What follows belongs to an exercise in optimizing a design on an open flow for small area, a short achievable clock period and few clock cycles per item; a production flow would make more cautious choices.
Function was checked by simulation only, so behaviour that the tests miss may differ from the original.
The series may have gaps, and a smaller design here may also do less where the tests do not look.
Power and IR drop assume default switching activity.

**run.sh**
```bash
#!/bin/bash
# synth_recipe.tcl (not shown) runs the flow's synth.tcl, then flattens the netlist and writes it again
# the make line also repeats each setting of config.mk as NAME=value (left out here)
make -C /OpenROAD-flow-scripts/flow DESIGN_CONFIG=/design/flow/config.mk WORK_HOME=/design/flow/orfs CLKGATE_MAP_FILE= SYNTH_SCRIPT=/design/flow/synth_recipe.tcl finish
```
**config.mk**
```make
export PLATFORM = sky130hd
export DESIGN_NAME = ecsm_processor
export DESIGN_NICKNAME = ecsm_processor
export VERILOG_FILES = /design/flow/design.v
export SDC_FILE = /design/flow/constraint.sdc
export NUM_CORES = 4
export LEC_CHECK = 0
export CAP_MARGIN = 20
export CORE_MARGIN = 2
export CORE_UTILIZATION = 40
export SLEW_MARGIN = 20
```
**constraint.sdc**
```tcl
create_clock -name core_clock -period 10.0 [get_ports {clk}]
set_input_delay 2.0000 -clock core_clock [delete_from_list [all_inputs] [get_ports {clk}]]
set_output_delay 2.0000 -clock core_clock [all_outputs]
set_load 0.01 [all_outputs]
```
**design.v**
```verilog
module binary_adder(a, b, c);
input [15:0] a, b;
output [15:0] c;
assign c = a ^ b;
endmodule
module adder_subtracter(a, b, carry_in, add_sub, s, carry_out);
input [15:0] a, b;
input carry_in;
input add_sub; 			 
output [15:0] s;
output carry_out;
wire [15:0] w1;
wire [16:0] w2;
assign w1 = (add_sub==0) ? b : ~b;
assign w2 = a + w1 + (carry_in ^ add_sub);
assign carry_out = w2[16] ^ add_sub;
assign s = w2[15:0];
endmodule
module mux2(in1, in2, sel, out);
input [15:0] in1, in2;
input sel;
output [15:0] out;
assign out = (sel) ? in2 : in1;
endmodule
module sb16(a,b,c);
input wire [15:0]a;
input wire [15:0]b;
output wire [30:0]c;
assign c[0]=(a[0] & b[0]);
assign c[1]=(a[0] & b[1])^(a[1] & b[0]);
assign c[2]=(a[0] & b[2])^(a[1] & b[1])^(a[2] & b[0]);
assign c[3]=(a[0] & b[3])^(a[1] & b[2])^(a[2] & b[1])^(a[3] & b[0]);
assign c[4]=(a[0] & b[4])^(a[1] & b[3])^(a[2] & b[2])^(a[3] & b[1])^(a[4] & b[0]);
assign c[5]=(a[0] & b[5])^(a[1] & b[4])^(a[2] & b[3])^(a[3] & b[2])^(a[4] & b[1])^(a[5] & b[0]);
assign c[6]=(a[0] & b[6])^(a[1] & b[5])^(a[2] & b[4])^(a[3] & b[3])^(a[4] & b[2])^(a[5] & b[1])^(a[6] & b[0]);
assign c[7]=(a[0] & b[7])^(a[1] & b[6])^(a[2] & b[5])^(a[3] & b[4])^(a[4] & b[3])^(a[5] & b[2])^(a[6] & b[1])^(a[7] & b[0]);
assign c[8]=(a[0] & b[8])^(a[1] & b[7])^(a[2] & b[6])^(a[3] & b[5])^(a[4] & b[4])^(a[5] & b[3])^(a[6] & b[2])^(a[7] & b[1])^(a[8] & b[0]);
assign c[9]=(a[0] & b[9])^(a[1] & b[8])^(a[2] & b[7])^(a[3] & b[6])^(a[4] & b[5])^(a[5] & b[4])^(a[6] & b[3])^(a[7] & b[2])^(a[8] & b[1])^(a[9] & b[0]);
assign c[10]=(a[0] & b[10])^(a[1] & b[9])^(a[2] & b[8])^(a[3] & b[7])^(a[4] & b[6])^(a[5] & b[5])^(a[6] & b[4])^(a[7] & b[3])^(a[8] & b[2])^(a[9] & b[1])^(a[10] & b[0]);
assign c[11]=(a[0] & b[11])^(a[1] & b[10])^(a[2] & b[9])^(a[3] & b[8])^(a[4] & b[7])^(a[5] & b[6])^(a[6] & b[5])^(a[7] & b[4])^(a[8] & b[3])^(a[9] & b[2])^(a[10] & b[1])^(a[11] & b[0]);
assign c[12]=(a[0] & b[12])^(a[1] & b[11])^(a[2] & b[10])^(a[3] & b[9])^(a[4] & b[8])^(a[5] & b[7])^(a[6] & b[6])^(a[7] & b[5])^(a[8] & b[4])^(a[9] & b[3])^(a[10] & b[2])^(a[11] & b[1])^(a[12] & b[0]);
assign c[13]=(a[0] & b[13])^(a[1] & b[12])^(a[2] & b[11])^(a[3] & b[10])^(a[4] & b[9])^(a[5] & b[8])^(a[6] & b[7])^(a[7] & b[6])^(a[8] & b[5])^(a[9] & b[4])^(a[10] & b[3])^(a[11] & b[2])^(a[12] & b[1])^(a[13] & b[0]);
assign c[14]=(a[0] & b[14])^(a[1] & b[13])^(a[2] & b[12])^(a[3] & b[11])^(a[4] & b[10])^(a[5] & b[9])^(a[6] & b[8])^(a[7] & b[7])^(a[8] & b[6])^(a[9] & b[5])^(a[10] & b[4])^(a[11] & b[3])^(a[12] & b[2])^(a[13] & b[1])^(a[14] & b[0]);
assign c[15]=(a[0] & b[15])^(a[1] & b[14])^(a[2] & b[13])^(a[3] & b[12])^(a[4] & b[11])^(a[5] & b[10])^(a[6] & b[9])^(a[7] & b[8])^(a[8] & b[7])^(a[9] & b[6])^(a[10] & b[5])^(a[11] & b[4])^(a[12] & b[3])^(a[13] & b[2])^(a[14] & b[1])^(a[15] & b[0]);
assign c[16]=(a[1] & b[15])^(a[2] & b[14])^(a[3] & b[13])^(a[4] & b[12])^(a[5] & b[11])^(a[6] & b[10])^(a[7] & b[9])^(a[8] & b[8])^(a[9] & b[7])^(a[10] & b[6])^(a[11] & b[5])^(a[12] & b[4])^(a[13] & b[3])^(a[14] & b[2])^(a[15] & b[1]);
assign c[17]=(a[2] & b[15])^(a[3] & b[14])^(a[4] & b[13])^(a[5] & b[12])^(a[6] & b[11])^(a[7] & b[10])^(a[8] & b[9])^(a[9] & b[8])^(a[10] & b[7])^(a[11] & b[6])^(a[12] & b[5])^(a[13] & b[4])^(a[14] & b[3])^(a[15] & b[2]);
assign c[18]=(a[3] & b[15])^(a[4] & b[14])^(a[5] & b[13])^(a[6] & b[12])^(a[7] & b[11])^(a[8] & b[10])^(a[9] & b[9])^(a[10] & b[8])^(a[11] & b[7])^(a[12] & b[6])^(a[13] & b[5])^(a[14] & b[4])^(a[15] & b[3]);
assign c[19]=(a[4] & b[15])^(a[5] & b[14])^(a[6] & b[13])^(a[7] & b[12])^(a[8] & b[11])^(a[9] & b[10])^(a[10] & b[9])^(a[11] & b[8])^(a[12] & b[7])^(a[13] & b[6])^(a[14] & b[5])^(a[15] & b[4]);
assign c[20]=(a[5] & b[15])^(a[6] & b[14])^(a[7] & b[13])^(a[8] & b[12])^(a[9] & b[11])^(a[10] & b[10])^(a[11] & b[9])^(a[12] & b[8])^(a[13] & b[7])^(a[14] & b[6])^(a[15] & b[5]);
assign c[21]=(a[6] & b[15])^(a[7] & b[14])^(a[8] & b[13])^(a[9] & b[12])^(a[10] & b[11])^(a[11] & b[10])^(a[12] & b[9])^(a[13] & b[8])^(a[14] & b[7])^(a[15] & b[6]);
assign c[22]=(a[7] & b[15])^(a[8] & b[14])^(a[9] & b[13])^(a[10] & b[12])^(a[11] & b[11])^(a[12] & b[10])^(a[13] & b[9])^(a[14] & b[8])^(a[15] & b[7]);
assign c[23]=(a[8] & b[15])^(a[9] & b[14])^(a[10] & b[13])^(a[11] & b[12])^(a[12] & b[11])^(a[13] & b[10])^(a[14] & b[9])^(a[15] & b[8]);
assign c[24]=(a[9] & b[15])^(a[10] & b[14])^(a[11] & b[13])^(a[12] & b[12])^(a[13] & b[11])^(a[14] & b[10])^(a[15] & b[9]);
assign c[25]=(a[10] & b[15])^(a[11] & b[14])^(a[12] & b[13])^(a[13] & b[12])^(a[14] & b[11])^(a[15] & b[10]);
assign c[26]=(a[11] & b[15])^(a[12] & b[14])^(a[13] & b[13])^(a[14] & b[12])^(a[15] & b[11]);
assign c[27]=(a[12] & b[15])^(a[13] & b[14])^(a[14] & b[13])^(a[15] & b[12]);
assign c[28]=(a[13] & b[15])^(a[14] & b[14])^(a[15] & b[13]);
assign c[29]=(a[14] & b[15])^(a[15] & b[14]);
assign c[30]=(a[15] & b[15]);
endmodule
module ROM1(address, dout);
input [2:0] address;
output reg [15:0] dout;
always @*
begin
	case(address)
	3'd0 : dout <= 16'd0;
	3'd1 : dout <= 16'd1;
	3'd2 : dout <= 16'd32;
	3'd3 : dout <= 16'd128;		
	3'd4 : dout <= 16'd4096;
	default : dout <= 16'd0;
	endcase
end	
endmodule
module ROM2(address, dout);
input [3:0] address;
output reg [7:0] dout;
always @*
begin
	case(address)
	4'd0 : dout <= 8'd00;
	4'd1 : dout <= 8'd18;
	4'd2 : dout <= 8'd36;
	4'd3 : dout <= 8'd54;
	4'd4 : dout <= 8'd72;
	4'd5 : dout <= 8'd90;
	4'd6 : dout <= 8'd108;
	4'd7 : dout <= 8'd126;
	4'd8 : dout <= 8'd144;
	4'd9 : dout <= 8'd162;	
	4'd10 : dout <= 8'd180;
	4'd11 : dout <= 8'd198;
	4'd12 : dout <= 8'd216;
	4'd13 : dout <= 8'd234;	
	default : dout <= 8'd0;
	endcase
end	
endmodule
module mask_d(clk, rst, mask_d_en, R2_1, R1_0, dout_lsb, Tbit_sign, terminal_condition,
				  R2_1_masked, R1_0_masked, d_carry, Tbit, Tbit_no_sign);
input clk, rst;
input mask_d_en;
input R2_1, R1_0, dout_lsb, Tbit_sign, terminal_condition;
output R2_1_masked, R1_0_masked;
output reg d_carry;
output reg Tbit, Tbit_no_sign;
wire Tbit_wire;
wire d_carry_wire;
reg mask_d_en_delayed;
assign R2_1_masked = (mask_d_en & (!R2_1) & (!(dout_lsb^d_carry))) ? 1'b1 : R2_1;
assign d_carry_wire = (mask_d_en & R2_1 & (dout_lsb^d_carry));
assign R1_0_masked = (d_carry_wire) ? 1'b0 : R1_0;
assign Tbit_wire = (mask_d_en & (R2_1^dout_lsb^d_carry)) ? 1'b1 : 1'b0;
always @(posedge clk)
begin
	if(rst)
		d_carry <= 1'b0;
	else if(mask_d_en & mask_d_en_delayed)	 
		d_carry <= d_carry_wire;
	else 
		d_carry <= d_carry;
end
always @(posedge clk)
begin
	if(rst)
		Tbit<=1'b0;
	else if((mask_d_en & mask_d_en_delayed) | (mask_d_en & terminal_condition))	
		Tbit<=Tbit_wire^Tbit_sign;
	else
		Tbit<=Tbit;
end
always @(posedge clk)
begin
	if(mask_d_en & mask_d_en_delayed)
		Tbit_no_sign <= Tbit_wire;
	else 	
		Tbit_no_sign <= Tbit_no_sign;
end
always @(posedge clk)	
mask_d_en_delayed <= mask_d_en;
endmodule
module ACC(clk, rst, rst_d_carry, en1, en2, clr1, clr2, R1set, lsb_en, lsb_en_mode, carry_en, mode, sel1, sel2, add, 
			  sel3, sel4, sel5, sel6, sel7, Tbit_sign,  mask, mask_d_en, Cen, Cshift, 
			  terminal_condition, ROM_sel, enable_flag_adjustment,
			  LSB_store, Tbit_no_sign, doutb, dina, b0_one, b1_zero, Tbit_pair, M4_out0, flag_adjustment,
			  CL, R2, R1);
input clk, rst, rst_d_carry;
input en1, en2, clr1, clr2, R1set, lsb_en, lsb_en_mode;
input [1:0] sel2, carry_en, mode;
input sel1, sel3, sel4, sel5, sel6, sel7, Tbit_sign, mask, mask_d_en, add, Cen, Cshift, terminal_condition, enable_flag_adjustment;
input [2:0] ROM_sel;
output LSB_store;				 
output Tbit_no_sign; 				 
input [15:0] doutb;
output [15:0] dina;
output b0_one, b1_zero; 	 
output [1:0] Tbit_pair;		 
output M4_out0;				 
output reg [1:0] flag_adjustment;	 
output [15:0] CL, R2, R1;
reg [15:0] R1, R2, CL, CU;
reg [4:0] T;
reg LSB_store, LSB_store_delayed, carryout1, carryout2;
reg d0_even;
wire [15:0] M1_out, M2_out, M3_out, M4_out, M5_out, sum_out, badd_out1, badd_out2, ROM_out;
wire [30:0] mult_out;
wire carry_in, carry_out, R1_lsb, R2_1_masked, R1_0_masked, R_carry, Tbit, Tbit_R_carry, Tbit_R_carry_d0_even, M4_out_lsb, en_T;
wire [4:0] masked_CL;
always @(posedge clk)
begin
	if(clr1) R1<=16'd0;
	else if(en1) R1<=doutb;
	else R1<=R1;
end	
always @(posedge clk)
begin
	if(clr2) R2<=16'd0;
	else if(en2) R2<=doutb;
	else R2<=R2;
end
always @(posedge clk)
begin
	if(lsb_en)
		LSB_store <= (lsb_en_mode) ? doutb[15] : doutb[0];
	else
		LSB_store <= LSB_store;
end
always @(posedge clk)
begin
	if(lsb_en)
		LSB_store_delayed <= LSB_store;
	else
		LSB_store_delayed <= LSB_store_delayed;
end
always @(posedge clk)
begin
	if(carry_en[0]==1'b1) carryout1<=carry_out;
	else carryout1<=carryout1;
end
always @(posedge clk)
begin
	if(carry_en==2'd2) carryout2<=carry_out;
	else carryout2<=carryout2;
end
always @(posedge clk)
begin
	if(carry_en==2'd3) d0_even <= ~doutb[0];
	else d0_even<=d0_even;
end
mask_d	mskd(clk, rst_d_carry, mask_d_en, R2[1], R1[0], doutb[0], Tbit_sign, terminal_condition,
				  R2_1_masked, R1_0_masked, R_carry, Tbit, Tbit_no_sign);
mux2 M1({R2[15:2],R2_1_masked,R2[0]}, {LSB_store,R2[15:2],R2_1_masked}, sel1, M1_out);
assign Tbit_R_carry = (sel7) ? Tbit : R_carry;
assign Tbit_R_carry_d0_even = ((sel7==1'b1) && (carry_en==2'd3)) ? d0_even : Tbit_R_carry;
assign carry_in = (sel2==2'd2) ? carryout2 
		 :(sel2==2'd1) ? carryout1
		 :(sel2==2'd0) ? 1'b0
		 :Tbit_R_carry_d0_even;
assign R1_lsb = (R1set) ? 1'b1 : R1_0_masked;
adder_subtracter	AS(M1_out, {R1[15:1],R1_lsb}, carry_in, add, sum_out, carry_out);
ROM1 RM(ROM_sel, ROM_out);
mux2 M2(R1, ROM_out, sel4, M2_out);
sb16 sb(R2, M2_out, mult_out);
mux2 M3(16'd0, CL, sel5, M3_out);
binary_adder badd1(mult_out[15:0], M3_out, badd_out1);
mux2 M4(sum_out, badd_out1, sel3, M4_out);
assign M4_out0 = M4_out[0];
assign M4_out_lsb = M4_out[0]^enable_flag_adjustment;
mux2 M5(16'd0, CU, sel5, M5_out);
binary_adder badd2({1'b0,mult_out[30:16]}, M5_out, badd_out2);
assign b0_one = (R2[7:0]==8'd1 || R2[7:0]==8'd255) ? 1'b1 : 1'b0;
assign b1_zero = ((R1[7:0]==8'd0)&(R_carry==1'b0))||((R1[7:0]==8'd255)&(R_carry==1'b1)) ? 1'b1 : 1'b0;
always @(posedge clk)
begin
	if(Cshift)
		{CU, CL} <= {16'd0, CU};
	else if (Cen)	
		{CU, CL} <= {badd_out2, M4_out[15:1], M4_out_lsb};
	else
		{CU, CL} <= {CU, CL};
end	
assign en_T = ((mode==2'd1) & (Cshift|Cen)) | ((mode==2'd0) & (Cshift));
always @(posedge clk)
begin
	if(en_T)
		T <= CL[15:11];
	else
		T <= T;
end		
always @(posedge clk)
begin
	if(rst)
		flag_adjustment <= 2'd0;
	else if(enable_flag_adjustment)
		flag_adjustment <= {flag_adjustment[0],M4_out_lsb};
	else	
		flag_adjustment <= flag_adjustment;
end
assign masked_CL = (mask) ? 5'd0 : CL[15:11];
assign dina = (sel6) ? {CL[10:0],T} : {masked_CL,CL[10:0]};
assign Tbit_pair = {LSB_store, LSB_store_delayed};
endmodule
module top_ALU(clk, rst, rst_d_carry, control_group1, control_group2, mode, sel4, sel5, ROM_sel, 
	       LSB_store, Tbit_no_sign, doutb, dina, b0_one, b1_zero, Tbit_pair, M4_out0, flag_adjustment,
		CL, R2, R1);
input clk, rst, rst_d_carry;
input [8:0] control_group1;
input [13:0] control_group2;
input sel4, sel5;
input [1:0] mode;
input [2:0] ROM_sel;
output LSB_store;				 
output Tbit_no_sign;
input [15:0] doutb;
output [15:0] dina;
output b0_one, b1_zero; 	 
output [1:0] Tbit_pair;		 
output M4_out0;				 
output [1:0] flag_adjustment;	 
output [15:0] CL, R2, R1;
wire en1, en2, clr1, clr2, R1set, lsb_en, lsb_en_mode;
wire [1:0] sel2, carry_en;
wire sel1, sel3, sel4, sel5, sel6, sel7, Tbit_sign, mask, mask_d_en, add_sub, Cen, Cshift, terminal_condition, enable_flag_adjustment;
wire [2:0] ROM_sel;
assign {en1, en2, clr1, clr2, sel3, sel6, mask, Cen, Cshift}= control_group1; 
assign {sel1, sel2, sel7, Tbit_sign, mask_d_en, enable_flag_adjustment, add_sub, 
		  carry_en, lsb_en, lsb_en_mode, R1set, terminal_condition} = control_group2;
ACC		AL(clk, rst, rst_d_carry, en1, en2, clr1, clr2, R1set, lsb_en, lsb_en_mode, carry_en, mode, sel1, sel2, add_sub, 
			  sel3, sel4, sel5, sel6, sel7, Tbit_sign,  mask, mask_d_en, Cen, Cshift, 
			  terminal_condition, ROM_sel, enable_flag_adjustment,
			  LSB_store, Tbit_no_sign, doutb, dina, b0_one, b1_zero, Tbit_pair, M4_out0, flag_adjustment,
			  CL, R2, R1);
endmodule
module addressb(clk, rst, RdOffset, WtOffset, SCOffset, suspend,
					ROMBaseSel, BaseSel, OffsetSel, Baseen, address_carryin, 
					address);
input clk;
input rst;			 
input [4:0] RdOffset;
input [5:0] WtOffset;
input [4:0] SCOffset;
input suspend;
input [3:0] ROMBaseSel;
input [2:0] BaseSel;
input OffsetSel;
input [1:0] Baseen;
input address_carryin;		 
output [7:0] address;
reg [7:0] RdBase1, RdBase2;
wire [7:0] BasePointer, BaseAddress;
wire [5:0] Offset;
ROM2 BASEPOINTER(ROMBaseSel, BasePointer);
always @(posedge clk)
begin
	if(rst)
		RdBase1 <= 8'd0;
	else if(Baseen==2'd1)
		RdBase1 <= BasePointer;
	else 	
		RdBase1 <= RdBase1;
end
always @(posedge clk)
begin
	if(rst)
		RdBase2 <= 8'd0;
	else if(Baseen==2'd2)
		RdBase2 <= BasePointer;
	else 	
		RdBase2 <= RdBase2;
end
assign BaseAddress = (BaseSel==3'd0) ? RdBase1
                    :(BaseSel==3'd1) ? RdBase2
                    :(BaseSel==3'd2) ? 8'd234
						  :(BaseSel==3'd3) ? BasePointer
                    :(BaseSel==3'd4) ? 8'd243
						  :(BaseSel==3'd5) ? 8'd63
						  :(BaseSel==3'd6) ? 8'd72
						  : 8'd81;						  
assign Offset = (suspend==1'b0) ? {1'b0,SCOffset} 
					:(OffsetSel) ? WtOffset 
					: {1'b0,RdOffset};						  
assign address = BaseAddress + Offset + address_carryin; 
endmodule
module primitives(clk, rst, mode,
						en1, en2, clr1, clr2, sel3, sel6, mask, Cen, Cshift, wea, BaseSel,
					   sel4, sel5, OffsetSel, RdOffset, WtOffset, ROM_sel, done, state);
input clk, rst;
input [1:0] mode;		 
output reg en1, en2, clr1, clr2, sel3, sel4, sel5, sel6, mask, Cen, Cshift, wea;
output reg [2:0] ROM_sel;
output reg [1:0] BaseSel;
output reg OffsetSel;
output [4:0] RdOffset;
output [5:0] WtOffset;
output done;
output [5:0] state;
reg [5:0] C1;
reg [4:0] C2;
reg C1inc, C2inc, C2init, RdOffsetSel, C1sel;
reg [5:0] state, nextstate;
reg [3:0] C2initR;
reg C1rst, C2rst;
reg flag;
wire [5:0] C1_plus1, C1_wire;
wire [4:0] C1_sub_17, C1_sub_C2, C2_initial, C1_minus18;
wire carry, C1_half, C1_full, C2_full, C1_minus18_carry;
assign {carry, C1_sub_17} = C1_plus1 - 5'd17;
assign C2_initial = (carry) ? 5'd0 : C1_sub_17;
assign C1_wire = (C1sel) ? C1_plus1 : C1;
assign C1_sub_C2 = C1_wire - C2;
assign RdOffset = (RdOffsetSel) ? C1_sub_C2 : C2;
assign {C1_minus18_carry,C1_minus18} = C1 - 5'd18;
assign WtOffset = (C1_minus18_carry) ? C1 : C1_minus18;
assign C1_plus1 = C1 + 1'b1;
always @(posedge clk)
begin
	if(C2rst)
		C2 <= 5'd0;
	else if(C2init)
		C2 <= C2_initial;
	else if(C2inc)
		C2 <= C2 + 1'b1;
	else
		C2 <= C2;
end
always @(posedge clk)
begin
	if(C1rst)
		C1 <= 6'd0;
	else if(C1inc)
		C1 <= C1_plus1;
	else
		C1 <= C1;
end		
always @(posedge clk)
begin
	if(rst)
		C2initR <= 4'b0000;
	else
		C2initR <= {C2initR[2:0],C2init};
end		
always @(posedge clk)
begin
	if(rst || (state==6'd4))
		flag <= 1'b0;
	else if(state==6'd7 || state==6'd27 || state==6'd33)
		flag <= 1'b1;
	else
		flag <= flag;
end
always @(posedge clk)
begin
	if(rst)
		state <= 6'd0;
	else
		state <= nextstate;
end		
assign C1_full = (C1==6'd34) ? 1'b1 : 1'b0;
assign C2_full = ((C2==5'd17) | (C2==C1)) ? 1'b1 : 1'b0;
assign C1_half = (C1==6'd17) ? 1'b1 : 1'b0;
always @(state or C1_half or C2_full or C2initR or C1_minus18_carry or flag or mode)
begin
	case(state)
	6'd0: begin   
				C1inc<=1'b0; C2inc<=1'b0; C2init<=1'b0; C1rst<=1'b1; C2rst<=1'b1;
				RdOffsetSel<=1'b0; BaseSel<=2'd0; OffsetSel<=1'b0; C1sel<=1'b0;
				en1<=1'b0; en2<=1'b0; clr1<=1'b1; clr2<=1'b1; ROM_sel<=3'd0;
				sel3<=1'b1; sel4<=1'b1; sel5<=1'b0; sel6<=1'b0; mask<=1'b0; Cen<=1'b1; Cshift<=1'b0; wea<=1'b0;
			end
	6'd1: begin   
				C1inc<=1'b0; C2inc<=1'b0; C2init<=1'b0; C1rst<=1'b0; C2rst<=1'b0;
				RdOffsetSel<=1'b0; BaseSel<=2'd0; OffsetSel<=1'b0; C1sel<=1'b0;
				en1<=1'b0; clr1<=1'b0; clr2<=1'b0; ROM_sel<=3'd0;
				sel3<=1'b1; sel4<=1'b1; sel5<=1'b0; sel6<=1'b0; mask<=1'b0; Cen<=1'b0; Cshift<=1'b0; wea<=1'b0;
				if(C2initR[3]) en2<=1'b0; else en2<=1'b1;
			end
	6'd2: begin   
				C1inc<=1'b0;  C1rst<=1'b0; C2rst<=1'b0;
				RdOffsetSel<=1'b1; BaseSel<=2'd1; OffsetSel<=1'b0;
				en1<=1'b1; en2<=1'b0; clr1<=1'b0; clr2<=1'b0; ROM_sel<=3'd1;
				sel3<=1'b1; sel4<=1'b0; sel5<=1'b1; sel6<=1'b0; mask<=1'b0; Cen<=1'b1; Cshift<=1'b0; wea<=1'b0;
				if(C2_full && C2initR[1]==1'b0) begin C2inc<=1'b0; C2init<=1'b1; end
				else begin C2inc<=1'b1; C2init<=1'b0; end
				if(C2initR[1]) C1sel<=1'b1; else C1sel<=1'b0;
			end
	6'd3: begin   
				C1inc<=1'b1; C2inc<=1'b0; C2init<=1'b0;  C1rst<=1'b0; C2rst<=1'b0;
				RdOffsetSel<=1'b0; OffsetSel<=1'b1; C1sel<=1'b0;
				en1<=1'b0; en2<=1'b1; clr1<=1'b0; clr2<=1'b0; ROM_sel<=3'd0;
				sel3<=1'b1; sel4<=1'b1; sel5<=1'b0; Cen<=1'b0; Cshift<=1'b1; wea<=1'b1;
				if(C1_minus18_carry) begin BaseSel<=2'd2; sel6<=1'b0; end 
				else begin BaseSel<=2'd3; sel6<=1'b1; end 
				if(C1_half) mask<=1'b1; else mask<=1'b0; 
			end
	6'd4: begin   
				C1inc<=1'b0; C2inc<=1'b0; C2init<=1'b0;  C1rst<=1'b0; C2rst<=1'b0;
				RdOffsetSel<=1'b1; BaseSel<=2'd3; OffsetSel<=1'b1; C1sel<=1'b0;
				en1<=1'b0; en2<=1'b0; clr1<=1'b0; clr2<=1'b0; ROM_sel<=3'd0;
				sel3<=1'b1; sel4<=1'b1; sel5<=1'b0; sel6<=1'b1; mask<=1'b0; Cen<=1'b0; Cshift<=1'b1; wea<=1'b1;
			end
	6'd5: begin   
				C1inc<=1'b0; C2inc<=1'b0; C2init<=1'b0;  C1rst<=1'b1; C2rst<=1'b1;
				RdOffsetSel<=1'b0; BaseSel<=2'd3; OffsetSel<=1'b0; C1sel<=1'b0;
				en1<=1'b0; en2<=1'b0; clr1<=1'b0; clr2<=1'b0; ROM_sel<=3'd0;
				sel3<=1'b1; sel4<=1'b1; sel5<=1'b0; sel6<=1'b0; mask<=1'b0; Cen<=1'b1; Cshift<=1'b0; wea<=1'b0;
			end
	6'd6: begin   
				C1inc<=1'b0; C2inc<=1'b0; C2init<=1'b0;  C1rst<=1'b0; C2rst<=1'b0;
				RdOffsetSel<=1'b0; BaseSel<=2'd2; OffsetSel<=1'b0; C1sel<=1'b0;
				en1<=1'b0; en2<=1'b0; clr1<=1'b0; clr2<=1'b0; ROM_sel<=3'd0;
				sel3<=1'b1; sel4<=1'b1; sel5<=1'b1; sel6<=1'b0; mask<=1'b0; Cen<=1'b0; Cshift<=1'b0; wea<=1'b0;
			end			
	6'd7: begin   
				C1inc<=1'b0; C2inc<=1'b0; C2init<=1'b0;  C1rst<=1'b0; C2rst<=1'b0;
				RdOffsetSel<=1'b0; BaseSel<=2'd3; OffsetSel<=1'b0; C1sel<=1'b0;
				en1<=1'b0; clr1<=1'b0; clr2<=1'b0; ROM_sel<=3'd0;
				sel3<=1'b1; sel4<=1'b1; sel5<=1'b1; sel6<=1'b0; mask<=1'b0; Cen<=1'b0; Cshift<=1'b0; wea<=1'b0;
				if(flag) en2<=1'b0; else en2<=1'b1; 
			end			
	6'd8: begin   
				C1inc<=1'b0; C2inc<=1'b0; C2init<=1'b0;  C1rst<=1'b0; C2rst<=1'b0;
				RdOffsetSel<=1'b0; BaseSel<=2'd3; OffsetSel<=1'b0; C1sel<=1'b0;
				en1<=1'b0; en2<=1'b1; clr1<=1'b0; clr2<=1'b0; ROM_sel<=3'd1;
				sel3<=1'b1; sel4<=1'b1; sel5<=1'b1; sel6<=1'b0; mask<=1'b0; Cen<=1'b1; Cshift<=1'b0; wea<=1'b0;
			end			
	6'd9: begin   
				C1inc<=1'b0; C2inc<=1'b0; C2init<=1'b0;  C1rst<=1'b0; C2rst<=1'b0;
				RdOffsetSel<=1'b0; BaseSel<=2'd3; OffsetSel<=1'b0; C1sel<=1'b0;
				en1<=1'b0; en2<=1'b0; clr1<=1'b0; clr2<=1'b0; ROM_sel<=3'd1;
				sel3<=1'b1; sel4<=1'b1; sel5<=1'b1; sel6<=1'b0; mask<=1'b0; Cen<=1'b1; Cshift<=1'b0; wea<=1'b0;
			end
	6'd10: begin   
				C1inc<=1'b0; C2inc<=1'b0; C2init<=1'b0;  C1rst<=1'b0; C2rst<=1'b0;
				RdOffsetSel<=1'b0; BaseSel<=2'd3; OffsetSel<=1'b0; C1sel<=1'b0;
				en1<=1'b0; en2<=1'b0; clr1<=1'b0; clr2<=1'b0; ROM_sel<=3'd2;
				sel3<=1'b1; sel4<=1'b1; sel5<=1'b1; sel6<=1'b0; mask<=1'b0; Cen<=1'b1; Cshift<=1'b0; wea<=1'b0;
			end
	6'd11: begin   
				C1inc<=1'b0; C2inc<=1'b1; C2init<=1'b0;  C1rst<=1'b0; C2rst<=1'b0;
				RdOffsetSel<=1'b0; BaseSel<=2'd3; OffsetSel<=1'b0; C1sel<=1'b0;
				en1<=1'b0; en2<=1'b0; clr1<=1'b0; clr2<=1'b0; ROM_sel<=3'd3;
				sel3<=1'b1; sel4<=1'b1; sel5<=1'b1; sel6<=1'b0; mask<=1'b0; Cen<=1'b1; Cshift<=1'b0; wea<=1'b0;
			end			
	6'd12: begin   
				C1inc<=1'b0; C2inc<=1'b0; C2init<=1'b0;  C1rst<=1'b0; C2rst<=1'b0;
				RdOffsetSel<=1'b0; BaseSel<=2'd2; OffsetSel<=1'b0; C1sel<=1'b0;
				en1<=1'b0; en2<=1'b0; clr1<=1'b0; clr2<=1'b0; ROM_sel<=3'd4;
				sel3<=1'b1; sel4<=1'b1; sel5<=1'b1; sel6<=1'b0; mask<=1'b0; Cen<=1'b1; Cshift<=1'b0; wea<=1'b0;
			end
	6'd13: begin   
				C1inc<=1'b1; C2inc<=1'b0; C2init<=1'b0; 
				RdOffsetSel<=1'b0; BaseSel<=2'd3; OffsetSel<=1'b1; C1sel<=1'b0;	 
				en1<=1'b0; en2<=1'b1; clr1<=1'b0; clr2<=1'b0; ROM_sel<=3'd4;
				sel3<=1'b1; sel4<=1'b1; sel5<=1'b1; sel6<=1'b0; Cen<=1'b0; Cshift<=1'b1; wea<=1'b1;
				if(C1_half) begin mask<=1'b1; C1rst<=1'b1; C2rst<=1'b1; end
				else begin mask<=1'b0; C1rst<=1'b0; C2rst<=1'b0; end
			end
	6'd14: begin   
				C1inc<=1'b0; C2inc<=1'b0; C2init<=1'b0; C1rst<=1'b0; C2rst<=1'b0;
				RdOffsetSel<=1'b0; BaseSel<=2'd2; OffsetSel<=1'b1; C1sel<=1'b0;	 
				en1<=1'b0; en2<=1'b0; clr1<=1'b0; clr2<=1'b0; ROM_sel<=3'd0;
				sel3<=1'b1; sel4<=1'b1; sel5<=1'b0; sel6<=1'b1; mask<=1'b0; Cen<=1'b1; Cshift<=1'b0; wea<=1'b1;
			end
	6'd15: begin   
				C1inc<=1'b0; C2inc<=1'b0; C2init<=1'b0; C1rst<=1'b0; C2rst<=1'b0;
				RdOffsetSel<=1'b0; BaseSel<=2'd3; OffsetSel<=1'b0; C1sel<=1'b0;	 
				en1<=1'b0; en2<=1'b0; clr1<=1'b0; clr2<=1'b0; ROM_sel<=3'd0;
				sel3<=1'b1; sel4<=1'b1; sel5<=1'b1; sel6<=1'b0; mask<=1'b0; Cen<=1'b0; Cshift<=1'b0; wea<=1'b0;
			end
	6'd16: begin   
				C1inc<=1'b0; C2inc<=1'b0; C2init<=1'b0; C1rst<=1'b0; C2rst<=1'b0;
				RdOffsetSel<=1'b0; BaseSel<=2'd2; OffsetSel<=1'b0; C1sel<=1'b0;	 
				en1<=1'b0; en2<=1'b1; clr1<=1'b0; clr2<=1'b0; ROM_sel<=3'd0;
				sel3<=1'b1; sel4<=1'b1; sel5<=1'b1; sel6<=1'b0; mask<=1'b0; Cen<=1'b0; Cshift<=1'b0; wea<=1'b0;
			end
	6'd17: begin   
				C1inc<=1'b0; C2inc<=1'b0; C2init<=1'b0; C1rst<=1'b0; C2rst<=1'b0;
				RdOffsetSel<=1'b0; BaseSel<=2'd3; OffsetSel<=1'b0; C1sel<=1'b0;
				en1<=1'b0; en2<=1'b1; clr1<=1'b0; clr2<=1'b0; ROM_sel<=3'd1;
				sel3<=1'b1; sel4<=1'b1; sel5<=1'b1; sel6<=1'b0; mask<=1'b0; Cen<=1'b1; Cshift<=1'b0; wea<=1'b0;
			end
	6'd18: begin   
				C1inc<=1'b0; C2inc<=1'b0; C2init<=1'b0; C1rst<=1'b0; C2rst<=1'b0;
				RdOffsetSel<=1'b0; BaseSel<=2'd3; OffsetSel<=1'b0; C1sel<=1'b0;
				en1<=1'b0; en2<=1'b0; clr1<=1'b0; clr2<=1'b0; ROM_sel<=3'd1;
				sel3<=1'b1; sel4<=1'b1; sel5<=1'b1; sel6<=1'b0; mask<=1'b0; Cen<=1'b1; Cshift<=1'b0; wea<=1'b0;
			end
	6'd19: begin   
				C1inc<=1'b0; C2inc<=1'b0; C2init<=1'b0; C1rst<=1'b0; C2rst<=1'b0;
				RdOffsetSel<=1'b0; BaseSel<=2'd3; OffsetSel<=1'b0; C1sel<=1'b0;
				en1<=1'b0; en2<=1'b0; clr1<=1'b0; clr2<=1'b0; ROM_sel<=3'd2;
				sel3<=1'b1; sel4<=1'b1; sel5<=1'b1; sel6<=1'b0; mask<=1'b0; Cen<=1'b1; Cshift<=1'b0; wea<=1'b0;
			end
	6'd20: begin   
				C1inc<=1'b0; C2inc<=1'b1; C2init<=1'b0; C1rst<=1'b0; C2rst<=1'b0;
				RdOffsetSel<=1'b0; BaseSel<=2'd3; OffsetSel<=1'b0; C1sel<=1'b0;
				en1<=1'b0; en2<=1'b0; clr1<=1'b0; clr2<=1'b0; ROM_sel<=3'd3;
				sel3<=1'b1; sel4<=1'b1; sel5<=1'b1; sel6<=1'b0; mask<=1'b0; Cen<=1'b1; Cshift<=1'b0; wea<=1'b0;
			end
	6'd21: begin   
				C1inc<=1'b0; C2inc<=1'b0; C2init<=1'b0; C1rst<=1'b0; C2rst<=1'b0;
				RdOffsetSel<=1'b0; BaseSel<=2'd3; OffsetSel<=1'b0; C1sel<=1'b0;	 
				en1<=1'b0; en2<=1'b0; clr1<=1'b0; clr2<=1'b0; ROM_sel<=3'd4;
				sel3<=1'b1; sel4<=1'b1; sel5<=1'b1; sel6<=1'b0; mask<=1'b0; Cen<=1'b1; Cshift<=1'b0; wea<=1'b0;
			end
	6'd22: begin   
				C1inc<=1'b1; C2inc<=1'b0; C2init<=1'b0; C1rst<=1'b0; C2rst<=1'b0;
				RdOffsetSel<=1'b0; BaseSel<=2'd3; OffsetSel<=1'b1; C1sel<=1'b0;	 
				en1<=1'b0; en2<=1'b1; clr1<=1'b0; clr2<=1'b0; ROM_sel<=3'd4;
				sel3<=1'b1; sel4<=1'b1; sel5<=1'b1; sel6<=1'b0; mask<=1'b0; Cen<=1'b0; Cshift<=1'b1; wea<=1'b1;
			end			
	6'd23: begin   
				C1inc<=1'b0; C2inc<=1'b0; C2init<=1'b0; C1rst<=1'b0; C2rst<=1'b0;
				RdOffsetSel<=1'b0; BaseSel<=2'd3; OffsetSel<=1'b0; C1sel<=1'b0;
				en1<=1'b0; en2<=1'b0; clr1<=1'b0; clr2<=1'b0; ROM_sel<=3'd1;
				sel3<=1'b1; sel4<=1'b1; sel5<=1'b1; sel6<=1'b0; mask<=1'b0; Cen<=1'b1; Cshift<=1'b0; wea<=1'b0;
			end
	6'd24: begin   
				C1inc<=1'b0; C2inc<=1'b0; C2init<=1'b0; C1rst<=1'b1; C2rst<=1'b1;
				RdOffsetSel<=1'b0; BaseSel<=2'd3; OffsetSel<=1'b1; C1sel<=1'b0;	 
				en1<=1'b0; en2<=1'b1; clr1<=1'b0; clr2<=1'b0; ROM_sel<=3'd0;
				sel3<=1'b1; sel4<=1'b1; sel5<=1'b1; sel6<=1'b0; mask<=1'b0; Cen<=1'b1; Cshift<=1'b0; wea<=1'b1;
			end			
	6'd25: begin   
 				C1inc<=1'b0; C2inc<=1'b0; C2init<=1'b0; C1rst<=1'b0; C2rst<=1'b0;
				RdOffsetSel<=1'b0; BaseSel<=2'd0; OffsetSel<=1'b0; C1sel<=1'b0;
				en1<=1'b0; en2<=1'b0; clr1<=1'b0; clr2<=1'b0; ROM_sel<=3'd0;
				sel3<=1'b1; sel4<=1'b0; sel5<=1'b0; sel6<=1'b1; mask<=1'b0; Cen<=1'b0; Cshift<=1'b0; wea<=1'b0;
			end
	6'd26: begin   
 				C2inc<=1'b0; C2init<=1'b0; C1rst<=1'b0; C2rst<=1'b0;
				RdOffsetSel<=1'b0; OffsetSel<=1'b1; C1sel<=1'b0;
				en1<=1'b1; en2<=1'b1; clr1<=1'b0; clr2<=1'b0; ROM_sel<=3'd0;
				sel3<=1'b1; sel4<=1'b0; sel5<=1'b0; Cen<=1'b0; 
				if(flag) begin wea<=1'b1; C1inc<=1'b1; Cshift<=1'b1; end 
				else begin wea<=1'b0; C1inc<=1'b0; Cshift<=1'b0; end		
				if(C1_minus18_carry) begin BaseSel<=2'd2; sel6<=1'b0; end 
				else begin BaseSel<=2'd3; sel6<=1'b1; end 
				if(C1_half) mask<=1'b1; else mask<=1'b0; 				
			end
	6'd27: begin   
 				C2inc<=1'b1; C2init<=1'b0; C1rst<=1'b0; C2rst<=1'b0;
				RdOffsetSel<=1'b0; OffsetSel<=1'b1; C1sel<=1'b0;
				en1<=1'b0; en2<=1'b0; clr1<=1'b0; clr2<=1'b0; ROM_sel<=3'd0;
				sel3<=1'b1; sel4<=1'b0; sel5<=1'b0; Cen<=1'b1; Cshift<=1'b0;
				if(flag) begin wea<=1'b1; C1inc<=1'b1; end
				else begin wea<=1'b0; C1inc<=1'b0; end
				if(C1_minus18_carry) begin BaseSel<=2'd2; sel6<=1'b0; end 
				else begin BaseSel<=2'd3; sel6<=1'b1; end 
				if(C1_half) mask<=1'b1; else mask<=1'b0; 				
			end
	6'd28: begin   
 				C1inc<=1'b0; C2inc<=1'b0; C2init<=1'b0; C1rst<=1'b0; C2rst<=1'b0;
				RdOffsetSel<=1'b0; BaseSel<=2'd0; OffsetSel<=1'b0; C1sel<=1'b0;
				en1<=1'b0; en2<=1'b0; clr1<=1'b0; clr2<=1'b0; ROM_sel<=3'd1;
				sel3<=1'b1; sel4<=1'b1; sel5<=1'b1; sel6<=1'b0; mask<=1'b0; Cen<=1'b1; Cshift<=1'b0; wea<=1'b0;
			end
	6'd29: begin   
 				C2init<=1'b0; C1rst<=1'b0; C2rst<=1'b0;
				RdOffsetSel<=1'b0; BaseSel<=2'd3; OffsetSel<=1'b1; C1sel<=1'b0;	 
				en1<=1'b0; en2<=1'b1; clr1<=1'b0; clr2<=1'b0; ROM_sel<=3'd1;
				sel3<=1'b1; sel4<=1'b1; sel5<=1'b0; sel6<=1'b0; mask<=1'b0; Cen<=1'b0; Cshift<=1'b0; 
				if(flag & (mode==2'd2)) begin wea<=1'b1; C1inc<=1'b1; end
				else begin wea<=1'b0; C1inc<=1'b0; end
				if(mode==2'd3) C2inc<=1'b1; else C2inc<=1'b0;  
			end
	6'd30: begin   
 				C1inc<=1'b0; C2inc<=1'b1; C2init<=1'b0; C1rst<=1'b0; C2rst<=1'b0;
				RdOffsetSel<=1'b0; BaseSel<=2'd1; OffsetSel<=1'b0; C1sel<=1'b0;
				en1<=1'b0; en2<=1'b0; clr1<=1'b0; clr2<=1'b0; ROM_sel<=3'd1;
				sel3<=1'b1; sel4<=1'b1; sel5<=1'b0; sel6<=1'b0; mask<=1'b0; Cen<=1'b0; Cshift<=1'b0; wea<=1'b0;
			end			
	6'd31: begin   
 				C1inc<=1'b0; C2inc<=1'b0; C2init<=1'b0; C1rst<=1'b0; C2rst<=1'b0;
				RdOffsetSel<=1'b0; BaseSel<=2'd0; OffsetSel<=1'b0; C1sel<=1'b0;
				en1<=1'b0; en2<=1'b1; clr1<=1'b0; clr2<=1'b0; ROM_sel<=3'd1;
				sel3<=1'b1; sel4<=1'b1; sel5<=1'b0; sel6<=1'b0; mask<=1'b0; Cen<=1'b1; Cshift<=1'b0; wea<=1'b0;
			end
	6'd32: begin   
 				C1inc<=1'b0; C2init<=1'b0; C1rst<=1'b0; C2rst<=1'b0;
				RdOffsetSel<=1'b0; BaseSel<=2'd1; OffsetSel<=1'b0; C1sel<=1'b0;
				en1<=1'b0; en2<=1'b1; clr1<=1'b0; clr2<=1'b0; ROM_sel<=3'd1;
				sel3<=1'b1; sel4<=1'b1; sel6<=1'b0; mask<=1'b0; Cen<=1'b1; Cshift<=1'b0; wea<=1'b0;
				if(mode==2'd2) begin C2inc<=1'b1;  sel5<=1'b1; end
				else begin C2inc<=1'b0; sel5<=1'b0; end
			end
	6'd33: begin   
 				C1inc<=1'b1; C2inc<=1'b0; C2init<=1'b0; C1rst<=1'b0; C2rst<=1'b0;
				RdOffsetSel<=1'b0; BaseSel<=2'd3; OffsetSel<=1'b1; C1sel<=1'b0;	 
				en1<=1'b0; en2<=1'b1; clr1<=1'b0; clr2<=1'b0; ROM_sel<=3'd1;
				sel3<=1'b1; sel4<=1'b1; sel5<=1'b0; sel6<=1'b0; mask<=1'b0; Cen<=1'b1; Cshift<=1'b0; wea<=1'b1;
			end			
	6'd63: begin   
				C1inc<=1'b0; C2inc<=1'b0; C2init<=1'b0;  C1rst<=1'b0; C2rst<=1'b0;
				RdOffsetSel<=1'b1; BaseSel<=2'd0; OffsetSel<=1'b0; C1sel<=1'b1; 
				en1<=1'b0; en2<=1'b0; clr1<=1'b0; clr2<=1'b0; ROM_sel<=3'd0;
				sel3<=1'b1; sel4<=1'b1; sel5<=1'b1; sel6<=1'b0; mask<=1'b0; Cen<=1'b0; Cshift<=1'b0; wea<=1'b0;
			end
	default: begin
				C1inc<=1'b0; C2inc<=1'b0; C2init<=1'b0; C1rst<=1'b0; C2rst<=1'b0;
				RdOffsetSel<=1'b1; BaseSel<=2'd0; OffsetSel<=1'b0; C1sel<=1'b1; 
				en1<=1'b0; en2<=1'b0; clr1<=1'b0; clr2<=1'b0; ROM_sel<=3'd0;
				sel3<=1'b1; sel4<=1'b1; sel5<=1'b1; sel6<=1'b0; mask<=1'b0; Cen<=1'b0; Cshift<=1'b0; wea<=1'b0;
			end
	endcase
end
always @(state or mode or C1_full or C2initR or C1_half or flag)
begin	
	case(state)
	6'd0 : begin 
				if(mode==2'd0) 
					nextstate <= 6'd1;
				else if(mode==2'd1)
					nextstate <= 6'd25;
				else	 
					nextstate <= 6'd28;
			end		
	6'd1 : nextstate <= 6'd2;
	6'd2 : begin
				if(C2initR[1] | C1_full)
					nextstate <= 6'd3;
				else
					nextstate <= 6'd1;
			end
	6'd3 : begin
				if(C1_full)
					nextstate <= 6'd4;
				else
					nextstate <= 6'd1;
			end		
	6'd4: nextstate <= 6'd5;
	6'd5: nextstate <= 6'd6;
	6'd6: nextstate <= 6'd7;
	6'd7: nextstate <= 6'd8;
	6'd8: nextstate <= 6'd9;
	6'd9: nextstate <= 6'd10;
	6'd10: nextstate <= 6'd11;	
	6'd11: nextstate <= 6'd12;
	6'd12: nextstate <= 6'd13;
	6'd13 : begin
				if(C1_half)
					nextstate <= 6'd14;
				else
					nextstate <= 6'd7;
			end
	6'd14: nextstate <= 6'd15;	
	6'd15: nextstate <= 6'd16;	
	6'd16: nextstate <= 6'd17;	
	6'd17: nextstate <= 6'd18;	
	6'd18: nextstate <= 6'd19;	
	6'd19: nextstate <= 6'd20;		
	6'd20: nextstate <= 6'd21;	
	6'd21: nextstate <= 6'd22;	
	6'd22: nextstate <= 6'd23;
	6'd23: nextstate <= 6'd24;
	6'd24: nextstate <= 6'd63;
	6'd25: nextstate <= 6'd26;	
	6'd26: begin
				if(C1_full)
					nextstate <= 6'd4;	 
				else
					nextstate <= 6'd27;
			end	
	6'd27: nextstate <= 6'd25;
	6'd28: nextstate <= 6'd29;
	6'd29: begin
				if(C1_half & (mode==2'd2))
					nextstate <= 6'd63;
				else if(mode==2'd3)
					nextstate <= 6'd32;
				else
					nextstate <= 6'd30;
			end		
	6'd30: nextstate <= 6'd31;
	6'd31: nextstate <= 6'd32;
	6'd32: nextstate <= 6'd33;
	6'd33: begin
				if(C1_half & (mode==2'd3))
					nextstate <= 6'd63;
				else
					nextstate <= 6'd28;
			end
	6'd63: nextstate <= 6'd63;	
	default: nextstate <= 6'd63;
	endcase
end
assign done = (state==6'd63) ? 1'b1 : 1'b0;	
endmodule
module top_primitives(clk, rst, mode,
							ALU_control_group1, sel4, sel5, ROM_sel, wea, BaseSel,
							RdOffset, WtOffset, OffsetSel, done, state);
input clk, rst;
input [1:0] mode;		 
output [8:0] ALU_control_group1;
output sel4, sel5;
output [2:0] ROM_sel;
output wea; 
output [2:0] BaseSel;
output [4:0] RdOffset;
output [5:0] WtOffset;
output OffsetSel;
output done;
output [5:0] state;
wire en1, en2, clr1, clr2, sel3, sel6, mask, Cen, Cshift, wea;
wire [1:0] BaseSel1;
wire [2:0] BaseSel;
assign BaseSel = {1'b0, BaseSel1};
primitives	 prim(clk, rst, mode,
						en1, en2, clr1, clr2, sel3, sel6, mask, Cen, Cshift, wea, BaseSel1,
					   sel4, sel5, OffsetSel, RdOffset, WtOffset, ROM_sel, done, state);
assign ALU_control_group1 = {en1, en2, clr1, clr2, sel3, sel6, mask, Cen, Cshift};
endmodule
module inversion_rom(address, dout);
input [3:0] address;
output reg [7:0] dout;
always @*
begin
	case(address)
	4'd0 : dout <= 8'd1;
	4'd1 : dout <= 8'd2;
	4'd2 : dout <= 8'd4;
	4'd3 : dout <= 8'd8;
	4'd4 : dout <= 8'd1;
	4'd5 : dout <= 8'd17;
	4'd6 : dout <= 8'd1;
	4'd7 : dout <= 8'd35;
	4'd8 : dout <= 8'd70;
	4'd9 : dout <= 8'd1;
	4'd10 : dout <= 8'd141;	
	default : dout <= 8'd1;
	endcase
end
endmodule
module inversion_new(clk, rst, done_primitive, 
							control_group3, done_inversion, 
							state, inv_rom_dout, count);
input clk, rst;
input done_primitive;	 
output [8:0] control_group3;
output done_inversion;		
output [2:0] state;
output [7:0] inv_rom_dout;
output [7:0] count;
wire [3:0] BasePtSel;
reg [1:0] Base_en, mode;
reg en_primitive;
reg [3:0] inv_rom_address;
wire [7:0] inv_rom_dout;
reg [7:0] count;
wire count_one, chain_end, inv_rom_dout_one;
reg [2:0] BasePtSel1;
reg inc_rom_address, count_init, count_dec;
reg [2:0] state, nextstate;
reg first_run;
inversion_rom	inv_rom(inv_rom_address, inv_rom_dout);
assign BasePtSel = {1'b0, BasePtSel1};
assign control_group3 = {BasePtSel, Base_en, mode, en_primitive};
always @(posedge clk)
begin
	if(rst)
		inv_rom_address <= 4'd0;
	else if(inc_rom_address)
		inv_rom_address <= inv_rom_address + 1'b1;
	else
		inv_rom_address <= inv_rom_address;
end
always @(posedge clk)
begin
	if(count_init)
		count <= inv_rom_dout;
	else if(count_dec)
		count <= count - 1'b1;
	else
		count <= count;
end		
assign count_one = (count==8'd1) ? 1'b1 : 1'b0;
assign chain_end = (inv_rom_address==4'd11) ? 1'b1 : 1'b0;
assign inv_rom_dout_one = (inv_rom_dout==4'd1) ? 1'b1 : 1'b0;
always @(posedge clk)
begin
	if(rst)
		state<=3'd0;
	else
		state<=nextstate;
end		
always @(posedge clk)
begin
	if(rst)
		first_run<=1'b1;
	else if(state==3'd5)
		first_run<=1'b0;
	else
		first_run<=first_run;
end		
always @(state or first_run or inv_rom_dout_one)
begin
	case(state)
	3'd0: begin  
				BasePtSel1<=3'd0; Base_en<=2'd0; mode<=2'd0; en_primitive<=1'b0;
				inc_rom_address<=1'b0; count_init<=1'b0; count_dec<=1'b0;
			end
	3'd1: begin  
				Base_en<=2'd1; mode<=2'd0; en_primitive<=1'b0;
				inc_rom_address<=1'b0; count_init<=1'b1; count_dec<=1'b0;
				if(first_run) BasePtSel1<=3'd6; else BasePtSel1<=3'd7;  
			end
	3'd2: begin  
				BasePtSel1<=3'd1; Base_en<=2'd0; mode<=2'd1; en_primitive<=1'b1;
				inc_rom_address<=1'b0; count_init<=1'b0; count_dec<=1'b0;
			end			
	3'd3: begin  
				BasePtSel1<=3'd1; Base_en<=2'd1; mode<=2'd1; en_primitive<=1'b0;
				inc_rom_address<=1'b0; count_init<=1'b0; count_dec<=1'b1;
			end			
	3'd4: begin  
				Base_en<=2'd2; mode<=2'd0; en_primitive<=1'b0;
				inc_rom_address<=1'b1; count_init<=1'b0; count_dec<=1'b0;
				if(inv_rom_dout_one) BasePtSel1<=3'd6; else BasePtSel1<=3'd7;
			end
	3'd5: begin  
				BasePtSel1<=3'd7; Base_en<=2'd0; mode<=2'd0; en_primitive<=1'b1;
				inc_rom_address<=1'b0; count_init<=1'b0; count_dec<=1'b0;
			end
	3'd6: begin  
				BasePtSel1<=3'd7; Base_en<=2'd0; mode<=2'd1; en_primitive<=1'b1;
				inc_rom_address<=1'b0; count_init<=1'b0; count_dec<=1'b0;
			end			
	3'd7: begin  
				BasePtSel1<=3'd1; Base_en<=2'd0; mode<=2'd0; en_primitive<=1'b0;
				inc_rom_address<=1'b0; count_init<=1'b0; count_dec<=1'b0;
			end
	default: begin  
				BasePtSel1<=3'd1; Base_en<=2'd0; mode<=2'd0; en_primitive<=1'b0;
				inc_rom_address<=1'b0; count_init<=1'b0; count_dec<=1'b0;
			end	
	endcase
end
always @(state or done_primitive or count_one or chain_end)
begin
	case(state)
	3'd0: nextstate<=3'd1;
	3'd1: begin
				if(chain_end & done_primitive)
					nextstate<=3'd6;
				else
					nextstate<=3'd2;
			end
	3'd2: begin
				if(done_primitive)
					nextstate<=3'd3;
				else
					nextstate<=3'd2;
			end		
	3'd3: begin
				if(count_one)
					nextstate<=3'd4;
				else
					nextstate<=3'd2;
			end		
	3'd4: nextstate<=3'd5;
	3'd5: begin
				if(done_primitive)
					nextstate<=3'd1;
				else
					nextstate<=3'd5;
			end
	3'd6: begin
				if(done_primitive)
					nextstate<=3'd7;
				else
					nextstate<=3'd6;			
			end
	3'd7: nextstate<=3'd7;
	default: nextstate<=3'd1;	
	endcase
end	
assign done_inversion = (state==3'd7) ? 1'b1 : 1'b0;
endmodule
module instruction_decoder(clk, rst, instruction_ready, Tbit_ready, 
									instruction, op0, op1, op2, done_primitive, done_inversion,
									control_group3, en_invert, suspend,
									instruction_executed);
input clk, rst;
input instruction_ready, Tbit_ready;
input [2:0] instruction;
input [3:0] op0, op1, op2;
input done_primitive, done_inversion;
output [8:0] control_group3;	 
output en_invert, suspend;
output instruction_executed;
wire [3:0] BasePtSel;
reg [1:0] base_en;
wire [1:0] mode;
wire en_primitive;
reg [1:0] op_sel;
reg decode_enable;
wire move_to_done_state;
assign control_group3 = {BasePtSel, base_en, mode, en_primitive};
assign BasePtSel = (op_sel==2'd0) ? op0 : (op_sel==2'd1) ? op1 : op2;
assign en_primitive = ((instruction==3'd1||instruction==3'd2||instruction==3'd3||instruction==3'd5)&decode_enable) ? 1'b1 : 1'b0; 
assign en_invert = (instruction==3'd4 && decode_enable==1'b1) ? 1'b1 : 1'b0;
assign move_to_done_state = (en_primitive & done_primitive) | (en_invert & done_inversion) | (Tbit_ready & suspend==1'b0);
assign mode =   (instruction==3'd1) ? 2'd2	 
					:(instruction==3'd2) ? 2'd0    
					:(instruction==3'd3) ? 2'd1    
					: 2'd3;								 
assign suspend = ((instruction==3'd7) & decode_enable) ? 1'b0 : 1'b1;
reg [1:0] state, nextstate;
always @(posedge clk)
begin
	if(rst)
		state<=2'd0;
	else
		state<=nextstate;
end		
always @(state)
begin	
	case(state)
	2'd0: begin	op_sel<=2'd0; base_en<=2'd0; decode_enable<=1'b0; end
	2'd1: begin	op_sel<=2'd1; base_en<=2'd1; decode_enable<=1'b0; end	 
	2'd2: begin	op_sel<=2'd2; base_en<=2'd2; decode_enable<=1'b0; end	 
	2'd3: begin	op_sel<=2'd0; base_en<=2'd0; decode_enable<=1'b1; end	 
	default: begin	op_sel<=2'd0; base_en<=2'd0; decode_enable<=1'b0; end
	endcase
end
always @(state or instruction_ready or move_to_done_state)
begin
	case(state)
	2'd0: begin
				if(instruction_ready)
					nextstate <= 2'd1;
				else
					nextstate <= 2'd0;
			end			
	2'd1: nextstate <= 2'd2;
	2'd2: nextstate <= 2'd3;
	2'd3: begin
				if(move_to_done_state)
					nextstate <= 3'd0;
				else
					nextstate <= 2'd3;
			end	
	default: nextstate <= 2'd0;
	endcase
end
assign instruction_executed = move_to_done_state;
endmodule
module scalarconv_tnaf(clk, rst, suspend, Tbit_no_sign, b0_one, b1_zero, M4_out0, flag_adjustment,
			rst_d_carry, en1, en2, clr1, clr2, sel1, sel2, sel3, sel6, sel7, Tbit_sign, mask, mask_d_en, enable_flag_adjustment,
			add_sub, carry_en, lsb_en, lsb_en_mode, address_carryin, R1set, Cen, Cshift, terminal_condition,
			BaseSel, SCOffset, wea, length_even, Tbit_ready, done, 
			state, length_counter);
input clk, rst;
input suspend;		 
input Tbit_no_sign;	 
input b0_one, b1_zero;  
input M4_out0;				 
input [1:0] flag_adjustment;
output reg rst_d_carry, en1, en2, clr1, clr2, sel1, sel7, R1set, Cen, Cshift;
output terminal_condition, enable_flag_adjustment;
output reg add_sub, lsb_en, address_carryin, wea, mask_d_en;
output reg [1:0] sel2, carry_en;
output reg [2:0] BaseSel; 
output [4:0] SCOffset;
output sel3, sel6, Tbit_sign, mask, lsb_en_mode;
output reg length_even;	 
output Tbit_ready;
output reg done;
output [5:0] state;
output [8:0] length_counter;
assign {sel3, sel6, mask} = 3'b000;
reg [4:0] word_counter;
reg [8:0] length_counter;
reg [5:0] state, nextstate;
reg clr_wc, inc_wc, dec_length;
wire wc_full, wc_half, wc_zero, lc_full;
wire length_counter_large, terminal_condition_wire;	 
reg terminal_condition;
wire done_wire;
wire rst_or_state_is30;
always @(posedge clk)
begin
	if(clr_wc)
		word_counter<=5'd0;
	else if(inc_wc)
		word_counter<=word_counter+1'b1;
	else
		word_counter<=word_counter;
end
always @(posedge clk)
begin
	if(rst_or_state_is30)
		length_counter <= 9'd0;
	else if(dec_length)
		length_counter <= length_counter - 1'b1;	
	else if((state==6'd22 || state==6'd35) & wc_half)
		length_counter <= length_counter + 1'b1;
	else
		length_counter <= length_counter;
end
assign wc_full = (word_counter==6'd17) ? 1'b1 : 1'b0;
assign wc_half = (word_counter==6'd8) ? 1'b1 : 1'b0;
assign wc_zero = (word_counter==6'd0) ? 1'b1 : 1'b0;
assign lc_full = (length_counter==9'd282) ? 1'b1 : 1'b0;
assign lsb_en_mode = (wc_full & (state==6'd13)) | (wc_half & (state==6'd32));
assign length_counter_large = (length_counter>9'd280) ? 1'b1 : 1'b0;
assign terminal_condition_wire = wc_zero & length_counter_large & b0_one & b1_zero & (state==6'd35);
assign Tbit_sign = length_counter[0];
assign enable_flag_adjustment = (((state==6'd26 && M4_out0==1'b0)|(state==6'd28 && flag_adjustment[0]==1'b1)) & wc_zero)? 1'b1 : 1'b0;
assign rst_or_state_is30 = (rst | (state==6'd30)) ? 1'b1 : 1'b0;
always @(posedge clk)
rst_d_carry <= rst_or_state_is30;
always @(posedge clk)	 
begin
	if(rst_or_state_is30)
		terminal_condition<=1'b0;
	else if(terminal_condition_wire)
		terminal_condition<=1'b1;
	else 
		terminal_condition<=terminal_condition;
end
always @(posedge clk)
begin
	if(clr_wc)	 
		length_even<=length_counter[0];
	else	
		length_even<=length_even;
end
always @(posedge clk)
begin
	if(rst)
		state<=6'd0;
	else if(suspend)
		state<=state;
	else
		state<=nextstate;
end		
always @(state or wc_full or wc_half or wc_zero or M4_out0 or flag_adjustment[0] or Tbit_no_sign)
begin
	case(state)
	6'd0: begin		 
			en1<=1'b0; en2<=1'b0; clr1<=1'b1; clr2<=1'b1; clr_wc<=1'b1; inc_wc<=1'b0; dec_length<=1'b0;
			BaseSel<=3'd0; sel1<=1'b0; sel2<=2'd0; sel7<=1'b0; add_sub<=1'b0; carry_en<=2'd0; lsb_en<=1'b0;
			R1set<=1'b0; Cen<=1'b1; Cshift<=1'b0; address_carryin<=1'b0; wea<=1'b0; mask_d_en<=1'b0;
			end
	6'd1: begin		 
			en1<=1'b0; en2<=1'b0; clr1<=1'b0; clr2<=1'b0; inc_wc<=1'b1; dec_length<=1'b0;
			BaseSel<=3'd1; sel1<=1'b0; sel2<=2'd0; sel7<=1'b0; add_sub<=1'b0; carry_en<=2'd0; lsb_en<=1'b0;
			R1set<=1'b0; Cen<=1'b0; Cshift<=1'b0; address_carryin<=1'b0; wea<=1'b1; mask_d_en<=1'b0;
			if(wc_full) clr_wc<=1'b1; else clr_wc<=1'b0;
			end
	6'd2: begin		 
			en1<=1'b0; en2<=1'b0; clr1<=1'b0; clr2<=1'b0; inc_wc<=1'b1; dec_length<=1'b0;
			BaseSel<=3'd2; sel1<=1'b0; sel2<=2'd0; sel7<=1'b0; add_sub<=1'b0; carry_en<=2'd0; lsb_en<=1'b0;
			R1set<=1'b0; Cen<=1'b1; Cshift<=1'b0; address_carryin<=1'b0; wea<=1'b1; mask_d_en<=1'b0;
			if(wc_full) begin clr_wc<=1'b1; R1set<=1'b1; end
			else begin clr_wc<=1'b0; R1set<=1'b0; end
			end
	6'd3: begin		 
			en1<=1'b0; en2<=1'b0; clr1<=1'b0; clr2<=1'b0; inc_wc<=1'b1; clr_wc<=1'b0; dec_length<=1'b0;
			BaseSel<=3'd3; sel1<=1'b0; sel2<=2'd0; sel7<=1'b0; add_sub<=1'b0; carry_en<=2'd0; lsb_en<=1'b0;
			R1set<=1'b0; Cen<=1'b1; Cshift<=1'b0; address_carryin<=1'b0; wea<=1'b1; mask_d_en<=1'b0;
			if(wc_full) clr_wc<=1'b1; else clr_wc<=1'b0;
			end
	6'd4: begin		 
			en1<=1'b0; en2<=1'b0; clr1<=1'b0; clr2<=1'b0; clr_wc<=1'b0; inc_wc<=1'b0; dec_length<=1'b0;
			BaseSel<=3'd0; sel1<=1'b0; sel2<=2'd0; sel7<=1'b0; add_sub<=1'b0; carry_en<=2'd0; lsb_en<=1'b0;
			R1set<=1'b0; Cen<=1'b0; Cshift<=1'b0; address_carryin<=1'b0; wea<=1'b0; mask_d_en<=1'b0;
			end
	6'd62: begin	 
			en1<=1'b0; en2<=1'b0; clr1<=1'b0; clr2<=1'b0; clr_wc<=1'b0; inc_wc<=1'b0; dec_length<=1'b0;
			BaseSel<=3'd0; sel1<=1'b0; sel2<=2'd0; sel7<=1'b0; add_sub<=1'b0; carry_en<=2'd3; lsb_en<=1'b0;
			R1set<=1'b0; Cen<=1'b0; Cshift<=1'b0; address_carryin<=1'b0; wea<=1'b0; mask_d_en<=1'b0;
			end
	6'd5: begin		 
			en1<=1'b0; en2<=1'b0; clr1<=1'b0; clr2<=1'b0; clr_wc<=1'b0; inc_wc<=1'b0; dec_length<=1'b0;
			BaseSel<=3'd2; sel1<=1'b0; sel2<=2'd0; sel7<=1'b0; add_sub<=1'b0; carry_en<=2'd0; lsb_en<=1'b0;
			R1set<=1'b0; Cen<=1'b0; Cshift<=1'b0; address_carryin<=1'b0; wea<=1'b0; mask_d_en<=1'b0;
			end
	6'd6: begin		 
			en1<=1'b0; en2<=1'b1; clr1<=1'b0; clr2<=1'b0; clr_wc<=1'b0; inc_wc<=1'b0; dec_length<=1'b0;
			BaseSel<=3'd3; sel1<=1'b0; sel2<=2'd0; sel7<=1'b0; add_sub<=1'b0; carry_en<=2'd0; lsb_en<=1'b0;
			R1set<=1'b0; Cen<=1'b0; Cshift<=1'b0; address_carryin<=1'b0; wea<=1'b0; mask_d_en<=1'b0;
			end
	6'd7: begin		 
			en1<=1'b1; en2<=1'b0; clr1<=1'b0; clr2<=1'b0; clr_wc<=1'b0; inc_wc<=1'b0; dec_length<=1'b0;
			BaseSel<=3'd4; sel1<=1'b0; sel2<=2'd0; sel7<=1'b0; add_sub<=1'b0; carry_en<=2'd0; lsb_en<=1'b0;
			R1set<=1'b0; Cen<=1'b0; Cshift<=1'b0; address_carryin<=1'b0; wea<=1'b0; mask_d_en<=1'b0;
			end
	6'd8: begin		 
			en1<=1'b0; en2<=1'b1; clr1<=1'b0; clr2<=1'b0; clr_wc<=1'b0; inc_wc<=1'b0; dec_length<=1'b0;
			BaseSel<=3'd5; sel1<=1'b0; sel7<=1'b0; carry_en<=2'd1; lsb_en<=1'b0;
			R1set<=1'b0; Cen<=1'b1; Cshift<=1'b0; address_carryin<=1'b0; wea<=1'b0; mask_d_en<=1'b0;
			if(wc_zero) sel2<=2'd0; else sel2<=2'd1;
			if(Tbit_no_sign) add_sub<=1'b0; else add_sub<=1'b1;
			end
	6'd9: begin		 
			en1<=1'b1; en2<=1'b0; clr1<=1'b0; clr2<=1'b0; clr_wc<=1'b0; inc_wc<=1'b0; dec_length<=1'b0;
			BaseSel<=3'd2; sel1<=1'b0; sel2<=2'd0; sel7<=1'b0; add_sub<=1'b0; carry_en<=2'd0; lsb_en<=1'b0;
			R1set<=1'b0; Cen<=1'b0; Cshift<=1'b0; address_carryin<=1'b0; wea<=1'b1; mask_d_en<=1'b0;
			end
	6'd10:begin		 
			en1<=1'b0; en2<=1'b0; clr1<=1'b0; clr2<=1'b0; clr_wc<=1'b0; inc_wc<=1'b0; dec_length<=1'b0;
			BaseSel<=3'd5; sel1<=1'b0; sel7<=1'b0; carry_en<=2'd2; lsb_en<=1'b0;
			R1set<=1'b0; Cen<=1'b1; Cshift<=1'b0; address_carryin<=1'b0; wea<=1'b0; mask_d_en<=1'b0;
			if(wc_zero) sel2<=2'd0; else sel2<=2'd2;
			if(Tbit_no_sign) add_sub<=1'b0; else add_sub<=1'b1;
			end
	6'd11:begin		 
			en1<=1'b0; en2<=1'b0; clr1<=1'b0; clr2<=1'b0; inc_wc<=1'b1; dec_length<=1'b0;
			BaseSel<=3'd4; sel1<=1'b0; sel2<=2'd0; sel7<=1'b0; add_sub<=1'b0; carry_en<=2'd0; lsb_en<=1'b0;
			R1set<=1'b0; Cen<=1'b0; Cshift<=1'b0; address_carryin<=1'b0; wea<=1'b1; mask_d_en<=1'b0;
			if(wc_half) clr_wc<=1'b1; else clr_wc<=1'b0; 	
			end
	6'd12: begin		 
			en1<=1'b0; en2<=1'b0; clr1<=1'b0; clr2<=1'b0; clr_wc<=1'b0; inc_wc<=1'b0; dec_length<=1'b0;
			BaseSel<=3'd0; sel1<=1'b0; sel2<=2'd0; sel7<=1'b0; add_sub<=1'b0; carry_en<=2'd0; lsb_en<=1'b0;
			R1set<=1'b0; Cen<=1'b0; Cshift<=1'b0; address_carryin<=1'b0; wea<=1'b0; mask_d_en<=1'b0;
			end
	6'd13: begin		 
			en1<=1'b0; en2<=1'b1; clr1<=1'b0; clr2<=1'b0; clr_wc<=1'b0; inc_wc<=1'b0; dec_length<=1'b0;
			BaseSel<=3'd0; sel1<=1'b0; sel2<=2'd0; sel7<=1'b0; add_sub<=1'b0; carry_en<=2'd0; lsb_en<=1'b0^wc_full;
			R1set<=1'b0; Cen<=1'b0; Cshift<=1'b0; address_carryin<=1'b1; wea<=1'b0; mask_d_en<=1'b0;
			end
	6'd14: begin		 
			en1<=1'b0; en2<=1'b0; clr1<=1'b1; clr2<=1'b0; clr_wc<=1'b0; inc_wc<=1'b0; dec_length<=1'b0;
			BaseSel<=3'd1; sel1<=1'b0; sel2<=2'd0; sel7<=1'b0; add_sub<=1'b0; carry_en<=2'd0; lsb_en<=1'b1^wc_full;
			R1set<=1'b0; Cen<=1'b0; Cshift<=1'b0; address_carryin<=1'b0; wea<=1'b0; mask_d_en<=1'b0;
			end
	6'd15: begin		 
			en1<=1'b1; en2<=1'b0; clr1<=1'b0; clr2<=1'b0; clr_wc<=1'b0; inc_wc<=1'b0; dec_length<=1'b0;
			BaseSel<=3'd1; sel1<=1'b1; sel2<=2'd0; sel7<=1'b0; add_sub<=1'b0; carry_en<=2'd0; lsb_en<=1'b0;
			R1set<=1'b0; Cen<=1'b1; Cshift<=1'b0; address_carryin<=1'b0; wea<=1'b0;
				if(wc_zero) mask_d_en<=1'b1; else mask_d_en<=1'b0;
			end
	6'd16: begin		 
			en1<=1'b0; en2<=1'b0; clr1<=1'b0; clr2<=1'b0; clr_wc<=1'b0; inc_wc<=1'b0; dec_length<=1'b0;
			BaseSel<=3'd1; sel1<=1'b1; sel7<=1'b0; add_sub<=1'b1; carry_en<=2'd1; lsb_en<=1'b0;
			R1set<=1'b0; Cen<=1'b1; Cshift<=1'b0; address_carryin<=1'b0; wea<=1'b1;
			if(wc_zero) begin mask_d_en<=1'b1; sel2<=2'd3;	end
			else begin mask_d_en<=1'b0; sel2<=2'd1;	end
			end
	6'd17: begin		 
			en1<=1'b0; en2<=1'b0; clr1<=1'b0; clr2<=1'b0; inc_wc<=1'b1; dec_length<=1'b0;
			BaseSel<=3'd0; sel1<=1'b1; sel7<=1'b0; add_sub<=1'b1; carry_en<=2'd0; lsb_en<=1'b0;
			R1set<=1'b0; Cen<=1'b0; Cshift<=1'b0; address_carryin<=1'b0; wea<=1'b1; mask_d_en<=1'b0;
			if(wc_full) clr_wc<=1'b1; else clr_wc<=1'b0;
			if(wc_zero) sel2<=2'd0;	else sel2<=2'd1;
			end
	6'd18:begin		 
			en1<=1'b0; en2<=1'b0; clr1<=1'b0; clr2<=1'b0; clr_wc<=1'b0; inc_wc<=1'b0; dec_length<=1'b0;
			BaseSel<=3'd5; sel1<=1'b0; sel2<=2'd0; sel7<=1'b0; add_sub<=1'b0; carry_en<=2'd0; lsb_en<=1'b0;
			R1set<=1'b0; Cen<=1'b0; Cshift<=1'b0; address_carryin<=1'b0; wea<=1'b0; mask_d_en<=1'b0;
			end
	6'd19:begin		 
			en1<=1'b1; en2<=1'b1; clr1<=1'b0; clr2<=1'b0; clr_wc<=1'b0; inc_wc<=1'b0; dec_length<=1'b0;
			BaseSel<=3'd3; sel1<=1'b0; sel2<=2'd0; sel7<=1'b0; add_sub<=1'b0; carry_en<=2'd0; lsb_en<=1'b0;
			R1set<=1'b0; Cen<=1'b0; Cshift<=1'b0; address_carryin<=1'b0; wea<=1'b0; mask_d_en<=1'b0;
			end
	6'd20:begin		 
			en1<=1'b1; en2<=1'b0; clr1<=1'b0; clr2<=1'b0; clr_wc<=1'b0; inc_wc<=1'b0; dec_length<=1'b0;
			BaseSel<=3'd3; sel1<=1'b0; sel7<=1'b0; add_sub<=1'b0; carry_en<=2'd1; lsb_en<=1'b0;
			R1set<=1'b0; Cen<=1'b1; Cshift<=1'b0; address_carryin<=1'b0; wea<=1'b0; mask_d_en<=1'b0;
			if(wc_zero) sel2<=2'd0; else sel2<=2'd1;
			end
	6'd21:begin		 
			en1<=1'b0; en2<=1'b0; clr1<=1'b0; clr2<=1'b0; clr_wc<=1'b0; inc_wc<=1'b0; dec_length<=1'b0;
			BaseSel<=3'd3; sel1<=1'b0; sel7<=1'b0; add_sub<=1'b1; carry_en<=2'd2; lsb_en<=1'b0;
			R1set<=1'b0; Cen<=1'b1; Cshift<=1'b0; address_carryin<=1'b0; wea<=1'b1; mask_d_en<=1'b0;
			if(wc_zero) sel2<=2'd0; else sel2<=2'd2;
			end
	6'd22:begin		 
			en1<=1'b0; en2<=1'b0; clr1<=1'b0; clr2<=1'b0; inc_wc<=1'b1; dec_length<=1'b0;
			BaseSel<=3'd5; sel1<=1'b0; sel2<=2'd0; sel7<=1'b0; add_sub<=1'b1; carry_en<=2'd0; lsb_en<=1'b0;
			R1set<=1'b0; Cen<=1'b0; Cshift<=1'b0; address_carryin<=1'b0; wea<=1'b1; mask_d_en<=1'b0;
			if(wc_half) clr_wc<=1'b1; else clr_wc<=1'b0;
			end			
	6'd23:begin		 
			en1<=1'b0; en2<=1'b0; clr1<=1'b0; clr2<=1'b0; clr_wc<=1'b0; inc_wc<=1'b0; dec_length<=1'b0;
			BaseSel<=3'd2; sel1<=1'b0; sel2<=2'd0; sel7<=1'b0; add_sub<=1'b0; carry_en<=2'd0; lsb_en<=1'b0;
			R1set<=1'b0; Cen<=1'b0; Cshift<=1'b0; address_carryin<=1'b0; wea<=1'b0; mask_d_en<=1'b0;
			end
	6'd24:begin		 
			en1<=1'b0; en2<=1'b1; clr1<=1'b0; clr2<=1'b0; clr_wc<=1'b0; inc_wc<=1'b0; dec_length<=1'b0;
			BaseSel<=3'd0; sel1<=1'b0; sel2<=2'd0; sel7<=1'b0; add_sub<=1'b0; carry_en<=2'd0; lsb_en<=1'b0;
			R1set<=1'b0; Cen<=1'b0; Cshift<=1'b0; address_carryin<=1'b0; wea<=1'b0; mask_d_en<=1'b0;
			end
	6'd25:begin		 
			en1<=1'b1; en2<=1'b0; clr1<=1'b0; clr2<=1'b0; clr_wc<=1'b0; inc_wc<=1'b0; dec_length<=1'b0;
			BaseSel<=3'd4; sel1<=1'b0; sel2<=2'd0; sel7<=1'b0; add_sub<=1'b0; carry_en<=2'd0; lsb_en<=1'b0; 
			R1set<=1'b0; Cen<=1'b0; Cshift<=1'b0; address_carryin<=1'b0; wea<=1'b0; mask_d_en<=1'b0;
			end
	6'd26:begin		 
			en1<=1'b0; en2<=1'b1; clr1<=1'b0; clr2<=1'b0; clr_wc<=1'b0; inc_wc<=1'b0; dec_length<=1'b0;
			BaseSel<=3'd1; sel1<=1'b0; sel7<=1'b1; add_sub<=1'b1; lsb_en<=1'b0;
			R1set<=1'b0; Cen<=1'b1; Cshift<=1'b0; address_carryin<=1'b0; wea<=1'b0; mask_d_en<=1'b0;
			if(wc_zero) begin sel2<=2'd3; carry_en<=2'd3; end
			else begin sel2<=2'd1; carry_en<=2'd1; end
			end
	6'd27:begin		 
			en1<=1'b1; en2<=1'b0; clr1<=1'b0; clr2<=1'b0; clr_wc<=1'b0; inc_wc<=1'b0; dec_length<=1'b0;
			BaseSel<=3'd2; sel1<=1'b0; sel2<=2'd0; sel7<=1'b0; add_sub<=1'b0; carry_en<=2'd0; lsb_en<=1'b0;
			R1set<=1'b0; Cen<=1'b0; Cshift<=1'b0; address_carryin<=1'b0; wea<=1'b1; mask_d_en<=1'b0;
			end
	6'd28:begin		 
			en1<=1'b0; en2<=1'b0; clr1<=1'b0; clr2<=1'b0; clr_wc<=1'b0; inc_wc<=1'b0; dec_length<=1'b0;
			BaseSel<=3'd5; sel1<=1'b0; sel7<=1'b0; add_sub<=1'b1; carry_en<=2'd2; lsb_en<=1'b0;
			R1set<=1'b0; Cen<=1'b1; Cshift<=1'b0; address_carryin<=1'b0; wea<=1'b0; mask_d_en<=1'b0;
			if(wc_zero) sel2<=2'd0; else sel2<=2'd2;
			end
	6'd29:begin		 
			en1<=1'b0; en2<=1'b0; clr1<=1'b0; clr2<=1'b0; inc_wc<=1'b1; dec_length<=1'b0;
			BaseSel<=3'd4; sel1<=1'b0; sel2<=2'd0; sel7<=1'b0; add_sub<=1'b0; carry_en<=2'd0; lsb_en<=1'b0;
			R1set<=1'b0; Cen<=1'b0; Cshift<=1'b0; address_carryin<=1'b0; wea<=1'b1; mask_d_en<=1'b0;
			if(wc_half) clr_wc<=1'b1; else clr_wc<=1'b0; 	
			end
	6'd30:begin		 
			en1<=1'b0; en2<=1'b0; clr1<=1'b1; clr2<=1'b1; clr_wc<=1'b1; inc_wc<=1'b0; dec_length<=1'b0;
			BaseSel<=3'd2; sel1<=1'b0; sel2<=2'd0; sel7<=1'b0; add_sub<=1'b0; carry_en<=2'd0; lsb_en<=1'b0;
			R1set<=1'b0; Cen<=1'b0; Cshift<=1'b1; address_carryin<=1'b0; wea<=1'b0; mask_d_en<=1'b0;
			end
	6'd31:begin		 
			en1<=1'b0; en2<=1'b0; clr1<=1'b0; clr2<=1'b0; clr_wc<=1'b0; inc_wc<=1'b0; dec_length<=1'b0;
			BaseSel<=3'd2; sel1<=1'b0; sel2<=2'd0; sel7<=1'b0; add_sub<=1'b0; carry_en<=2'd0; lsb_en<=1'b0;
			R1set<=1'b0; Cen<=1'b0; Cshift<=1'b0; address_carryin<=1'b0; wea<=1'b0; mask_d_en<=1'b0;
			end
	6'd32:begin		 
			en1<=1'b0; en2<=1'b1; clr1<=1'b0; clr2<=1'b0; clr_wc<=1'b0; inc_wc<=1'b0; dec_length<=1'b0;
			BaseSel<=3'd2; sel1<=1'b0; sel2<=2'd0; sel7<=1'b0; add_sub<=1'b0; carry_en<=2'd0; lsb_en<=1'b0^wc_half;
			R1set<=1'b0; Cen<=1'b0; Cshift<=1'b0; address_carryin<=1'b1; wea<=1'b0; mask_d_en<=1'b0;
			end
	6'd33:begin		 
			en1<=1'b0; en2<=1'b0; clr1<=1'b1; clr2<=1'b0; clr_wc<=1'b0; inc_wc<=1'b0; dec_length<=1'b0;
			BaseSel<=3'd4; sel1<=1'b0; sel2<=2'd0; sel7<=1'b0; add_sub<=1'b0; carry_en<=2'd0; lsb_en<=1'b1^wc_half;
			R1set<=1'b0; Cen<=1'b0; Cshift<=1'b0; address_carryin<=1'b0; wea<=1'b0; mask_d_en<=1'b0;
			end
	6'd34:begin		 
			en1<=1'b1; en2<=1'b0; clr1<=1'b0; clr2<=1'b0; clr_wc<=1'b0; inc_wc<=1'b0; dec_length<=1'b0;
			BaseSel<=3'd4; sel1<=1'b1; sel2<=2'd0; sel7<=1'b0; add_sub<=1'b0; carry_en<=2'd0; lsb_en<=1'b0;
			R1set<=1'b0; Cen<=1'b1; Cshift<=1'b0; address_carryin<=1'b0; wea<=1'b0;
				if(wc_zero) mask_d_en<=1'b1; else mask_d_en<=1'b0; 
			end
	6'd35:begin		 
			en1<=1'b0; en2<=1'b0; clr1<=1'b0; clr2<=1'b0; clr_wc<=1'b0; inc_wc<=1'b0; dec_length<=1'b0;
			BaseSel<=3'd4; sel1<=1'b1; sel7<=1'b0; add_sub<=1'b1; carry_en<=2'd1; lsb_en<=1'b0;
			R1set<=1'b0; Cen<=1'b1; Cshift<=1'b0; address_carryin<=1'b0; wea<=1'b1;
				if(wc_zero) begin mask_d_en<=1'b1; sel2<=2'd3; end
				else begin mask_d_en<=1'b0; sel2<=2'd1; end
			end
	6'd36:begin		 
			en1<=1'b0; en2<=1'b0; clr1<=1'b0; clr2<=1'b0; dec_length<=1'b0;
			BaseSel<=3'd2; sel1<=1'b1; sel7<=1'b0; add_sub<=1'b1; carry_en<=2'd0; lsb_en<=1'b0;
			R1set<=1'b0; Cen<=1'b0; Cshift<=1'b0; address_carryin<=1'b0; wea<=1'b1; mask_d_en<=1'b0;
			if(wc_half) clr_wc<=1'b1; else clr_wc<=1'b0;
			if(wc_zero) begin sel2<=2'd0; inc_wc<=1'b0; end 
			else begin sel2<=2'd1; inc_wc<=1'b1; end
			end
	6'd37:begin		 
			en1<=1'b0; en2<=1'b0; clr1<=1'b0; clr2<=1'b0; clr_wc<=1'b1; inc_wc<=1'b0; dec_length<=1'b0;
			BaseSel<=3'd2; sel1<=1'b1; sel2<=2'd0; sel7<=1'b0; add_sub<=1'b1; carry_en<=2'd0; lsb_en<=1'b0;
			R1set<=1'b0; Cen<=1'b0; Cshift<=1'b0; address_carryin<=1'b0; wea<=1'b0; mask_d_en<=1'b1;
			end
	6'd38: begin		 
			en1<=1'b0; en2<=1'b0; clr1<=1'b0; clr2<=1'b0; clr_wc<=1'b0; inc_wc<=1'b0; dec_length<=1'b0;
			BaseSel<=3'd0; sel1<=1'b0; sel2<=2'd0; sel7<=1'b0; add_sub<=1'b0; carry_en<=2'd0; lsb_en<=1'b0;
			R1set<=1'b0; Cen<=1'b0; Cshift<=1'b0; address_carryin<=1'b0; wea<=1'b0; mask_d_en<=1'b0;
			end
	6'd39: begin		 
			en1<=1'b1; en2<=1'b1; clr1<=1'b0; clr2<=1'b0; clr_wc<=1'b0; inc_wc<=1'b0; dec_length<=1'b0;
			BaseSel<=3'd0; sel1<=1'b0; sel2<=2'd0; sel7<=1'b0; add_sub<=1'b0; carry_en<=2'd0; lsb_en<=1'b0;
			R1set<=1'b0; Cen<=1'b0; Cshift<=1'b0; address_carryin<=1'b0; wea<=1'b0; mask_d_en<=1'b0;
			end
	6'd40: begin		 
			en1<=1'b0; en2<=1'b0; clr1<=1'b0; clr2<=1'b0; clr_wc<=1'b0; inc_wc<=1'b0; dec_length<=1'b0;
			BaseSel<=3'd0; sel1<=1'b0; sel2<=2'd3; sel7<=1'b1; add_sub<=1'b0; carry_en<=2'd0; lsb_en<=1'b0;
			R1set<=1'b0; Cen<=1'b1; Cshift<=1'b0; address_carryin<=1'b0; wea<=1'b0; mask_d_en<=1'b0;
			end
	6'd41: begin		 
			en1<=1'b0; en2<=1'b0; clr1<=1'b0; clr2<=1'b0; clr_wc<=1'b0; inc_wc<=1'b1; dec_length<=1'b0;
			BaseSel<=3'd0; sel1<=1'b1; sel2<=2'd0; sel7<=1'b0; add_sub<=1'b0; carry_en<=2'd0; lsb_en<=1'b0;
			R1set<=1'b0; Cen<=1'b1; Cshift<=1'b0; address_carryin<=1'b0; wea<=1'b1; mask_d_en<=1'b0;
			end
	6'd42: begin		 
			en1<=1'b0; en2<=1'b0; clr1<=1'b0; clr2<=1'b0; clr_wc<=1'b1; inc_wc<=1'b0; dec_length<=1'b0;
			BaseSel<=3'd0; sel1<=1'b0; sel2<=2'd0; sel7<=1'b0; add_sub<=1'b0; carry_en<=2'd0; lsb_en<=1'b0;
			R1set<=1'b0; Cen<=1'b0; Cshift<=1'b0; address_carryin<=1'b0; wea<=1'b0; mask_d_en<=1'b0;
			end
	6'd47:begin		 
			en1<=1'b0; en2<=1'b0; clr1<=1'b1; clr2<=1'b0; clr_wc<=1'b0; inc_wc<=1'b0; dec_length<=1'b0;
			BaseSel<=3'd0; sel1<=1'b0; sel2<=2'd0; sel7<=1'b0; add_sub<=1'b0; carry_en<=2'd0; lsb_en<=1'b0;
			R1set<=1'b0; Cen<=1'b0; Cshift<=1'b0; address_carryin<=1'b0; wea<=1'b0; mask_d_en<=1'b0;
			end
	6'd48:begin		 
			en1<=1'b0; en2<=1'b1; clr1<=1'b0; clr2<=1'b0; clr_wc<=1'b0; inc_wc<=1'b0; dec_length<=1'b0;
			BaseSel<=3'd0; sel1<=1'b0; sel2<=2'd0; sel7<=1'b0; add_sub<=1'b0; carry_en<=2'd0; lsb_en<=1'b1;
			R1set<=1'b0; Cen<=1'b0; Cshift<=1'b0; address_carryin<=1'b0; wea<=1'b0; mask_d_en<=1'b0;
			end
	6'd49:begin		 
			en1<=1'b0; en2<=1'b0; clr1<=1'b0; clr2<=1'b0; clr_wc<=1'b0; inc_wc<=1'b0; dec_length<=1'b0;
			BaseSel<=3'd0; sel1<=1'b1; sel2<=2'd0; sel7<=1'b1; add_sub<=1'b0; carry_en<=2'd0; lsb_en<=1'b0;
			R1set<=1'b0; Cen<=1'b1; Cshift<=1'b0; address_carryin<=1'b0; wea<=1'b0; mask_d_en<=1'b0;
			end
	6'd50:begin		 
			en1<=1'b0; en2<=1'b0; clr1<=1'b0; clr2<=1'b0; clr_wc<=1'b0; inc_wc<=1'b0; dec_length<=1'b1;
			BaseSel<=3'd0; sel1<=1'b1; sel2<=2'd0; sel7<=1'b0; add_sub<=1'b0; carry_en<=2'd0; lsb_en<=1'b0;
			R1set<=1'b0; Cen<=1'b1; Cshift<=1'b0; address_carryin<=1'b0; wea<=1'b1; mask_d_en<=1'b0;
			end	
	6'd51:begin		 
			en1<=1'b0; en2<=1'b0; clr1<=1'b0; clr2<=1'b0; clr_wc<=1'b0; inc_wc<=1'b0; dec_length<=1'b0;
			BaseSel<=3'd0; sel1<=1'b0; sel2<=2'd0; sel7<=1'b0; add_sub<=1'b0; carry_en<=2'd0; lsb_en<=1'b0;
			R1set<=1'b0; Cen<=1'b0; Cshift<=1'b0; address_carryin<=1'b0; wea<=1'b0; mask_d_en<=1'b0;
			end
	6'd52:begin		 
			en1<=1'b0; en2<=1'b1; clr1<=1'b0; clr2<=1'b0; clr_wc<=1'b0; inc_wc<=1'b0; dec_length<=1'b0;
			BaseSel<=3'd0; sel1<=1'b0; sel2<=2'd0; sel7<=1'b0; add_sub<=1'b0; carry_en<=2'd0; lsb_en<=1'b1;
			R1set<=1'b0; Cen<=1'b0; Cshift<=1'b0; address_carryin<=1'b0; wea<=1'b0; mask_d_en<=1'b0;
			end
	6'd53:begin		 
			en1<=1'b0; en2<=1'b0; clr1<=1'b0; clr2<=1'b0; clr_wc<=1'b0; inc_wc<=1'b0; dec_length<=1'b0;
			BaseSel<=3'd0; sel1<=1'b1; sel2<=2'd0; sel7<=1'b1; add_sub<=1'b0; carry_en<=2'd0; lsb_en<=1'b0;
			R1set<=1'b0; Cen<=1'b1; Cshift<=1'b0; address_carryin<=1'b0; wea<=1'b0; mask_d_en<=1'b0;
			end
	6'd54:begin		 
			en1<=1'b0; en2<=1'b0; clr1<=1'b0; clr2<=1'b0; clr_wc<=1'b0; inc_wc<=1'b0; dec_length<=1'b1;
			BaseSel<=3'd0; sel1<=1'b1; sel2<=2'd0; sel7<=1'b0; add_sub<=1'b0; carry_en<=2'd0; lsb_en<=1'b0;
			R1set<=1'b0; Cen<=1'b1; Cshift<=1'b0; address_carryin<=1'b0; wea<=1'b1; mask_d_en<=1'b0;
			end
	6'd55:begin		 
			en1<=1'b0; en2<=1'b0; clr1<=1'b0; clr2<=1'b0; clr_wc<=1'b0; inc_wc<=1'b0; dec_length<=1'b0;
			BaseSel<=3'd0; sel1<=1'b1; sel2<=2'd0; sel7<=1'b0; add_sub<=1'b0; carry_en<=2'd0; lsb_en<=1'b0;
			R1set<=1'b0; Cen<=1'b0; Cshift<=1'b0; address_carryin<=1'b0; wea<=1'b0; mask_d_en<=1'b0;
			end
	6'd63:begin		 
			en1<=1'b0; en2<=1'b0; clr1<=1'b0; clr2<=1'b0; clr_wc<=1'b0; inc_wc<=1'b0; dec_length<=1'b0;
			BaseSel<=3'd0; sel1<=1'b0; sel2<=2'd0; sel7<=1'b0; add_sub<=1'b0; carry_en<=2'd0; lsb_en<=1'b0;
			R1set<=1'b0; Cen<=1'b0; Cshift<=1'b0; address_carryin<=1'b0; wea<=1'b0; mask_d_en<=1'b0;
			end
	default: begin		 
			en1<=1'b0; en2<=1'b0; clr1<=1'b0; clr2<=1'b0; clr_wc<=1'b0; inc_wc<=1'b0; dec_length<=1'b0;
			BaseSel<=3'd0; sel1<=1'b0; sel2<=2'd0; sel7<=1'b0; add_sub<=1'b0; carry_en<=2'd0; lsb_en<=1'b0;
			R1set<=1'b0; Cen<=1'b0; Cshift<=1'b0; address_carryin<=1'b0; wea<=1'b0; mask_d_en<=1'b0;
			end
	endcase
end	
always @(state or wc_zero or wc_full or wc_half or lc_full or terminal_condition
			or length_even or length_counter[0])
begin
	case(state)
	6'd0: nextstate<=6'd1;
	6'd1: begin	 
				if(wc_full)
					nextstate<=6'd2;
				else	
					nextstate<=6'd1;
			end	
	6'd2: begin  
				if(wc_full)
					nextstate<=6'd3;
				else
					nextstate<=6'd2;
			end
	6'd3: begin  
				if(wc_full)
					nextstate<=6'd4;
				else
					nextstate<=6'd3;
			end	
	6'd4: nextstate<=6'd62;
	6'd62: nextstate<=6'd12;
	6'd5: nextstate<=6'd6;
	6'd6: nextstate<=6'd7;
	6'd7: nextstate<=6'd8;
	6'd8: nextstate<=6'd9;
	6'd9: nextstate<=6'd10;
	6'd10: nextstate<=6'd11;
	6'd11: begin
				if(wc_half)
					nextstate<=6'd18;
				else
					nextstate<=6'd5;
			end
	6'd12: nextstate<=6'd13;
	6'd13: nextstate<=6'd14;
	6'd14: nextstate<=6'd15;
	6'd15: nextstate<=6'd16;
	6'd16: nextstate<=6'd17;
	6'd17: begin
				if(wc_full)
					nextstate<=6'd5;
				else	
					nextstate<=6'd12;
			end	
	6'd18: nextstate<=6'd19;
	6'd19: nextstate<=6'd20;
	6'd20: nextstate<=6'd21;
	6'd21: nextstate<=6'd22;	
	6'd22: begin
				if(lc_full & wc_half)
					nextstate<=6'd23;
				else if(wc_half)
					nextstate<=6'd12;
				else	
					nextstate<=6'd18;
			end
	6'd23: nextstate<=6'd24;
	6'd24: nextstate<=6'd25;
	6'd25: nextstate<=6'd26;
	6'd26: nextstate<=6'd27;
	6'd27: nextstate<=6'd28;
	6'd28: nextstate<=6'd29;
	6'd29: begin
				if(wc_half)
					nextstate<=6'd30;
				else
					nextstate<=6'd23;
			end
	6'd30: nextstate<=6'd31;
	6'd31: nextstate<=6'd32;
	6'd32: nextstate<=6'd33;
	6'd33: nextstate<=6'd34;
	6'd34: nextstate<=6'd35;
	6'd35: nextstate<=6'd36;
	6'd36: begin
				if(terminal_condition)
					nextstate<=6'd37;
				else if(wc_zero)
					nextstate<=6'd38;
				else
					nextstate<=6'd31;
			end
	6'd37: nextstate<=6'd38;
	6'd38: nextstate<=6'd39;
	6'd39: nextstate<=6'd40;
	6'd40: nextstate<=6'd41;
	6'd41: begin
				if(terminal_condition)
					nextstate<=6'd42;
				else
					nextstate<=6'd31;
			end
	6'd42: nextstate<=6'd47;			
	6'd47: begin
				if(length_even)
					nextstate<=6'd51;	
				else			
					nextstate<=6'd48;
			end			
	6'd48: nextstate<=6'd49;
	6'd49: nextstate<=6'd50;
	6'd50: nextstate<=6'd63;			 
	6'd51: nextstate<=6'd52;
	6'd52: nextstate<=6'd53;
	6'd53: nextstate<=6'd54;
	6'd54: nextstate<=6'd55;
	6'd55: begin
				if(length_counter[0])
					nextstate<=6'd63;		 
				else			
					nextstate<=6'd51;
			end
	6'd63: nextstate<=6'd51;
	default: nextstate<=6'd63;
	endcase
end
assign SCOffset = (state>6'd37) ? length_counter[8:4] : word_counter;
assign Tbit_ready = (state==6'd63) ? 1'b1 : 1'b0;
assign done_wire = (Tbit_ready & (length_counter==9'd511)) ? 1'b1 : 1'b0;
always @(posedge clk)
begin
	if(rst)
		done<=1'b0;
	else
		done<= done_wire | done;
end		
endmodule
module scalarconv_top(clk, rst, suspend, Tbit_no_sign, b0_one, b1_zero, M4_out0, flag_adjustment,
         		rst_d_carry, control_group1, control_group2, wea, address_carryin, BaseSel, SCOffset,
			length_even, Tbit_ready, done,
			state, length_counter);
input clk, rst;
input suspend;		 
input Tbit_no_sign;
input b0_one, b1_zero;  
input M4_out0;				 
input [1:0] flag_adjustment;
output rst_d_carry;
output [8:0] control_group1;
output [13:0] control_group2;
output wea, address_carryin;
output [2:0] BaseSel;
output [4:0] SCOffset;
output length_even;
output Tbit_ready, done;
output [5:0] state;
output [8:0] length_counter;
wire en1, en2, clr1, clr2, sel1, sel7, R1set, Cen, Cshift;
wire terminal_condition, enable_flag_adjustment;
wire add_sub, lsb_en, address_carryin, wea, mask_d_en;
wire [1:0] sel2, carry_en;
wire [2:0] BaseSel; 
wire sel3, sel6, Tbit_sign, mask, lsb_en_mode;
wire length_even;	 
wire Tbit_ready, done;
scalarconv_tnaf	SC(clk, rst, suspend, Tbit_no_sign, b0_one, b1_zero, M4_out0, flag_adjustment,
			rst_d_carry, en1, en2, clr1, clr2, sel1, sel2, sel3, sel6, sel7, Tbit_sign, mask, mask_d_en, enable_flag_adjustment,
			add_sub, carry_en, lsb_en, lsb_en_mode, address_carryin, R1set, Cen, Cshift, terminal_condition,
			BaseSel, SCOffset, wea, length_even, Tbit_ready, done,
			state, length_counter);
assign control_group1 = {en1, en2, clr1, clr2, sel3, sel6, mask, Cen, Cshift}; 
assign control_group2 = {sel1, sel2, sel7, Tbit_sign, mask_d_en, enable_flag_adjustment, add_sub, 
									  carry_en, lsb_en, lsb_en_mode, R1set, terminal_condition};
endmodule
module 	processor(clk, rst, instruction_ready, instruction, op0, op1, op2,
			address, doutb, dina, wea, length_even, done_SC, Tbit_pair, flag_adjustment, instruction_executed,
			state_SC);
input clk, rst;
input instruction_ready;
input [2:0] instruction;
input [3:0] op0, op1, op2;
output [7:0] address;
input [15:0] doutb;
output [15:0] dina;
output wea;
output length_even, done_SC;
output [1:0] Tbit_pair, flag_adjustment;
output instruction_executed;
output [5:0] state_SC;
wire [5:0] state_SC, state_PR;
wire [8:0] length_counter;
wire [15:0] CL, R2, R1;
wire [2:0]state_inv;
wire [7:0] inv_rom_dout;
wire [7:0] count;
wire done_primitive, done_inversion;
wire [8:0] control_group3, control_group3_ins, control_group3_inv;
wire [3:0] BasePtSel;
wire [1:0] Base_en, mode;
wire en_primitive, en_invert, suspend;
wire sel4, sel5, OffsetSel;
wire [4:0] RdOffset, SCOffset;
wire [5:0] WtOffset;
wire [2:0] ROM_sel;
wire [2:0] BaseSel, BaseSel_SC, BaseSel_PR;
wire [8:0] control_group1, control_group1_SC, control_group1_PR;
wire [13:0] control_group2, control_group2_SC;
wire b0_one, b1_zero, M4_out0;				
wire [1:0] Tbit_pair, flag_adjustment;
wire wea, wea_SC, wea_PR, address_carryin;
wire Tbit_no_sign, rst_d_carry, LSB_store;
instruction_decoder  INS_DEC(clk, rst, instruction_ready, Tbit_ready,
									  instruction, op0, op1, op2, done_primitive, done_inversion,
							 		  control_group3_ins, en_invert, suspend,
									  instruction_executed);
scalarconv_top	 SC(clk, rst, suspend, Tbit_no_sign, b0_one, b1_zero, M4_out0, flag_adjustment,
	  	 rst_d_carry, control_group1_SC, control_group2_SC, wea_SC, address_carryin, BaseSel_SC, SCOffset,
		 length_even, Tbit_ready, done_SC,
		 state_SC, length_counter);
inversion_new	IN(clk, ~en_invert, done_primitive, 
							control_group3_inv, done_inversion, 
							state_inv, inv_rom_dout, count);
top_primitives	 PR(clk, ~en_primitive, mode,
							control_group1_PR, sel4, sel5, ROM_sel, wea_PR, BaseSel_PR,
							RdOffset, WtOffset, OffsetSel, done_primitive, state_PR);
top_ALU			ALU(clk, rst, rst_d_carry, control_group1, control_group2, mode, sel4, sel5, ROM_sel, 
			    LSB_store, Tbit_no_sign, doutb, dina, b0_one, b1_zero, Tbit_pair, M4_out0, flag_adjustment,
       			    CL, R2, R1);
addressb		ADDR(clk, rst, RdOffset, WtOffset, SCOffset, suspend,
			     BasePtSel, BaseSel, OffsetSel, Base_en, address_carryin, address);					  
assign control_group1 = (suspend==1'b0) ? control_group1_SC : control_group1_PR;
assign control_group2 = control_group2_SC;
assign control_group3 = (en_invert) ? control_group3_inv : control_group3_ins;
assign wea = (suspend==1'b0) ? wea_SC: wea_PR;					  
assign BaseSel = (suspend==1'b0) ? BaseSel_SC : BaseSel_PR;
assign {BasePtSel, Base_en, mode, en_primitive} = control_group3;
endmodule
module program_rom(prog_addr, inst, addr_opa, addr_opb, addr_res);
input  [6:0] prog_addr;
output [2:0] inst;
output [3:0] addr_opa, addr_opb, addr_res;
reg [14:0] word;
always @*
begin
  case(prog_addr)
    7'd0: word = {3'b111, 4'd3, 4'd0, 4'd1};  
    7'd1: word = {3'b011, 4'd6, 4'd10, 4'd0};  
    7'd2: word = {3'b011, 4'd8, 4'd11, 4'd0};  
    7'd3: word = {3'b001, 4'd6, 4'd10, 4'd6};  
    7'd4: word = {3'b100, 4'd7, 4'd6, 4'd0};  
    7'd5: word = {3'b001, 4'd1, 4'd11, 4'd8};  
    7'd6: word = {3'b010, 4'd9, 4'd1, 4'd7};  
    7'd7: word = {3'b011, 4'd1, 4'd9, 4'd0};  
    7'd8: word = {3'b001, 4'd1, 4'd1, 4'd9};  
    7'd9: word = {3'b001, 4'd6, 4'd6, 4'd1};  
    7'd10: word = {3'b001, 4'd1, 4'd6, 4'd10};  
    7'd11: word = {3'b010, 4'd8, 4'd9, 4'd1};  
    7'd12: word = {3'b001, 4'd8, 4'd8, 4'd6};  
    7'd13: word = {3'b001, 4'd8, 4'd8, 4'd11};  
    7'd14: word = {3'b010, 4'd7, 4'd7, 4'd10};  
    7'd15: word = {3'b001, 4'd9, 4'd9, 4'd7};  
    7'd16: word = {3'b011, 4'd1, 4'd7, 4'd0};  
    7'd17: word = {3'b001, 4'd7, 4'd7, 4'd1};  
    7'd18: word = {3'b001, 4'd7, 4'd7, 4'd6};  
    7'd19: word = {3'b001, 4'd1, 4'd7, 4'd10};  
    7'd20: word = {3'b010, 4'd9, 4'd9, 4'd1};  
    7'd21: word = {3'b001, 4'd9, 4'd9, 4'd7};  
    7'd22: word = {3'b001, 4'd9, 4'd9, 4'd11};  
    7'd23: word = {3'b001, 4'd9, 4'd9, 4'd10};  
    7'd24: word = {3'b001, 4'd11, 4'd10, 4'd11};  
    7'd25: word = {3'b001, 4'd1, 4'd10, 4'd11};  
    7'd26: word = {3'b010, 4'd10, 4'd10, 4'd12};  
    7'd27: word = {3'b011, 4'd1, 4'd12, 4'd0};  
    7'd28: word = {3'b010, 4'd11, 4'd11, 4'd1};  
    7'd29: word = {3'b011, 4'd11, 4'd11, 4'd0};  
    7'd30: word = {3'b011, 4'd11, 4'd11, 4'd0};  
    7'd31: word = {3'b011, 4'd10, 4'd10, 4'd0};  
    7'd32: word = {3'b011, 4'd10, 4'd10, 4'd0};  
    7'd33: word = {3'b011, 4'd12, 4'd12, 4'd0};  
    7'd34: word = {3'b011, 4'd12, 4'd12, 4'd0};  
    7'd35: word = {3'b101, 4'd3, 4'd6, 4'd0};  
    7'd36: word = {3'b101, 4'd4, 4'd8, 4'd0};  
    7'd37: word = {3'b001, 4'd5, 4'd6, 4'd8};  
    7'd38: word = {3'b101, 4'd3, 4'd7, 4'd0};  
    7'd39: word = {3'b101, 4'd4, 4'd9, 4'd0};  
    7'd40: word = {3'b001, 4'd5, 4'd7, 4'd9};  
    7'd41: word = {3'b101, 4'd3, 4'd6, 4'd0};  
    7'd42: word = {3'b101, 4'd5, 4'd8, 4'd0};  
    7'd43: word = {3'b001, 4'd4, 4'd6, 4'd8};  
    7'd44: word = {3'b101, 4'd3, 4'd7, 4'd0};  
    7'd45: word = {3'b101, 4'd5, 4'd9, 4'd0};  
    7'd46: word = {3'b001, 4'd4, 4'd7, 4'd9};  
    7'd47: word = {3'b011, 4'd1, 4'd12, 4'd0};  
    7'd48: word = {3'b010, 4'd1, 4'd1, 4'd4};  
    7'd49: word = {3'b001, 4'd1, 4'd1, 4'd11};  
    7'd50: word = {3'b010, 4'd2, 4'd12, 4'd3};  
    7'd51: word = {3'b001, 4'd2, 4'd2, 4'd10};  
    7'd52: word = {3'b011, 4'd10, 4'd2, 4'd0};  
    7'd53: word = {3'b001, 4'd10, 4'd10, 4'd1};  
    7'd54: word = {3'b010, 4'd2, 4'd2, 4'd12};  
    7'd55: word = {3'b010, 4'd10, 4'd10, 4'd2};  
    7'd56: word = {3'b010, 4'd11, 4'd1, 4'd2};  
    7'd57: word = {3'b011, 4'd1, 4'd1, 4'd0};  
    7'd58: word = {3'b001, 4'd10, 4'd10, 4'd1};  
    7'd59: word = {3'b011, 4'd12, 4'd2, 4'd0};  
    7'd60: word = {3'b010, 4'd2, 4'd3, 4'd12};  
    7'd61: word = {3'b001, 4'd2, 4'd2, 4'd10};  
    7'd62: word = {3'b001, 4'd11, 4'd11, 4'd12};  
    7'd63: word = {3'b010, 4'd11, 4'd11, 4'd2};  
    7'd64: word = {3'b011, 4'd1, 4'd12, 4'd0};  
    7'd65: word = {3'b010, 4'd1, 4'd1, 4'd5};  
    7'd66: word = {3'b001, 4'd11, 4'd11, 4'd1};  
    7'd67: word = {3'b101, 4'd6, 4'd12, 4'd0};  
    7'd68: word = {3'b100, 4'd7, 4'd6, 4'd0};  
    7'd69: word = {3'b010, 4'd10, 4'd10, 4'd7};  
    7'd70: word = {3'b011, 4'd7, 4'd7, 4'd0};  
    7'd71: word = {3'b010, 4'd11, 4'd11, 4'd7};  
    7'd72: word = {3'b101, 4'd10, 4'd6, 4'd0};  
    7'd73: word = {3'b101, 4'd11, 4'd8, 4'd0};  
    7'd74: word = {3'b101, 4'd10, 4'd7, 4'd0};  
    7'd75: word = {3'b101, 4'd11, 4'd9, 4'd0};  
    7'd76: word = {3'b101, 4'd1, 4'd6, 4'd0};  
    7'd77: word = {3'b101, 4'd2, 4'd8, 4'd0};  
    default: word = 15'd0;
  endcase
end
assign inst     = word[14:12];
assign addr_res = word[11:8];
assign addr_opa = word[7:4];
assign addr_opb = word[3:0];
endmodule
module ecsm_fsm(clk, rst, en_ecsm, en_primitive, done_primitive, done_ecsm,
                k_even, done_k, k_bits, k_end, prog_addr);
input clk, rst;
input en_ecsm;
output reg en_primitive;
input done_primitive;
output done_ecsm;
input k_even, done_k;
input [1:0] k_bits, k_end;
output [6:0] prog_addr;
localparam [6:0] PNTR_GET_K         = 7'd0;
localparam [6:0] PNTR_PRECOMP_B     = 7'd1;
localparam [6:0] PNTR_PRECOMP_E     = 7'd23;
localparam [6:0] PNTR_FLIP_R_B      = 7'd24;
localparam [6:0] PNTR_FLIP_D_B      = 7'd25;
localparam [6:0] PNTR_RANDBASE_B    = 7'd26;
localparam [6:0] PNTR_RANDBASE_E    = 7'd28;
localparam [6:0] PNTR_FROBMAP_B     = 7'd29;
localparam [6:0] PNTR_FROBMAP_E     = 7'd34;
localparam [6:0] PNTR_ADDINIT_P_B   = 7'd35;
localparam [6:0] PNTR_ADDINIT_P_E   = 7'd37;
localparam [6:0] PNTR_ADDINIT_M_B   = 7'd38;
localparam [6:0] PNTR_ADDINIT_M_E   = 7'd40;
localparam [6:0] PNTR_SUBINIT_P_B   = 7'd41;
localparam [6:0] PNTR_SUBINIT_P_E   = 7'd43;
localparam [6:0] PNTR_SUBINIT_M_B   = 7'd44;
localparam [6:0] PNTR_SUBINIT_M_E   = 7'd46;
localparam [6:0] PNTR_ADDSUB_B      = 7'd47;
localparam [6:0] PNTR_ADDSUB_E      = 7'd66;
localparam [6:0] PNTR_AFFINE_B      = 7'd67;
localparam [6:0] PNTR_AFFINE_E      = 7'd71;
localparam [6:0] PNTR_CHGBASE_P_R_B = 7'd72;
localparam [6:0] PNTR_CHGBASE_P_R_E = 7'd73;
localparam [6:0] PNTR_CHGBASE_M_R_B = 7'd74;
localparam [6:0] PNTR_CHGBASE_M_R_E = 7'd75;
localparam [6:0] PNTR_CHGBASE_D_B   = 7'd76;
localparam [6:0] PNTR_CHGBASE_D_E   = 7'd77;
localparam [5:0] ST_IDLE = 6'd0, ST_GET_MSB_E = 6'd1,
  ST_PRECOMP_B = 6'd2, ST_PRECOMP_C = 6'd3, ST_PRECOMP_E = 6'd4,
  ST_CHGBASE_P_R_B = 6'd5, ST_CHGBASE_P_R_C = 6'd6, ST_CHGBASE_P_R_E = 6'd7,
  ST_CHGBASE_M_R_B = 6'd8, ST_CHGBASE_M_R_C = 6'd9, ST_CHGBASE_M_R_E = 6'd10,
  ST_CHGBASE_D_B = 6'd11, ST_CHGBASE_D_C = 6'd12, ST_CHGBASE_D_E = 6'd13,
  ST_FLIP_R_B = 6'd14, ST_FLIP_R_E = 6'd15,
  ST_FLIP_D_B = 6'd16, ST_FLIP_D_E = 6'd17,
  ST_RANDBASE_B = 6'd18, ST_RANDBASE_C = 6'd19, ST_RANDBASE_E = 6'd20,
  ST_GET_K_B = 6'd21, ST_GET_K_E = 6'd22,
  ST_FROB_B = 6'd23, ST_FROB_C = 6'd24, ST_FROB_E = 6'd25,
  ST_PADD_P_B = 6'd26, ST_PADD_P_C = 6'd27, ST_PADD_P_E = 6'd28,
  ST_PADD_M_B = 6'd29, ST_PADD_M_C = 6'd30, ST_PADD_M_E = 6'd31,
  ST_PSUB_P_B = 6'd32, ST_PSUB_P_C = 6'd33, ST_PSUB_P_E = 6'd34,
  ST_PSUB_M_B = 6'd35, ST_PSUB_M_C = 6'd36, ST_PSUB_M_E = 6'd37,
  ST_PADDSUB_B = 6'd38, ST_PADDSUB_C = 6'd39, ST_PADDSUB_E = 6'd40,
  ST_END = 6'd41,
  ST_AFFINE_B = 6'd42, ST_AFFINE_C = 6'd43, ST_AFFINE_E = 6'd44;
reg [5:0] state;
reg [6:0] cntr, cntr_value;
reg cntr_set, cntr_up;
reg final_proc;
always @(posedge clk)
begin
  if(rst)
    cntr <= 7'd0;
  else if(cntr_set)
    cntr <= cntr_value;
  else if(cntr_up)
    cntr <= cntr + 1'b1;
end
always @(posedge clk)
begin
  if(rst)
    final_proc <= 1'b1;
  else if(state == ST_IDLE)
    final_proc <= 1'b0;
  else if(state == ST_END)
    final_proc <= 1'b1;
end
always @*
begin
  en_primitive = 1'b0;
  cntr_value = PNTR_GET_K;
  cntr_set = 1'b0;
  cntr_up = 1'b0;
  case(state)
    ST_IDLE:          begin cntr_value = PNTR_GET_K; cntr_set = 1'b1; end
    ST_GET_MSB_E:     en_primitive = 1'b1;
    ST_PRECOMP_B:     begin cntr_value = PNTR_PRECOMP_B; cntr_set = 1'b1; end
    ST_CHGBASE_P_R_B: begin cntr_value = PNTR_CHGBASE_P_R_B; cntr_set = 1'b1; end
    ST_CHGBASE_M_R_B: begin cntr_value = PNTR_CHGBASE_M_R_B; cntr_set = 1'b1; end
    ST_CHGBASE_D_B:   begin cntr_value = PNTR_CHGBASE_D_B; cntr_set = 1'b1; end
    ST_FLIP_R_B:      begin cntr_value = PNTR_FLIP_R_B; cntr_set = 1'b1; end
    ST_FLIP_D_B:      begin cntr_value = PNTR_FLIP_D_B; cntr_set = 1'b1; end
    ST_RANDBASE_B:    begin cntr_value = PNTR_RANDBASE_B; cntr_set = 1'b1; end
    ST_FROB_B:        begin cntr_value = PNTR_FROBMAP_B; cntr_set = 1'b1; end
    ST_GET_K_B:       begin cntr_value = PNTR_GET_K; cntr_set = 1'b1; end
    ST_PADD_P_B:      begin cntr_value = PNTR_ADDINIT_P_B; cntr_set = 1'b1; end
    ST_PADD_M_B:      begin cntr_value = PNTR_ADDINIT_M_B; cntr_set = 1'b1; end
    ST_PSUB_P_B:      begin cntr_value = PNTR_SUBINIT_P_B; cntr_set = 1'b1; end
    ST_PSUB_M_B:      begin cntr_value = PNTR_SUBINIT_M_B; cntr_set = 1'b1; end
    ST_PADDSUB_B:     begin cntr_value = PNTR_ADDSUB_B; cntr_set = 1'b1; end
    ST_AFFINE_B:      begin cntr_value = PNTR_AFFINE_B; cntr_set = 1'b1; end
    ST_PRECOMP_C, ST_CHGBASE_P_R_C, ST_CHGBASE_M_R_C, ST_CHGBASE_D_C, ST_RANDBASE_C,
    ST_FROB_C, ST_PADD_P_C, ST_PADD_M_C, ST_PSUB_P_C, ST_PSUB_M_C, ST_PADDSUB_C,
    ST_AFFINE_C:      cntr_up = 1'b1;
    ST_PRECOMP_E, ST_CHGBASE_P_R_E, ST_CHGBASE_M_R_E, ST_CHGBASE_D_E, ST_FLIP_R_E,
    ST_FLIP_D_E, ST_RANDBASE_E, ST_GET_K_E, ST_FROB_E, ST_PADD_P_E, ST_PADD_M_E,
    ST_PSUB_P_E, ST_PSUB_M_E, ST_PADDSUB_E,
    ST_AFFINE_E:      en_primitive = 1'b1;
    default: ;
  endcase
end
always @(posedge clk)
begin
  if(rst)
    state <= ST_IDLE;
  else
    case(state)
      ST_IDLE:      if(en_ecsm) state <= ST_GET_MSB_E;
      ST_GET_MSB_E: if(done_primitive) state <= ST_PRECOMP_B;
      ST_PRECOMP_B, ST_PRECOMP_C: state <= ST_PRECOMP_E;
      ST_PRECOMP_E:
        if(done_primitive) begin
          if(cntr == PNTR_PRECOMP_E) begin
            if(k_even) begin
              if(k_bits[0] ^ k_bits[1]) state <= ST_CHGBASE_M_R_B;
              else state <= ST_CHGBASE_P_R_B;
            end else
              state <= ST_CHGBASE_D_B;
          end else
            state <= ST_PRECOMP_C;
        end
      ST_CHGBASE_P_R_B, ST_CHGBASE_P_R_C: state <= ST_CHGBASE_P_R_E;
      ST_CHGBASE_P_R_E:
        if(done_primitive) begin
          if(cntr == PNTR_CHGBASE_P_R_E) state <= k_bits[0] ? ST_FLIP_D_B : ST_FLIP_R_B;
          else state <= ST_CHGBASE_P_R_C;
        end
      ST_CHGBASE_M_R_B, ST_CHGBASE_M_R_C: state <= ST_CHGBASE_M_R_E;
      ST_CHGBASE_M_R_E:
        if(done_primitive) begin
          if(cntr == PNTR_CHGBASE_M_R_E) state <= k_bits[0] ? ST_FLIP_D_B : ST_FLIP_R_B;
          else state <= ST_CHGBASE_M_R_C;
        end
      ST_CHGBASE_D_B, ST_CHGBASE_D_C: state <= ST_CHGBASE_D_E;
      ST_CHGBASE_D_E:
        if(done_primitive) begin
          if(cntr == PNTR_CHGBASE_D_E) state <= k_bits[1] ? ST_FLIP_D_B : ST_FLIP_R_B;
          else state <= ST_CHGBASE_D_C;
        end
      ST_FLIP_R_B: state <= ST_FLIP_R_E;
      ST_FLIP_R_E: if(done_primitive) state <= ST_RANDBASE_B;
      ST_FLIP_D_B: state <= ST_FLIP_D_E;
      ST_FLIP_D_E: if(done_primitive) state <= ST_RANDBASE_B;
      ST_RANDBASE_B, ST_RANDBASE_C: state <= ST_RANDBASE_E;
      ST_RANDBASE_E:
        if(done_primitive) begin
          if(cntr == PNTR_RANDBASE_E) state <= ST_FROB_B;
          else state <= ST_RANDBASE_C;
        end
      ST_GET_K_B: state <= ST_GET_K_E;
      ST_GET_K_E:
        if(done_primitive) begin
          if(k_bits[0]) state <= k_bits[1] ? ST_PADD_P_B : ST_PADD_M_B;
          else          state <= k_bits[1] ? ST_PSUB_M_B : ST_PSUB_P_B;
        end
      ST_FROB_B, ST_FROB_C: state <= ST_FROB_E;
      ST_FROB_E:
        if(done_primitive) begin
          if(cntr == PNTR_FROBMAP_E) state <= ST_GET_K_B;
          else state <= ST_FROB_C;
        end
      ST_PADD_P_B, ST_PADD_P_C: state <= ST_PADD_P_E;
      ST_PADD_P_E:
        if(done_primitive) begin
          if(cntr == PNTR_ADDINIT_P_E) state <= ST_PADDSUB_B;
          else state <= ST_PADD_P_C;
        end
      ST_PADD_M_B, ST_PADD_M_C: state <= ST_PADD_M_E;
      ST_PADD_M_E:
        if(done_primitive) begin
          if(cntr == PNTR_ADDINIT_M_E) state <= ST_PADDSUB_B;
          else state <= ST_PADD_M_C;
        end
      ST_PSUB_P_B, ST_PSUB_P_C: state <= ST_PSUB_P_E;
      ST_PSUB_P_E:
        if(done_primitive) begin
          if(cntr == PNTR_SUBINIT_P_E) state <= ST_PADDSUB_B;
          else state <= ST_PSUB_P_C;
        end
      ST_PSUB_M_B, ST_PSUB_M_C: state <= ST_PSUB_M_E;
      ST_PSUB_M_E:
        if(done_primitive) begin
          if(cntr == PNTR_SUBINIT_M_E) state <= ST_PADDSUB_B;
          else state <= ST_PSUB_M_C;
        end
      ST_PADDSUB_B, ST_PADDSUB_C: state <= ST_PADDSUB_E;
      ST_PADDSUB_E:
        if(done_primitive) begin
          if(cntr == PNTR_ADDSUB_E) state <= done_k ? ST_END : ST_FROB_B;
          else state <= ST_PADDSUB_C;
        end
      ST_END:
        if(!final_proc && k_end[1]) state <= k_end[0] ? ST_PSUB_P_B : ST_PADD_M_B;
        else state <= ST_AFFINE_B;
      ST_AFFINE_B, ST_AFFINE_C: state <= ST_AFFINE_E;
      ST_AFFINE_E:
        if(done_primitive) begin
          if(cntr == PNTR_AFFINE_E) state <= ST_IDLE;
          else state <= ST_AFFINE_C;
        end
      default: state <= ST_IDLE;
    endcase
end
assign done_ecsm = (state == ST_IDLE);
assign prog_addr = cntr;
endmodule
module ecsm_processor(clk, rst, en_ecsm, done_ecsm, addr, doutb, dina, wea);
input clk, rst;
input en_ecsm;
output done_ecsm;
output [7:0] addr;
input [15:0] doutb;
output [15:0] dina;
output wea;
wire [6:0] prog_addr;
wire [2:0] inst;
wire [3:0] addr_opa, addr_opb, addr_res;
wire en_primitive, done_primitive;
wire done_k, k_even;
wire [1:0] k_bits, k_end;
wire [5:0] state_SC;
wire proc_rst = rst | done_ecsm;
ecsm_fsm i_ecsm_fsm(.clk(clk), .rst(rst), .en_ecsm(en_ecsm), .en_primitive(en_primitive),
                    .done_primitive(done_primitive), .done_ecsm(done_ecsm), .k_even(k_even),
                    .done_k(done_k), .k_bits(k_bits), .k_end(k_end), .prog_addr(prog_addr));
program_rom i_program_rom(.prog_addr(prog_addr), .inst(inst), .addr_opa(addr_opa),
                          .addr_opb(addr_opb), .addr_res(addr_res));
processor i_processor(clk, proc_rst, en_primitive, inst, addr_res, addr_opa, addr_opb, addr, doutb, dina, wea,
                      k_even, done_k, k_bits, k_end, done_primitive, state_SC);
endmodule
```
run_1/pinout.png
Scale bar: 50 µm. Pins as bars across the die edge, other pins in grey.
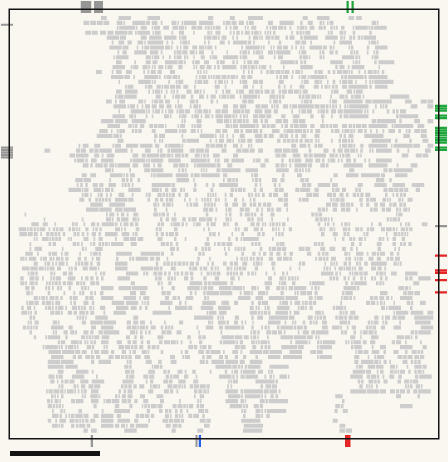
Key: blue = en_ecsm [pins 1, direction input, edge bottom]; red = addr [pins 8, direction output, edge 5 right, 3 bottom]; green = dina [pins 16, direction output, edge 14 right, 2 top]

run_1/cts.png
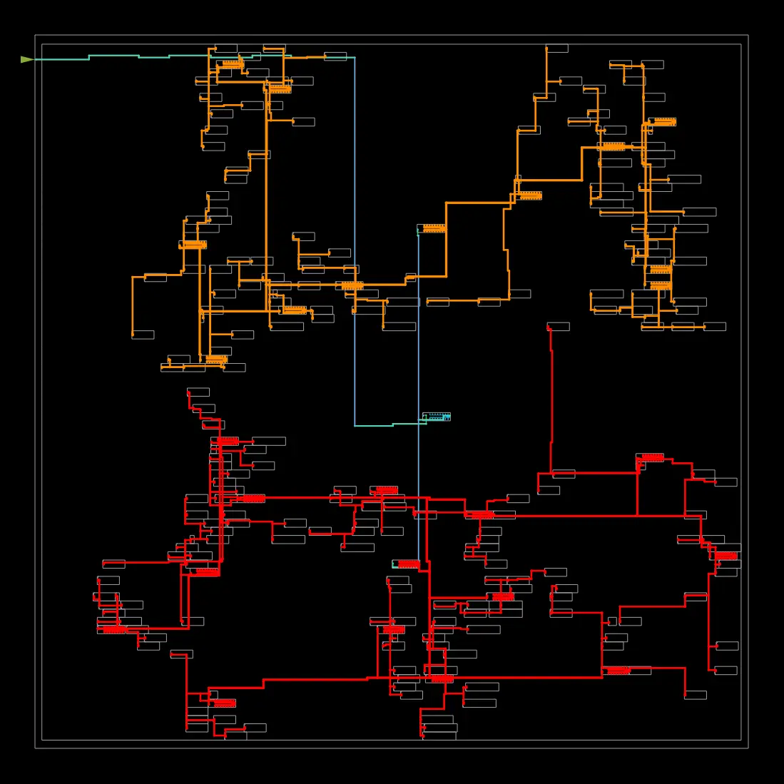
TritonCTS Buffers: 27
H-tree levels: 1
Clock Tree Root: clkbuf_16
CTS sink cnt: 204
sequential cell count: 204

run_1/blocks.png
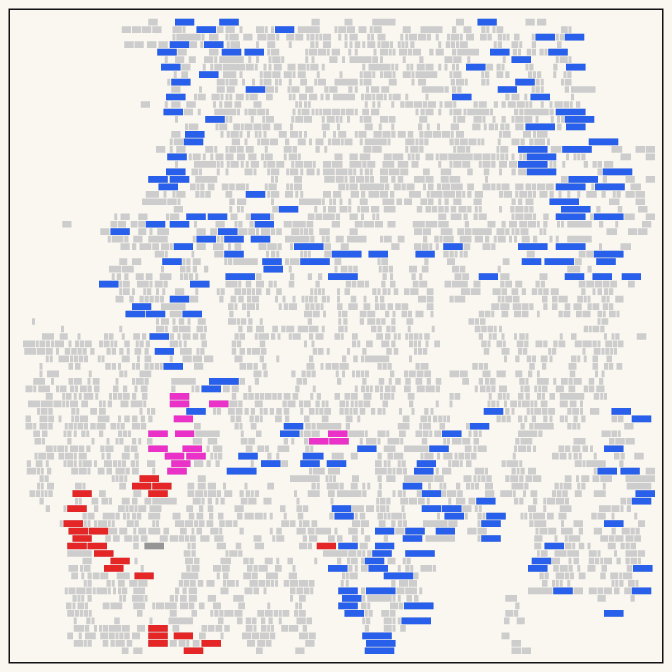
Key: red = i_ecsm_fsm [sequential cells 23, where bottom left]; blue = i_processor [sequential cells 165, where widely spread]; magenta = i_program_rom [sequential cells 15]

==> results_dict.tcl, run 1 <==
set metrics [dict create \
    outcome "finished clean" \
    fin_cells 3668 \
    crit_arrival_ps 6740 \
    synth_top_family_by_area "simple AND/OR/NAND/NOR gates" \
    met1_usage_pct 38.2 \
    dr_wl_met2_mm 33.3 \
    route.met3.wl_mm 6.85 \
    synth_seq_area_share_pct 20.5 \
    drtIter0Drc 2893 \
    seq_power_share_pct 28.4 \
    insertion_delay_ps 580 \
    p_switching_mw 1.42 \
    fill_cells 5382 \
    critPathBufInv 4 \
    highest_layer "met4" \
    reg2reg_slack_ps 3740 \
    power_leader "combinational logic" \
    whs_path_depth 1 \
    port-buffer-count 44 \
    placed_area_um2 22500 \
    dominant-cell-class "multi-input combinational cells" \
    post_cts_buffers 0 \
    period_share_pct 87.4 \
    fin_area_um2 23500 \
    synthMostInstantiatedCell "nand2_1" \
    leakagePower_nw 8.42 \
    wirelength_mm 76.7 \
    yosysUniqueCellTypes 98 \
    cp_top_family "compound AO/OA/AOI/OAI gates" \
    critical_path_required_ps 8000 \
    syn-num-nets 3168 \
    clockBufferDepth 3 \
    die_h_um 237 \
    final_hold_viol_count 0 \
    ys_ff_latch 204 \
    muxShareOfSynthArea_pct 4.97 \
    cpMostUsedCell "a21oi_1" \
    slew_headroom_pct 26.2 \
    tightest_slew_ps 1090 \
    multi_input_cells 2515 \
    seq_area_share_pct 18.9 \
    power_density_nw_per_um2 149 \
    placed_cells 3618 \
    ios 45 \
    gp_congestion 0.952 \
    drive_above_1_share_pct 6.46 \
    comb-power_mw 1.48 \
    core_um2 53700 \
    syn-cell-area_um2 21700 \
    swShare_pct 40.6 \
    synth-adder-area-share_pct 4.86 \
    cp_max_fo 27 \
    grt_usage_pct 26.4 \
    reg2reg_from "i_processor.SC.SC.state[0]$_SDFFE_PP0P_" \
    synth_simple_gate_area_share_pct 26.3 \
    worstSetupPathDepth 23 \
    p_comb_share_pct 42.3 \
    vias 22500 \
    rsz0062_at_grt "no" \
    fin_setup_tns_ps 0 \
    hp-class "register to register" \
    cpMaxStageDelayCell "or4b_2" \
    gr-usage-met3_pct 4.19 \
    synth_xor_xnor_area_share_pct 14.1 \
]
Testbench counts for the RTL of run 1, summed over its fixed seeds: cycles 18,784,258, items 12.
run 1: layout by cell type, fill, tap and decap left out, types with 13 or more instances in the layout:
cell type and count:
and3_1 25, a31oi_1 42, edfxtp_1 36, o22ai_1 34, xor2_1 95, and2_1 20
nor3_1 49, nor2_1 275, dfxtp_1 167, or3_1 13, o31ai_1 16, or2_2 17
a21oi_1 195, nor3b_1 13, o211ai_1 44, mux2_2 31, buf_4 64, a32oi_1 15
nand3_1 124, nand2b_1 33, a22oi_1 30, nand4_1 19, a211oi_1 25, nor2b_1 43
clkbuf_16 27, a21o_1 21, o21ai_0 193, ha_1 74, inv_1 88, nor4_1 23
clkdlybuf4s50_1 44, xnor2_1 210, mux2i_1 73, nand2_1 502, xnor3_1 15
run 1: per-stage QoR:
step | util, % | hold slack (ps) | setup WS, ps | power [mW]
CTS | 43.7 | 417 | 1170 | 3.47
global placement | 42.0 | 414 | 1520 | 2.42
global route | 43.7 | 425 | 749 | 3.70
detailed placement | 42.0 | 410 | 1830 | 2.44
floorplan | - | 389 | 3210 | 2.05
finish | 43.7 | 417 | 1260 | 3.50
## Run 2: what changed since run 1
--- a/design.v
+++ b/design.v
@@ -296,3 +296,3 @@
 					ROMBaseSel, BaseSel, OffsetSel, Baseen, address_carryin, 
-					address);
+					address, RdBase1, RdBase2, BasePointer);
 input clk;
@@ -309,4 +309,5 @@
 output [7:0] address;
-reg [7:0] RdBase1, RdBase2;
-wire [7:0] BasePointer, BaseAddress;
+output reg [7:0] RdBase1, RdBase2;
+output [7:0] BasePointer;
+wire [7:0] BaseAddress;
 wire [5:0] Offset;
@@ -344,430 +345,263 @@
 endmodule
-module primitives(clk, rst, mode,
-						en1, en2, clr1, clr2, sel3, sel6, mask, Cen, Cshift, wea, BaseSel,
-					   sel4, sel5, OffsetSel, RdOffset, WtOffset, ROM_sel, done, state);
+module fau(clk, rst, mode, baseA, baseB, baseD, doutb, addr, dina, wea, done);
 input clk, rst;
-input [1:0] mode;		 
-output reg en1, en2, clr1, clr2, sel3, sel4, sel5, sel6, mask, Cen, Cshift, wea;
-output reg [2:0] ROM_sel;
-output reg [1:0] BaseSel;
-output reg OffsetSel;
-output [4:0] RdOffset;
-output [5:0] WtOffset;
+input [1:0] mode;
+input [7:0] baseA, baseB, baseD;
+input [15:0] doutb;
+output [7:0] addr;
+output reg [15:0] dina;
+output wea;
 output done;
-output [5:0] state;
-reg [5:0] C1;
-reg [4:0] C2;
-reg C1inc, C2inc, C2init, RdOffsetSel, C1sel;
-reg [5:0] state, nextstate;
-reg [3:0] C2initR;
-reg C1rst, C2rst;
-reg flag;
-wire [5:0] C1_plus1, C1_wire;
-wire [4:0] C1_sub_17, C1_sub_C2, C2_initial, C1_minus18;
-wire carry, C1_half, C1_full, C2_full, C1_minus18_carry;
-assign {carry, C1_sub_17} = C1_plus1 - 5'd17;
-assign C2_initial = (carry) ? 5'd0 : C1_sub_17;
-assign C1_wire = (C1sel) ? C1_plus1 : C1;
-assign C1_sub_C2 = C1_wire - C2;
-assign RdOffset = (RdOffsetSel) ? C1_sub_C2 : C2;
-assign {C1_minus18_carry,C1_minus18} = C1 - 5'd18;
-assign WtOffset = (C1_minus18_carry) ? C1 : C1_minus18;
-assign C1_plus1 = C1 + 1'b1;
-always @(posedge clk)
+localparam [7:0] TEMP = 8'd234;
+localparam [3:0] S_IDLE = 4'd0, S_MUL = 4'd1, S_MULEND = 4'd2, S_SQR = 4'd3, S_ADD = 4'd4,
+                 S_CPY = 4'd5, S_REDP = 4'd6, S_RED = 4'd7, S_DONE = 4'd8;
+localparam [3:0] T_NONE = 4'd0, T_RD = 4'd1, T_PE = 4'd2, T_PO = 4'd3, T_RDB = 4'd4,
+                 T_RDC = 4'd5, T_P34 = 4'd6, T_P35 = 4'd7, T_P17 = 4'd8, T_RH = 4'd9,
+                 T_MW0 = 4'd10, T_MW1 = 4'd11, T_SW0 = 4'd12, T_SW1 = 4'd13, T_SQL = 4'd14,
+                 T_WX = 4'd15;
+reg [3:0] state;
+reg [4:0] i, ia, jb, p;
+reg [1:0] slot;
+reg nxtA, bnd, podd, firstel;
+reg [1:0] wq;
+reg [7:0] addr_r;
+reg we_r;
+reg [3:0] tag1, tag2;
+reg [1:0] gs1, gs2;      
+reg [7:0] n_addr;
+reg n_we;
+reg [3:0] n_tag;
+reg [1:0] n_gs;
+assign addr = addr_r;
+assign wea = we_r;
+assign done = (state == S_DONE);
+function [7:0] loc;
+input [5:0] w;
+input [7:0] bd;
 begin
-	if(C2rst)
-		C2 <= 5'd0;
-	else if(C2init)
-		C2 <= C2_initial;
-	else if(C2inc)
-		C2 <= C2 + 1'b1;
-	else
-		C2 <= C2;
+  if (w < 6'd18) loc = TEMP + {2'b00, w};
+  else loc = bd + {2'b00, w} - 8'd18;
 end
-always @(posedge clk)
-begin
-	if(C1rst)
-		C1 <= 6'd0;
-	else if(C1inc)
-		C1 <= C1_plus1;
-	else
-		C1 <= C1;
-end		
-always @(posedge clk)
-begin
-	if(rst)
-		C2initR <= 4'b0000;
-	else
-		C2initR <= {C2initR[2:0],C2init};
-end		
-always @(posedge clk)
-begin
-	if(rst || (state==6'd4))
-		flag <= 1'b0;
-	else if(state==6'd7 || state==6'd27 || state==6'd33)
-		flag <= 1'b1;
-	else
-		flag <= flag;
+endfunction
+wire [5:0] cw = {p, 1'b0};              
+wire [4:0] pn = p + 5'd1;
+wire [5:0] cn = {pn, 1'b0} - 6'd17;    
+wire elemA = nxtA;
+wire is_bnd = nxtA ? (ia == 5'd17) : (jb == 5'd0);
+wire last_el = bnd;
+always @* begin
+  n_addr = addr_r;
+  n_we = 1'b0;
+  n_tag = T_NONE;
+  n_gs = 2'd0;
+  case (state)
+    S_MUL: begin
+      if (wq != 2'd0) begin
+        n_we = 1'b1;
+        if (wq == 2'd2) begin n_tag = T_MW0; n_addr = loc(cw - 6'd2, baseD); end
+        else begin n_tag = T_MW1; n_addr = loc(cw - 6'd1, baseD); end
+      end else begin
+        n_addr = nxtA ? (baseA + {3'b000, ia}) : (baseB + {3'b000, jb});
+        n_tag = firstel ? T_RD : (podd ? T_PO : T_PE);
+      end
+    end
+    S_MULEND: begin
+      if (slot == 2'd1) begin n_we = 1'b1; n_tag = T_MW0; n_addr = loc(cw, baseD); end
+      else if (slot == 2'd2) begin n_we = 1'b1; n_tag = T_MW1; n_addr = loc(cw + 6'd1, baseD); end
+    end
+    S_SQR: begin
+      if (slot == 2'd0) begin
+        if (i != 5'd18) begin n_tag = T_RD; n_addr = baseA + {3'b000, i}; end
+      end else if (slot == 2'd1) begin
+        if (i != 5'd0) begin n_we = 1'b1; n_tag = T_SW0; n_addr = loc({i, 1'b0} - 6'd2, baseD); end
+      end else begin
+        if (i != 5'd0) begin n_we = 1'b1; n_tag = T_SW1; n_addr = loc({i, 1'b0} - 6'd1, baseD); end
+        else n_tag = T_SQL;
+      end
+    end
+    S_ADD: begin
+      if (slot == 2'd0) begin
+        if (i != 5'd18) begin n_tag = T_RD; n_addr = baseA + {3'b000, i}; end
+      end else if (slot == 2'd1) begin
+        if (i != 5'd18) begin n_tag = T_RDB; n_addr = baseB + {3'b000, i}; end
+      end else begin
+        if (i != 5'd0) begin n_we = 1'b1; n_tag = T_WX; n_addr = baseD + {3'b000, i} - 8'd1; end
+      end
+    end
+    S_CPY: begin
+      if (slot == 2'd0) begin
+        if (i != 5'd18) begin n_tag = T_RDC; n_addr = baseA + {3'b000, i}; end
+      end else begin
+        if (i != 5'd0) begin n_we = 1'b1; n_tag = T_WX; n_addr = baseD + {3'b000, i} - 8'd1; end
+      end
+    end
+    S_REDP: begin
+      case (slot)
+        2'd0: begin n_tag = T_RD;  n_addr = baseD + 8'd15; end
+        2'd1: begin n_tag = T_P34; n_addr = baseD + 8'd16; end
+        2'd2: begin n_tag = T_P35; n_addr = baseD + 8'd17; end
+        default: begin n_tag = T_P17; n_addr = TEMP + 8'd17; end
+      endcase
+    end
+    S_RED: begin
+      if (slot == 2'd0) begin
+        if (i != 5'd18) begin n_tag = T_RD; n_addr = TEMP + {3'b000, i}; end
+      end else if (slot == 2'd1) begin
+        if (i != 5'd18) begin
+          n_tag = T_RH; n_addr = baseD + {3'b000, i};
+          n_gs = (i == 5'd0) ? 2'd1 : (i == 5'd1) ? 2'd2 : (i == 5'd17) ? 2'd3 : 2'd0;
+        end
+      end else begin
+        if (i != 5'd0) begin n_we = 1'b1; n_tag = T_WX; n_addr = baseD + {3'b000, i} - 8'd1; end
+      end
+    end
+    default: ;
+  endcase
 end
-always @(posedge clk)
-begin
-	if(rst)
-		state <= 6'd0;
-	else
-		state <= nextstate;
-end		
-assign C1_full = (C1==6'd34) ? 1'b1 : 1'b0;
-assign C2_full = ((C2==5'd17) | (C2==C1)) ? 1'b1 : 1'b0;
-assign C1_half = (C1==6'd17) ? 1'b1 : 1'b0;
-always @(state or C1_half or C2_full or C2initR or C1_minus18_carry or flag or mode)
+always @(posedge clk) begin
+  if (rst) begin
+    state <= S_IDLE;
+    i <= 5'd0; slot <= 2'd0; p <= 5'd0;
+    ia <= 5'd0; jb <= 5'd1; nxtA <= 1'b0; bnd <= 1'b0; podd <= 1'b1; firstel <= 1'b1;
+    wq <= 2'd0;
+  end else begin
+    case (state)
+      S_IDLE: begin
+        i <= 5'd0; slot <= 2'd0; p <= 5'd0;
+        ia <= 5'd0; jb <= 5'd1; nxtA <= 1'b0; bnd <= 1'b0; podd <= 1'b1; firstel <= 1'b1;
+        wq <= 2'd0;
+        case (mode)
+          2'd0: state <= S_MUL;
+          2'd1: state <= S_SQR;
+          2'd2: state <= S_ADD;
+          default: state <= S_CPY;
+        endcase
+      end
+      S_MUL: begin
+        if (wq != 2'd0) wq <= wq - 2'd1;
+        else begin
+          if (nxtA) ia <= ia + 5'd1; else jb <= jb - 5'd1;
+          nxtA <= ~nxtA;
+          if (!firstel) podd <= ~podd;
+          firstel <= 1'b0;
+          if (is_bnd) bnd <= 1'b1;
+          if (last_el) begin
+            bnd <= 1'b0;
+            firstel <= 1'b1;
+            if (p == 5'd17) begin
+              state <= S_MULEND; slot <= 2'd0;
+            end else begin
+              p <= p + 5'd1;
+              wq <= 2'd0;
+              if (pn <= 5'd8) begin
+                nxtA <= 1'b0; ia <= 5'd0; jb <= {pn[3:0], 1'b1}; podd <= 1'b1;
+              end else begin
+                nxtA <= 1'b1; ia <= cn[4:0]; jb <= 5'd17; podd <= 1'b0;
+              end
+            end
+          end else if (firstel && p != 5'd0) begin
+            wq <= 2'd2;
+          end
+        end
+      end
+      S_MULEND: begin
+        if (slot == 2'd2) begin state <= S_REDP; slot <= 2'd0; end
+        else slot <= slot + 2'd1;
+      end
+      S_SQR: begin
+        if (slot == 2'd2) begin
+          slot <= 2'd0;
+          if (i == 5'd18) begin state <= S_REDP; i <= 5'd0; end
+          else i <= i + 5'd1;
+        end else slot <= slot + 2'd1;
+      end
+      S_ADD: begin
+        if (slot == 2'd2) begin
+          slot <= 2'd0;
+          if (i == 5'd18) state <= S_DONE;
+          else i <= i + 5'd1;
+        end else slot <= slot + 2'd1;
+      end
+      S_CPY: begin
+        if (slot == 2'd1) begin
+          slot <= 2'd0;
+          if (i == 5'd18) state <= S_DONE;
+          else i <= i + 5'd1;
+        end else slot <= slot + 2'd1;
+      end
+      S_REDP: begin
+        if (slot == 2'd3) begin state <= S_RED; slot <= 2'd0; i <= 5'd0; end
+        else slot <= slot + 2'd1;
+      end
+      S_RED: begin
+        if (slot == 2'd2) begin
+          slot <= 2'd0;
+          if (i == 5'd18) state <= S_DONE;
+          else i <= i + 5'd1;
+        end else slot <= slot + 2'd1;
+      end
+      default: ;
+    endcase
+  end
+end
+always @(posedge clk) begin
+  if (rst) begin
+    we_r <= 1'b0; tag1 <= T_NONE; tag2 <= T_NONE; gs1 <= 2'd0; gs2 <= 2'd0;
+  end else begin
+    we_r <= n_we; tag1 <= n_tag; tag2 <= tag1; gs1 <= n_gs; gs2 <= gs1;
+  end
+  addr_r <= n_addr;
+end
+reg [15:0] W, X, SQ, Hm;
+reg [30:0] acc_e, acc_o;
+reg [14:0] prev_hi;
+reg [10:0] G;
+wire [30:0] prod;
+sb16 mul(W, doutb, prod);
+wire [15:0] Ht = {doutb[10:0], SQ[15:11]};             
+wire [15:0] Ft = Ht ^ {Ht[10:0], Hm[15:11]} ^ {Ht[8:0], Hm[15:9]} ^ {Ht[3:0], Hm[15:4]};
+wire [15:0] H17 = {doutb[10:0], W[15:11]};            
+wire [15:0] F17 = H17 ^ {H17[10:0], Hm[15:11]} ^ {H17[8:0], Hm[15:9]} ^ {H17[3:0], Hm[15:4]};
+wire [15:0] F18w = (H17 >> 11) ^ (H17 >> 9) ^ (H17 >> 4);
+wire [5:0]  F18 = F18w[5:0];
+wire [15:0] Gf0 = {5'd0, G} ^ {G, 5'd0} ^ {G[8:0], 7'd0} ^ {G[3:0], 12'd0};
+wire [15:0] Gf1 = {14'd0, G[10:9]} ^ {9'd0, G[10:4]};
+wire [15:0] Rt0 = W ^ Ft ^ ((gs2 == 2'd1) ? Gf0 : (gs2 == 2'd2) ? Gf1 : 16'd0);
+wire [15:0] Rt = (gs2 == 2'd3) ? {5'd0, Rt0[10:0]} : Rt0;
+always @(posedge clk) begin
+  case (tag2)
+    T_RD:  W <= doutb;
+    T_PE: begin acc_e <= acc_e ^ prod; W <= doutb; end
+    T_PO: begin acc_o <= acc_o ^ prod; W <= doutb; end
+    T_RDB: X <= W ^ doutb;
+    T_RDC: X <= doutb;
+    T_P34: begin Hm <= {doutb[10:0], W[15:11]}; W <= doutb; end
+    T_P35: G <= {F18, F17[15:11]};
+    T_P17: begin SQ <= doutb; Hm <= 16'd0; end
+    T_RH: begin X <= Rt; Hm <= Ht; SQ <= doutb; end
+    default: ;
+  endcase
+  if (tag1 == T_MW1 || rst) begin
+    acc_e <= 31'd0; acc_o <= 31'd0;
+    prev_hi <= rst ? 15'd0 : acc_o[30:16];
+  end
+  if (tag1 == T_SW1 || tag1 == T_SQL) SQ <= W;
+end
+function [15:0] spread8;
+input [7:0] a;
+integer k;
 begin
-	case(state)
-	6'd0: begin   
-				C1inc<=1'b0; C2inc<=1'b0; C2init<=1'b0; C1rst<=1'b1; C2rst<=1'b1;
-				RdOffsetSel<=1'b0; BaseSel<=2'd0; OffsetSel<=1'b0; C1sel<=1'b0;
-				en1<=1'b0; en2<=1'b0; clr1<=1'b1; clr2<=1'b1; ROM_sel<=3'd0;
-				sel3<=1'b1; sel4<=1'b1; sel5<=1'b0; sel6<=1'b0; mask<=1'b0; Cen<=1'b1; Cshift<=1'b0; wea<=1'b0;
-			end
-	6'd1: begin   
-				C1inc<=1'b0; C2inc<=1'b0; C2init<=1'b0; C1rst<=1'b0; C2rst<=1'b0;
-				RdOffsetSel<=1'b0; BaseSel<=2'd0; OffsetSel<=1'b0; C1sel<=1'b0;
-				en1<=1'b0; clr1<=1'b0; clr2<=1'b0; ROM_sel<=3'd0;
-				sel3<=1'b1; sel4<=1'b1; sel5<=1'b0; sel6<=1'b0; mask<=1'b0; Cen<=1'b0; Cshift<=1'b0; wea<=1'b0;
-				if(C2initR[3]) en2<=1'b0; else en2<=1'b1;
-			end
-	6'd2: begin   
-				C1inc<=1'b0;  C1rst<=1'b0; C2rst<=1'b0;
-				RdOffsetSel<=1'b1; BaseSel<=2'd1; OffsetSel<=1'b0;
-				en1<=1'b1; en2<=1'b0; clr1<=1'b0; clr2<=1'b0; ROM_sel<=3'd1;
-				sel3<=1'b1; sel4<=1'b0; sel5<=1'b1; sel6<=1'b0; mask<=1'b0; Cen<=1'b1; Cshift<=1'b0; wea<=1'b0;
-				if(C2_full && C2initR[1]==1'b0) begin C2inc<=1'b0; C2init<=1'b1; end
-				else begin C2inc<=1'b1; C2init<=1'b0; end
-				if(C2initR[1]) C1sel<=1'b1; else C1sel<=1'b0;
-			end
-	6'd3: begin   
-				C1inc<=1'b1; C2inc<=1'b0; C2init<=1'b0;  C1rst<=1'b0; C2rst<=1'b0;
-				RdOffsetSel<=1'b0; OffsetSel<=1'b1; C1sel<=1'b0;
-				en1<=1'b0; en2<=1'b1; clr1<=1'b0; clr2<=1'b0; ROM_sel<=3'd0;
-				sel3<=1'b1; sel4<=1'b1; sel5<=1'b0; Cen<=1'b0; Cshift<=1'b1; wea<=1'b1;
-				if(C1_minus18_carry) begin BaseSel<=2'd2; sel6<=1'b0; end 
-				else begin BaseSel<=2'd3; sel6<=1'b1; end 
-				if(C1_half) mask<=1'b1; else mask<=1'b0; 
-			end
-	6'd4: begin   
-				C1inc<=1'b0; C2inc<=1'b0; C2init<=1'b0;  C1rst<=1'b0; C2rst<=1'b0;
-				RdOffsetSel<=1'b1; BaseSel<=2'd3; OffsetSel<=1'b1; C1sel<=1'b0;
-				en1<=1'b0; en2<=1'b0; clr1<=1'b0; clr2<=1'b0; ROM_sel<=3'd0;
-				sel3<=1'b1; sel4<=1'b1; sel5<=1'b0; sel6<=1'b1; mask<=1'b0; Cen<=1'b0; Cshift<=1'b1; wea<=1'b1;
-			end
-	6'd5: begin   
-				C1inc<=1'b0; C2inc<=1'b0; C2init<=1'b0;  C1rst<=1'b1; C2rst<=1'b1;
-				RdOffsetSel<=1'b0; BaseSel<=2'd3; OffsetSel<=1'b0; C1sel<=1'b0;
-				en1<=1'b0; en2<=1'b0; clr1<=1'b0; clr2<=1'b0; ROM_sel<=3'd0;
-				sel3<=1'b1; sel4<=1'b1; sel5<=1'b0; sel6<=1'b0; mask<=1'b0; Cen<=1'b1; Cshift<=1'b0; wea<=1'b0;
-			end
-	6'd6: begin   
-				C1inc<=1'b0; C2inc<=1'b0; C2init<=1'b0;  C1rst<=1'b0; C2rst<=1'b0;
-				RdOffsetSel<=1'b0; BaseSel<=2'd2; OffsetSel<=1'b0; C1sel<=1'b0;
-				en1<=1'b0; en2<=1'b0; clr1<=1'b0; clr2<=1'b0; ROM_sel<=3'd0;
-				sel3<=1'b1; sel4<=1'b1; sel5<=1'b1; sel6<=1'b0; mask<=1'b0; Cen<=1'b0; Cshift<=1'b0; wea<=1'b0;
-			end			
-	6'd7: begin   
-				C1inc<=1'b0; C2inc<=1'b0; C2init<=1'b0;  C1rst<=1'b0; C2rst<=1'b0;
-				RdOffsetSel<=1'b0; BaseSel<=2'd3; OffsetSel<=1'b0; C1sel<=1'b0;
-				en1<=1'b0; clr1<=1'b0; clr2<=1'b0; ROM_sel<=3'd0;
-				sel3<=1'b1; sel4<=1'b1; sel5<=1'b1; sel6<=1'b0; mask<=1'b0; Cen<=1'b0; Cshift<=1'b0; wea<=1'b0;
-				if(flag) en2<=1'b0; else en2<=1'b1; 
-			end			
-	6'd8: begin   
-				C1inc<=1'b0; C2inc<=1'b0; C2init<=1'b0;  C1rst<=1'b0; C2rst<=1'b0;
-				RdOffsetSel<=1'b0; BaseSel<=2'd3; OffsetSel<=1'b0; C1sel<=1'b0;
-				en1<=1'b0; en2<=1'b1; clr1<=1'b0; clr2<=1'b0; ROM_sel<=3'd1;
-				sel3<=1'b1; sel4<=1'b1; sel5<=1'b1; sel6<=1'b0; mask<=1'b0; Cen<=1'b1; Cshift<=1'b0; wea<=1'b0;
-			end			
-	6'd9: begin   
-				C1inc<=1'b0; C2inc<=1'b0; C2init<=1'b0;  C1rst<=1'b0; C2rst<=1'b0;
-				RdOffsetSel<=1'b0; BaseSel<=2'd3; OffsetSel<=1'b0; C1sel<=1'b0;
-				en1<=1'b0; en2<=1'b0; clr1<=1'b0; clr2<=1'b0; ROM_sel<=3'd1;
-				sel3<=1'b1; sel4<=1'b1; sel5<=1'b1; sel6<=1'b0; mask<=1'b0; Cen<=1'b1; Cshift<=1'b0; wea<=1'b0;
-			end
-	6'd10: begin   
-				C1inc<=1'b0; C2inc<=1'b0; C2init<=1'b0;  C1rst<=1'b0; C2rst<=1'b0;
-				RdOffsetSel<=1'b0; BaseSel<=2'd3; OffsetSel<=1'b0; C1sel<=1'b0;
-				en1<=1'b0; en2<=1'b0; clr1<=1'b0; clr2<=1'b0; ROM_sel<=3'd2;
-				sel3<=1'b1; sel4<=1'b1; sel5<=1'b1; sel6<=1'b0; mask<=1'b0; Cen<=1'b1; Cshift<=1'b0; wea<=1'b0;
-			end
-	6'd11: begin   
-				C1inc<=1'b0; C2inc<=1'b1; C2init<=1'b0;  C1rst<=1'b0; C2rst<=1'b0;
-				RdOffsetSel<=1'b0; BaseSel<=2'd3; OffsetSel<=1'b0; C1sel<=1'b0;
-				en1<=1'b0; en2<=1'b0; clr1<=1'b0; clr2<=1'b0; ROM_sel<=3'd3;
-				sel3<=1'b1; sel4<=1'b1; sel5<=1'b1; sel6<=1'b0; mask<=1'b0; Cen<=1'b1; Cshift<=1'b0; wea<=1'b0;
-			end			
-	6'd12: begin   
-				C1inc<=1'b0; C2inc<=1'b0; C2init<=1'b0;  C1rst<=1'b0; C2rst<=1'b0;
-				RdOffsetSel<=1'b0; BaseSel<=2'd2; OffsetSel<=1'b0; C1sel<=1'b0;
-				en1<=1'b0; en2<=1'b0; clr1<=1'b0; clr2<=1'b0; ROM_sel<=3'd4;
-				sel3<=1'b1; sel4<=1'b1; sel5<=1'b1; sel6<=1'b0; mask<=1'b0; Cen<=1'b1; Cshift<=1'b0; wea<=1'b0;
-			end
-	6'd13: begin   
-				C1inc<=1'b1; C2inc<=1'b0; C2init<=1'b0; 
-				RdOffsetSel<=1'b0; BaseSel<=2'd3; OffsetSel<=1'b1; C1sel<=1'b0;	 
-				en1<=1'b0; en2<=1'b1; clr1<=1'b0; clr2<=1'b0; ROM_sel<=3'd4;
-				sel3<=1'b1; sel4<=1'b1; sel5<=1'b1; sel6<=1'b0; Cen<=1'b0; Cshift<=1'b1; wea<=1'b1;
-				if(C1_half) begin mask<=1'b1; C1rst<=1'b1; C2rst<=1'b1; end
-				else begin mask<=1'b0; C1rst<=1'b0; C2rst<=1'b0; end
-			end
-	6'd14: begin   
-				C1inc<=1'b0; C2inc<=1'b0; C2init<=1'b0; C1rst<=1'b0; C2rst<=1'b0;
-				RdOffsetSel<=1'b0; BaseSel<=2'd2; OffsetSel<=1'b1; C1sel<=1'b0;	 
-				en1<=1'b0; en2<=1'b0; clr1<=1'b0; clr2<=1'b0; ROM_sel<=3'd0;
-				sel3<=1'b1; sel4<=1'b1; sel5<=1'b0; sel6<=1'b1; mask<=1'b0; Cen<=1'b1; Cshift<=1'b0; wea<=1'b1;
-			end
-	6'd15: begin   
-				C1inc<=1'b0; C2inc<=1'b0; C2init<=1'b0; C1rst<=1'b0; C2rst<=1'b0;
-				RdOffsetSel<=1'b0; BaseSel<=2'd3; OffsetSel<=1'b0; C1sel<=1'b0;	 
-				en1<=1'b0; en2<=1'b0; clr1<=1'b0; clr2<=1'b0; ROM_sel<=3'd0;
-				sel3<=1'b1; sel4<=1'b1; sel5<=1'b1; sel6<=1'b0; mask<=1'b0; Cen<=1'b0; Cshift<=1'b0; wea<=1'b0;
-			end
-	6'd16: begin   
-				C1inc<=1'b0; C2inc<=1'b0; C2init<=1'b0; C1rst<=1'b0; C2rst<=1'b0;
-				RdOffsetSel<=1'b0; BaseSel<=2'd2; OffsetSel<=1'b0; C1sel<=1'b0;	 
-				en1<=1'b0; en2<=1'b1; clr1<=1'b0; clr2<=1'b0; ROM_sel<=3'd0;
-				sel3<=1'b1; sel4<=1'b1; sel5<=1'b1; sel6<=1'b0; mask<=1'b0; Cen<=1'b0; Cshift<=1'b0; wea<=1'b0;
-			end
-	6'd17: begin   
-				C1inc<=1'b0; C2inc<=1'b0; C2init<=1'b0; C1rst<=1'b0; C2rst<=1'b0;
-				RdOffsetSel<=1'b0; BaseSel<=2'd3; OffsetSel<=1'b0; C1sel<=1'b0;
-				en1<=1'b0; en2<=1'b1; clr1<=1'b0; clr2<=1'b0; ROM_sel<=3'd1;
-				sel3<=1'b1; sel4<=1'b1; sel5<=1'b1; sel6<=1'b0; mask<=1'b0; Cen<=1'b1; Cshift<=1'b0; wea<=1'b0;
-			end
-	6'd18: begin   
-				C1inc<=1'b0; C2inc<=1'b0; C2init<=1'b0; C1rst<=1'b0; C2rst<=1'b0;
-				RdOffsetSel<=1'b0; BaseSel<=2'd3; OffsetSel<=1'b0; C1sel<=1'b0;
-				en1<=1'b0; en2<=1'b0; clr1<=1'b0; clr2<=1'b0; ROM_sel<=3'd1;
-				sel3<=1'b1; sel4<=1'b1; sel5<=1'b1; sel6<=1'b0; mask<=1'b0; Cen<=1'b1; Cshift<=1'b0; wea<=1'b0;
-			end
-	6'd19: begin   
-				C1inc<=1'b0; C2inc<=1'b0; C2init<=1'b0; C1rst<=1'b0; C2rst<=1'b0;
-				RdOffsetSel<=1'b0; BaseSel<=2'd3; OffsetSel<=1'b0; C1sel<=1'b0;
-				en1<=1'b0; en2<=1'b0; clr1<=1'b0; clr2<=1'b0; ROM_sel<=3'd2;
-				sel3<=1'b1; sel4<=1'b1; sel5<=1'b1; sel6<=1'b0; mask<=1'b0; Cen<=1'b1; Cshift<=1'b0; wea<=1'b0;
-			end
-	6'd20: begin   
-				C1inc<=1'b0; C2inc<=1'b1; C2init<=1'b0; C1rst<=1'b0; C2rst<=1'b0;
-				RdOffsetSel<=1'b0; BaseSel<=2'd3; OffsetSel<=1'b0; C1sel<=1'b0;
-				en1<=1'b0; en2<=1'b0; clr1<=1'b0; clr2<=1'b0; ROM_sel<=3'd3;
-				sel3<=1'b1; sel4<=1'b1; sel5<=1'b1; sel6<=1'b0; mask<=1'b0; Cen<=1'b1; Cshift<=1'b0; wea<=1'b0;
-			end
-	6'd21: begin   
-				C1inc<=1'b0; C2inc<=1'b0; C2init<=1'b0; C1rst<=1'b0; C2rst<=1'b0;
-				RdOffsetSel<=1'b0; BaseSel<=2'd3; OffsetSel<=1'b0; C1sel<=1'b0;	 
-				en1<=1'b0; en2<=1'b0; clr1<=1'b0; clr2<=1'b0; ROM_sel<=3'd4;
-				sel3<=1'b1; sel4<=1'b1; sel5<=1'b1; sel6<=1'b0; mask<=1'b0; Cen<=1'b1; Cshift<=1'b0; wea<=1'b0;
-			end
-	6'd22: begin   
-				C1inc<=1'b1; C2inc<=1'b0; C2init<=1'b0; C1rst<=1'b0; C2rst<=1'b0;
-				RdOffsetSel<=1'b0; BaseSel<=2'd3; OffsetSel<=1'b1; C1sel<=1'b0;	 
-				en1<=1'b0; en2<=1'b1; clr1<=1'b0; clr2<=1'b0; ROM_sel<=3'd4;
-				sel3<=1'b1; sel4<=1'b1; sel5<=1'b1; sel6<=1'b0; mask<=1'b0; Cen<=1'b0; Cshift<=1'b1; wea<=1'b1;
-			end			
-	6'd23: begin   
-				C1inc<=1'b0; C2inc<=1'b0; C2init<=1'b0; C1rst<=1'b0; C2rst<=1'b0;
-				RdOffsetSel<=1'b0; BaseSel<=2'd3; OffsetSel<=1'b0; C1sel<=1'b0;
-				en1<=1'b0; en2<=1'b0; clr1<=1'b0; clr2<=1'b0; ROM_sel<=3'd1;
-				sel3<=1'b1; sel4<=1'b1; sel5<=1'b1; sel6<=1'b0; mask<=1'b0; Cen<=1'b1; Cshift<=1'b0; wea<=1'b0;
-			end
-	6'd24: begin   
-				C1inc<=1'b0; C2inc<=1'b0; C2init<=1'b0; C1rst<=1'b1; C2rst<=1'b1;
-				RdOffsetSel<=1'b0; BaseSel<=2'd3; OffsetSel<=1'b1; C1sel<=1'b0;	 
-				en1<=1'b0; en2<=1'b1; clr1<=1'b0; clr2<=1'b0; ROM_sel<=3'd0;
-				sel3<=1'b1; sel4<=1'b1; sel5<=1'b1; sel6<=1'b0; mask<=1'b0; Cen<=1'b1; Cshift<=1'b0; wea<=1'b1;
-			end			
-	6'd25: begin   
- 				C1inc<=1'b0; C2inc<=1'b0; C2init<=1'b0; C1rst<=1'b0; C2rst<=1'b0;
-				RdOffsetSel<=1'b0; BaseSel<=2'd0; OffsetSel<=1'b0; C1sel<=1'b0;
-				en1<=1'b0; en2<=1'b0; clr1<=1'b0; clr2<=1'b0; ROM_sel<=3'd0;
-				sel3<=1'b1; sel4<=1'b0; sel5<=1'b0; sel6<=1'b1; mask<=1'b0; Cen<=1'b0; Cshift<=1'b0; wea<=1'b0;
-			end
-	6'd26: begin   
- 				C2inc<=1'b0; C2init<=1'b0; C1rst<=1'b0; C2rst<=1'b0;
-				RdOffsetSel<=1'b0; OffsetSel<=1'b1; C1sel<=1'b0;
-				en1<=1'b1; en2<=1'b1; clr1<=1'b0; clr2<=1'b0; ROM_sel<=3'd0;
-				sel3<=1'b1; sel4<=1'b0; sel5<=1'b0; Cen<=1'b0; 
-				if(flag) begin wea<=1'b1; C1inc<=1'b1; Cshift<=1'b1; end 
-				else begin wea<=1'b0; C1inc<=1'b0; Cshift<=1'b0; end		
-				if(C1_minus18_carry) begin BaseSel<=2'd2; sel6<=1'b0; end 
-				else begin BaseSel<=2'd3; sel6<=1'b1; end 
-				if(C1_half) mask<=1'b1; else mask<=1'b0; 				
-			end
-	6'd27: begin   
- 				C2inc<=1'b1; C2init<=1'b0; C1rst<=1'b0; C2rst<=1'b0;
-				RdOffsetSel<=1'b0; OffsetSel<=1'b1; C1sel<=1'b0;
-				en1<=1'b0; en2<=1'b0; clr1<=1'b0; clr2<=1'b0; ROM_sel<=3'd0;
-				sel3<=1'b1; sel4<=1'b0; sel5<=1'b0; Cen<=1'b1; Cshift<=1'b0;
-				if(flag) begin wea<=1'b1; C1inc<=1'b1; end
-				else begin wea<=1'b0; C1inc<=1'b0; end
-				if(C1_minus18_carry) begin BaseSel<=2'd2; sel6<=1'b0; end 
-				else begin BaseSel<=2'd3; sel6<=1'b1; end 
-				if(C1_half) mask<=1'b1; else mask<=1'b0; 				
-			end
-	6'd28: begin   
- 				C1inc<=1'b0; C2inc<=1'b0; C2init<=1'b0; C1rst<=1'b0; C2rst<=1'b0;
-				RdOffsetSel<=1'b0; BaseSel<=2'd0; OffsetSel<=1'b0; C1sel<=1'b0;
-				en1<=1'b0; en2<=1'b0; clr1<=1'b0; clr2<=1'b0; ROM_sel<=3'd1;
-				sel3<=1'b1; sel4<=1'b1; sel5<=1'b1; sel6<=1'b0; mask<=1'b0; Cen<=1'b1; Cshift<=1'b0; wea<=1'b0;
-			end
-	6'd29: begin   
- 				C2init<=1'b0; C1rst<=1'b0; C2rst<=1'b0;
-				RdOffsetSel<=1'b0; BaseSel<=2'd3; OffsetSel<=1'b1; C1sel<=1'b0;	 
-				en1<=1'b0; en2<=1'b1; clr1<=1'b0; clr2<=1'b0; ROM_sel<=3'd1;
-				sel3<=1'b1; sel4<=1'b1; sel5<=1'b0; sel6<=1'b0; mask<=1'b0; Cen<=1'b0; Cshift<=1'b0; 
-				if(flag & (mode==2'd2)) begin wea<=1'b1; C1inc<=1'b1; end
-				else begin wea<=1'b0; C1inc<=1'b0; end
-				if(mode==2'd3) C2inc<=1'b1; else C2inc<=1'b0;  
-			end
-	6'd30: begin   
- 				C1inc<=1'b0; C2inc<=1'b1; C2init<=1'b0; C1rst<=1'b0; C2rst<=1'b0;
-				RdOffsetSel<=1'b0; BaseSel<=2'd1; OffsetSel<=1'b0; C1sel<=1'b0;
-				en1<=1'b0; en2<=1'b0; clr1<=1'b0; clr2<=1'b0; ROM_sel<=3'd1;
-				sel3<=1'b1; sel4<=1'b1; sel5<=1'b0; sel6<=1'b0; mask<=1'b0; Cen<=1'b0; Cshift<=1'b0; wea<=1'b0;
-			end			
-	6'd31: begin   
- 				C1inc<=1'b0; C2inc<=1'b0; C2init<=1'b0; C1rst<=1'b0; C2rst<=1'b0;
-				RdOffsetSel<=1'b0; BaseSel<=2'd0; OffsetSel<=1'b0; C1sel<=1'b0;
-				en1<=1'b0; en2<=1'b1; clr1<=1'b0; clr2<=1'b0; ROM_sel<=3'd1;
-				sel3<=1'b1; sel4<=1'b1; sel5<=1'b0; sel6<=1'b0; mask<=1'b0; Cen<=1'b1; Cshift<=1'b0; wea<=1'b0;
-			end
-	6'd32: begin   
- 				C1inc<=1'b0; C2init<=1'b0; C1rst<=1'b0; C2rst<=1'b0;
-				RdOffsetSel<=1'b0; BaseSel<=2'd1; OffsetSel<=1'b0; C1sel<=1'b0;
-				en1<=1'b0; en2<=1'b1; clr1<=1'b0; clr2<=1'b0; ROM_sel<=3'd1;
-				sel3<=1'b1; sel4<=1'b1; sel6<=1'b0; mask<=1'b0; Cen<=1'b1; Cshift<=1'b0; wea<=1'b0;
-				if(mode==2'd2) begin C2inc<=1'b1;  sel5<=1'b1; end
-				else begin C2inc<=1'b0; sel5<=1'b0; end
-			end
-	6'd33: begin   
- 				C1inc<=1'b1; C2inc<=1'b0; C2init<=1'b0; C1rst<=1'b0; C2rst<=1'b0;
-				RdOffsetSel<=1'b0; BaseSel<=2'd3; OffsetSel<=1'b1; C1sel<=1'b0;	 
-				en1<=1'b0; en2<=1'b1; clr1<=1'b0; clr2<=1'b0; ROM_sel<=3'd1;
-				sel3<=1'b1; sel4<=1'b1; sel5<=1'b0; sel6<=1'b0; mask<=1'b0; Cen<=1'b1; Cshift<=1'b0; wea<=1'b1;
-			end			
-	6'd63: begin   
-				C1inc<=1'b0; C2inc<=1'b0; C2init<=1'b0;  C1rst<=1'b0; C2rst<=1'b0;
-				RdOffsetSel<=1'b1; BaseSel<=2'd0; OffsetSel<=1'b0; C1sel<=1'b1; 
-				en1<=1'b0; en2<=1'b0; clr1<=1'b0; clr2<=1'b0; ROM_sel<=3'd0;
-				sel3<=1'b1; sel4<=1'b1; sel5<=1'b1; sel6<=1'b0; mask<=1'b0; Cen<=1'b0; Cshift<=1'b0; wea<=1'b0;
-			end
-	default: begin
-				C1inc<=1'b0; C2inc<=1'b0; C2init<=1'b0; C1rst<=1'b0; C2rst<=1'b0;
-				RdOffsetSel<=1'b1; BaseSel<=2'd0; OffsetSel<=1'b0; C1sel<=1'b1; 
-				en1<=1'b0; en2<=1'b0; clr1<=1'b0; clr2<=1'b0; ROM_sel<=3'd0;
-				sel3<=1'b1; sel4<=1'b1; sel5<=1'b1; sel6<=1'b0; mask<=1'b0; Cen<=1'b0; Cshift<=1'b0; wea<=1'b0;
-			end
-	endcase
+  spread8 = 16'd0;
+  for (k = 0; k < 8; k = k + 1) spread8[2*k] = a[k];
 end
-always @(state or mode or C1_full or C2initR or C1_half or flag)
-begin	
-	case(state)
-	6'd0 : begin 
-				if(mode==2'd0) 
-					nextstate <= 6'd1;
-				else if(mode==2'd1)
-					nextstate <= 6'd25;
-				else	 
-					nextstate <= 6'd28;
-			end		
-	6'd1 : nextstate <= 6'd2;
-	6'd2 : begin
-				if(C2initR[1] | C1_full)
-					nextstate <= 6'd3;
-				else
-					nextstate <= 6'd1;
-			end
-	6'd3 : begin
-				if(C1_full)
-					nextstate <= 6'd4;
-				else
-					nextstate <= 6'd1;
-			end		
-	6'd4: nextstate <= 6'd5;
-	6'd5: nextstate <= 6'd6;
-	6'd6: nextstate <= 6'd7;
-	6'd7: nextstate <= 6'd8;
-	6'd8: nextstate <= 6'd9;
-	6'd9: nextstate <= 6'd10;
-	6'd10: nextstate <= 6'd11;	
-	6'd11: nextstate <= 6'd12;
-	6'd12: nextstate <= 6'd13;
-	6'd13 : begin
-				if(C1_half)
-					nextstate <= 6'd14;
-				else
-					nextstate <= 6'd7;
-			end
-	6'd14: nextstate <= 6'd15;	
-	6'd15: nextstate <= 6'd16;	
-	6'd16: nextstate <= 6'd17;	
-	6'd17: nextstate <= 6'd18;	
-	6'd18: nextstate <= 6'd19;	
-	6'd19: nextstate <= 6'd20;		
-	6'd20: nextstate <= 6'd21;	
-	6'd21: nextstate <= 6'd22;	
-	6'd22: nextstate <= 6'd23;
-	6'd23: nextstate <= 6'd24;
-	6'd24: nextstate <= 6'd63;
-	6'd25: nextstate <= 6'd26;	
-	6'd26: begin
-				if(C1_full)
-					nextstate <= 6'd4;	 
-				else
-					nextstate <= 6'd27;
-			end	
-	6'd27: nextstate <= 6'd25;
-	6'd28: nextstate <= 6'd29;
-	6'd29: begin
-				if(C1_half & (mode==2'd2))
-					nextstate <= 6'd63;
-				else if(mode==2'd3)
-					nextstate <= 6'd32;
-				else
-					nextstate <= 6'd30;
-			end		
-	6'd30: nextstate <= 6'd31;
-	6'd31: nextstate <= 6'd32;
-	6'd32: nextstate <= 6'd33;
-	6'd33: begin
-				if(C1_half & (mode==2'd3))
-					nextstate <= 6'd63;
-				else
-					nextstate <= 6'd28;
-			end
-	6'd63: nextstate <= 6'd63;	
-	default: nextstate <= 6'd63;
-	endcase
+endfunction
+always @* begin
+  case (tag1)
+    T_MW0: dina = acc_e[15:0] ^ {1'b0, prev_hi};
+    T_MW1: dina = acc_o[15:0] ^ {1'b0, acc_e[30:16]};
+    T_SW0: dina = spread8(SQ[7:0]);
+    T_SW1: dina = spread8(SQ[15:8]);
+    default: dina = X;
+  endcase
 end
-assign done = (state==6'd63) ? 1'b1 : 1'b0;	
-endmodule
-module top_primitives(clk, rst, mode,
-							ALU_control_group1, sel4, sel5, ROM_sel, wea, BaseSel,
-							RdOffset, WtOffset, OffsetSel, done, state);
-input clk, rst;
-input [1:0] mode;		 
-output [8:0] ALU_control_group1;
-output sel4, sel5;
-output [2:0] ROM_sel;
-output wea; 
-output [2:0] BaseSel;
-output [4:0] RdOffset;
-output [5:0] WtOffset;
-output OffsetSel;
-output done;
-output [5:0] state;
-wire en1, en2, clr1, clr2, sel3, sel6, mask, Cen, Cshift, wea;
-wire [1:0] BaseSel1;
-wire [2:0] BaseSel;
-assign BaseSel = {1'b0, BaseSel1};
-primitives	 prim(clk, rst, mode,
-						en1, en2, clr1, clr2, sel3, sel6, mask, Cen, Cshift, wea, BaseSel1,
-					   sel4, sel5, OffsetSel, RdOffset, WtOffset, ROM_sel, done, state);
-assign ALU_control_group1 = {en1, en2, clr1, clr2, sel3, sel6, mask, Cen, Cshift};
 endmodule
@@ -1588,6 +1422,6 @@
 output [5:0] state_SC;
-wire [5:0] state_SC, state_PR;
+wire [5:0] state_SC;
 wire [8:0] length_counter;
 wire [15:0] CL, R2, R1;
-wire [2:0]state_inv;
+wire [2:0] state_inv;
 wire [7:0] inv_rom_dout;
@@ -1599,17 +1433,19 @@
 wire en_primitive, en_invert, suspend;
-wire sel4, sel5, OffsetSel;
-wire [4:0] RdOffset, SCOffset;
-wire [5:0] WtOffset;
-wire [2:0] ROM_sel;
-wire [2:0] BaseSel, BaseSel_SC, BaseSel_PR;
-wire [8:0] control_group1, control_group1_SC, control_group1_PR;
+wire [4:0] SCOffset;
+wire [2:0] BaseSel_SC;
+wire [8:0] control_group1, control_group1_SC;
 wire [13:0] control_group2, control_group2_SC;
-wire b0_one, b1_zero, M4_out0;				
+wire b0_one, b1_zero, M4_out0;
 wire [1:0] Tbit_pair, flag_adjustment;
-wire wea, wea_SC, wea_PR, address_carryin;
+wire wea_SC, address_carryin;
 wire Tbit_no_sign, rst_d_carry, LSB_store;
+wire [7:0] address_SC, RdBase1, RdBase2, BasePointer;
+wire [15:0] dina_ALU;
+wire [7:0] address_F;
+wire [15:0] dina_F;
+wire wea_F;
 instruction_decoder  INS_DEC(clk, rst, instruction_ready, Tbit_ready,
-									  instruction, op0, op1, op2, done_primitive, done_inversion,
-							 		  control_group3_ins, en_invert, suspend,
-									  instruction_executed);
+				  instruction, op0, op1, op2, done_primitive, done_inversion,
+				  control_group3_ins, en_invert, suspend,
+				  instruction_executed);
 scalarconv_top	 SC(clk, rst, suspend, Tbit_no_sign, b0_one, b1_zero, M4_out0, flag_adjustment,
@@ -1618,19 +1454,20 @@
 		 state_SC, length_counter);
-inversion_new	IN(clk, ~en_invert, done_primitive, 
-							control_group3_inv, done_inversion, 
-							state_inv, inv_rom_dout, count);
-top_primitives	 PR(clk, ~en_primitive, mode,
-							control_group1_PR, sel4, sel5, ROM_sel, wea_PR, BaseSel_PR,
-							RdOffset, WtOffset, OffsetSel, done_primitive, state_PR);
-top_ALU			ALU(clk, rst, rst_d_carry, control_group1, control_group2, mode, sel4, sel5, ROM_sel, 
-			    LSB_store, Tbit_no_sign, doutb, dina, b0_one, b1_zero, Tbit_pair, M4_out0, flag_adjustment,
+inversion_new	IN(clk, ~en_invert, done_primitive,
+				control_group3_inv, done_inversion,
+				state_inv, inv_rom_dout, count);
+fau		FU(clk, rst | ~en_primitive, mode, RdBase1, RdBase2, BasePointer,
+		   doutb, address_F, dina_F, wea_F, done_primitive);
+top_ALU			ALU(clk, rst, rst_d_carry, control_group1, control_group2, mode, 1'b1, 1'b0, 3'd0,
+			    LSB_store, Tbit_no_sign, doutb, dina_ALU, b0_one, b1_zero, Tbit_pair, M4_out0, flag_adjustment,
        			    CL, R2, R1);
-addressb		ADDR(clk, rst, RdOffset, WtOffset, SCOffset, suspend,
-			     BasePtSel, BaseSel, OffsetSel, Base_en, address_carryin, address);					  
-assign control_group1 = (suspend==1'b0) ? control_group1_SC : control_group1_PR;
+addressb		ADDR(clk, rst, 5'd0, 6'd0, SCOffset, suspend,
+			     BasePtSel, (suspend==1'b0) ? BaseSel_SC : 3'd0, 1'b0, Base_en, address_carryin, address_SC,
+			     RdBase1, RdBase2, BasePointer);
+assign control_group1 = (suspend==1'b0) ? control_group1_SC : 9'b001110010;
 assign control_group2 = control_group2_SC;
 assign control_group3 = (en_invert) ? control_group3_inv : control_group3_ins;
-assign wea = (suspend==1'b0) ? wea_SC: wea_PR;					  
-assign BaseSel = (suspend==1'b0) ? BaseSel_SC : BaseSel_PR;
 assign {BasePtSel, Base_en, mode, en_primitive} = control_group3;
+assign address = (suspend==1'b0) ? address_SC : address_F;
+assign dina = (suspend==1'b0) ? dina_ALU : dina_F;
+assign wea = (suspend==1'b0) ? wea_SC : wea_F;
 endmodule
run_2/cts.png
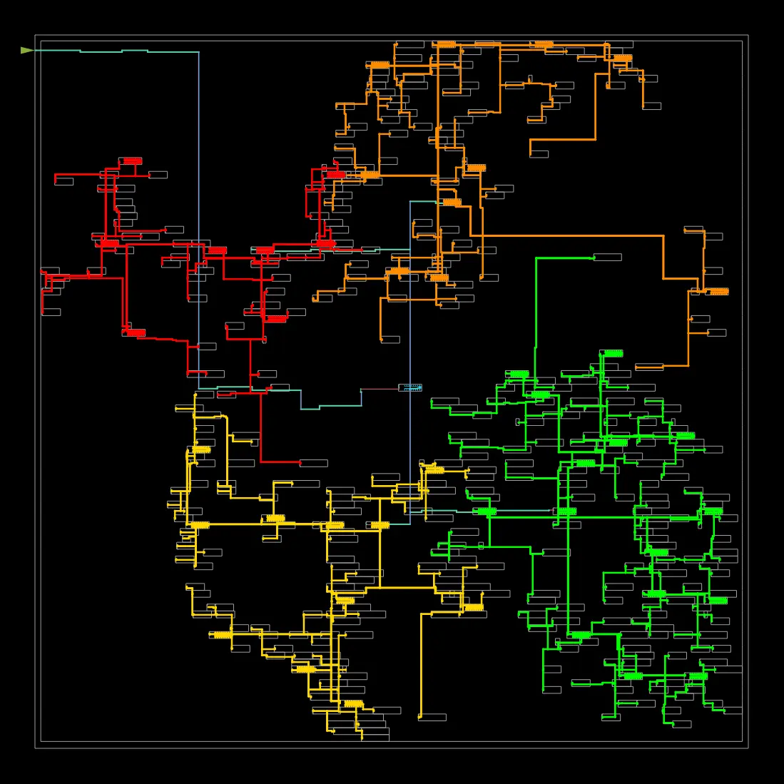
TritonCTS Buffers: 45
sequential cell count: 363
H-tree levels: 2
CTS sink cnt: 363

==> results_dict.tcl, run 2 <==
set metrics [dict create \
    synth_area_leader_cell "dfxtp_1" \
    syn-num-nets 4163 \
    synthMostInstantiatedCell "nand2_1" \
    clockBufferDepth 3 \
    grt_busiest_layer "met2" \
    core_um2 77100 \
    hp-class "register to register" \
    dp_slack_ps 2630 \
    critPathBufInv 3 \
    overflow 0 \
    power_density_nw_per_um2 175 \
    highest_layer "met4" \
    drv_slew 0 \
    outcome "finished clean" \
    cpMostUsedCell "a21o_1" \
    drt-pass1-iter-count 8 \
    final_cell_mix "545 x nand2_1, 399 x nor2_1, 335 x xnor2_1, 265 x a21oi_1, 237 x dfxtp_1" \
    slew_headroom_pct 26.5 \
    grt_usage_pct 26.0 \
    final_common_cell "nand2_1" \
    total_power_mw 5.88 \
    antenna_left 0 \
    muxShareOfSynthArea_pct 3.69 \
    utilization_pct 43.7 \
    dominant-cell-class "multi-input combinational cells" \
    yosysUniqueCellTypes 109 \
    rows 102 \
    seq_area_share_pct 25.3 \
    syn_inst 3977 \
    p_comb_share_pct 43.0 \
    ff_latch_area_um2 8520 \
    max_freq_ghz 0.124 \
    synth_simple_gate_area_share_pct 21.5 \
    fin_cells 4927 \
    die_h_um 283 \
    leakagePower_nw 12.8 \
    setup_ws_ps 1960 \
    vias 29300 \
    placed_cells 4843 \
    yosys_most_used_dff "dfxtp_1" \
    cp_slowest_stage_delay_ps 620 \
    multi_input_area_share_pct 62.1 \
    yosys.area.top_type_share_pct 15.4 \
    holdWs_ps 417 \
    dp_hpwl_mm 72.9 \
    ys_async_sr_fraction_pct 0 \
    synth_compound_area_share_pct 19.9 \
    syn_to_final_growth_pct 8.58 \
    crit_arrival_ps 6040 \
    cts_tree "built" \
    fin_setup_tns_ps 0 \
    die-area_um2 79800 \
    layout_min_cycle_time_ps 8040 \
    wirelength_mm 106 \
    critPathLaunchType "register" \
    grt_pass1_wl_mm 163 \
    drtIter0Drc 3448 \
    multi_input_cells 3199 \
    powerClk_mw 1.68 \
    comb-power_mw 2.53 \
    nNonClkInverters 131 \
    ios 45 \
    route.met3.wl_mm 9.65 \
    buffers 110 \
    taps 1040 \
    cts_resized 0 \
    power_leader "combinational logic" \
    post_cts_buffers 0 \
    final-nonclk-buf-share_pct 2.76 \
    drv_cap 0 \
    cp_top_family "compound AO/OA/AOI/OAI gates" \
    avgViaCountPerCell 5.96 \
    rsz0062_at_grt "no" \
    final_hold_viol_count 0 \
    met1_length_mm 47.0 \
    insertion_delay_ps 630 \
    synth_xor_xnor_area_share_pct 15.0 \
    dr_wl_met2_mm 45.8 \
    path_cells "ha_1 -> and4bb_1 -> o211ai_1 -> o21ai_1 -> inv_1 -> ha_1 -> a211o_1 -> o31ai_2 -> buf_4 -> a31oi_1 -> o21ai_0 -> nand2_1 -> ha_1 -> a21o_1 -> a21o_1 -> a21o_1 -> a21o_1 -> nor4b_1 -> xor2_1 -> o21ai_1 -> clkdlybuf4s50_1" \
    fill_cells 7865 \
    first_global_vias 27000 \
    clockRootBuffer "clkbuf_16" \
    hold_buffers 0 \
    fp.dieW_um 283 \
    drive_above_1_share_pct 6.41 \
    gp_congestion 0.963 \
    cp_max_fo 17 \
    initial_core_util_pct 40.2 \
    finalClockSkew_ps 79.2 \
    finalSetupViolCount 0 \
    p_switching_mw 2.39 \
    met2_usage_pct 39.4 \
    ys_ff_latch 363 \
    yosysWarningCount 13 \
    pwr-share-clk_pct 28.5 \
    placed_area_um2 32100 \
    critical_path_required_ps 8000 \
    grt_max_degree 78 \
    path_class "register to output port" \
    swShare_pct 40.6 \
    gr-usage-met3_pct 3.95 \
    nNetsFinal 4036 \
    final-clk-cell-share_pct 4.52 \
    seq_power_share_pct 28.5 \
    p_int_mw 3.50 \
    synth_commonest_cells "545 x nand2_1, 401 x nor2_1, 335 x xnor2_1" \
    antenna_found_initial 1 \
    nClkBuffers 57 \
    diodes 0 \
    syn_area_per_cell_um2 7.80 \
    synth_top_family_by_area "simple AND/OR/NAND/NOR gates" \
    fin_area_um2 33700 \
    synth_edf_count 125 \
    met1_usage_pct 37.5 \
    period_share_pct 80.4 \
    tightest_slew_ps 1100 \
    multi_input_area_um2 20900 \
    syn-cell-area_um2 31000 \
    synth-adder-area-share_pct 7.08 \
    port-buffer-count 44 \
    synth_seq_area_share_pct 27.5 \
    wl_per_cell_um 21.5 \
    cpMaxStageDelayCell "and4bb_1" \
]
Testbench counts for the RTL of run 2, summed over its fixed seeds: cycles 11,328,828, items 12.
run_2/gates.png
Scale bar: 100 µm.
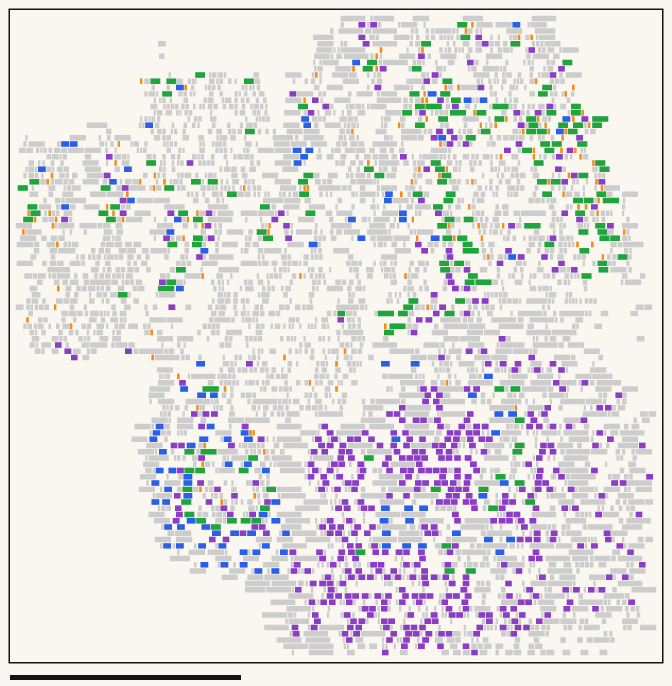
Key: purple = xor and xnor cells [cells 531, most used xnor2_1]; blue = mux cells [cells 109, most used mux2i_1]; green = fa/ha/maj cells [cells 168, most used ha_1, where widely spread]; orange = inv cells [cells 131, most used inv_1]

## run 2: changes by cell type in the layout (fill, tap and decap cells not counted), moves of 45 or more
cell	delta
edfxtp_1	+89
ha_1	+80
nor2_1	+124
dfxtp_1	+70
a21oi_1	+70
xnor2_1	+125
xor2_1	+101
nand3_1	-45
## run 2: path summary, 6_finish.rpt
check / start / endpoint / slack, ps / cells past startpoint
setup / recovery: i_processor.INS_DEC.state[1]$_SDFF_PP0_ / addr[7] / 1960 / 21
hold / removal: i_processor.SC.SC.rst_d_carry$_DFF_P_ / i_processor.ALU.AL.mskd.d_carry$_SDFFE_PP0P_ / 420 / 1
setup reg to reg: i_processor.SC.SC.state[1]$_SDFFE_PP0P_ / i_processor.ALU.AL.carryout1$_DFFE_PP_ / 3830 / 19
hold reg to reg: i_processor.SC.SC.rst_d_carry$_DFF_P_ / i_processor.ALU.AL.mskd.d_carry$_SDFFE_PP0P_ / 420 / 1
## run 2: cells by family (layout without fill, tap and decap cells)
group / Yosys count / count (layout)
fa+ha+maj: 168 / 168
buf+inv: 415 / 325
simple gates: 1433 / 1433
xor+xnor: 531 / 531
mux: 109 / 109
compound gates: 958 / 958
flops: 363 / 363
run_2/m4.png
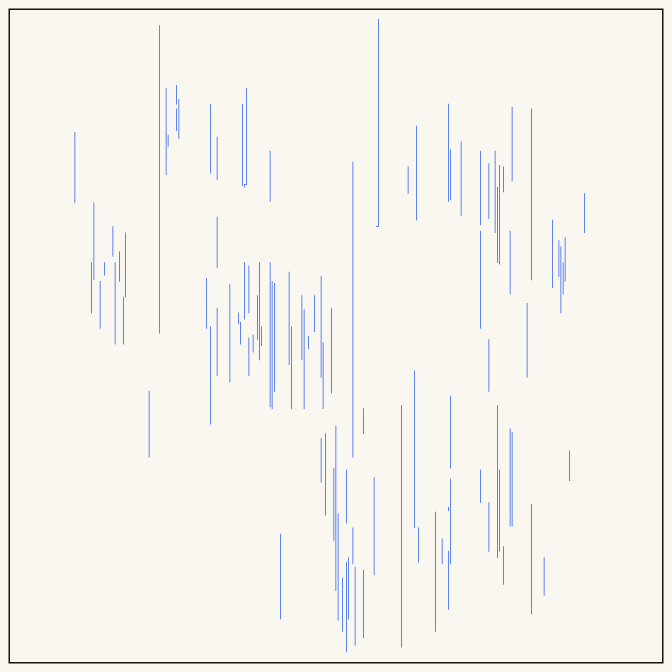

## Run 3: what changed since run 2
--- a/design.v
+++ b/design.v
@@ -356,7 +356,8 @@
 localparam [3:0] S_IDLE = 4'd0, S_MUL = 4'd1, S_MULEND = 4'd2, S_SQR = 4'd3, S_ADD = 4'd4,
-                 S_CPY = 4'd5, S_REDP = 4'd6, S_RED = 4'd7, S_DONE = 4'd8;
-localparam [3:0] T_NONE = 4'd0, T_RD = 4'd1, T_PE = 4'd2, T_PO = 4'd3, T_RDB = 4'd4,
-                 T_RDC = 4'd5, T_P34 = 4'd6, T_P35 = 4'd7, T_P17 = 4'd8, T_RH = 4'd9,
-                 T_MW0 = 4'd10, T_MW1 = 4'd11, T_SW0 = 4'd12, T_SW1 = 4'd13, T_SQL = 4'd14,
-                 T_WX = 4'd15;
+                 S_CPY = 4'd5, S_REDP = 4'd6, S_RED = 4'd7, S_DONE = 4'd8,
+                 S_SQP = 4'd9, S_SQC = 4'd10;
+localparam [4:0] T_NONE = 5'd0, T_RD = 5'd1, T_PE = 5'd2, T_PO = 5'd3, T_RDB = 5'd4,
+                 T_RDC = 5'd5, T_P34 = 5'd6, T_P35 = 5'd7, T_P17 = 5'd8, T_RH = 5'd9,
+                 T_MW0 = 5'd10, T_MW1 = 5'd11, T_WH = 5'd12, T_SG = 5'd13, T_SQH = 5'd14,
+                 T_WX = 5'd15;
 reg [3:0] state;
@@ -368,3 +369,3 @@
 reg we_r;
-reg [3:0] tag1, tag2;
+reg [4:0] tag1, tag2;
 reg [1:0] gs1, gs2;      
@@ -372,3 +373,3 @@
 reg n_we;
-reg [3:0] n_tag;
+reg [4:0] n_tag;
 reg [1:0] n_gs;
@@ -411,10 +412,34 @@
     end
+    S_SQP: begin
+      case (slot)
+        2'd0: begin n_tag = T_RD;  n_addr = baseA + 8'd16; end
+        2'd1: begin n_tag = T_SG;  n_addr = baseA + 8'd17; end
+        2'd2: begin n_tag = T_P17; n_addr = baseA + 8'd8; end
+        default: begin n_tag = T_RD; n_addr = baseA; end
+      endcase
+    end
     S_SQR: begin
+      case (slot)
+        2'd0: begin
+          n_tag = T_SQH; n_addr = baseA + 8'd9 + {3'b000, i};
+          n_gs = (i == 5'd0) ? 2'd1 : (i == 5'd8) ? 2'd3 : 2'd0;
+        end
+        2'd1: begin
+          if (i != 5'd8) begin n_tag = T_RD; n_addr = baseA + {3'b000, i} + 8'd1; end
+        end
+        2'd2: begin
+          n_we = 1'b1; n_tag = T_WX;
+          n_addr = ((i <= 5'd4) ? TEMP : baseD) + {2'b00, i, 1'b0};
+        end
+        default: begin
+          n_we = 1'b1; n_tag = T_WH;
+          n_addr = ((i <= 5'd4) ? TEMP : baseD) + {2'b00, i, 1'b1};
+        end
+      endcase
+    end
+    S_SQC: begin
       if (slot == 2'd0) begin
-        if (i != 5'd18) begin n_tag = T_RD; n_addr = baseA + {3'b000, i}; end
-      end else if (slot == 2'd1) begin
-        if (i != 5'd0) begin n_we = 1'b1; n_tag = T_SW0; n_addr = loc({i, 1'b0} - 6'd2, baseD); end
+        if (i != 5'd10) begin n_tag = T_RDC; n_addr = TEMP + {3'b000, i}; end
       end else begin
-        if (i != 5'd0) begin n_we = 1'b1; n_tag = T_SW1; n_addr = loc({i, 1'b0} - 6'd1, baseD); end
-        else n_tag = T_SQL;
+        if (i != 5'd0) begin n_we = 1'b1; n_tag = T_WX; n_addr = baseD + {3'b000, i} - 8'd1; end
       end
@@ -474,3 +499,3 @@
           2'd0: state <= S_MUL;
-          2'd1: state <= S_SQR;
+          2'd1: state <= S_SQP;
           2'd2: state <= S_ADD;
@@ -510,6 +535,17 @@
       end
+      S_SQP: begin
+        if (slot == 2'd3) begin state <= S_SQR; slot <= 2'd0; i <= 5'd0; end
+        else slot <= slot + 2'd1;
+      end
       S_SQR: begin
-        if (slot == 2'd2) begin
+        slot <= slot + 2'd1;
+        if (slot == 2'd3) begin
+          if (i == 5'd8) begin state <= S_SQC; i <= 5'd0; slot <= 2'd0; end
+          else i <= i + 5'd1;
+        end
+      end
+      S_SQC: begin
+        if (slot == 2'd1) begin
           slot <= 2'd0;
-          if (i == 5'd18) begin state <= S_REDP; i <= 5'd0; end
+          if (i == 5'd10) state <= S_DONE;
           else i <= i + 5'd1;
@@ -560,6 +596,33 @@
 sb16 mul(W, doutb, prod);
+function [15:0] fold;    
+input [15:0] h, hp;
+begin
+  fold = h ^ {h[10:0], hp[15:11]} ^ {h[8:0], hp[15:9]} ^ {h[3:0], hp[15:4]};
+end
+endfunction
+function [15:0] spread8;
+input [7:0] a;
+integer k;
+begin
+  spread8 = 16'd0;
+  for (k = 0; k < 8; k = k + 1) spread8[2*k] = a[k];
+end
+endfunction
+wire is_sq = (tag2 == T_SQH) || (tag2 == T_SG);
+wire [15:0] lo_in = spread8(doutb[7:0]);
+wire [15:0] hi_in = spread8(doutb[15:8]);
+wire [15:0] loS = spread8(SQ[7:0]);
+wire [15:0] hiS = spread8(SQ[15:8]);
+wire [15:0] loW = spread8(W[7:0]);
+wire [15:0] hiW = spread8(W[15:8]);
+wire [15:0] hiWv = spread8(W[15:8]);
+wire [15:0] Hsq_m1 = (gs2 == 2'd1) ? 16'd0 : {hiS[10:0], loS[15:11]};    
+wire [15:0] Hsq_0  = {lo_in[10:0], hiS[15:11]};                         
+wire [15:0] Hsq_1  = {hi_in[10:0], lo_in[15:11]};                       
 wire [15:0] Ht = {doutb[10:0], SQ[15:11]};             
-wire [15:0] Ft = Ht ^ {Ht[10:0], Hm[15:11]} ^ {Ht[8:0], Hm[15:9]} ^ {Ht[3:0], Hm[15:4]};
-wire [15:0] H17 = {doutb[10:0], W[15:11]};            
-wire [15:0] F17 = H17 ^ {H17[10:0], Hm[15:11]} ^ {H17[8:0], Hm[15:9]} ^ {H17[3:0], Hm[15:4]};
+wire [15:0] fa = is_sq ? fold(Hsq_0, Hsq_m1) : fold(Ht, Hm);
+wire [15:0] fb = fold(Hsq_1, Hsq_0);
+wire [15:0] H16 = is_sq ? {lo_in[10:0], hiWv[15:11]} : Hm;
+wire [15:0] H17 = is_sq ? {hi_in[10:0], lo_in[15:11]} : {doutb[10:0], W[15:11]};
+wire [15:0] F17 = fold(H17, H16);
 wire [15:0] F18w = (H17 >> 11) ^ (H17 >> 9) ^ (H17 >> 4);
@@ -568,4 +631,8 @@
 wire [15:0] Gf1 = {14'd0, G[10:9]} ^ {9'd0, G[10:4]};
-wire [15:0] Rt0 = W ^ Ft ^ ((gs2 == 2'd1) ? Gf0 : (gs2 == 2'd2) ? Gf1 : 16'd0);
+wire [15:0] g0 = (gs2 == 2'd1) ? Gf0 : (gs2 == 2'd2) ? Gf1 : 16'd0;
+wire [15:0] Rt0 = W ^ fa ^ g0;
 wire [15:0] Rt = (gs2 == 2'd3) ? {5'd0, Rt0[10:0]} : Rt0;
+wire [15:0] Rs0 = loW ^ fa ^ ((gs2 == 2'd1) ? Gf0 : 16'd0);
+wire [15:0] Rs1a = hiW ^ fb ^ ((gs2 == 2'd1) ? Gf1 : 16'd0);
+wire [15:0] Rs1 = (gs2 == 2'd3) ? {5'd0, Rs1a[10:0]} : Rs1a;
 always @(posedge clk) begin
@@ -578,3 +645,4 @@
     T_P34: begin Hm <= {doutb[10:0], W[15:11]}; W <= doutb; end
-    T_P35: G <= {F18, F17[15:11]};
+    T_P35, T_SG: G <= {F18, F17[15:11]};
+    T_SQH: begin X <= Rs0; Hm <= Rs1; SQ <= doutb; end
     T_P17: begin SQ <= doutb; Hm <= 16'd0; end
@@ -587,12 +655,3 @@
   end
-  if (tag1 == T_SW1 || tag1 == T_SQL) SQ <= W;
 end
-function [15:0] spread8;
-input [7:0] a;
-integer k;
-begin
-  spread8 = 16'd0;
-  for (k = 0; k < 8; k = k + 1) spread8[2*k] = a[k];
-end
-endfunction
 always @* begin
@@ -601,4 +660,3 @@
     T_MW1: dina = acc_o[15:0] ^ {1'b0, acc_e[30:16]};
-    T_SW0: dina = spread8(SQ[7:0]);
-    T_SW1: dina = spread8(SQ[15:8]);
+    T_WH: dina = Hm;
     default: dina = X;
run_3/m4.png
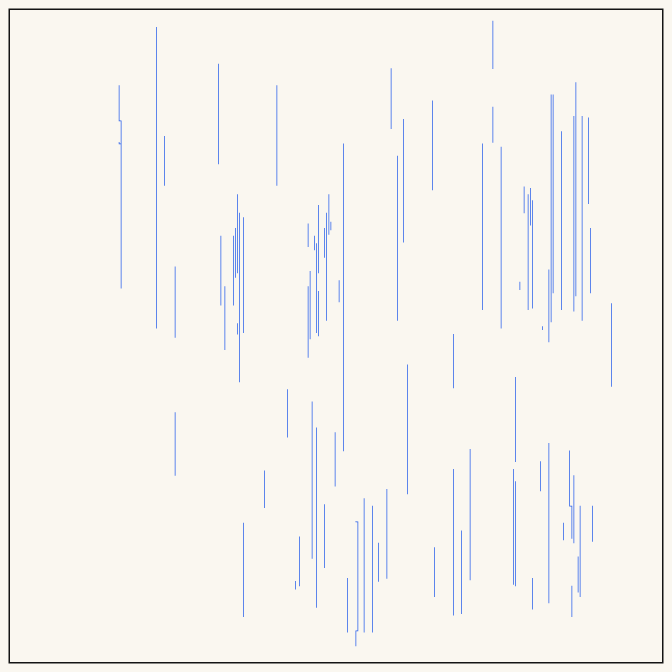
The wires run mostly vertical. The layer carries 3470 µm of wire. The layer holds 3.0% of the routed length. The longest straight run is 136 µm.

run_3/pinout.png
Scale bar: 100 µm. Pins as bars across the die edge, other pins in grey.
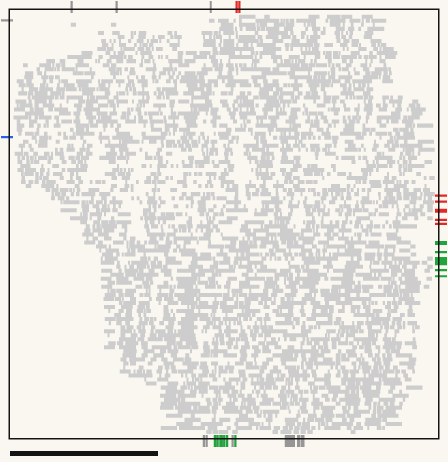
Key: blue = en_ecsm [pins 1, direction input, edge left]; red = addr [pins 8, direction output, edge 6 right, 2 top]; green = dina [pins 16, direction output, edge 9 right, 7 bottom]

==> results_dict.tcl, run 3 <==
set metrics [dict create \
    final_common_cell "nand2_1" \
    nNetsFinal 4359 \
    core_um2 80400 \
    syn_to_final_growth_pct 8.31 \
    nNonClkInverters 133 \
    grt_pass1_wl_mm 175 \
    clockBufferDepth 3 \
    cp_slowest_stage_delay_ps 680 \
    muxShareOfSynthArea_pct 2.13 \
    nClkBuffers 53 \
    outcome "finished clean" \
    synth_simple_gate_area_share_pct 21.5 \
    period_share_pct 78.3 \
    clock_sinks 359 \
    syn-num-nets 4516 \
    route.met3.wl_mm 10.1 \
    drive_above_1_share_pct 5.58 \
    grt_max_degree 72 \
    overflow 0 \
    gr-usage-met3_pct 4.18 \
    tightest_slew_ps 1200 \
    wl_per_cell_um 21.7 \
    yosys.area.top_type_share_pct 14.7 \
    leakagePower_nw 12.9 \
    power_density_nw_per_um2 124 \
    avgViaCountPerCell 5.97 \
    wirelength_mm 114 \
    drt-pass1-iter-count 7 \
    die_h_um 289 \
    final-nonclk-buf-share_pct 2.96 \
    fin_setup_tns_ps 0 \
    post_cts_buffers 0 \
    met1_usage_pct 38.0 \
    ios 45 \
    holdWs_ps 430 \
    initial_core_util_pct 40.4 \
    drv_slew 0 \
    synth_area_leader_cell "dfxtp_1" \
    rsz0062_at_grt "no" \
    synth_compound_area_share_pct 21.6 \
    ir_worst_vdd_mv 0.172 \
    seq_area_share_pct 23.9 \
    finalSetupViolCount 0 \
    highest_layer "met4" \
    antenna_left 0 \
    dp_hpwl_mm 79.2 \
    layout_min_cycle_time_ps 7830 \
    gp_congestion 1.01 \
    synthMostInstantiatedCell "nand2_1" \
    synth_top_family_by_area "compound AO/OA/AOI/OAI gates" \
    cpMostUsedCell "a21oi_1" \
    final_hold_viol_count 0 \
    fin_area_um2 35100 \
    hold_buffers 0 \
    insertion_delay_ps 620 \
    yosysUniqueCellTypes 97 \
    synth_commonest_cells "640 x nand2_1, 440 x nor2_1, 407 x xnor2_1" \
    multi_input_area_um2 22300 \
    critical_path_required_ps 8000 \
    met2_usage_pct 40.9 \
    met1_length_mm 50.7 \
    dominant-cell-class "multi-input combinational cells" \
    path_cells "buf_4 -> nor2b_1 -> o2bb2ai_1 -> mux2_2 -> a21oi_1 -> nand2_1 -> o21ai_1 -> nand2_1 -> o21ai_0 -> ha_1 -> a21o_1 -> a21oi_1 -> o21bai_1 -> a21oi_1 -> nor3_1 -> xor2_1 -> o21ai_1 -> clkdlybuf4s50_1" \
    critPathBufInv 2 \
    synth_xor_xnor_area_share_pct 16.5 \
    max_freq_ghz 0.128 \
    ff_latch_area_um2 8400 \
    ctsHtreeMaxLevel 2 \
    fp.dieW_um 289 \
    slew_headroom_pct 20.0 \
    port-buffer-count 44 \
    critPathLaunchType "register" \
    die-area_um2 83400 \
    fill_cells 8169 \
    multi_input_area_share_pct 63.5 \
    hp-class "register to register" \
    crit_arrival_ps 5830 \
    buffers 124 \
    vias 31500 \
    seq_cell_count 359 \
    syn-cell-area_um2 32400 \
    cpMaxStageDelayCell "a21oi_1" \
    cp_max_fo 50 \
    syn_area_per_cell_um2 7.50 \
    first_global_vias 28900 \
    syn_inst 4328 \
    final-clk-cell-share_pct 4.47 \
    clockRootBuffer "clkbuf_16" \
    synth_seq_area_share_pct 25.9 \
    drtIter0Drc 3914 \
    cts_made_buffers 45 \
    cts_tree "built" \
    final_cell_mix "639 x nand2_1, 437 x nor2_1, 407 x xnor2_1, 309 x a21oi_1, 273 x o21ai_0" \
    grt_busiest_layer "met2" \
    drv_cap 0 \
    total_power_mw 4.37 \
]
Testbench counts for the RTL of run 3, summed over its fixed seeds: cycles 9,902,116, items 12.
-- run 3: through the flow --
stage | util, % | worst slack, ps | instances
4_1_cts | 43.7 | 2180 | 5267
3_3_place_gp | 41.7 | 2930 | 5183
5_1_grt | 43.7 | 1680 | 5268
3_5_place_dp | 41.7 | 2820 | 5183
2_1_floorplan | - | 4030 | 4328
6_report | 43.7 | 2170 | 5268
-- run 3: power breakdown --
group	switching (mW)	internal (mW)	leakage, nW	total (mW)
registers	0.0390	1.53	3.15	1.57
logic	0.674	0.404	9.04	1.08
clock network	0.731	0.993	0.762	1.72
total	1.44	2.93	12.9	4.37
-- run 3: worst paths after layout --
path	startpoint	to	slack, ps	cells past startpoint
worst min-delay path	i_processor.SC.SC.rst_d_carry$_DFF_P_	i_processor.ALU.AL.mskd.d_carry$_SDFFE_PP0P_	430	1
worst min register to register	i_processor.SC.SC.rst_d_carry$_DFF_P_	i_processor.ALU.AL.mskd.d_carry$_SDFFE_PP0P_	430	1
worst max-delay path	i_processor.SC.SC.state[4]$_SDFFE_PP0P_	addr[7]	2170	18
worst max register to register	i_processor.SC.SC.state[0]$_SDFFE_PP0P_	i_processor.ALU.AL.carryout1$_DFFE_PP_	3860	24
## Run 4: large edit since run 3, in outline
design.v: 1864 -> 1927 lines; modules unchanged: 12
  mask_d: edited, 43 -> 45 lines
  ACC: edited, 121 -> 122 lines
  top_ALU: edited, 31 -> 32 lines
  addressb: edited, 51 -> 54 lines
  instruction_decoder: edited, 69 -> 71 lines
  scalarconv_tnaf: edited, 528 -> 559 lines
  scalarconv_top: edited, 37 -> 41 lines
  processor: edited, 66 -> 85 lines
==> module ACC as of run 4 <==
module ACC(clk, rst, rst_d_carry, en1, en2, clr1, clr2, R1set, lsb_en, lsb_en_mode, carry_en, mode, sel1, sel2, add, 
			  sel3, sel4, sel5, sel6, sel7, Tbit_sign,  mask, mask_d_en, Cen, Cshift, 
			  terminal_condition, ROM_sel, enable_flag_adjustment,
			  LSB_store, Tbit_no_sign, doutb, dina, b0_one, b1_zero, Tbit_pair, M4_out0, flag_adjustment,
			  CL, R2, R1, Tbit_no_sign_n);
input clk, rst, rst_d_carry;
input en1, en2, clr1, clr2, R1set, lsb_en, lsb_en_mode;
input [1:0] sel2, carry_en, mode;
input sel1, sel3, sel4, sel5, sel6, sel7, Tbit_sign, mask, mask_d_en, add, Cen, Cshift, terminal_condition, enable_flag_adjustment;
input [2:0] ROM_sel;
output LSB_store;				 
output Tbit_no_sign; 				 
input [15:0] doutb;
output [15:0] dina;
output b0_one, b1_zero; 	 
output [1:0] Tbit_pair;		 
output M4_out0;				 
output reg [1:0] flag_adjustment;	 
output [15:0] CL, R2, R1;
output Tbit_no_sign_n;
reg [15:0] R1, R2, CL, CU;
reg [4:0] T;
reg LSB_store, LSB_store_delayed, carryout1, carryout2;
reg d0_even;
wire [15:0] M1_out, M2_out, M3_out, M4_out, M5_out, sum_out, badd_out1, badd_out2, ROM_out;
wire [30:0] mult_out;
wire carry_in, carry_out, R1_lsb, R2_1_masked, R1_0_masked, R_carry, Tbit, Tbit_R_carry, Tbit_R_carry_d0_even, M4_out_lsb, en_T;
wire [4:0] masked_CL;
always @(posedge clk)
begin
	if(clr1) R1<=16'd0;
	else if(en1) R1<=doutb;
	else R1<=R1;
end	
always @(posedge clk)
begin
	if(clr2) R2<=16'd0;
	else if(en2) R2<=doutb;
	else R2<=R2;
end
always @(posedge clk)
begin
	if(lsb_en)
		LSB_store <= (lsb_en_mode) ? doutb[15] : doutb[0];
	else
		LSB_store <= LSB_store;
end
always @(posedge clk)
begin
	if(lsb_en)
		LSB_store_delayed <= LSB_store;
	else
		LSB_store_delayed <= LSB_store_delayed;
end
always @(posedge clk)
begin
	if(carry_en[0]==1'b1) carryout1<=carry_out;
	else carryout1<=carryout1;
end
always @(posedge clk)
begin
	if(carry_en==2'd2) carryout2<=carry_out;
	else carryout2<=carryout2;
end
always @(posedge clk)
begin
	if(carry_en==2'd3) d0_even <= ~doutb[0];
	else d0_even<=d0_even;
end
mask_d	mskd(clk, rst_d_carry, mask_d_en, R2[1], R1[0], doutb[0], Tbit_sign, terminal_condition,
				  R2_1_masked, R1_0_masked, R_carry, Tbit, Tbit_no_sign, Tbit_no_sign_n);
mux2 M1({R2[15:2],R2_1_masked,R2[0]}, {LSB_store,R2[15:2],R2_1_masked}, sel1, M1_out);
assign Tbit_R_carry = (sel7) ? Tbit : R_carry;
assign Tbit_R_carry_d0_even = ((sel7==1'b1) && (carry_en==2'd3)) ? d0_even : Tbit_R_carry;
assign carry_in = (sel2==2'd2) ? carryout2 
		 :(sel2==2'd1) ? carryout1
		 :(sel2==2'd0) ? 1'b0
		 :Tbit_R_carry_d0_even;
assign R1_lsb = (R1set) ? 1'b1 : R1_0_masked;
adder_subtracter	AS(M1_out, {R1[15:1],R1_lsb}, carry_in, add, sum_out, carry_out);
ROM1 RM(ROM_sel, ROM_out);
mux2 M2(R1, ROM_out, sel4, M2_out);
sb16 sb(R2, M2_out, mult_out);
mux2 M3(16'd0, CL, sel5, M3_out);
binary_adder badd1(mult_out[15:0], M3_out, badd_out1);
mux2 M4(sum_out, badd_out1, sel3, M4_out);
assign M4_out0 = M4_out[0];
assign M4_out_lsb = M4_out[0]^enable_flag_adjustment;
mux2 M5(16'd0, CU, sel5, M5_out);
binary_adder badd2({1'b0,mult_out[30:16]}, M5_out, badd_out2);
assign b0_one = (R2[7:0]==8'd1 || R2[7:0]==8'd255) ? 1'b1 : 1'b0;
assign b1_zero = ((R1[7:0]==8'd0)&(R_carry==1'b0))||((R1[7:0]==8'd255)&(R_carry==1'b1)) ? 1'b1 : 1'b0;
always @(posedge clk)
begin
	if(Cshift)
		{CU, CL} <= {16'd0, CU};
	else if (Cen)	
		{CU, CL} <= {badd_out2, M4_out[15:1], M4_out_lsb};
	else
		{CU, CL} <= {CU, CL};
end	
assign en_T = ((mode==2'd1) & (Cshift|Cen)) | ((mode==2'd0) & (Cshift));
always @(posedge clk)
begin
	if(en_T)
		T <= CL[15:11];
	else
		T <= T;
end		
always @(posedge clk)
begin
	if(rst)
		flag_adjustment <= 2'd0;
	else if(enable_flag_adjustment)
		flag_adjustment <= {flag_adjustment[0],M4_out_lsb};
	else	
		flag_adjustment <= flag_adjustment;
end
assign masked_CL = (mask) ? 5'd0 : CL[15:11];
assign dina = (sel6) ? {CL[10:0],T} : {masked_CL,CL[10:0]};
assign Tbit_pair = {LSB_store, LSB_store_delayed};
endmodule
==> module processor as of run 4 <==
module 	processor(clk, rst, instruction_ready, instruction, op0, op1, op2,
			address, doutb, dina, wea, length_even, done_SC, Tbit_pair, flag_adjustment, instruction_executed,
			state_SC);
input clk, rst;
input instruction_ready;
input [2:0] instruction;
input [3:0] op0, op1, op2;
output [7:0] address;
input [15:0] doutb;
output [15:0] dina;
output wea;
output length_even, done_SC;
output [1:0] Tbit_pair, flag_adjustment;
output instruction_executed;
output [5:0] state_SC;
wire [5:0] state_SC;
wire [8:0] length_counter;
wire [15:0] CL, R2, R1;
wire [2:0] state_inv;
wire [7:0] inv_rom_dout;
wire [7:0] count;
wire done_primitive, done_inversion;
wire [8:0] control_group3, control_group3_ins, control_group3_inv;
wire [3:0] BasePtSel;
wire [1:0] Base_en, mode;
wire en_primitive, en_invert, suspend;
wire [4:0] SCOffset;
wire [2:0] BaseSel_SC;
wire [8:0] control_group1, control_group1_SC;
wire [13:0] control_group2, control_group2_SC;
wire b0_one, b1_zero, M4_out0;
wire [1:0] Tbit_pair, flag_adjustment;
wire wea_SC, address_carryin;
wire Tbit_no_sign, rst_d_carry, LSB_store;
wire [7:0] address_SC, RdBase1, RdBase2, BasePointer, RdBase1_n, RdBase2_n;
wire suspend_n, Tbit_no_sign_n, address_carryin_n;
wire [2:0] BaseSel_n;
wire [4:0] SCOffset_n;
wire [7:0] op0_base;
reg suspend_r;
reg [7:0] address_SC_r;
wire [15:0] dina_ALU;
wire [7:0] address_F;
wire [15:0] dina_F;
wire wea_F;
instruction_decoder  INS_DEC(clk, rst, instruction_ready, Tbit_ready,
				  instruction, op0, op1, op2, done_primitive, done_inversion,
				  control_group3_ins, en_invert, suspend,
				  instruction_executed, suspend_n);
always @(posedge clk)
	suspend_r <= suspend_n;
scalarconv_top	 SC(clk, rst, suspend_r, Tbit_no_sign, b0_one, b1_zero, M4_out0, flag_adjustment,
	  	 rst_d_carry, control_group1_SC, control_group2_SC, wea_SC, address_carryin, BaseSel_SC, SCOffset,
		 length_even, Tbit_ready, done_SC,
		 state_SC, length_counter, Tbit_no_sign_n, BaseSel_n, SCOffset_n, address_carryin_n);
inversion_new	IN(clk, ~en_invert, done_primitive,
				control_group3_inv, done_inversion,
				state_inv, inv_rom_dout, count);
fau		FU(clk, rst | ~en_primitive, mode, RdBase1, RdBase2, BasePointer,
		   doutb, address_F, dina_F, wea_F, done_primitive);
top_ALU			ALU(clk, rst, rst_d_carry, control_group1, control_group2, mode, 1'b1, 1'b0, 3'd0,
			    LSB_store, Tbit_no_sign, doutb, dina_ALU, b0_one, b1_zero, Tbit_pair, M4_out0, flag_adjustment,
       			    CL, R2, R1, Tbit_no_sign_n);
addressb		ADDR(clk, rst, 5'd0, 6'd0, SCOffset, suspend_r,
			     BasePtSel, (suspend_r==1'b0) ? BaseSel_SC : 3'd0, 1'b0, Base_en, address_carryin, address_SC,
			     RdBase1, RdBase2, BasePointer, RdBase1_n, RdBase2_n);
ROM2 OP0BASE(op0, op0_base);
wire [7:0] base_SC_n = (BaseSel_n==3'd0) ? RdBase1_n
                      :(BaseSel_n==3'd1) ? RdBase2_n
                      :(BaseSel_n==3'd2) ? 8'd234
                      :(BaseSel_n==3'd3) ? op0_base
                      :(BaseSel_n==3'd4) ? 8'd243
                      :(BaseSel_n==3'd5) ? 8'd63
                      :(BaseSel_n==3'd6) ? 8'd72
                      : 8'd81;
always @(posedge clk)
	address_SC_r <= base_SC_n + {3'b000, SCOffset_n} + address_carryin_n;
assign control_group1 = (suspend_r==1'b0) ? control_group1_SC : 9'b001110010;
assign control_group2 = control_group2_SC;
assign control_group3 = (en_invert) ? control_group3_inv : control_group3_ins;
assign {BasePtSel, Base_en, mode, en_primitive} = control_group3;
assign address = (suspend_r==1'b0) ? address_SC_r : address_F;
assign dina = (suspend_r==1'b0) ? dina_ALU : dina_F;
assign wea = (suspend_r==1'b0) ? wea_SC : wea_F;
endmodule
==> module addressb as of run 4 <==
module addressb(clk, rst, RdOffset, WtOffset, SCOffset, suspend,
					ROMBaseSel, BaseSel, OffsetSel, Baseen, address_carryin, 
					address, RdBase1, RdBase2, BasePointer, RdBase1_n, RdBase2_n);
input clk;
input rst;			 
input [4:0] RdOffset;
input [5:0] WtOffset;
input [4:0] SCOffset;
input suspend;
input [3:0] ROMBaseSel;
input [2:0] BaseSel;
input OffsetSel;
input [1:0] Baseen;
input address_carryin;		 
output [7:0] address;
output reg [7:0] RdBase1, RdBase2;
output [7:0] BasePointer;
output [7:0] RdBase1_n, RdBase2_n;	 
assign RdBase1_n = rst ? 8'd0 : (Baseen==2'd1) ? BasePointer : RdBase1;
assign RdBase2_n = rst ? 8'd0 : (Baseen==2'd2) ? BasePointer : RdBase2;
wire [7:0] BaseAddress;
wire [5:0] Offset;
ROM2 BASEPOINTER(ROMBaseSel, BasePointer);
always @(posedge clk)
begin
	if(rst)
		RdBase1 <= 8'd0;
	else if(Baseen==2'd1)
		RdBase1 <= BasePointer;
	else 	
		RdBase1 <= RdBase1;
end
always @(posedge clk)
begin
	if(rst)
		RdBase2 <= 8'd0;
	else if(Baseen==2'd2)
		RdBase2 <= BasePointer;
	else 	
		RdBase2 <= RdBase2;
end
assign BaseAddress = (BaseSel==3'd0) ? RdBase1
                    :(BaseSel==3'd1) ? RdBase2
                    :(BaseSel==3'd2) ? 8'd234
						  :(BaseSel==3'd3) ? BasePointer
                    :(BaseSel==3'd4) ? 8'd243
						  :(BaseSel==3'd5) ? 8'd63
						  :(BaseSel==3'd6) ? 8'd72
						  : 8'd81;						  
assign Offset = (suspend==1'b0) ? {1'b0,SCOffset} 
					:(OffsetSel) ? WtOffset 
					: {1'b0,RdOffset};						  
assign address = BaseAddress + Offset + address_carryin; 
endmodule
==> module mask_d as of run 4 <==
module mask_d(clk, rst, mask_d_en, R2_1, R1_0, dout_lsb, Tbit_sign, terminal_condition,
				  R2_1_masked, R1_0_masked, d_carry, Tbit, Tbit_no_sign, Tbit_no_sign_n);
input clk, rst;
input mask_d_en;
input R2_1, R1_0, dout_lsb, Tbit_sign, terminal_condition;
output R2_1_masked, R1_0_masked;
output reg d_carry;
output reg Tbit, Tbit_no_sign;
output Tbit_no_sign_n;
assign Tbit_no_sign_n = (mask_d_en & mask_d_en_delayed) ? Tbit_wire : Tbit_no_sign;
wire Tbit_wire;
wire d_carry_wire;
reg mask_d_en_delayed;
assign R2_1_masked = (mask_d_en & (!R2_1) & (!(dout_lsb^d_carry))) ? 1'b1 : R2_1;
assign d_carry_wire = (mask_d_en & R2_1 & (dout_lsb^d_carry));
assign R1_0_masked = (d_carry_wire) ? 1'b0 : R1_0;
assign Tbit_wire = (mask_d_en & (R2_1^dout_lsb^d_carry)) ? 1'b1 : 1'b0;
always @(posedge clk)
begin
	if(rst)
		d_carry <= 1'b0;
	else if(mask_d_en & mask_d_en_delayed)	 
		d_carry <= d_carry_wire;
	else 
		d_carry <= d_carry;
end
always @(posedge clk)
begin
	if(rst)
		Tbit<=1'b0;
	else if((mask_d_en & mask_d_en_delayed) | (mask_d_en & terminal_condition))	
		Tbit<=Tbit_wire^Tbit_sign;
	else
		Tbit<=Tbit;
end
always @(posedge clk)
begin
	if(mask_d_en & mask_d_en_delayed)
		Tbit_no_sign <= Tbit_wire;
	else 	
		Tbit_no_sign <= Tbit_no_sign;
end
always @(posedge clk)	
mask_d_en_delayed <= mask_d_en;
endmodule
==> module instruction_decoder as of run 4 <==
module instruction_decoder(clk, rst, instruction_ready, Tbit_ready, 
									instruction, op0, op1, op2, done_primitive, done_inversion,
									control_group3, en_invert, suspend,
									instruction_executed, suspend_n);
input clk, rst;
input instruction_ready, Tbit_ready;
input [2:0] instruction;
input [3:0] op0, op1, op2;
input done_primitive, done_inversion;
output [8:0] control_group3;	 
output en_invert, suspend;
output instruction_executed;
output suspend_n;		 
wire [3:0] BasePtSel;
reg [1:0] base_en;
wire [1:0] mode;
wire en_primitive;
reg [1:0] op_sel;
reg decode_enable;
wire move_to_done_state;
assign control_group3 = {BasePtSel, base_en, mode, en_primitive};
assign BasePtSel = (op_sel==2'd0) ? op0 : (op_sel==2'd1) ? op1 : op2;
assign en_primitive = ((instruction==3'd1||instruction==3'd2||instruction==3'd3||instruction==3'd5)&decode_enable) ? 1'b1 : 1'b0; 
assign en_invert = (instruction==3'd4 && decode_enable==1'b1) ? 1'b1 : 1'b0;
assign move_to_done_state = (en_primitive & done_primitive) | (en_invert & done_inversion) | (Tbit_ready & suspend==1'b0);
assign mode =   (instruction==3'd1) ? 2'd2	 
					:(instruction==3'd2) ? 2'd0    
					:(instruction==3'd3) ? 2'd1    
					: 2'd3;								 
assign suspend = ((instruction==3'd7) & decode_enable) ? 1'b0 : 1'b1;
reg [1:0] state, nextstate;
always @(posedge clk)
begin
	if(rst)
		state<=2'd0;
	else
		state<=nextstate;
end		
always @(state)
begin	
	case(state)
	2'd0: begin	op_sel<=2'd0; base_en<=2'd0; decode_enable<=1'b0; end
	2'd1: begin	op_sel<=2'd1; base_en<=2'd1; decode_enable<=1'b0; end	 
	2'd2: begin	op_sel<=2'd2; base_en<=2'd2; decode_enable<=1'b0; end	 
	2'd3: begin	op_sel<=2'd0; base_en<=2'd0; decode_enable<=1'b1; end	 
	default: begin	op_sel<=2'd0; base_en<=2'd0; decode_enable<=1'b0; end
	endcase
end
always @(state or instruction_ready or move_to_done_state)
begin
	case(state)
	2'd0: begin
				if(instruction_ready)
					nextstate <= 2'd1;
				else
					nextstate <= 2'd0;
			end			
	2'd1: nextstate <= 2'd2;
	2'd2: nextstate <= 2'd3;
	2'd3: begin
				if(move_to_done_state)
					nextstate <= 3'd0;
				else
					nextstate <= 2'd3;
			end	
	default: nextstate <= 2'd0;
	endcase
end
assign suspend_n = ~((instruction==3'd7) & (nextstate==2'd3) & ~rst);
assign instruction_executed = move_to_done_state;
endmodule
==> module top_ALU as of run 4 <==
module top_ALU(clk, rst, rst_d_carry, control_group1, control_group2, mode, sel4, sel5, ROM_sel, 
	       LSB_store, Tbit_no_sign, doutb, dina, b0_one, b1_zero, Tbit_pair, M4_out0, flag_adjustment,
		CL, R2, R1, Tbit_no_sign_n);
input clk, rst, rst_d_carry;
input [8:0] control_group1;
input [13:0] control_group2;
input sel4, sel5;
input [1:0] mode;
input [2:0] ROM_sel;
output LSB_store;				 
output Tbit_no_sign;
input [15:0] doutb;
output [15:0] dina;
output b0_one, b1_zero; 	 
output [1:0] Tbit_pair;		 
output M4_out0;				 
output [1:0] flag_adjustment;	 
output [15:0] CL, R2, R1;
output Tbit_no_sign_n;
wire en1, en2, clr1, clr2, R1set, lsb_en, lsb_en_mode;
wire [1:0] sel2, carry_en;
wire sel1, sel3, sel4, sel5, sel6, sel7, Tbit_sign, mask, mask_d_en, add_sub, Cen, Cshift, terminal_condition, enable_flag_adjustment;
wire [2:0] ROM_sel;
assign {en1, en2, clr1, clr2, sel3, sel6, mask, Cen, Cshift}= control_group1; 
assign {sel1, sel2, sel7, Tbit_sign, mask_d_en, enable_flag_adjustment, add_sub, 
		  carry_en, lsb_en, lsb_en_mode, R1set, terminal_condition} = control_group2;
ACC		AL(clk, rst, rst_d_carry, en1, en2, clr1, clr2, R1set, lsb_en, lsb_en_mode, carry_en, mode, sel1, sel2, add_sub, 
			  sel3, sel4, sel5, sel6, sel7, Tbit_sign,  mask, mask_d_en, Cen, Cshift, 
			  terminal_condition, ROM_sel, enable_flag_adjustment,
			  LSB_store, Tbit_no_sign, doutb, dina, b0_one, b1_zero, Tbit_pair, M4_out0, flag_adjustment,
			  CL, R2, R1, Tbit_no_sign_n);
endmodule
run_4/m4.png
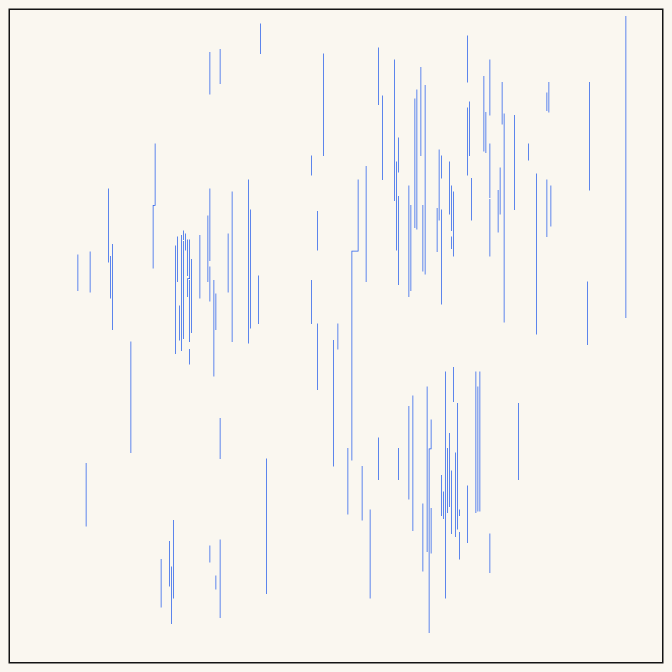
The longest straight run is 137 µm. 97 nets have wire on it. The wires run mostly vertical. The layer holds 3.7% of the routed length.

run_4/cts.png
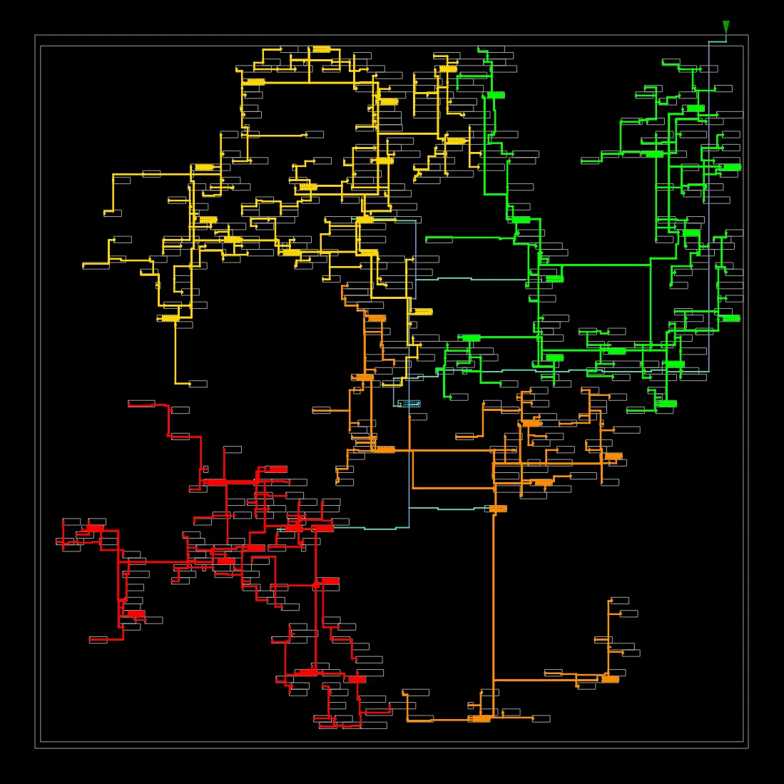
TritonCTS Buffers: 49
CTS sink cnt: 391
sequential cell count: 391

==> results_dict.tcl, run 4 <==
set metrics [dict create \
    outcome "finished clean" \
    final_common_cell "nand2_1" \
    reg2reg_to "i_processor.address_SC_r[7]$_DFF_P_" \
    total_power_mw 4.90 \
    ir_worst_vdd_mv 0.120 \
    final_cell_mix "594 x nand2_1, 434 x nor2_1, 370 x xnor2_1, 344 x a21oi_1, 276 x o21ai_0" \
    setup_ws_ps 2350 \
    synthMostInstantiatedCell "nand2_1" \
    yosysWarningCount 14 \
    reg2reg_slack_ps 2890 \
    ctsHtreeMaxLevel 2 \
    synth_simple_gate_area_share_pct 21.3 \
    synth_edf_count 120 \
    finalSetupViolCount 0 \
    post-route-drc-count 0 \
    crit_arrival_ps 8120 \
    leakagePower_nw 13.5 \
    drt-pass1-iter-count 8 \
    vias 32200 \
    diodes 0 \
    synth_compound_area_share_pct 21.1 \
    clockBufferDepth 3 \
    holdWs_ps 411 \
    overflow 0 \
    final_hold_viol_count 0 \
    endpoint "i_processor.address_SC_r[7]$_DFF_P_" \
    hold_buffers 0 \
    ys_async_sr_fraction_pct 0 \
    layout_min_cycle_time_ps 7650 \
    dp_slack_ps 1900 \
    fin_cells 5458 \
    synth_commonest_cells "595 x nand2_1, 435 x nor2_1, 370 x xnor2_1" \
    antenna_left 0 \
    r2r_cells 24 \
    placed_cells 5367 \
    ff_latch_area_um2 9030 \
    initial_core_util_pct 40.5 \
    rows 106 \
    yosys_most_used_dff "dfxtp_1" \
    port-buffer-count 44 \
    end_kind "register" \
    hp-class "register to register" \
    yosysUniqueCellTypes 111 \
    syn-num-nets 4645 \
    die-area_um2 87400 \
    drtIter0Drc 3479 \
    cts_tree "built" \
    grt_max_degree 78 \
    hold_end "i_processor.ALU.AL.mskd.mask_d_en_delayed$_DFF_P_" \
    min_from "i_processor.SC.SC.mask_d_en$_DFF_P_" \
    whs_path_depth 0 \
    placed_area_um2 35100 \
    syn_inst 4449 \
    drv_slew 0 \
    synth-adder-area-share_pct 6.84 \
    fin_setup_tns_ps 0 \
    synth_area_leader_cell "dfxtp_1" \
    fp.dieW_um 296 \
    nNetsFinal 4480 \
    cp_max_fo 28 \
    muxShareOfSynthArea_pct 3.36 \
    synth_seq_area_share_pct 26.6 \
    path_class "primary input to register" \
    grt_usage_pct 25.7 \
    slew_headroom_pct 25.3 \
    die_h_um 296 \
    clockRootBuffer "clkbuf_16" \
    period_share_pct 76.5 \
    ys_ff_latch 391 \
    yosys.area.top_type_share_pct 16.0 \
    post_cts_buffers 0 \
    rsz0062_at_grt "no" \
    gp_congestion 0.981 \
    first_global_vias 29400 \
    grt_pass1_wl_mm 178 \
    multi_input_area_um2 23100 \
    antenna_found_initial 0 \
    crit_start "rst" \
    syn_to_final_growth_pct 8.29 \
    critPathLaunchType "primary input" \
    power_density_nw_per_um2 133 \
    fin_area_um2 36800 \
    avgViaCountPerCell 5.90 \
    wirelength_mm 116 \
    fill_cells 8433 \
    utilization_pct 43.9 \
    syn_area_per_cell_um2 7.64 \
    ios 45 \
    syn-cell-area_um2 34000 \
    drive_above_1_share_pct 6.11 \
    critical_path_required_ps 10470 \
    cts_resized 0 \
    wl_per_cell_um 21.2 \
    synth_xor_xnor_area_share_pct 15.2 \
    cts.reportedPaths.clkPinSlew_ps 60 \
    finalClockSkew_ps 38.6 \
    dp_hpwl_mm 79.8 \
    max_freq_ghz 0.131 \
    drv_cap 0 \
    tightest_slew_ps 1120 \
    reg2reg_from "i_processor.SC.SC.state[5]$_DFF_P_" \
    synth_area_leaders "dfxtp_1 16%, edfxtp_1 11%, xnor2_1 9.5%" \
    synth_top_family_by_area "simple AND/OR/NAND/NOR gates" \
    insertion_delay_ps 630 \
    core_um2 84000 \
]
Testbench counts for the RTL of run 4, summed over its fixed seeds: cycles 9,902,116, items 12.
-- run 4: final cells by class --
class                           count  share of cell area, %
Tap cell                         1134                   3.85
Inverter                          151                   1.57
Sequential cell                   391                   24.5
Clock inverter                     30                  0.958
Clock buffer                       61                   3.65
Multi-Input combinational cell   3573                   62.7
Timing Repair Buffer              118                   2.70
-- run 4: metal layers --
metal  vias up  track usage [%]  routed length [µm]
met5         -                0                   0
met4         0             8.96                4250
met3       276             3.50                9460
met2      1523             40.7               51100
met1     15100             35.7               50900
li1      15300                -                   -
-- run 4: critical path: stages --
cell	delay, ps
clkdlybuf4s50_1	450
buf_4	220
inv_1	250
nand2_1	210
nor2_1	60
a21bo_2	550
clkinv_2	530
nor3_2	530
nor4_4	90
o21a_2	270
nor3_1	320
o21ai_0	130
a211oi_1	320
fa_1	290
a21o_1	130
a21oi_1	80
o21bai_1	140
a21oi_1	130
a211oi_1	330
o221ai_1	180
nor3b_1	240
nand4_1	180
a21oi_1	210
xor2_1	200
a211oi_2	50
-- run 4: where the power goes --
part	internal (mW)	switching, mW	leakage [nW]
Combinational	0.496	0.826	9.28
Clock	1.12	0.749	0.827
Sequential	1.66	0.0513	3.38
## Run 5: what changed since run 4
--- a/design.v
+++ b/design.v
@@ -362,11 +362,14 @@
 localparam [7:0] TEMP = 8'd234;
-localparam [3:0] S_IDLE = 4'd0, S_MUL = 4'd1, S_MULEND = 4'd2, S_SQR = 4'd3, S_ADD = 4'd4,
-                 S_CPY = 4'd5, S_REDP = 4'd6, S_RED = 4'd7, S_DONE = 4'd8,
-                 S_SQP = 4'd9, S_SQC = 4'd10;
-localparam [4:0] T_NONE = 5'd0, T_RD = 5'd1, T_PE = 5'd2, T_PO = 5'd3, T_RDB = 5'd4,
-                 T_RDC = 5'd5, T_P34 = 5'd6, T_P35 = 5'd7, T_P17 = 5'd8, T_RH = 5'd9,
-                 T_MW0 = 5'd10, T_MW1 = 5'd11, T_WH = 5'd12, T_SG = 5'd13, T_SQH = 5'd14,
-                 T_WX = 5'd15;
+localparam [3:0] S_IDLE = 4'd0, S_MUL = 4'd1, S_MULEND = 4'd2, S_SQP = 4'd3, S_SQR = 4'd4,
+                 S_SQC = 4'd5, S_ADD = 4'd6, S_CPY = 4'd7, S_REDP = 4'd8, S_RED = 4'd9,
+                 S_DONE = 4'd10;
+localparam [3:0] T_NONE = 4'd0, T_RD = 4'd1, T_PE = 4'd2, T_PO = 4'd3, T_RDB = 4'd4,
+                 T_RDC = 4'd5, T_P34 = 4'd6, T_P35 = 4'd7, T_P17 = 4'd8, T_RH = 4'd9,
+                 T_MW0 = 4'd10, T_MW1 = 4'd11, T_WH = 4'd12, T_SG = 4'd13, T_SQH = 4'd14,
+                 T_WX = 4'd15;
+localparam [1:0] B_A = 2'd0, B_B = 2'd1, B_D = 2'd2, B_T = 2'd3;
+localparam [1:0] O_IA = 2'd0, O_JB = 2'd1, O_I = 2'd2, O_WC = 2'd3;
 reg [3:0] state;
-reg [4:0] i, ia, jb, p;
+reg [4:0] i, ia, jb, p, wc;
+reg whi;
 reg [1:0] slot;
@@ -376,7 +379,7 @@
 reg we_r;
-reg [4:0] tag1, tag2;
+reg [3:0] tag1, tag2;
 reg [1:0] gs1, gs2;      
-reg [7:0] n_addr;
+reg [1:0] n_bs, n_os;
 reg n_we;
-reg [4:0] n_tag;
+reg [3:0] n_tag;
 reg [1:0] n_gs;
@@ -385,18 +388,9 @@
 assign done = (state == S_DONE);
-function [7:0] loc;
-input [5:0] w;
-input [7:0] bd;
-begin
-  if (w < 6'd18) loc = TEMP + {2'b00, w};
-  else loc = bd + {2'b00, w} - 8'd18;
-end
-endfunction
-wire [5:0] cw = {p, 1'b0};              
+wire is_bnd = nxtA ? (ia == 5'd17) : (jb == 5'd0);
 wire [4:0] pn = p + 5'd1;
 wire [5:0] cn = {pn, 1'b0} - 6'd17;    
-wire elemA = nxtA;
-wire is_bnd = nxtA ? (ia == 5'd17) : (jb == 5'd0);
-wire last_el = bnd;
+wire wbs_hi = whi;
 always @* begin
-  n_addr = addr_r;
+  n_bs = B_D;
+  n_os = O_WC;
   n_we = 1'b0;
@@ -407,7 +401,6 @@
       if (wq != 2'd0) begin
-        n_we = 1'b1;
-        if (wq == 2'd2) begin n_tag = T_MW0; n_addr = loc(cw - 6'd2, baseD); end
-        else begin n_tag = T_MW1; n_addr = loc(cw - 6'd1, baseD); end
+        n_we = 1'b1; n_bs = whi ? B_D : B_T; n_os = O_WC;
+        n_tag = (wq == 2'd2) ? T_MW0 : T_MW1;
       end else begin
-        n_addr = nxtA ? (baseA + {3'b000, ia}) : (baseB + {3'b000, jb});
+        n_bs = nxtA ? B_A : B_B; n_os = nxtA ? O_IA : O_JB;
         n_tag = firstel ? T_RD : (podd ? T_PO : T_PE);
@@ -416,11 +409,14 @@
     S_MULEND: begin
-      if (slot == 2'd1) begin n_we = 1'b1; n_tag = T_MW0; n_addr = loc(cw, baseD); end
-      else if (slot == 2'd2) begin n_we = 1'b1; n_tag = T_MW1; n_addr = loc(cw + 6'd1, baseD); end
+      if (slot != 2'd0) begin
+        n_we = 1'b1; n_bs = B_D; n_os = O_WC;
+        n_tag = (slot == 2'd1) ? T_MW0 : T_MW1;
+      end
     end
     S_SQP: begin
+      n_bs = B_A;
       case (slot)
-        2'd0: begin n_tag = T_RD;  n_addr = baseA + 8'd16; end
-        2'd1: begin n_tag = T_SG;  n_addr = baseA + 8'd17; end
-        2'd2: begin n_tag = T_P17; n_addr = baseA + 8'd8; end
-        default: begin n_tag = T_RD; n_addr = baseA; end
+        2'd0: begin n_tag = T_RD;  n_os = O_IA; end    
+        2'd1: begin n_tag = T_SG;  n_os = O_IA; end    
+        2'd2: begin n_tag = T_P17; n_os = O_IA; end    
+        default: begin n_tag = T_RD; n_os = O_JB; end  
       endcase
@@ -430,3 +426,3 @@
         2'd0: begin
-          n_tag = T_SQH; n_addr = baseA + 8'd9 + {3'b000, i};
+          n_tag = T_SQH; n_bs = B_A; n_os = O_IA;
           n_gs = (i == 5'd0) ? 2'd1 : (i == 5'd8) ? 2'd3 : 2'd0;
@@ -434,12 +430,7 @@
         2'd1: begin
-          if (i != 5'd8) begin n_tag = T_RD; n_addr = baseA + {3'b000, i} + 8'd1; end
-        end
-        2'd2: begin
-          n_we = 1'b1; n_tag = T_WX;
-          n_addr = ((i <= 5'd4) ? TEMP : baseD) + {2'b00, i, 1'b0};
-        end
-        default: begin
-          n_we = 1'b1; n_tag = T_WH;
-          n_addr = ((i <= 5'd4) ? TEMP : baseD) + {2'b00, i, 1'b1};
+          n_bs = B_A; n_os = O_JB;
+          if (i != 5'd8) n_tag = T_RD;
         end
+        2'd2: begin n_we = 1'b1; n_tag = T_WX; n_bs = whi ? B_D : B_T; n_os = O_WC; end
+        default: begin n_we = 1'b1; n_tag = T_WH; n_bs = whi ? B_D : B_T; n_os = O_WC; end
       endcase
@@ -448,5 +439,6 @@
       if (slot == 2'd0) begin
-        if (i != 5'd10) begin n_tag = T_RDC; n_addr = TEMP + {3'b000, i}; end
+        n_bs = B_T; n_os = O_I;
+        if (i != 5'd10) n_tag = T_RDC;
       end else begin
-        if (i != 5'd0) begin n_we = 1'b1; n_tag = T_WX; n_addr = baseD + {3'b000, i} - 8'd1; end
+        if (i != 5'd0) begin n_we = 1'b1; n_tag = T_WX; end
       end
@@ -455,7 +447,9 @@
       if (slot == 2'd0) begin
-        if (i != 5'd18) begin n_tag = T_RD; n_addr = baseA + {3'b000, i}; end
+        n_bs = B_A; n_os = O_I;
+        if (i != 5'd18) n_tag = T_RD;
       end else if (slot == 2'd1) begin
-        if (i != 5'd18) begin n_tag = T_RDB; n_addr = baseB + {3'b000, i}; end
+        n_bs = B_B; n_os = O_I;
+        if (i != 5'd18) n_tag = T_RDB;
       end else begin
-        if (i != 5'd0) begin n_we = 1'b1; n_tag = T_WX; n_addr = baseD + {3'b000, i} - 8'd1; end
+        if (i != 5'd0) begin n_we = 1'b1; n_tag = T_WX; end
       end
@@ -464,5 +458,6 @@
       if (slot == 2'd0) begin
-        if (i != 5'd18) begin n_tag = T_RDC; n_addr = baseA + {3'b000, i}; end
+        n_bs = B_A; n_os = O_I;
+        if (i != 5'd18) n_tag = T_RDC;
       end else begin
-        if (i != 5'd0) begin n_we = 1'b1; n_tag = T_WX; n_addr = baseD + {3'b000, i} - 8'd1; end
+        if (i != 5'd0) begin n_we = 1'b1; n_tag = T_WX; end
       end
@@ -470,7 +465,8 @@
     S_REDP: begin
+      n_os = O_I;
       case (slot)
-        2'd0: begin n_tag = T_RD;  n_addr = baseD + 8'd15; end
-        2'd1: begin n_tag = T_P34; n_addr = baseD + 8'd16; end
-        2'd2: begin n_tag = T_P35; n_addr = baseD + 8'd17; end
-        default: begin n_tag = T_P17; n_addr = TEMP + 8'd17; end
+        2'd0: begin n_tag = T_RD;  n_bs = B_D; end    
+        2'd1: begin n_tag = T_P34; n_bs = B_D; end    
+        2'd2: begin n_tag = T_P35; n_bs = B_D; end    
+        default: begin n_tag = T_P17; n_bs = B_T; end  
       endcase
@@ -479,6 +475,8 @@
       if (slot == 2'd0) begin
-        if (i != 5'd18) begin n_tag = T_RD; n_addr = TEMP + {3'b000, i}; end
+        n_bs = B_T; n_os = O_I;
+        if (i != 5'd18) n_tag = T_RD;
       end else if (slot == 2'd1) begin
+        n_bs = B_D; n_os = O_I;
         if (i != 5'd18) begin
-          n_tag = T_RH; n_addr = baseD + {3'b000, i};
+          n_tag = T_RH;
           n_gs = (i == 5'd0) ? 2'd1 : (i == 5'd1) ? 2'd2 : (i == 5'd17) ? 2'd3 : 2'd0;
@@ -486,3 +484,3 @@
       end else begin
-        if (i != 5'd0) begin n_we = 1'b1; n_tag = T_WX; n_addr = baseD + {3'b000, i} - 8'd1; end
+        if (i != 5'd0) begin n_we = 1'b1; n_tag = T_WX; end
       end
@@ -492,2 +490,4 @@
 end
+wire [7:0] n_base = (n_bs == B_A) ? baseA : (n_bs == B_B) ? baseB : (n_bs == B_D) ? baseD : TEMP;
+wire [4:0] n_off = (n_os == O_IA) ? ia : (n_os == O_JB) ? jb : (n_os == O_I) ? i : wc;
 always @(posedge clk) begin
@@ -495,3 +495,3 @@
     state <= S_IDLE;
-    i <= 5'd0; slot <= 2'd0; p <= 5'd0;
+    i <= 5'd0; slot <= 2'd0; p <= 5'd0; wc <= 5'd0; whi <= 1'b0;
     ia <= 5'd0; jb <= 5'd1; nxtA <= 1'b0; bnd <= 1'b0; podd <= 1'b1; firstel <= 1'b1;
@@ -499,12 +499,10 @@
   end else begin
+    if (n_we) wc <= wc + 5'd1;
     case (state)
       S_IDLE: begin
-        i <= 5'd0; slot <= 2'd0; p <= 5'd0;
-        ia <= 5'd0; jb <= 5'd1; nxtA <= 1'b0; bnd <= 1'b0; podd <= 1'b1; firstel <= 1'b1;
-        wq <= 2'd0;
         case (mode)
-          2'd0: state <= S_MUL;
-          2'd1: state <= S_SQP;
-          2'd2: state <= S_ADD;
-          default: state <= S_CPY;
+          2'd0: begin state <= S_MUL; whi <= 1'b0; end
+          2'd1: begin state <= S_SQP; whi <= 1'b0; ia <= 5'd16; jb <= 5'd0; end
+          2'd2: begin state <= S_ADD; whi <= 1'b1; end
+          default: begin state <= S_CPY; whi <= 1'b1; end
         endcase
@@ -512,4 +510,6 @@
       S_MUL: begin
-        if (wq != 2'd0) wq <= wq - 2'd1;
-        else begin
+        if (wq != 2'd0) begin
+          wq <= wq - 2'd1;
+          if (wc == 5'd17) begin wc <= 5'd0; whi <= 1'b1; end
+        end else begin
           if (nxtA) ia <= ia + 5'd1; else jb <= jb - 5'd1;
@@ -519,3 +519,3 @@
           if (is_bnd) bnd <= 1'b1;
-          if (last_el) begin
+          if (bnd) begin
             bnd <= 1'b0;
@@ -525,4 +525,3 @@
             end else begin
-              p <= p + 5'd1;
-              wq <= 2'd0;
+              p <= pn;
               if (pn <= 5'd8) begin
@@ -539,3 +538,3 @@
       S_MULEND: begin
-        if (slot == 2'd2) begin state <= S_REDP; slot <= 2'd0; end
+        if (slot == 2'd2) begin state <= S_REDP; slot <= 2'd0; i <= 5'd15; wc <= 5'd0; end
         else slot <= slot + 2'd1;
@@ -543,4 +542,9 @@
       S_SQP: begin
-        if (slot == 2'd3) begin state <= S_SQR; slot <= 2'd0; i <= 5'd0; end
-        else slot <= slot + 2'd1;
+        slot <= slot + 2'd1;
+        case (slot)
+          2'd0: ia <= 5'd17;
+          2'd1: ia <= 5'd8;
+          2'd2: ia <= 5'd9;
+          default: begin jb <= 5'd1; state <= S_SQR; i <= 5'd0; end
+        endcase
       end
@@ -548,4 +552,7 @@
         slot <= slot + 2'd1;
+        if (slot == 2'd0) ia <= ia + 5'd1;
+        if (slot == 2'd1) jb <= jb + 5'd1;
+        if (slot == 2'd3 && wc == 5'd9) whi <= 1'b1;
         if (slot == 2'd3) begin
-          if (i == 5'd8) begin state <= S_SQC; i <= 5'd0; slot <= 2'd0; end
+          if (i == 5'd8) begin state <= S_SQC; i <= 5'd0; slot <= 2'd0; wc <= 5'd0; end
           else i <= i + 5'd1;
@@ -575,4 +582,5 @@
       S_REDP: begin
+        slot <= slot + 2'd1;
+        if (slot < 2'd2) i <= i + 5'd1;
         if (slot == 2'd3) begin state <= S_RED; slot <= 2'd0; i <= 5'd0; end
-        else slot <= slot + 2'd1;
       end
@@ -595,3 +603,3 @@
   end
-  addr_r <= n_addr;
+  addr_r <= n_base + {3'b000, n_off};
 end
@@ -599,3 +607,2 @@
 reg [30:0] acc_e, acc_o;
-reg [14:0] prev_hi;
 reg [10:0] G;
@@ -624,3 +631,2 @@
 wire [15:0] hiW = spread8(W[15:8]);
-wire [15:0] hiWv = spread8(W[15:8]);
 wire [15:0] Hsq_m1 = (gs2 == 2'd1) ? 16'd0 : {hiS[10:0], loS[15:11]};    
@@ -631,3 +637,3 @@
 wire [15:0] fb = fold(Hsq_1, Hsq_0);
-wire [15:0] H16 = is_sq ? {lo_in[10:0], hiWv[15:11]} : Hm;
+wire [15:0] H16 = is_sq ? {lo_in[10:0], hiW[15:11]} : Hm;
 wire [15:0] H17 = is_sq ? {hi_in[10:0], lo_in[15:11]} : {doutb[10:0], W[15:11]};
@@ -653,5 +659,5 @@
     T_P35, T_SG: G <= {F18, F17[15:11]};
-    T_SQH: begin X <= Rs0; Hm <= Rs1; SQ <= doutb; end
     T_P17: begin SQ <= doutb; Hm <= 16'd0; end
     T_RH: begin X <= Rt; Hm <= Ht; SQ <= doutb; end
+    T_SQH: begin X <= Rs0; Hm <= Rs1; SQ <= doutb; end
     default: ;
@@ -659,4 +665,4 @@
   if (tag1 == T_MW1 || rst) begin
-    acc_e <= 31'd0; acc_o <= 31'd0;
-    prev_hi <= rst ? 15'd0 : acc_o[30:16];
+    acc_e <= rst ? 31'd0 : {16'd0, acc_o[30:16]};
+    acc_o <= 31'd0;
   end
@@ -665,3 +671,3 @@
   case (tag1)
-    T_MW0: dina = acc_e[15:0] ^ {1'b0, prev_hi};
+    T_MW0: dina = acc_e[15:0];
     T_MW1: dina = acc_o[15:0] ^ {1'b0, acc_e[30:16]};
run_5/gates.png
Scale bar: 100 µm.
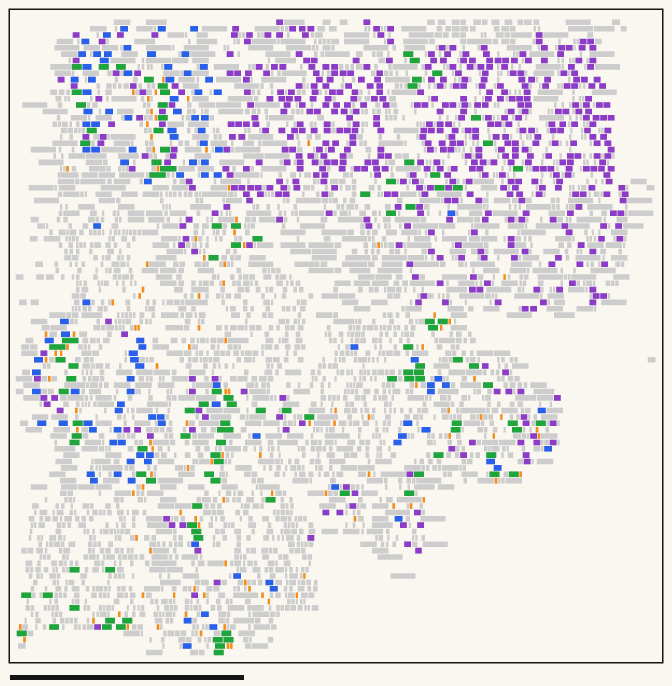
Key: green = fa/ha/maj cells [cells 112, most used ha_1]; orange = inv cells [cells 110, most used inv_1]; blue = mux cells [cells 112, most used mux2i_1]; purple = xor and xnor cells [cells 550, most used xnor2_1]

==> results_dict.tcl, run 5 <==
set metrics [dict create \
    outcome "finished clean" \
    core_um2 74600 \
    syn_inst 3892 \
    syn_area_per_cell_um2 7.75 \
    critPathBufInv 5 \
    clock_sinks 382 \
    avgViaCountPerCell 5.83 \
    cts.reportedPaths.clkPinSlew_ps 60 \
    nNetsFinal 3883 \
    r2r_cells 19 \
    cts_tree "built" \
    fill_cells 7563 \
    yosys.area.top_type_share_pct 16.9 \
    yosysWarningCount 14 \
    clockRootBuffer "clkbuf_16" \
    multi_input_area_um2 19700 \
    final_hold_viol_count 0 \
    wl_per_cell_um 20.4 \
    end_kind "register" \
    rsz0062_at_grt "no" \
    clockBufferDepth 3 \
    muxShareOfSynthArea_pct 3.85 \
    pwr-share-clk_pct 39.1 \
    crit_start "rst" \
    reg2reg_slack_ps 3830 \
    power_leader "clock" \
    critical_path_required_ps 10530 \
    path_cells "clkdlybuf4s50_1 -> buf_4 -> nand2b_1 -> buf_4 -> a21oi_1 -> o31ai_4 -> inv_2 -> nand2_1 -> or3_1 -> a31o_2 -> nand3_1 -> or4_1 -> o221ai_1 -> fa_1 -> inv_1 -> a21o_1 -> a21oi_1 -> o21bai_1 -> a21o_1 -> o2111ai_1 -> xor2_1" \
    drive_above_1_share_pct 6.12 \
    swShare_pct 31.8 \
    cts_resized 0 \
    whs_path_depth 0 \
    cp_top_family "compound AO/OA/AOI/OAI gates" \
    antenna_left 0 \
    die-area_um2 77600 \
    synth-adder-area-share_pct 4.77 \
    synth_simple_gate_area_share_pct 22.1 \
    insertion_delay_ps 610 \
    synthMostInstantiatedCell "nand2_1" \
    fin_setup_tns_ps 0 \
    post_cts_buffers 0 \
    leakagePower_nw 11.8 \
    rows 100 \
    layout_min_cycle_time_ps 6470 \
    hold_end "i_processor.ALU.AL.mskd.mask_d_en_delayed$_DFF_P_" \
    finalSetupViolCount 0 \
    ios 45 \
    overflow 0 \
    ff_latch_area_um2 8930 \
    grt_pass1_wl_mm 151 \
    synth_xor_xnor_area_share_pct 16.0 \
    post-route-drc-count 0 \
    final_cell_mix "553 x nand2_1, 431 x nor2_1, 357 x xnor2_1, 253 x dfxtp_1, 243 x a21oi_1" \
    drtIter0Drc 3230 \
    first_global_vias 25600 \
    cts_made_buffers 47 \
    critPathLaunchType "primary input" \
    fp.dieW_um 279 \
    antenna_found_initial 3 \
    die_h_um 279 \
    comb-power_mw 1.14 \
    port-buffer-count 44 \
    ys_ff_latch 382 \
    power_sequential_mw 1.71 \
    hp-class "register to register" \
    grt_max_degree 56 \
    synth_commonest_cells "554 x nand2_1, 431 x nor2_1, 357 x xnor2_1" \
    drt-pass1-iter-count 7 \
    fin_cells 4760 \
    ctsHtreeMaxLevel 2 \
    finalClockSkew_ps 47.7 \
    drv_slew 0 \
    drv_cap 0 \
    crit_arrival_ps 7000 \
    syn-cell-area_um2 30200 \
    reg2reg_to "i_processor.address_SC_r[7]$_DFF_P_" \
    syn_to_final_growth_pct 8.83 \
]
Testbench counts for the RTL of run 5, summed over its fixed seeds: cycles 9,902,116, items 12.
run_5/blocks.png
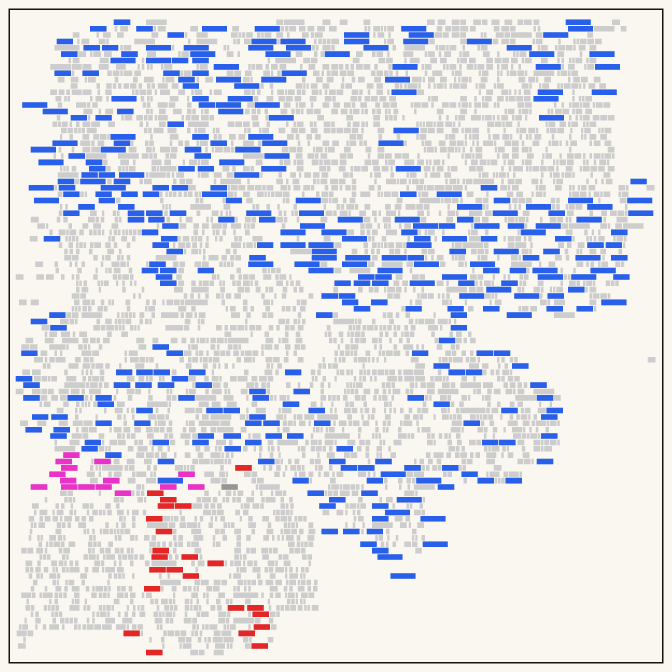
Key: red = i_ecsm_fsm [sequential cells 23, where bottom left]; magenta = i_program_rom [sequential cells 15, where bottom left]; blue = i_processor [sequential cells 343, where widely spread]
Another 1 sequential cells are not coloured.

[run 5: cell count changes in the layout (fill, tap and decap cells not counted), moves of 24 or more]
cell / previous run / this run
ha_1: 162 / 107
nor3_1: 96 / 72
o21ai_0: 276 / 214
nand2_1: 594 / 553
a21oi_1: 344 / 243
xor2_1: 222 / 193
inv_1: 139 / 101
[run 5: layer usage]
layer / wire [µm] / share of wire (%) / GRT usage (%)
met1: 44600 / 46 / 35.4
met2: 41700 / 43 / 36.7
met3: 8280 / 8.5 / 3.70
met4: 2620 / 2.7 / 7.42
met5: 13 / 0.013 / 0
[run 5: stage by stage]
stage                     cell area, µm²  setup WS [ps]  utilization [%]
after floorplan                    30200           3730                -
after global placement             31100           3040             41.8
after detailed placement           31100           3000             41.8
after CTS                          32800           3620             44.0
after global routing               32800           3250             44.0
final                              32800           3530             44.0
[run 5: cell type report]
cell class	count	area share (%)
inverters	110	1.26
clock inverters	24	0.861
clock buffers	64	4.28
multi-input cells	3104	59.9
well taps	969	3.69
repair buffers	107	2.78
flip-flops and latches	382	27.2
run_5/cts.png
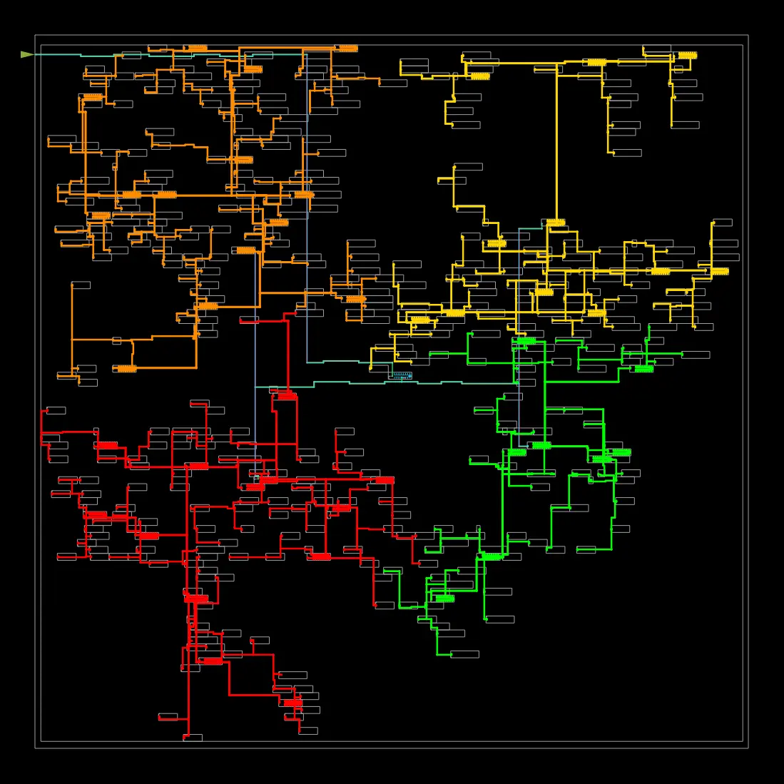

## Run 6: what changed since run 5
--- a/design.v
+++ b/design.v
@@ -316,4 +316,4 @@
 output [7:0] RdBase1_n, RdBase2_n;	 
-assign RdBase1_n = rst ? 8'd0 : (Baseen==2'd1) ? BasePointer : RdBase1;
-assign RdBase2_n = rst ? 8'd0 : (Baseen==2'd2) ? BasePointer : RdBase2;
+assign RdBase1_n = (Baseen==2'd1) ? BasePointer : RdBase1;
+assign RdBase2_n = (Baseen==2'd2) ? BasePointer : RdBase2;
 wire [7:0] BaseAddress;
@@ -377,3 +377,4 @@
 reg [1:0] wq;
-reg [7:0] addr_r;
+reg [7:0] addr_r, bD;
+reg s_mw0, s_mw1, s_wh;    
 reg we_r;
@@ -490,3 +491,3 @@
 end
-wire [7:0] n_base = (n_bs == B_A) ? baseA : (n_bs == B_B) ? baseB : (n_bs == B_D) ? baseD : TEMP;
+wire [7:0] n_base = (n_bs == B_A) ? baseA : (n_bs == B_B) ? baseB : (n_bs == B_D) ? bD : TEMP;
 wire [4:0] n_off = (n_os == O_IA) ? ia : (n_os == O_JB) ? jb : (n_os == O_I) ? i : wc;
@@ -502,2 +503,3 @@
       S_IDLE: begin
+        bD <= baseD;
         case (mode)
@@ -603,2 +605,5 @@
   end
+  s_mw0 <= (n_tag == T_MW0);
+  s_mw1 <= (n_tag == T_MW1);
+  s_wh <= (n_tag == T_WH);
   addr_r <= n_base + {3'b000, n_off};
@@ -670,8 +675,6 @@
 always @* begin
-  case (tag1)
-    T_MW0: dina = acc_e[15:0];
-    T_MW1: dina = acc_o[15:0] ^ {1'b0, acc_e[30:16]};
-    T_WH: dina = Hm;
-    default: dina = X;
-  endcase
+  if (s_mw0) dina = acc_e[15:0];
+  else if (s_mw1) dina = acc_o[15:0] ^ {1'b0, acc_e[30:16]};
+  else if (s_wh) dina = Hm;
+  else dina = X;
 end
@@ -912,3 +915,3 @@
 end
-assign suspend_n = ~((instruction==3'd7) & (nextstate==2'd3) & ~rst);
+assign suspend_n = ~((instruction==3'd7) & (nextstate==2'd3));
 assign instruction_executed = move_to_done_state;
@@ -1009,3 +1012,3 @@
 end		
-wire [5:0] ns_eff = rst ? 6'd0 : (suspend ? state : nextstate);
+wire [5:0] ns_eff = suspend ? state : nextstate;
 wire [4:0] wc_n = clr_wc ? 5'd0 : (inc_wc ? word_counter + 1'b1 : word_counter);
@@ -1014,3 +1017,3 @@
 wire nwc_zero = (wc_n == 5'd0);
-wire [8:0] lc_n = rst_or_state_is30 ? 9'd0 :
+wire [8:0] lc_n = (state==6'd30) ? 9'd0 :
                   dec_length ? length_counter - 1'b1 :
@@ -1027,2 +1030,10 @@
 begin
+	if(rst) begin	 
+	{en1, en2, clr1, clr2, clr_wc, inc_wc, dec_length, sel1, sel7, add_sub, lsb_en,
+	 R1set, Cen, Cshift, address_carryin, wea, mask_d_en} <= 17'b00111000000010000;
+	BaseSel <= 3'd0;
+	sel2 <= 2'd0;
+	carry_en <= 2'd0;
+	lsb_en_mode <= 1'b0;
+	end else begin
 	{en1, en2, clr1, clr2, clr_wc, inc_wc, dec_length, sel1, sel7, add_sub, lsb_en,
@@ -1035,2 +1046,3 @@
 	lsb_en_mode <= n_lsb_en_mode;
+	end
 	SCOffset <= SCOffset_n;
@@ -1565,3 +1577,3 @@
 always @(posedge clk)
-	suspend_r <= suspend_n;
+	suspend_r <= rst | suspend_n;
 scalarconv_top	 SC(clk, rst, suspend_r, Tbit_no_sign, b0_one, b1_zero, M4_out0, flag_adjustment,
run_6/cts.png
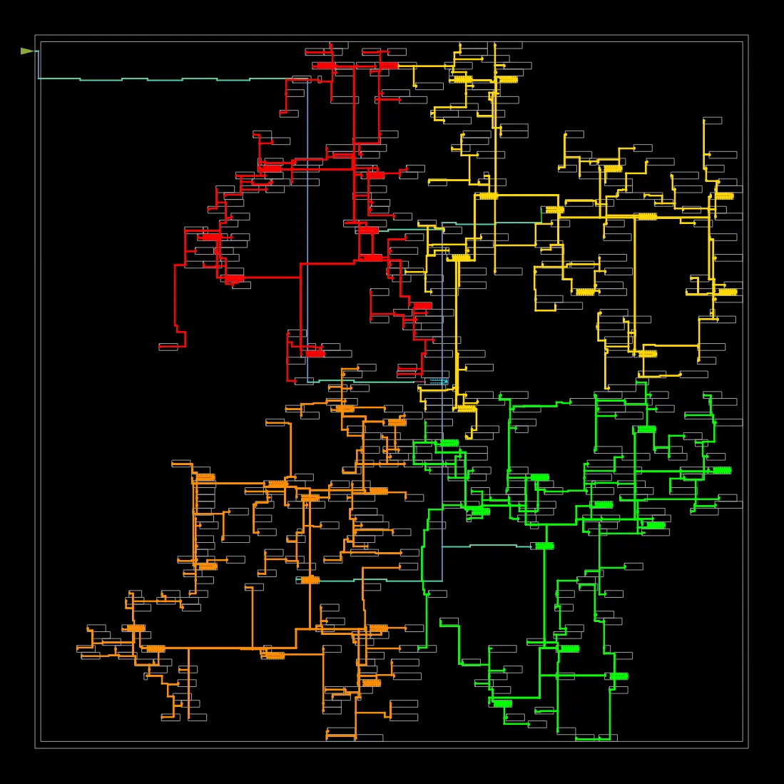
CTS sink cnt: 392
sequential cell count: 392
TritonCTS Buffers: 47

==> results_dict.tcl, run 6 <==
set metrics [dict create \
    final_cell_mix "569 x nand2_1, 429 x nor2_1, 359 x xnor2_1, 281 x a21oi_1, 256 x dfxtp_1" \
    drtIter0Drc 3012 \
    clockBufferDepth 3 \
    grt_max_degree 54 \
    reg2reg_from "i_processor.SC.SC.length_counter[0]$_SDFF_PP0_" \
    die_h_um 283 \
    seq_power_share_pct 36.6 \
    route.met3.wl_mm 7.49 \
    hp-class "register to register" \
    reg2reg_slack_ps 4500 \
    critPathBufInv 3 \
    ff_latch_area_um2 9200 \
    antenna_left 0 \
    multi_input_area_um2 20300 \
    muxShareOfSynthArea_pct 3.77 \
    critPathLaunchType "primary input" \
    powerClk_mw 1.80 \
    leakagePower_nw 12.2 \
    crit_arrival_ps 6870 \
    layout_min_cycle_time_ps 6550 \
    fin_setup_tns_ps 0 \
    highest_layer "met4" \
    drt-pass1-iter-count 6 \
    whs_path_depth 1 \
    grt_pass1_wl_mm 156 \
    final_hold_viol_count 0 \
    outcome "finished clean" \
    insertion_delay_ps 610 \
    finalClockSkew_ps 42.2 \
    cts.reportedPaths.clkPinSlew_ps 60 \
    min_from "i_processor.SC.SC.rst_d_carry$_DFF_P_" \
    core_um2 77200 \
    hold_buffers 0 \
    final_common_cell "nand2_1" \
    avgViaCountPerCell 5.80 \
    met1_usage_pct 33.9 \
    cts_tree "built" \
    critical_path_required_ps 10320 \
    grt_usage_pct 24.7 \
    power_sequential_mw 1.79 \
    yosys.area.top_type_share_pct 16.5 \
    syn_inst 3998 \
    swShare_pct 33.4 \
    dp_slack_ps 2960 \
    drv_cap 0 \
    synth-adder-area-share_pct 4.59 \
    setup_ws_ps 3450 \
    finalSetupViolCount 0 \
    p_switching_mw 1.64 \
    path_cells "clkdlybuf4s50_1 -> buf_4 -> xnor2_1 -> nand3b_1 -> a21oi_1 -> xor2_1 -> fa_1 -> inv_1 -> fa_1 -> a21o_1 -> a21oi_1 -> o21ai_0 -> a21oi_1 -> o21ai_0 -> a21oi_1 -> o21ai_0 -> o41ai_1 -> o21ai_0 -> a21o_1 -> a21oi_1 -> xnor2_1" \
    antenna_found_initial 0 \
    power_leader "clock" \
    yosysWarningCount 14 \
    clockRootBuffer "clkbuf_16" \
    comb-power_mw 1.30 \
    dr_wl_met2_mm 44.4 \
    gp_congestion 0.943 \
    met2_usage_pct 38.8 \
    ios 45 \
    die-area_um2 80000 \
    end_kind "register" \
    rows 102 \
    ir_worst_vdd_mv 0.115 \
    utilization_pct 43.8 \
    fill_cells 7729 \
    diodes 0 \
    ys_ff_latch 392 \
    drive_above_1_share_pct 6.70 \
    r2r_cells 23 \
    cp_slowest_stage_delay_ps 460 \
    fp.dieW_um 283 \
    wl_per_cell_um 20.5 \
    ctsHtreeMaxLevel 2 \
    port-buffer-count 44 \
    pwr-share-clk_pct 36.7 \
    synth_xor_xnor_area_share_pct 15.4 \
    fin_cells 4935 \
    synthMostInstantiatedCell "nand2_1" \
    rsz0062_at_grt "no" \
    cts_resized 0 \
    post_cts_buffers 0 \
    gr-usage-met3_pct 3.69 \
    grt_busiest_layer "met2" \
    nNetsFinal 3986 \
    first_global_vias 26200 \
    post-route-drc-count 0 \
    reg2reg_to "i_processor.address_SC_r[6]$_DFF_P_" \
    drv_slew 0 \
    cp_top_family "compound AO/OA/AOI/OAI gates" \
    met1_length_mm 44.7 \
    synth_commonest_cells "569 x nand2_1, 429 x nor2_1, 359 x xnor2_1" \
    syn_to_final_growth_pct 8.71 \
    overflow 0 \
    syn_area_per_cell_um2 7.78 \
    synth_simple_gate_area_share_pct 21.7 \
    syn-cell-area_um2 31100 \
    synth_compound_area_share_pct 19.7 \
    hold_end "i_processor.ALU.AL.mskd.d_carry$_SDFFE_PP0P_" \
]
Testbench counts for the RTL of run 6, summed over its fixed seeds: cycles 9,902,116, items 12.
run_6/blocks.png
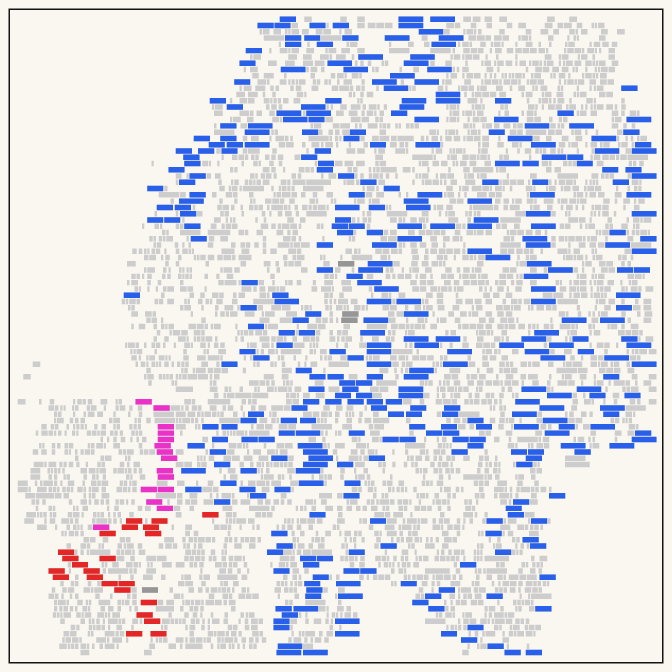
Key: red = i_ecsm_fsm [sequential cells 23, where bottom left]; magenta = i_program_rom [sequential cells 15]; blue = i_processor [sequential cells 350]
Another 4 sequential cells are not coloured.

## run 6: cell count changes after synthesis, sizes merged, moves of 12 or more
cell and change:
a21oi +39, nor2b +27, o22ai +22, nand2 +21, buf +20, a22oi +13, nand4 -13, and3 +12
## run 6: worst max path at each step
stage / startpoint / endpoint / slack [ps]
global placement: doutb[0] / i_processor.ALU.AL.carryout1$_DFFE_PP_ / 2960
CTS: doutb[0] / i_processor.ALU.AL.carryout2$_DFFE_PN_ / 3550
global route: doutb[0] / i_processor.ALU.AL.carryout2$_DFFE_PN_ / 3170
detailed placement: doutb[0] / i_processor.ALU.AL.carryout1$_DFFE_PP_ / 2960
floorplan: doutb[0] / i_processor.ALU.AL.carryout1$_DFFE_PP_ / 4110
finish: doutb[0] / i_processor.ALU.AL.carryout2$_DFFE_PN_ / 3450
## run 6: final cells by class
cell class	instances	share of cell area (%)
multi-input cells	3193	60.1
clock inverters	24	0.748
flip-flops and latches	392	27.2
well taps	1040	3.85
inverters	106	1.18
repair buffers	116	2.89
clock buffers	64	4.06
## run 6: per-stage QoR
step	power (mW)	cell area, µm²
floorplan	2.74	31100
global placement	3.10	32200
detailed placement	3.10	32200
CTS	4.92	33800
global route	5.13	33800
finish	4.90	33800
## Run 7: what changed since run 6
--- a/config.mk
+++ b/config.mk
@@ -7,2 +7,3 @@
 export LEC_CHECK = 0
+export ABC_AREA = 1
 export CAP_MARGIN = 20
run_7/cts.png
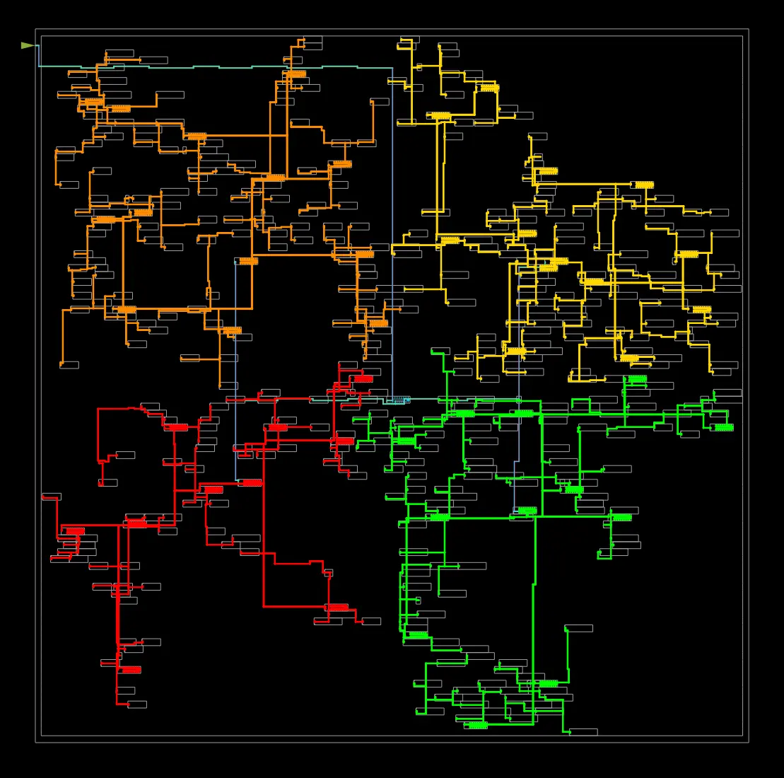
TritonCTS Buffers: 49

run_7/pinout.png
Scale bar: 100 µm. Pins as bars across the die edge, other pins in grey.
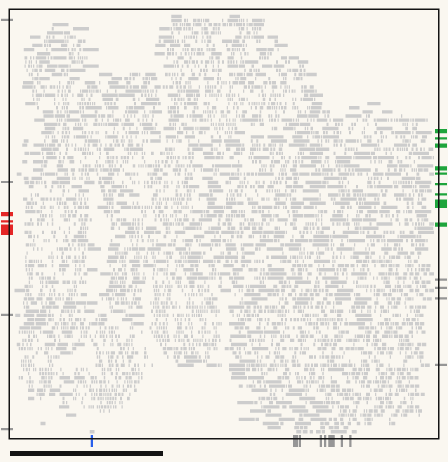
Key: green = dina [pins 16, direction output, edge right]; red = addr [pins 8, direction output, edge left]; blue = en_ecsm [pins 1, direction input, edge bottom]

==> results_dict.tcl, run 7 <==
set metrics [dict create \
    vias 29900 \
    ctsHtreeMaxLevel 2 \
    swShare_pct 33.5 \
    synth_xor_xnor_area_share_pct 11.9 \
    post-route-drc-count 0 \
    met1_length_mm 43.6 \
    final_cell_mix "1065 x nand2_1, 540 x nor2_1, 478 x inv_1, 312 x o21ai_0, 257 x dfxtp_1" \
    antenna_left 0 \
    synth_compound_area_share_pct 16.4 \
    hold_end "i_processor.ALU.AL.mskd.mask_d_en_delayed$_DFF_P_" \
    dr_wl_met2_mm 47.3 \
    cp_slowest_stage_delay_ps 450 \
    finalSetupViolCount 0 \
    wirelength_mm 103 \
    cp_top_family "compound AO/OA/AOI/OAI gates" \
    hp-class "register to register" \
    syn-cell-area_um2 30500 \
    synth_edf_count 135 \
    power_leader "sequential cells" \
    yosysWarningCount 14 \
    synth_area_leader_cell "dfxtp_1" \
    critPathLaunchType "primary input" \
    cts_resized 0 \
    crit_start "doutb[0]" \
    synth_top_family_by_area "simple AND/OR/NAND/NOR gates" \
    port-buffer-count 44 \
    crit_arrival_ps 6040 \
    final_common_cell "nand2_1" \
    drt-pass1-iter-count 6 \
    ys_ff_latch 392 \
    yosys.area.top_type_share_pct 16.9 \
    overflow 0 \
    fill_cells 7875 \
    p_switching_mw 1.53 \
    dp_hpwl_mm 74.6 \
    critical_path_required_ps 10340 \
    syn_to_final_growth_pct 9.38 \
    drv_slew 0 \
    finalClockSkew_ps 43.8 \
    r2r_cells 27 \
    leakagePower_nw 14.2 \
    cts_tree "built" \
    antenna_found_initial 0 \
    rsz0062_at_grt "no" \
    ios 45 \
    tightest_slew_ps 1110 \
    powerClk_mw 1.74 \
    rows 101 \
    fin_area_um2 33400 \
    seq_power_share_pct 38.5 \
    syn-num-nets 4630 \
    power_sequential_mw 1.76 \
    cpMostUsedCell "nand2_1" \
    placed_area_um2 31800 \
    synth_commonest_cells "1065 x nand2_1, 543 x nor2_1, 478 x inv_1" \
    met1_usage_pct 33.2 \
    yosys_most_used_dff "dfxtp_1" \
    hold_buffers 0 \
    grt_max_degree 48 \
    die_h_um 280 \
    path_class "primary input to register" \
    yosysUniqueCellTypes 73 \
    holdWs_ps 394 \
    wl_per_cell_um 18.8 \
    setup_ws_ps 4300 \
    pwr-share-clk_pct 38.0 \
    cp_max_fo 26 \
    fp.dieW_um 280 \
    comb-power_mw 1.08 \
    clock_sinks 392 \
    critPathBufInv 5 \
    highest_layer "met4" \
    cpMaxStageDelayCell "clkdlybuf4s50_1" \
    gp_congestion 0.974 \
    max_freq_ghz 0.175 \
    syn_inst 4500 \
    cts.reportedPaths.clkPinSlew_ps 60 \
    synth_area_leaders "dfxtp_1 17%, edfxtp_1 13%, nand2_1 13%" \
    slew_headroom_pct 25.8 \
    synthMostInstantiatedCell "nand2_1" \
    met2_usage_pct 43.1 \
    nNetsFinal 4589 \
    synth_simple_gate_area_share_pct 28.0 \
    drtIter0Drc 2927 \
    whs_path_depth 0 \
    ys_async_sr_fraction_pct 0 \
    drive_above_1_share_pct 5.49 \
    synth_seq_area_share_pct 30.1 \
    core_um2 75700 \
    diodes 0 \
    min_from "i_processor.SC.SC.mask_d_en$_SDFF_PP0_" \
    first_global_vias 28300 \
    drv_cap 0 \
    post_cts_buffers 0 \
    period_share_pct 57.0 \
    placed_cells 5385 \
    outcome "finished clean" \
    reg2reg_to "i_processor.address_SC_r[6]$_DFF_P_" \
    avgViaCountPerCell 5.46 \
    layout_min_cycle_time_ps 5700 \
    die-area_um2 78500 \
    clockBufferDepth 3 \
    p_int_mw 3.04 \
    fin_cells 5477 \
    reg2reg_from "i_processor.SC.SC.state[5]$_SDFF_PP0_" \
    synth-adder-area-share_pct 4.67 \
    grt_busiest_layer "met2" \
    end_kind "register" \
    dp_slack_ps 3630 \
    grt_usage_pct 25.9 \
    power_density_nw_per_um2 137 \
    ir_worst_vdd_mv 0.165 \
    initial_core_util_pct 40.3 \
    final_hold_viol_count 0 \
    p_comb_share_pct 23.5 \
    route.met3.wl_mm 6.81 \
    insertion_delay_ps 610 \
    syn_area_per_cell_um2 6.78 \
    fin_setup_tns_ps 0 \
    reg2reg_slack_ps 4900 \
    clockRootBuffer "clkbuf_16" \
    gr-usage-met3_pct 3.06 \
    total_power_mw 4.58 \
    utilization_pct 44.1 \
    muxShareOfSynthArea_pct 0.131 \
    grt_pass1_wl_mm 161 \
]
[run 7: cell count changes after synthesis, moves of 51 or more]
cell / delta
clkbuf_1: -87
inv_1: +377
mux2i_1: -70
nand2_1: +496
nand2b_1: -51
nand3_1: +141
nor2_1: +114
nor2b_1: -66
o21ai_0: +94
xnor2_1: -123
[run 7: worst max path at each step]
stage	slack (ps)	to	depth (start not counted)
final	4300	i_processor.ALU.AL.CL[12]$_SDFFCE_PP0P_	26
after global placement	3710	i_processor.FU.acc_e[14]$_DFFE_PP_	12
after detailed placement	3630	i_processor.FU.acc_e[13]$_DFFE_PP_	12
after CTS	4280	i_processor.FU.acc_e[14]$_DFFE_PP_	12
after floorplan	4890	i_processor.FU.acc_e[0]$_DFFE_PP_	10
after global routing	3780	i_processor.ALU.AL.CL[12]$_SDFFCE_PP0P_	26
[run 7: cell type report]
class                      instances  area [µm²]  share of cell area, %
inverter                         512        1920                   5.76
timing repair buffer              88         791                   2.37
clock buffer                      68        1400                   4.19
clock inverter                    23         166                  0.498
sequential                       392        9200                   27.6
tap                              978        1220                   3.67
multi-input combinational       3416       18700                   56.0
--- run 8: outline of the changes from run 7 ---
design.v: 1945 -> 1939 lines; modules unchanged: 19
  fau: edited, 329 -> 323 lines
==> results_dict.tcl, run 8 <==
set metrics [dict create \
    slew_headroom_pct 24.3 \
    period_share_pct 56.4 \
    drv_cap 0 \
    max_freq_ghz 0.177 \
    diodes 1 \
    synth-adder-area-share_pct 4.23 \
    final-clk-cell-share_pct 5.18 \
    muxShareOfSynthArea_pct 0.188 \
    cts_made_buffers 51 \
    dominant-cell-class "multi-input combinational cells" \
    fin_setup_tns_ps 0 \
    setup_ws_ps 4360 \
    cp_top_family "compound AO/OA/AOI/OAI gates" \
    cpMaxStageDelayCell "clkdlybuf4s50_1" \
    synth_area_leader_cell "dfxtp_1" \
    holdWs_ps 400 \
    nNonClkInverters 539 \
    crit_arrival_ps 6090 \
    critPathLaunchType "primary input" \
    seq_power_share_pct 39.1 \
    fin_area_um2 35200 \
    die_h_um 287 \
    total_power_mw 4.80 \
    route.met3.wl_mm 8.51 \
    utilization_pct 44.6 \
    post_cts_buffers 0 \
    insertion_delay_ps 630 \
    final_hold_viol_count 0 \
    synth_commonest_cells "1096 x nand2_1, 546 x nor2_1, 505 x inv_1" \
    post-route-drc-count 0 \
    synth_compound_area_share_pct 15.5 \
    yosys_most_used_dff "dfxtp_1" \
    placed_cells 5633 \
    rsz0062_at_grt "no" \
    gp_congestion 0.971 \
    end_kind "register" \
    avgViaCountPerCell 5.48 \
    drive_above_1_share_pct 4.98 \
    dp_slack_ps 3850 \
    p_switching_mw 1.50 \
    antenna_left 0 \
    outcome "finished clean" \
    synth_edf_count 152 \
    cts.reportedPaths.clkPinSlew_ps 60 \
    multi_input_area_share_pct 54.6 \
    finalClockSkew_ps 45.3 \
    syn-num-nets 4791 \
    cpMostUsedCell "nand2_1" \
    power_density_nw_per_um2 136 \
    met2_usage_pct 41.1 \
    wl_per_cell_um 19.1 \
    drt-pass1-iter-count 8 \
    fp.dieW_um 287 \
    multi_input_cells 3527 \
    core_um2 79000 \
    synth_seq_area_share_pct 31.4 \
    die-area_um2 82100 \
    highest_layer "met5" \
    nNetsFinal 4761 \
    fill_cells 8216 \
    ctsHtreeMaxLevel 2 \
    p_comb_share_pct 19.2 \
    grt_usage_pct 26.1 \
    clockBufferDepth 3 \
    cts_tree "built" \
    ys_ff_latch 425 \
    syn-cell-area_um2 31900 \
    multi_input_area_um2 19200 \
    syn_to_final_growth_pct 10.3 \
    power_leader "clock" \
    wirelength_mm 109 \
    synth_xor_xnor_area_share_pct 12.6 \
    synthMostInstantiatedCell "nand2_1" \
    critical_path_required_ps 10450 \
    first_global_vias 29300 \
    synth_area_leaders "dfxtp_1 17%, edfxtp_1 14%, nand2_1 13%" \
    placed_area_um2 33400 \
    synth_top_family_by_area "simple AND/OR/NAND/NOR gates" \
    leakagePower_nw 15.0 \
    power_sequential_mw 1.88 \
    ff_latch_area_um2 10000 \
    clockRootBuffer "clkbuf_16" \
    layout_min_cycle_time_ps 5640 \
    gr-usage-met3_pct 3.86 \
    dp_hpwl_mm 79.7 \
    dr_wl_met2_mm 48.2 \
    finalSetupViolCount 0 \
    ios 45 \
    seq_area_share_pct 28.5 \
    syn_inst 4667 \
    clock_sinks 425 \
    buffers 93 \
    yosysUniqueCellTypes 63 \
    cts_resized 0 \
    yosysWarningCount 14 \
    antenna_found_initial 1 \
    tightest_slew_ps 1130 \
    hp-class "register to register" \
    grt_max_degree 52 \
    powerClk_mw 2.00 \
    vias 31400 \
    p_int_mw 3.30 \
    rows 103 \
    initial_core_util_pct 40.4 \
    final_cell_mix "1096 x nand2_1, 543 x nor2_1, 505 x inv_1, 308 x o21ai_0, 273 x dfxtp_1" \
    grt_busiest_layer "met2" \
    path_class "primary input to register" \
    ir_worst_vdd_mv 0.135 \
    ys_async_sr_fraction_pct 0 \
    final_common_cell "nand2_1" \
    critPathBufInv 4 \
    drtIter0Drc 3237 \
    fin_cells 5731 \
    syn_area_per_cell_um2 6.84 \
    port-buffer-count 44 \
    taps 1050 \
    overflow 0 \
    cp_max_fo 26 \
    cp_slowest_stage_delay_ps 450 \
    met1_length_mm 49.5 \
    yosys.area.top_type_share_pct 17.1 \
    nClkBuffers 75 \
    comb-power_mw 0.922 \
    seq_cell_count 425 \
    grt_pass1_wl_mm 170 \
    pwr-share-clk_pct 41.7 \
    final-nonclk-buf-share_pct 2.32 \
    synth_simple_gate_area_share_pct 27.6 \
    drv_slew 0 \
    swShare_pct 31.2 \
    met1_usage_pct 36.9 \
    hold_buffers 0 \
]
Testbench counts for the RTL of run 8, summed over its fixed seeds: cycles 9,358,612, items 12.
[run 8: changes by cell type in the layout (fill, tap and decap cells not counted), moves of 11 or more]
cell and delta:
a21oi_1 -11, dfxtp_1 +16, edfxtp_1 +17, inv_1 +27
nand2_1 +31, nand3_1 +37, nor3_1 +14, o211ai_1 +19
o221ai_1 +25, xor2_1 +49
[run 8: cells by family after synthesis]
logic type,Yosys count
AOI/OAI and AO/OA,837
xor gates and xnor gates,458
adders and majority gates,105
buffers and inverters,715
DFF,425
muxes,6
and+or+nand+nor,2121
[run 8: path summary, 6_finish.rpt]
kind | startpoint | to | slack, ps | cells after the start
min reg2reg | i_processor.FU.gs1[0]$_SDFF_PP0_ | i_processor.FU.gs2[0]$_SDFF_PP0_ | 400 | 2
max reg2reg | i_processor.SC.SC.state[1]$_SDFF_PP0_ | i_processor.address_SC_r[5]$_DFF_P_ | 4980 | 27
min | i_processor.FU.gs1[0]$_SDFF_PP0_ | i_processor.FU.gs2[0]$_SDFF_PP0_ | 400 | 2
max | doutb[0] | i_processor.ALU.AL.CL[12]$_SDFFCE_PP0P_ | 4360 | 27
run_8/m4.png
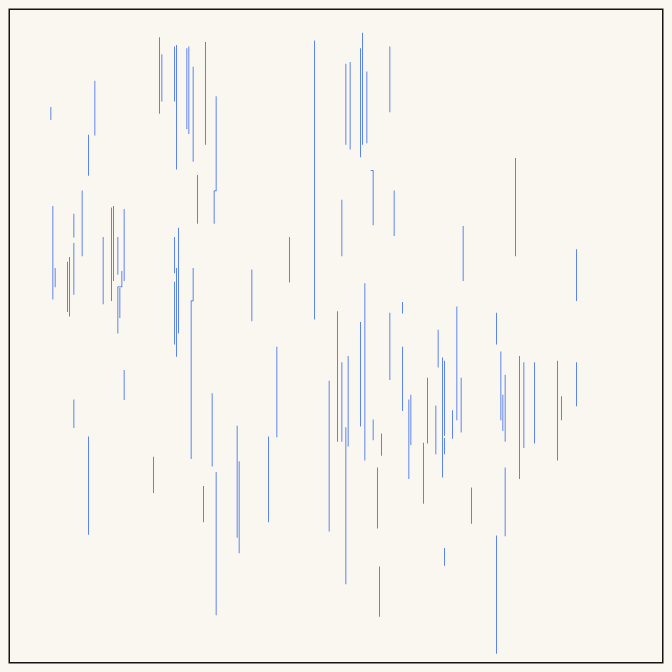
The longest straight run is 122 µm. The layer holds 2.9% of the routed length.

run_8/blocks.png
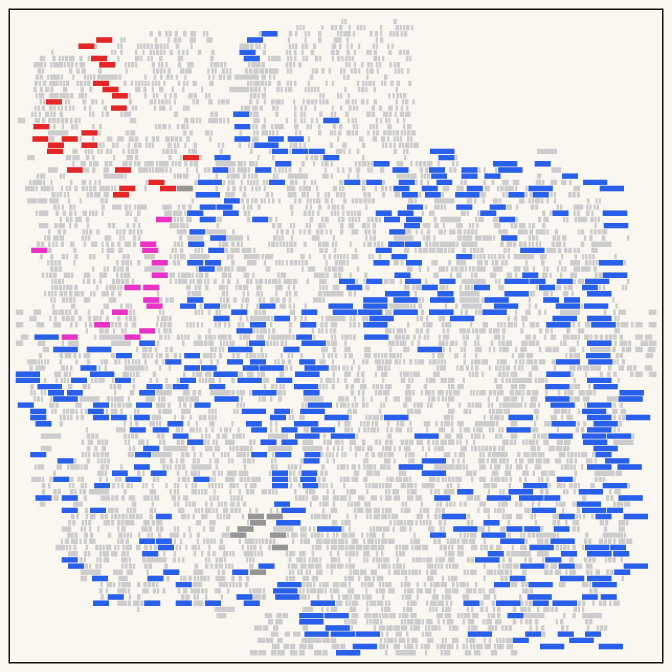
Key: red = i_ecsm_fsm [sequential cells 23, where top left]; magenta = i_program_rom [sequential cells 15, where left middle]; blue = i_processor [sequential cells 378, where widely spread]
Another 9 sequential cells are not coloured.

port drivers added, routing unchanged:
The results above use ideal ports. As a check the final layouts listed here were re-extracted and re-timed, cells and wires unchanged.
Step 1: set_driving_cell puts a clkbuf_16 on clk and a buf_2 on each other input, an assumption about the parent block.
Step 2 adds t to the input delays and takes it off the output delays; t is the mean of the earliest and latest rising clock arrival at the registers after step 1. Input paths then give back, and output paths get back, about the clock's delay inside the block.
Three values: no drivers, after step 1, after step 2; two values: the first two.
run | shift t [ns] | slack for setup (ns) | clock arrival spread, ns
run 1 | 0.635 | 1.255 / 1.188 / 1.824 | 0.029 / 0.029
run 2 | 0.658 | 1.964 / 1.893 / 2.551 | 0.079 / 0.079
run 3 | 0.668 | 2.171 / 2.103 / 2.771 | 0.052 / 0.052
run 4 | 0.682 | 2.347 / 2.397 / 1.715 | 0.040 / 0.040
run 5 | 0.653 | 3.530 / 3.575 / 2.922 | 0.052 / 0.052
run 6 | 0.656 | 3.450 / 3.488 / 2.832 | 0.044 / 0.044
run 7 | 0.661 | 4.300 / 4.342 / 3.681 | 0.044 / 0.044
run 8 | 0.679 | 4.358 / 4.367 / 3.711 | 0.046 / 0.047
After both steps setup and hold are still met in every run listed. For run 8, which loses most, drivers alone change the setup slack by +0.009 ns; drivers and shift together by -0.647 ns.
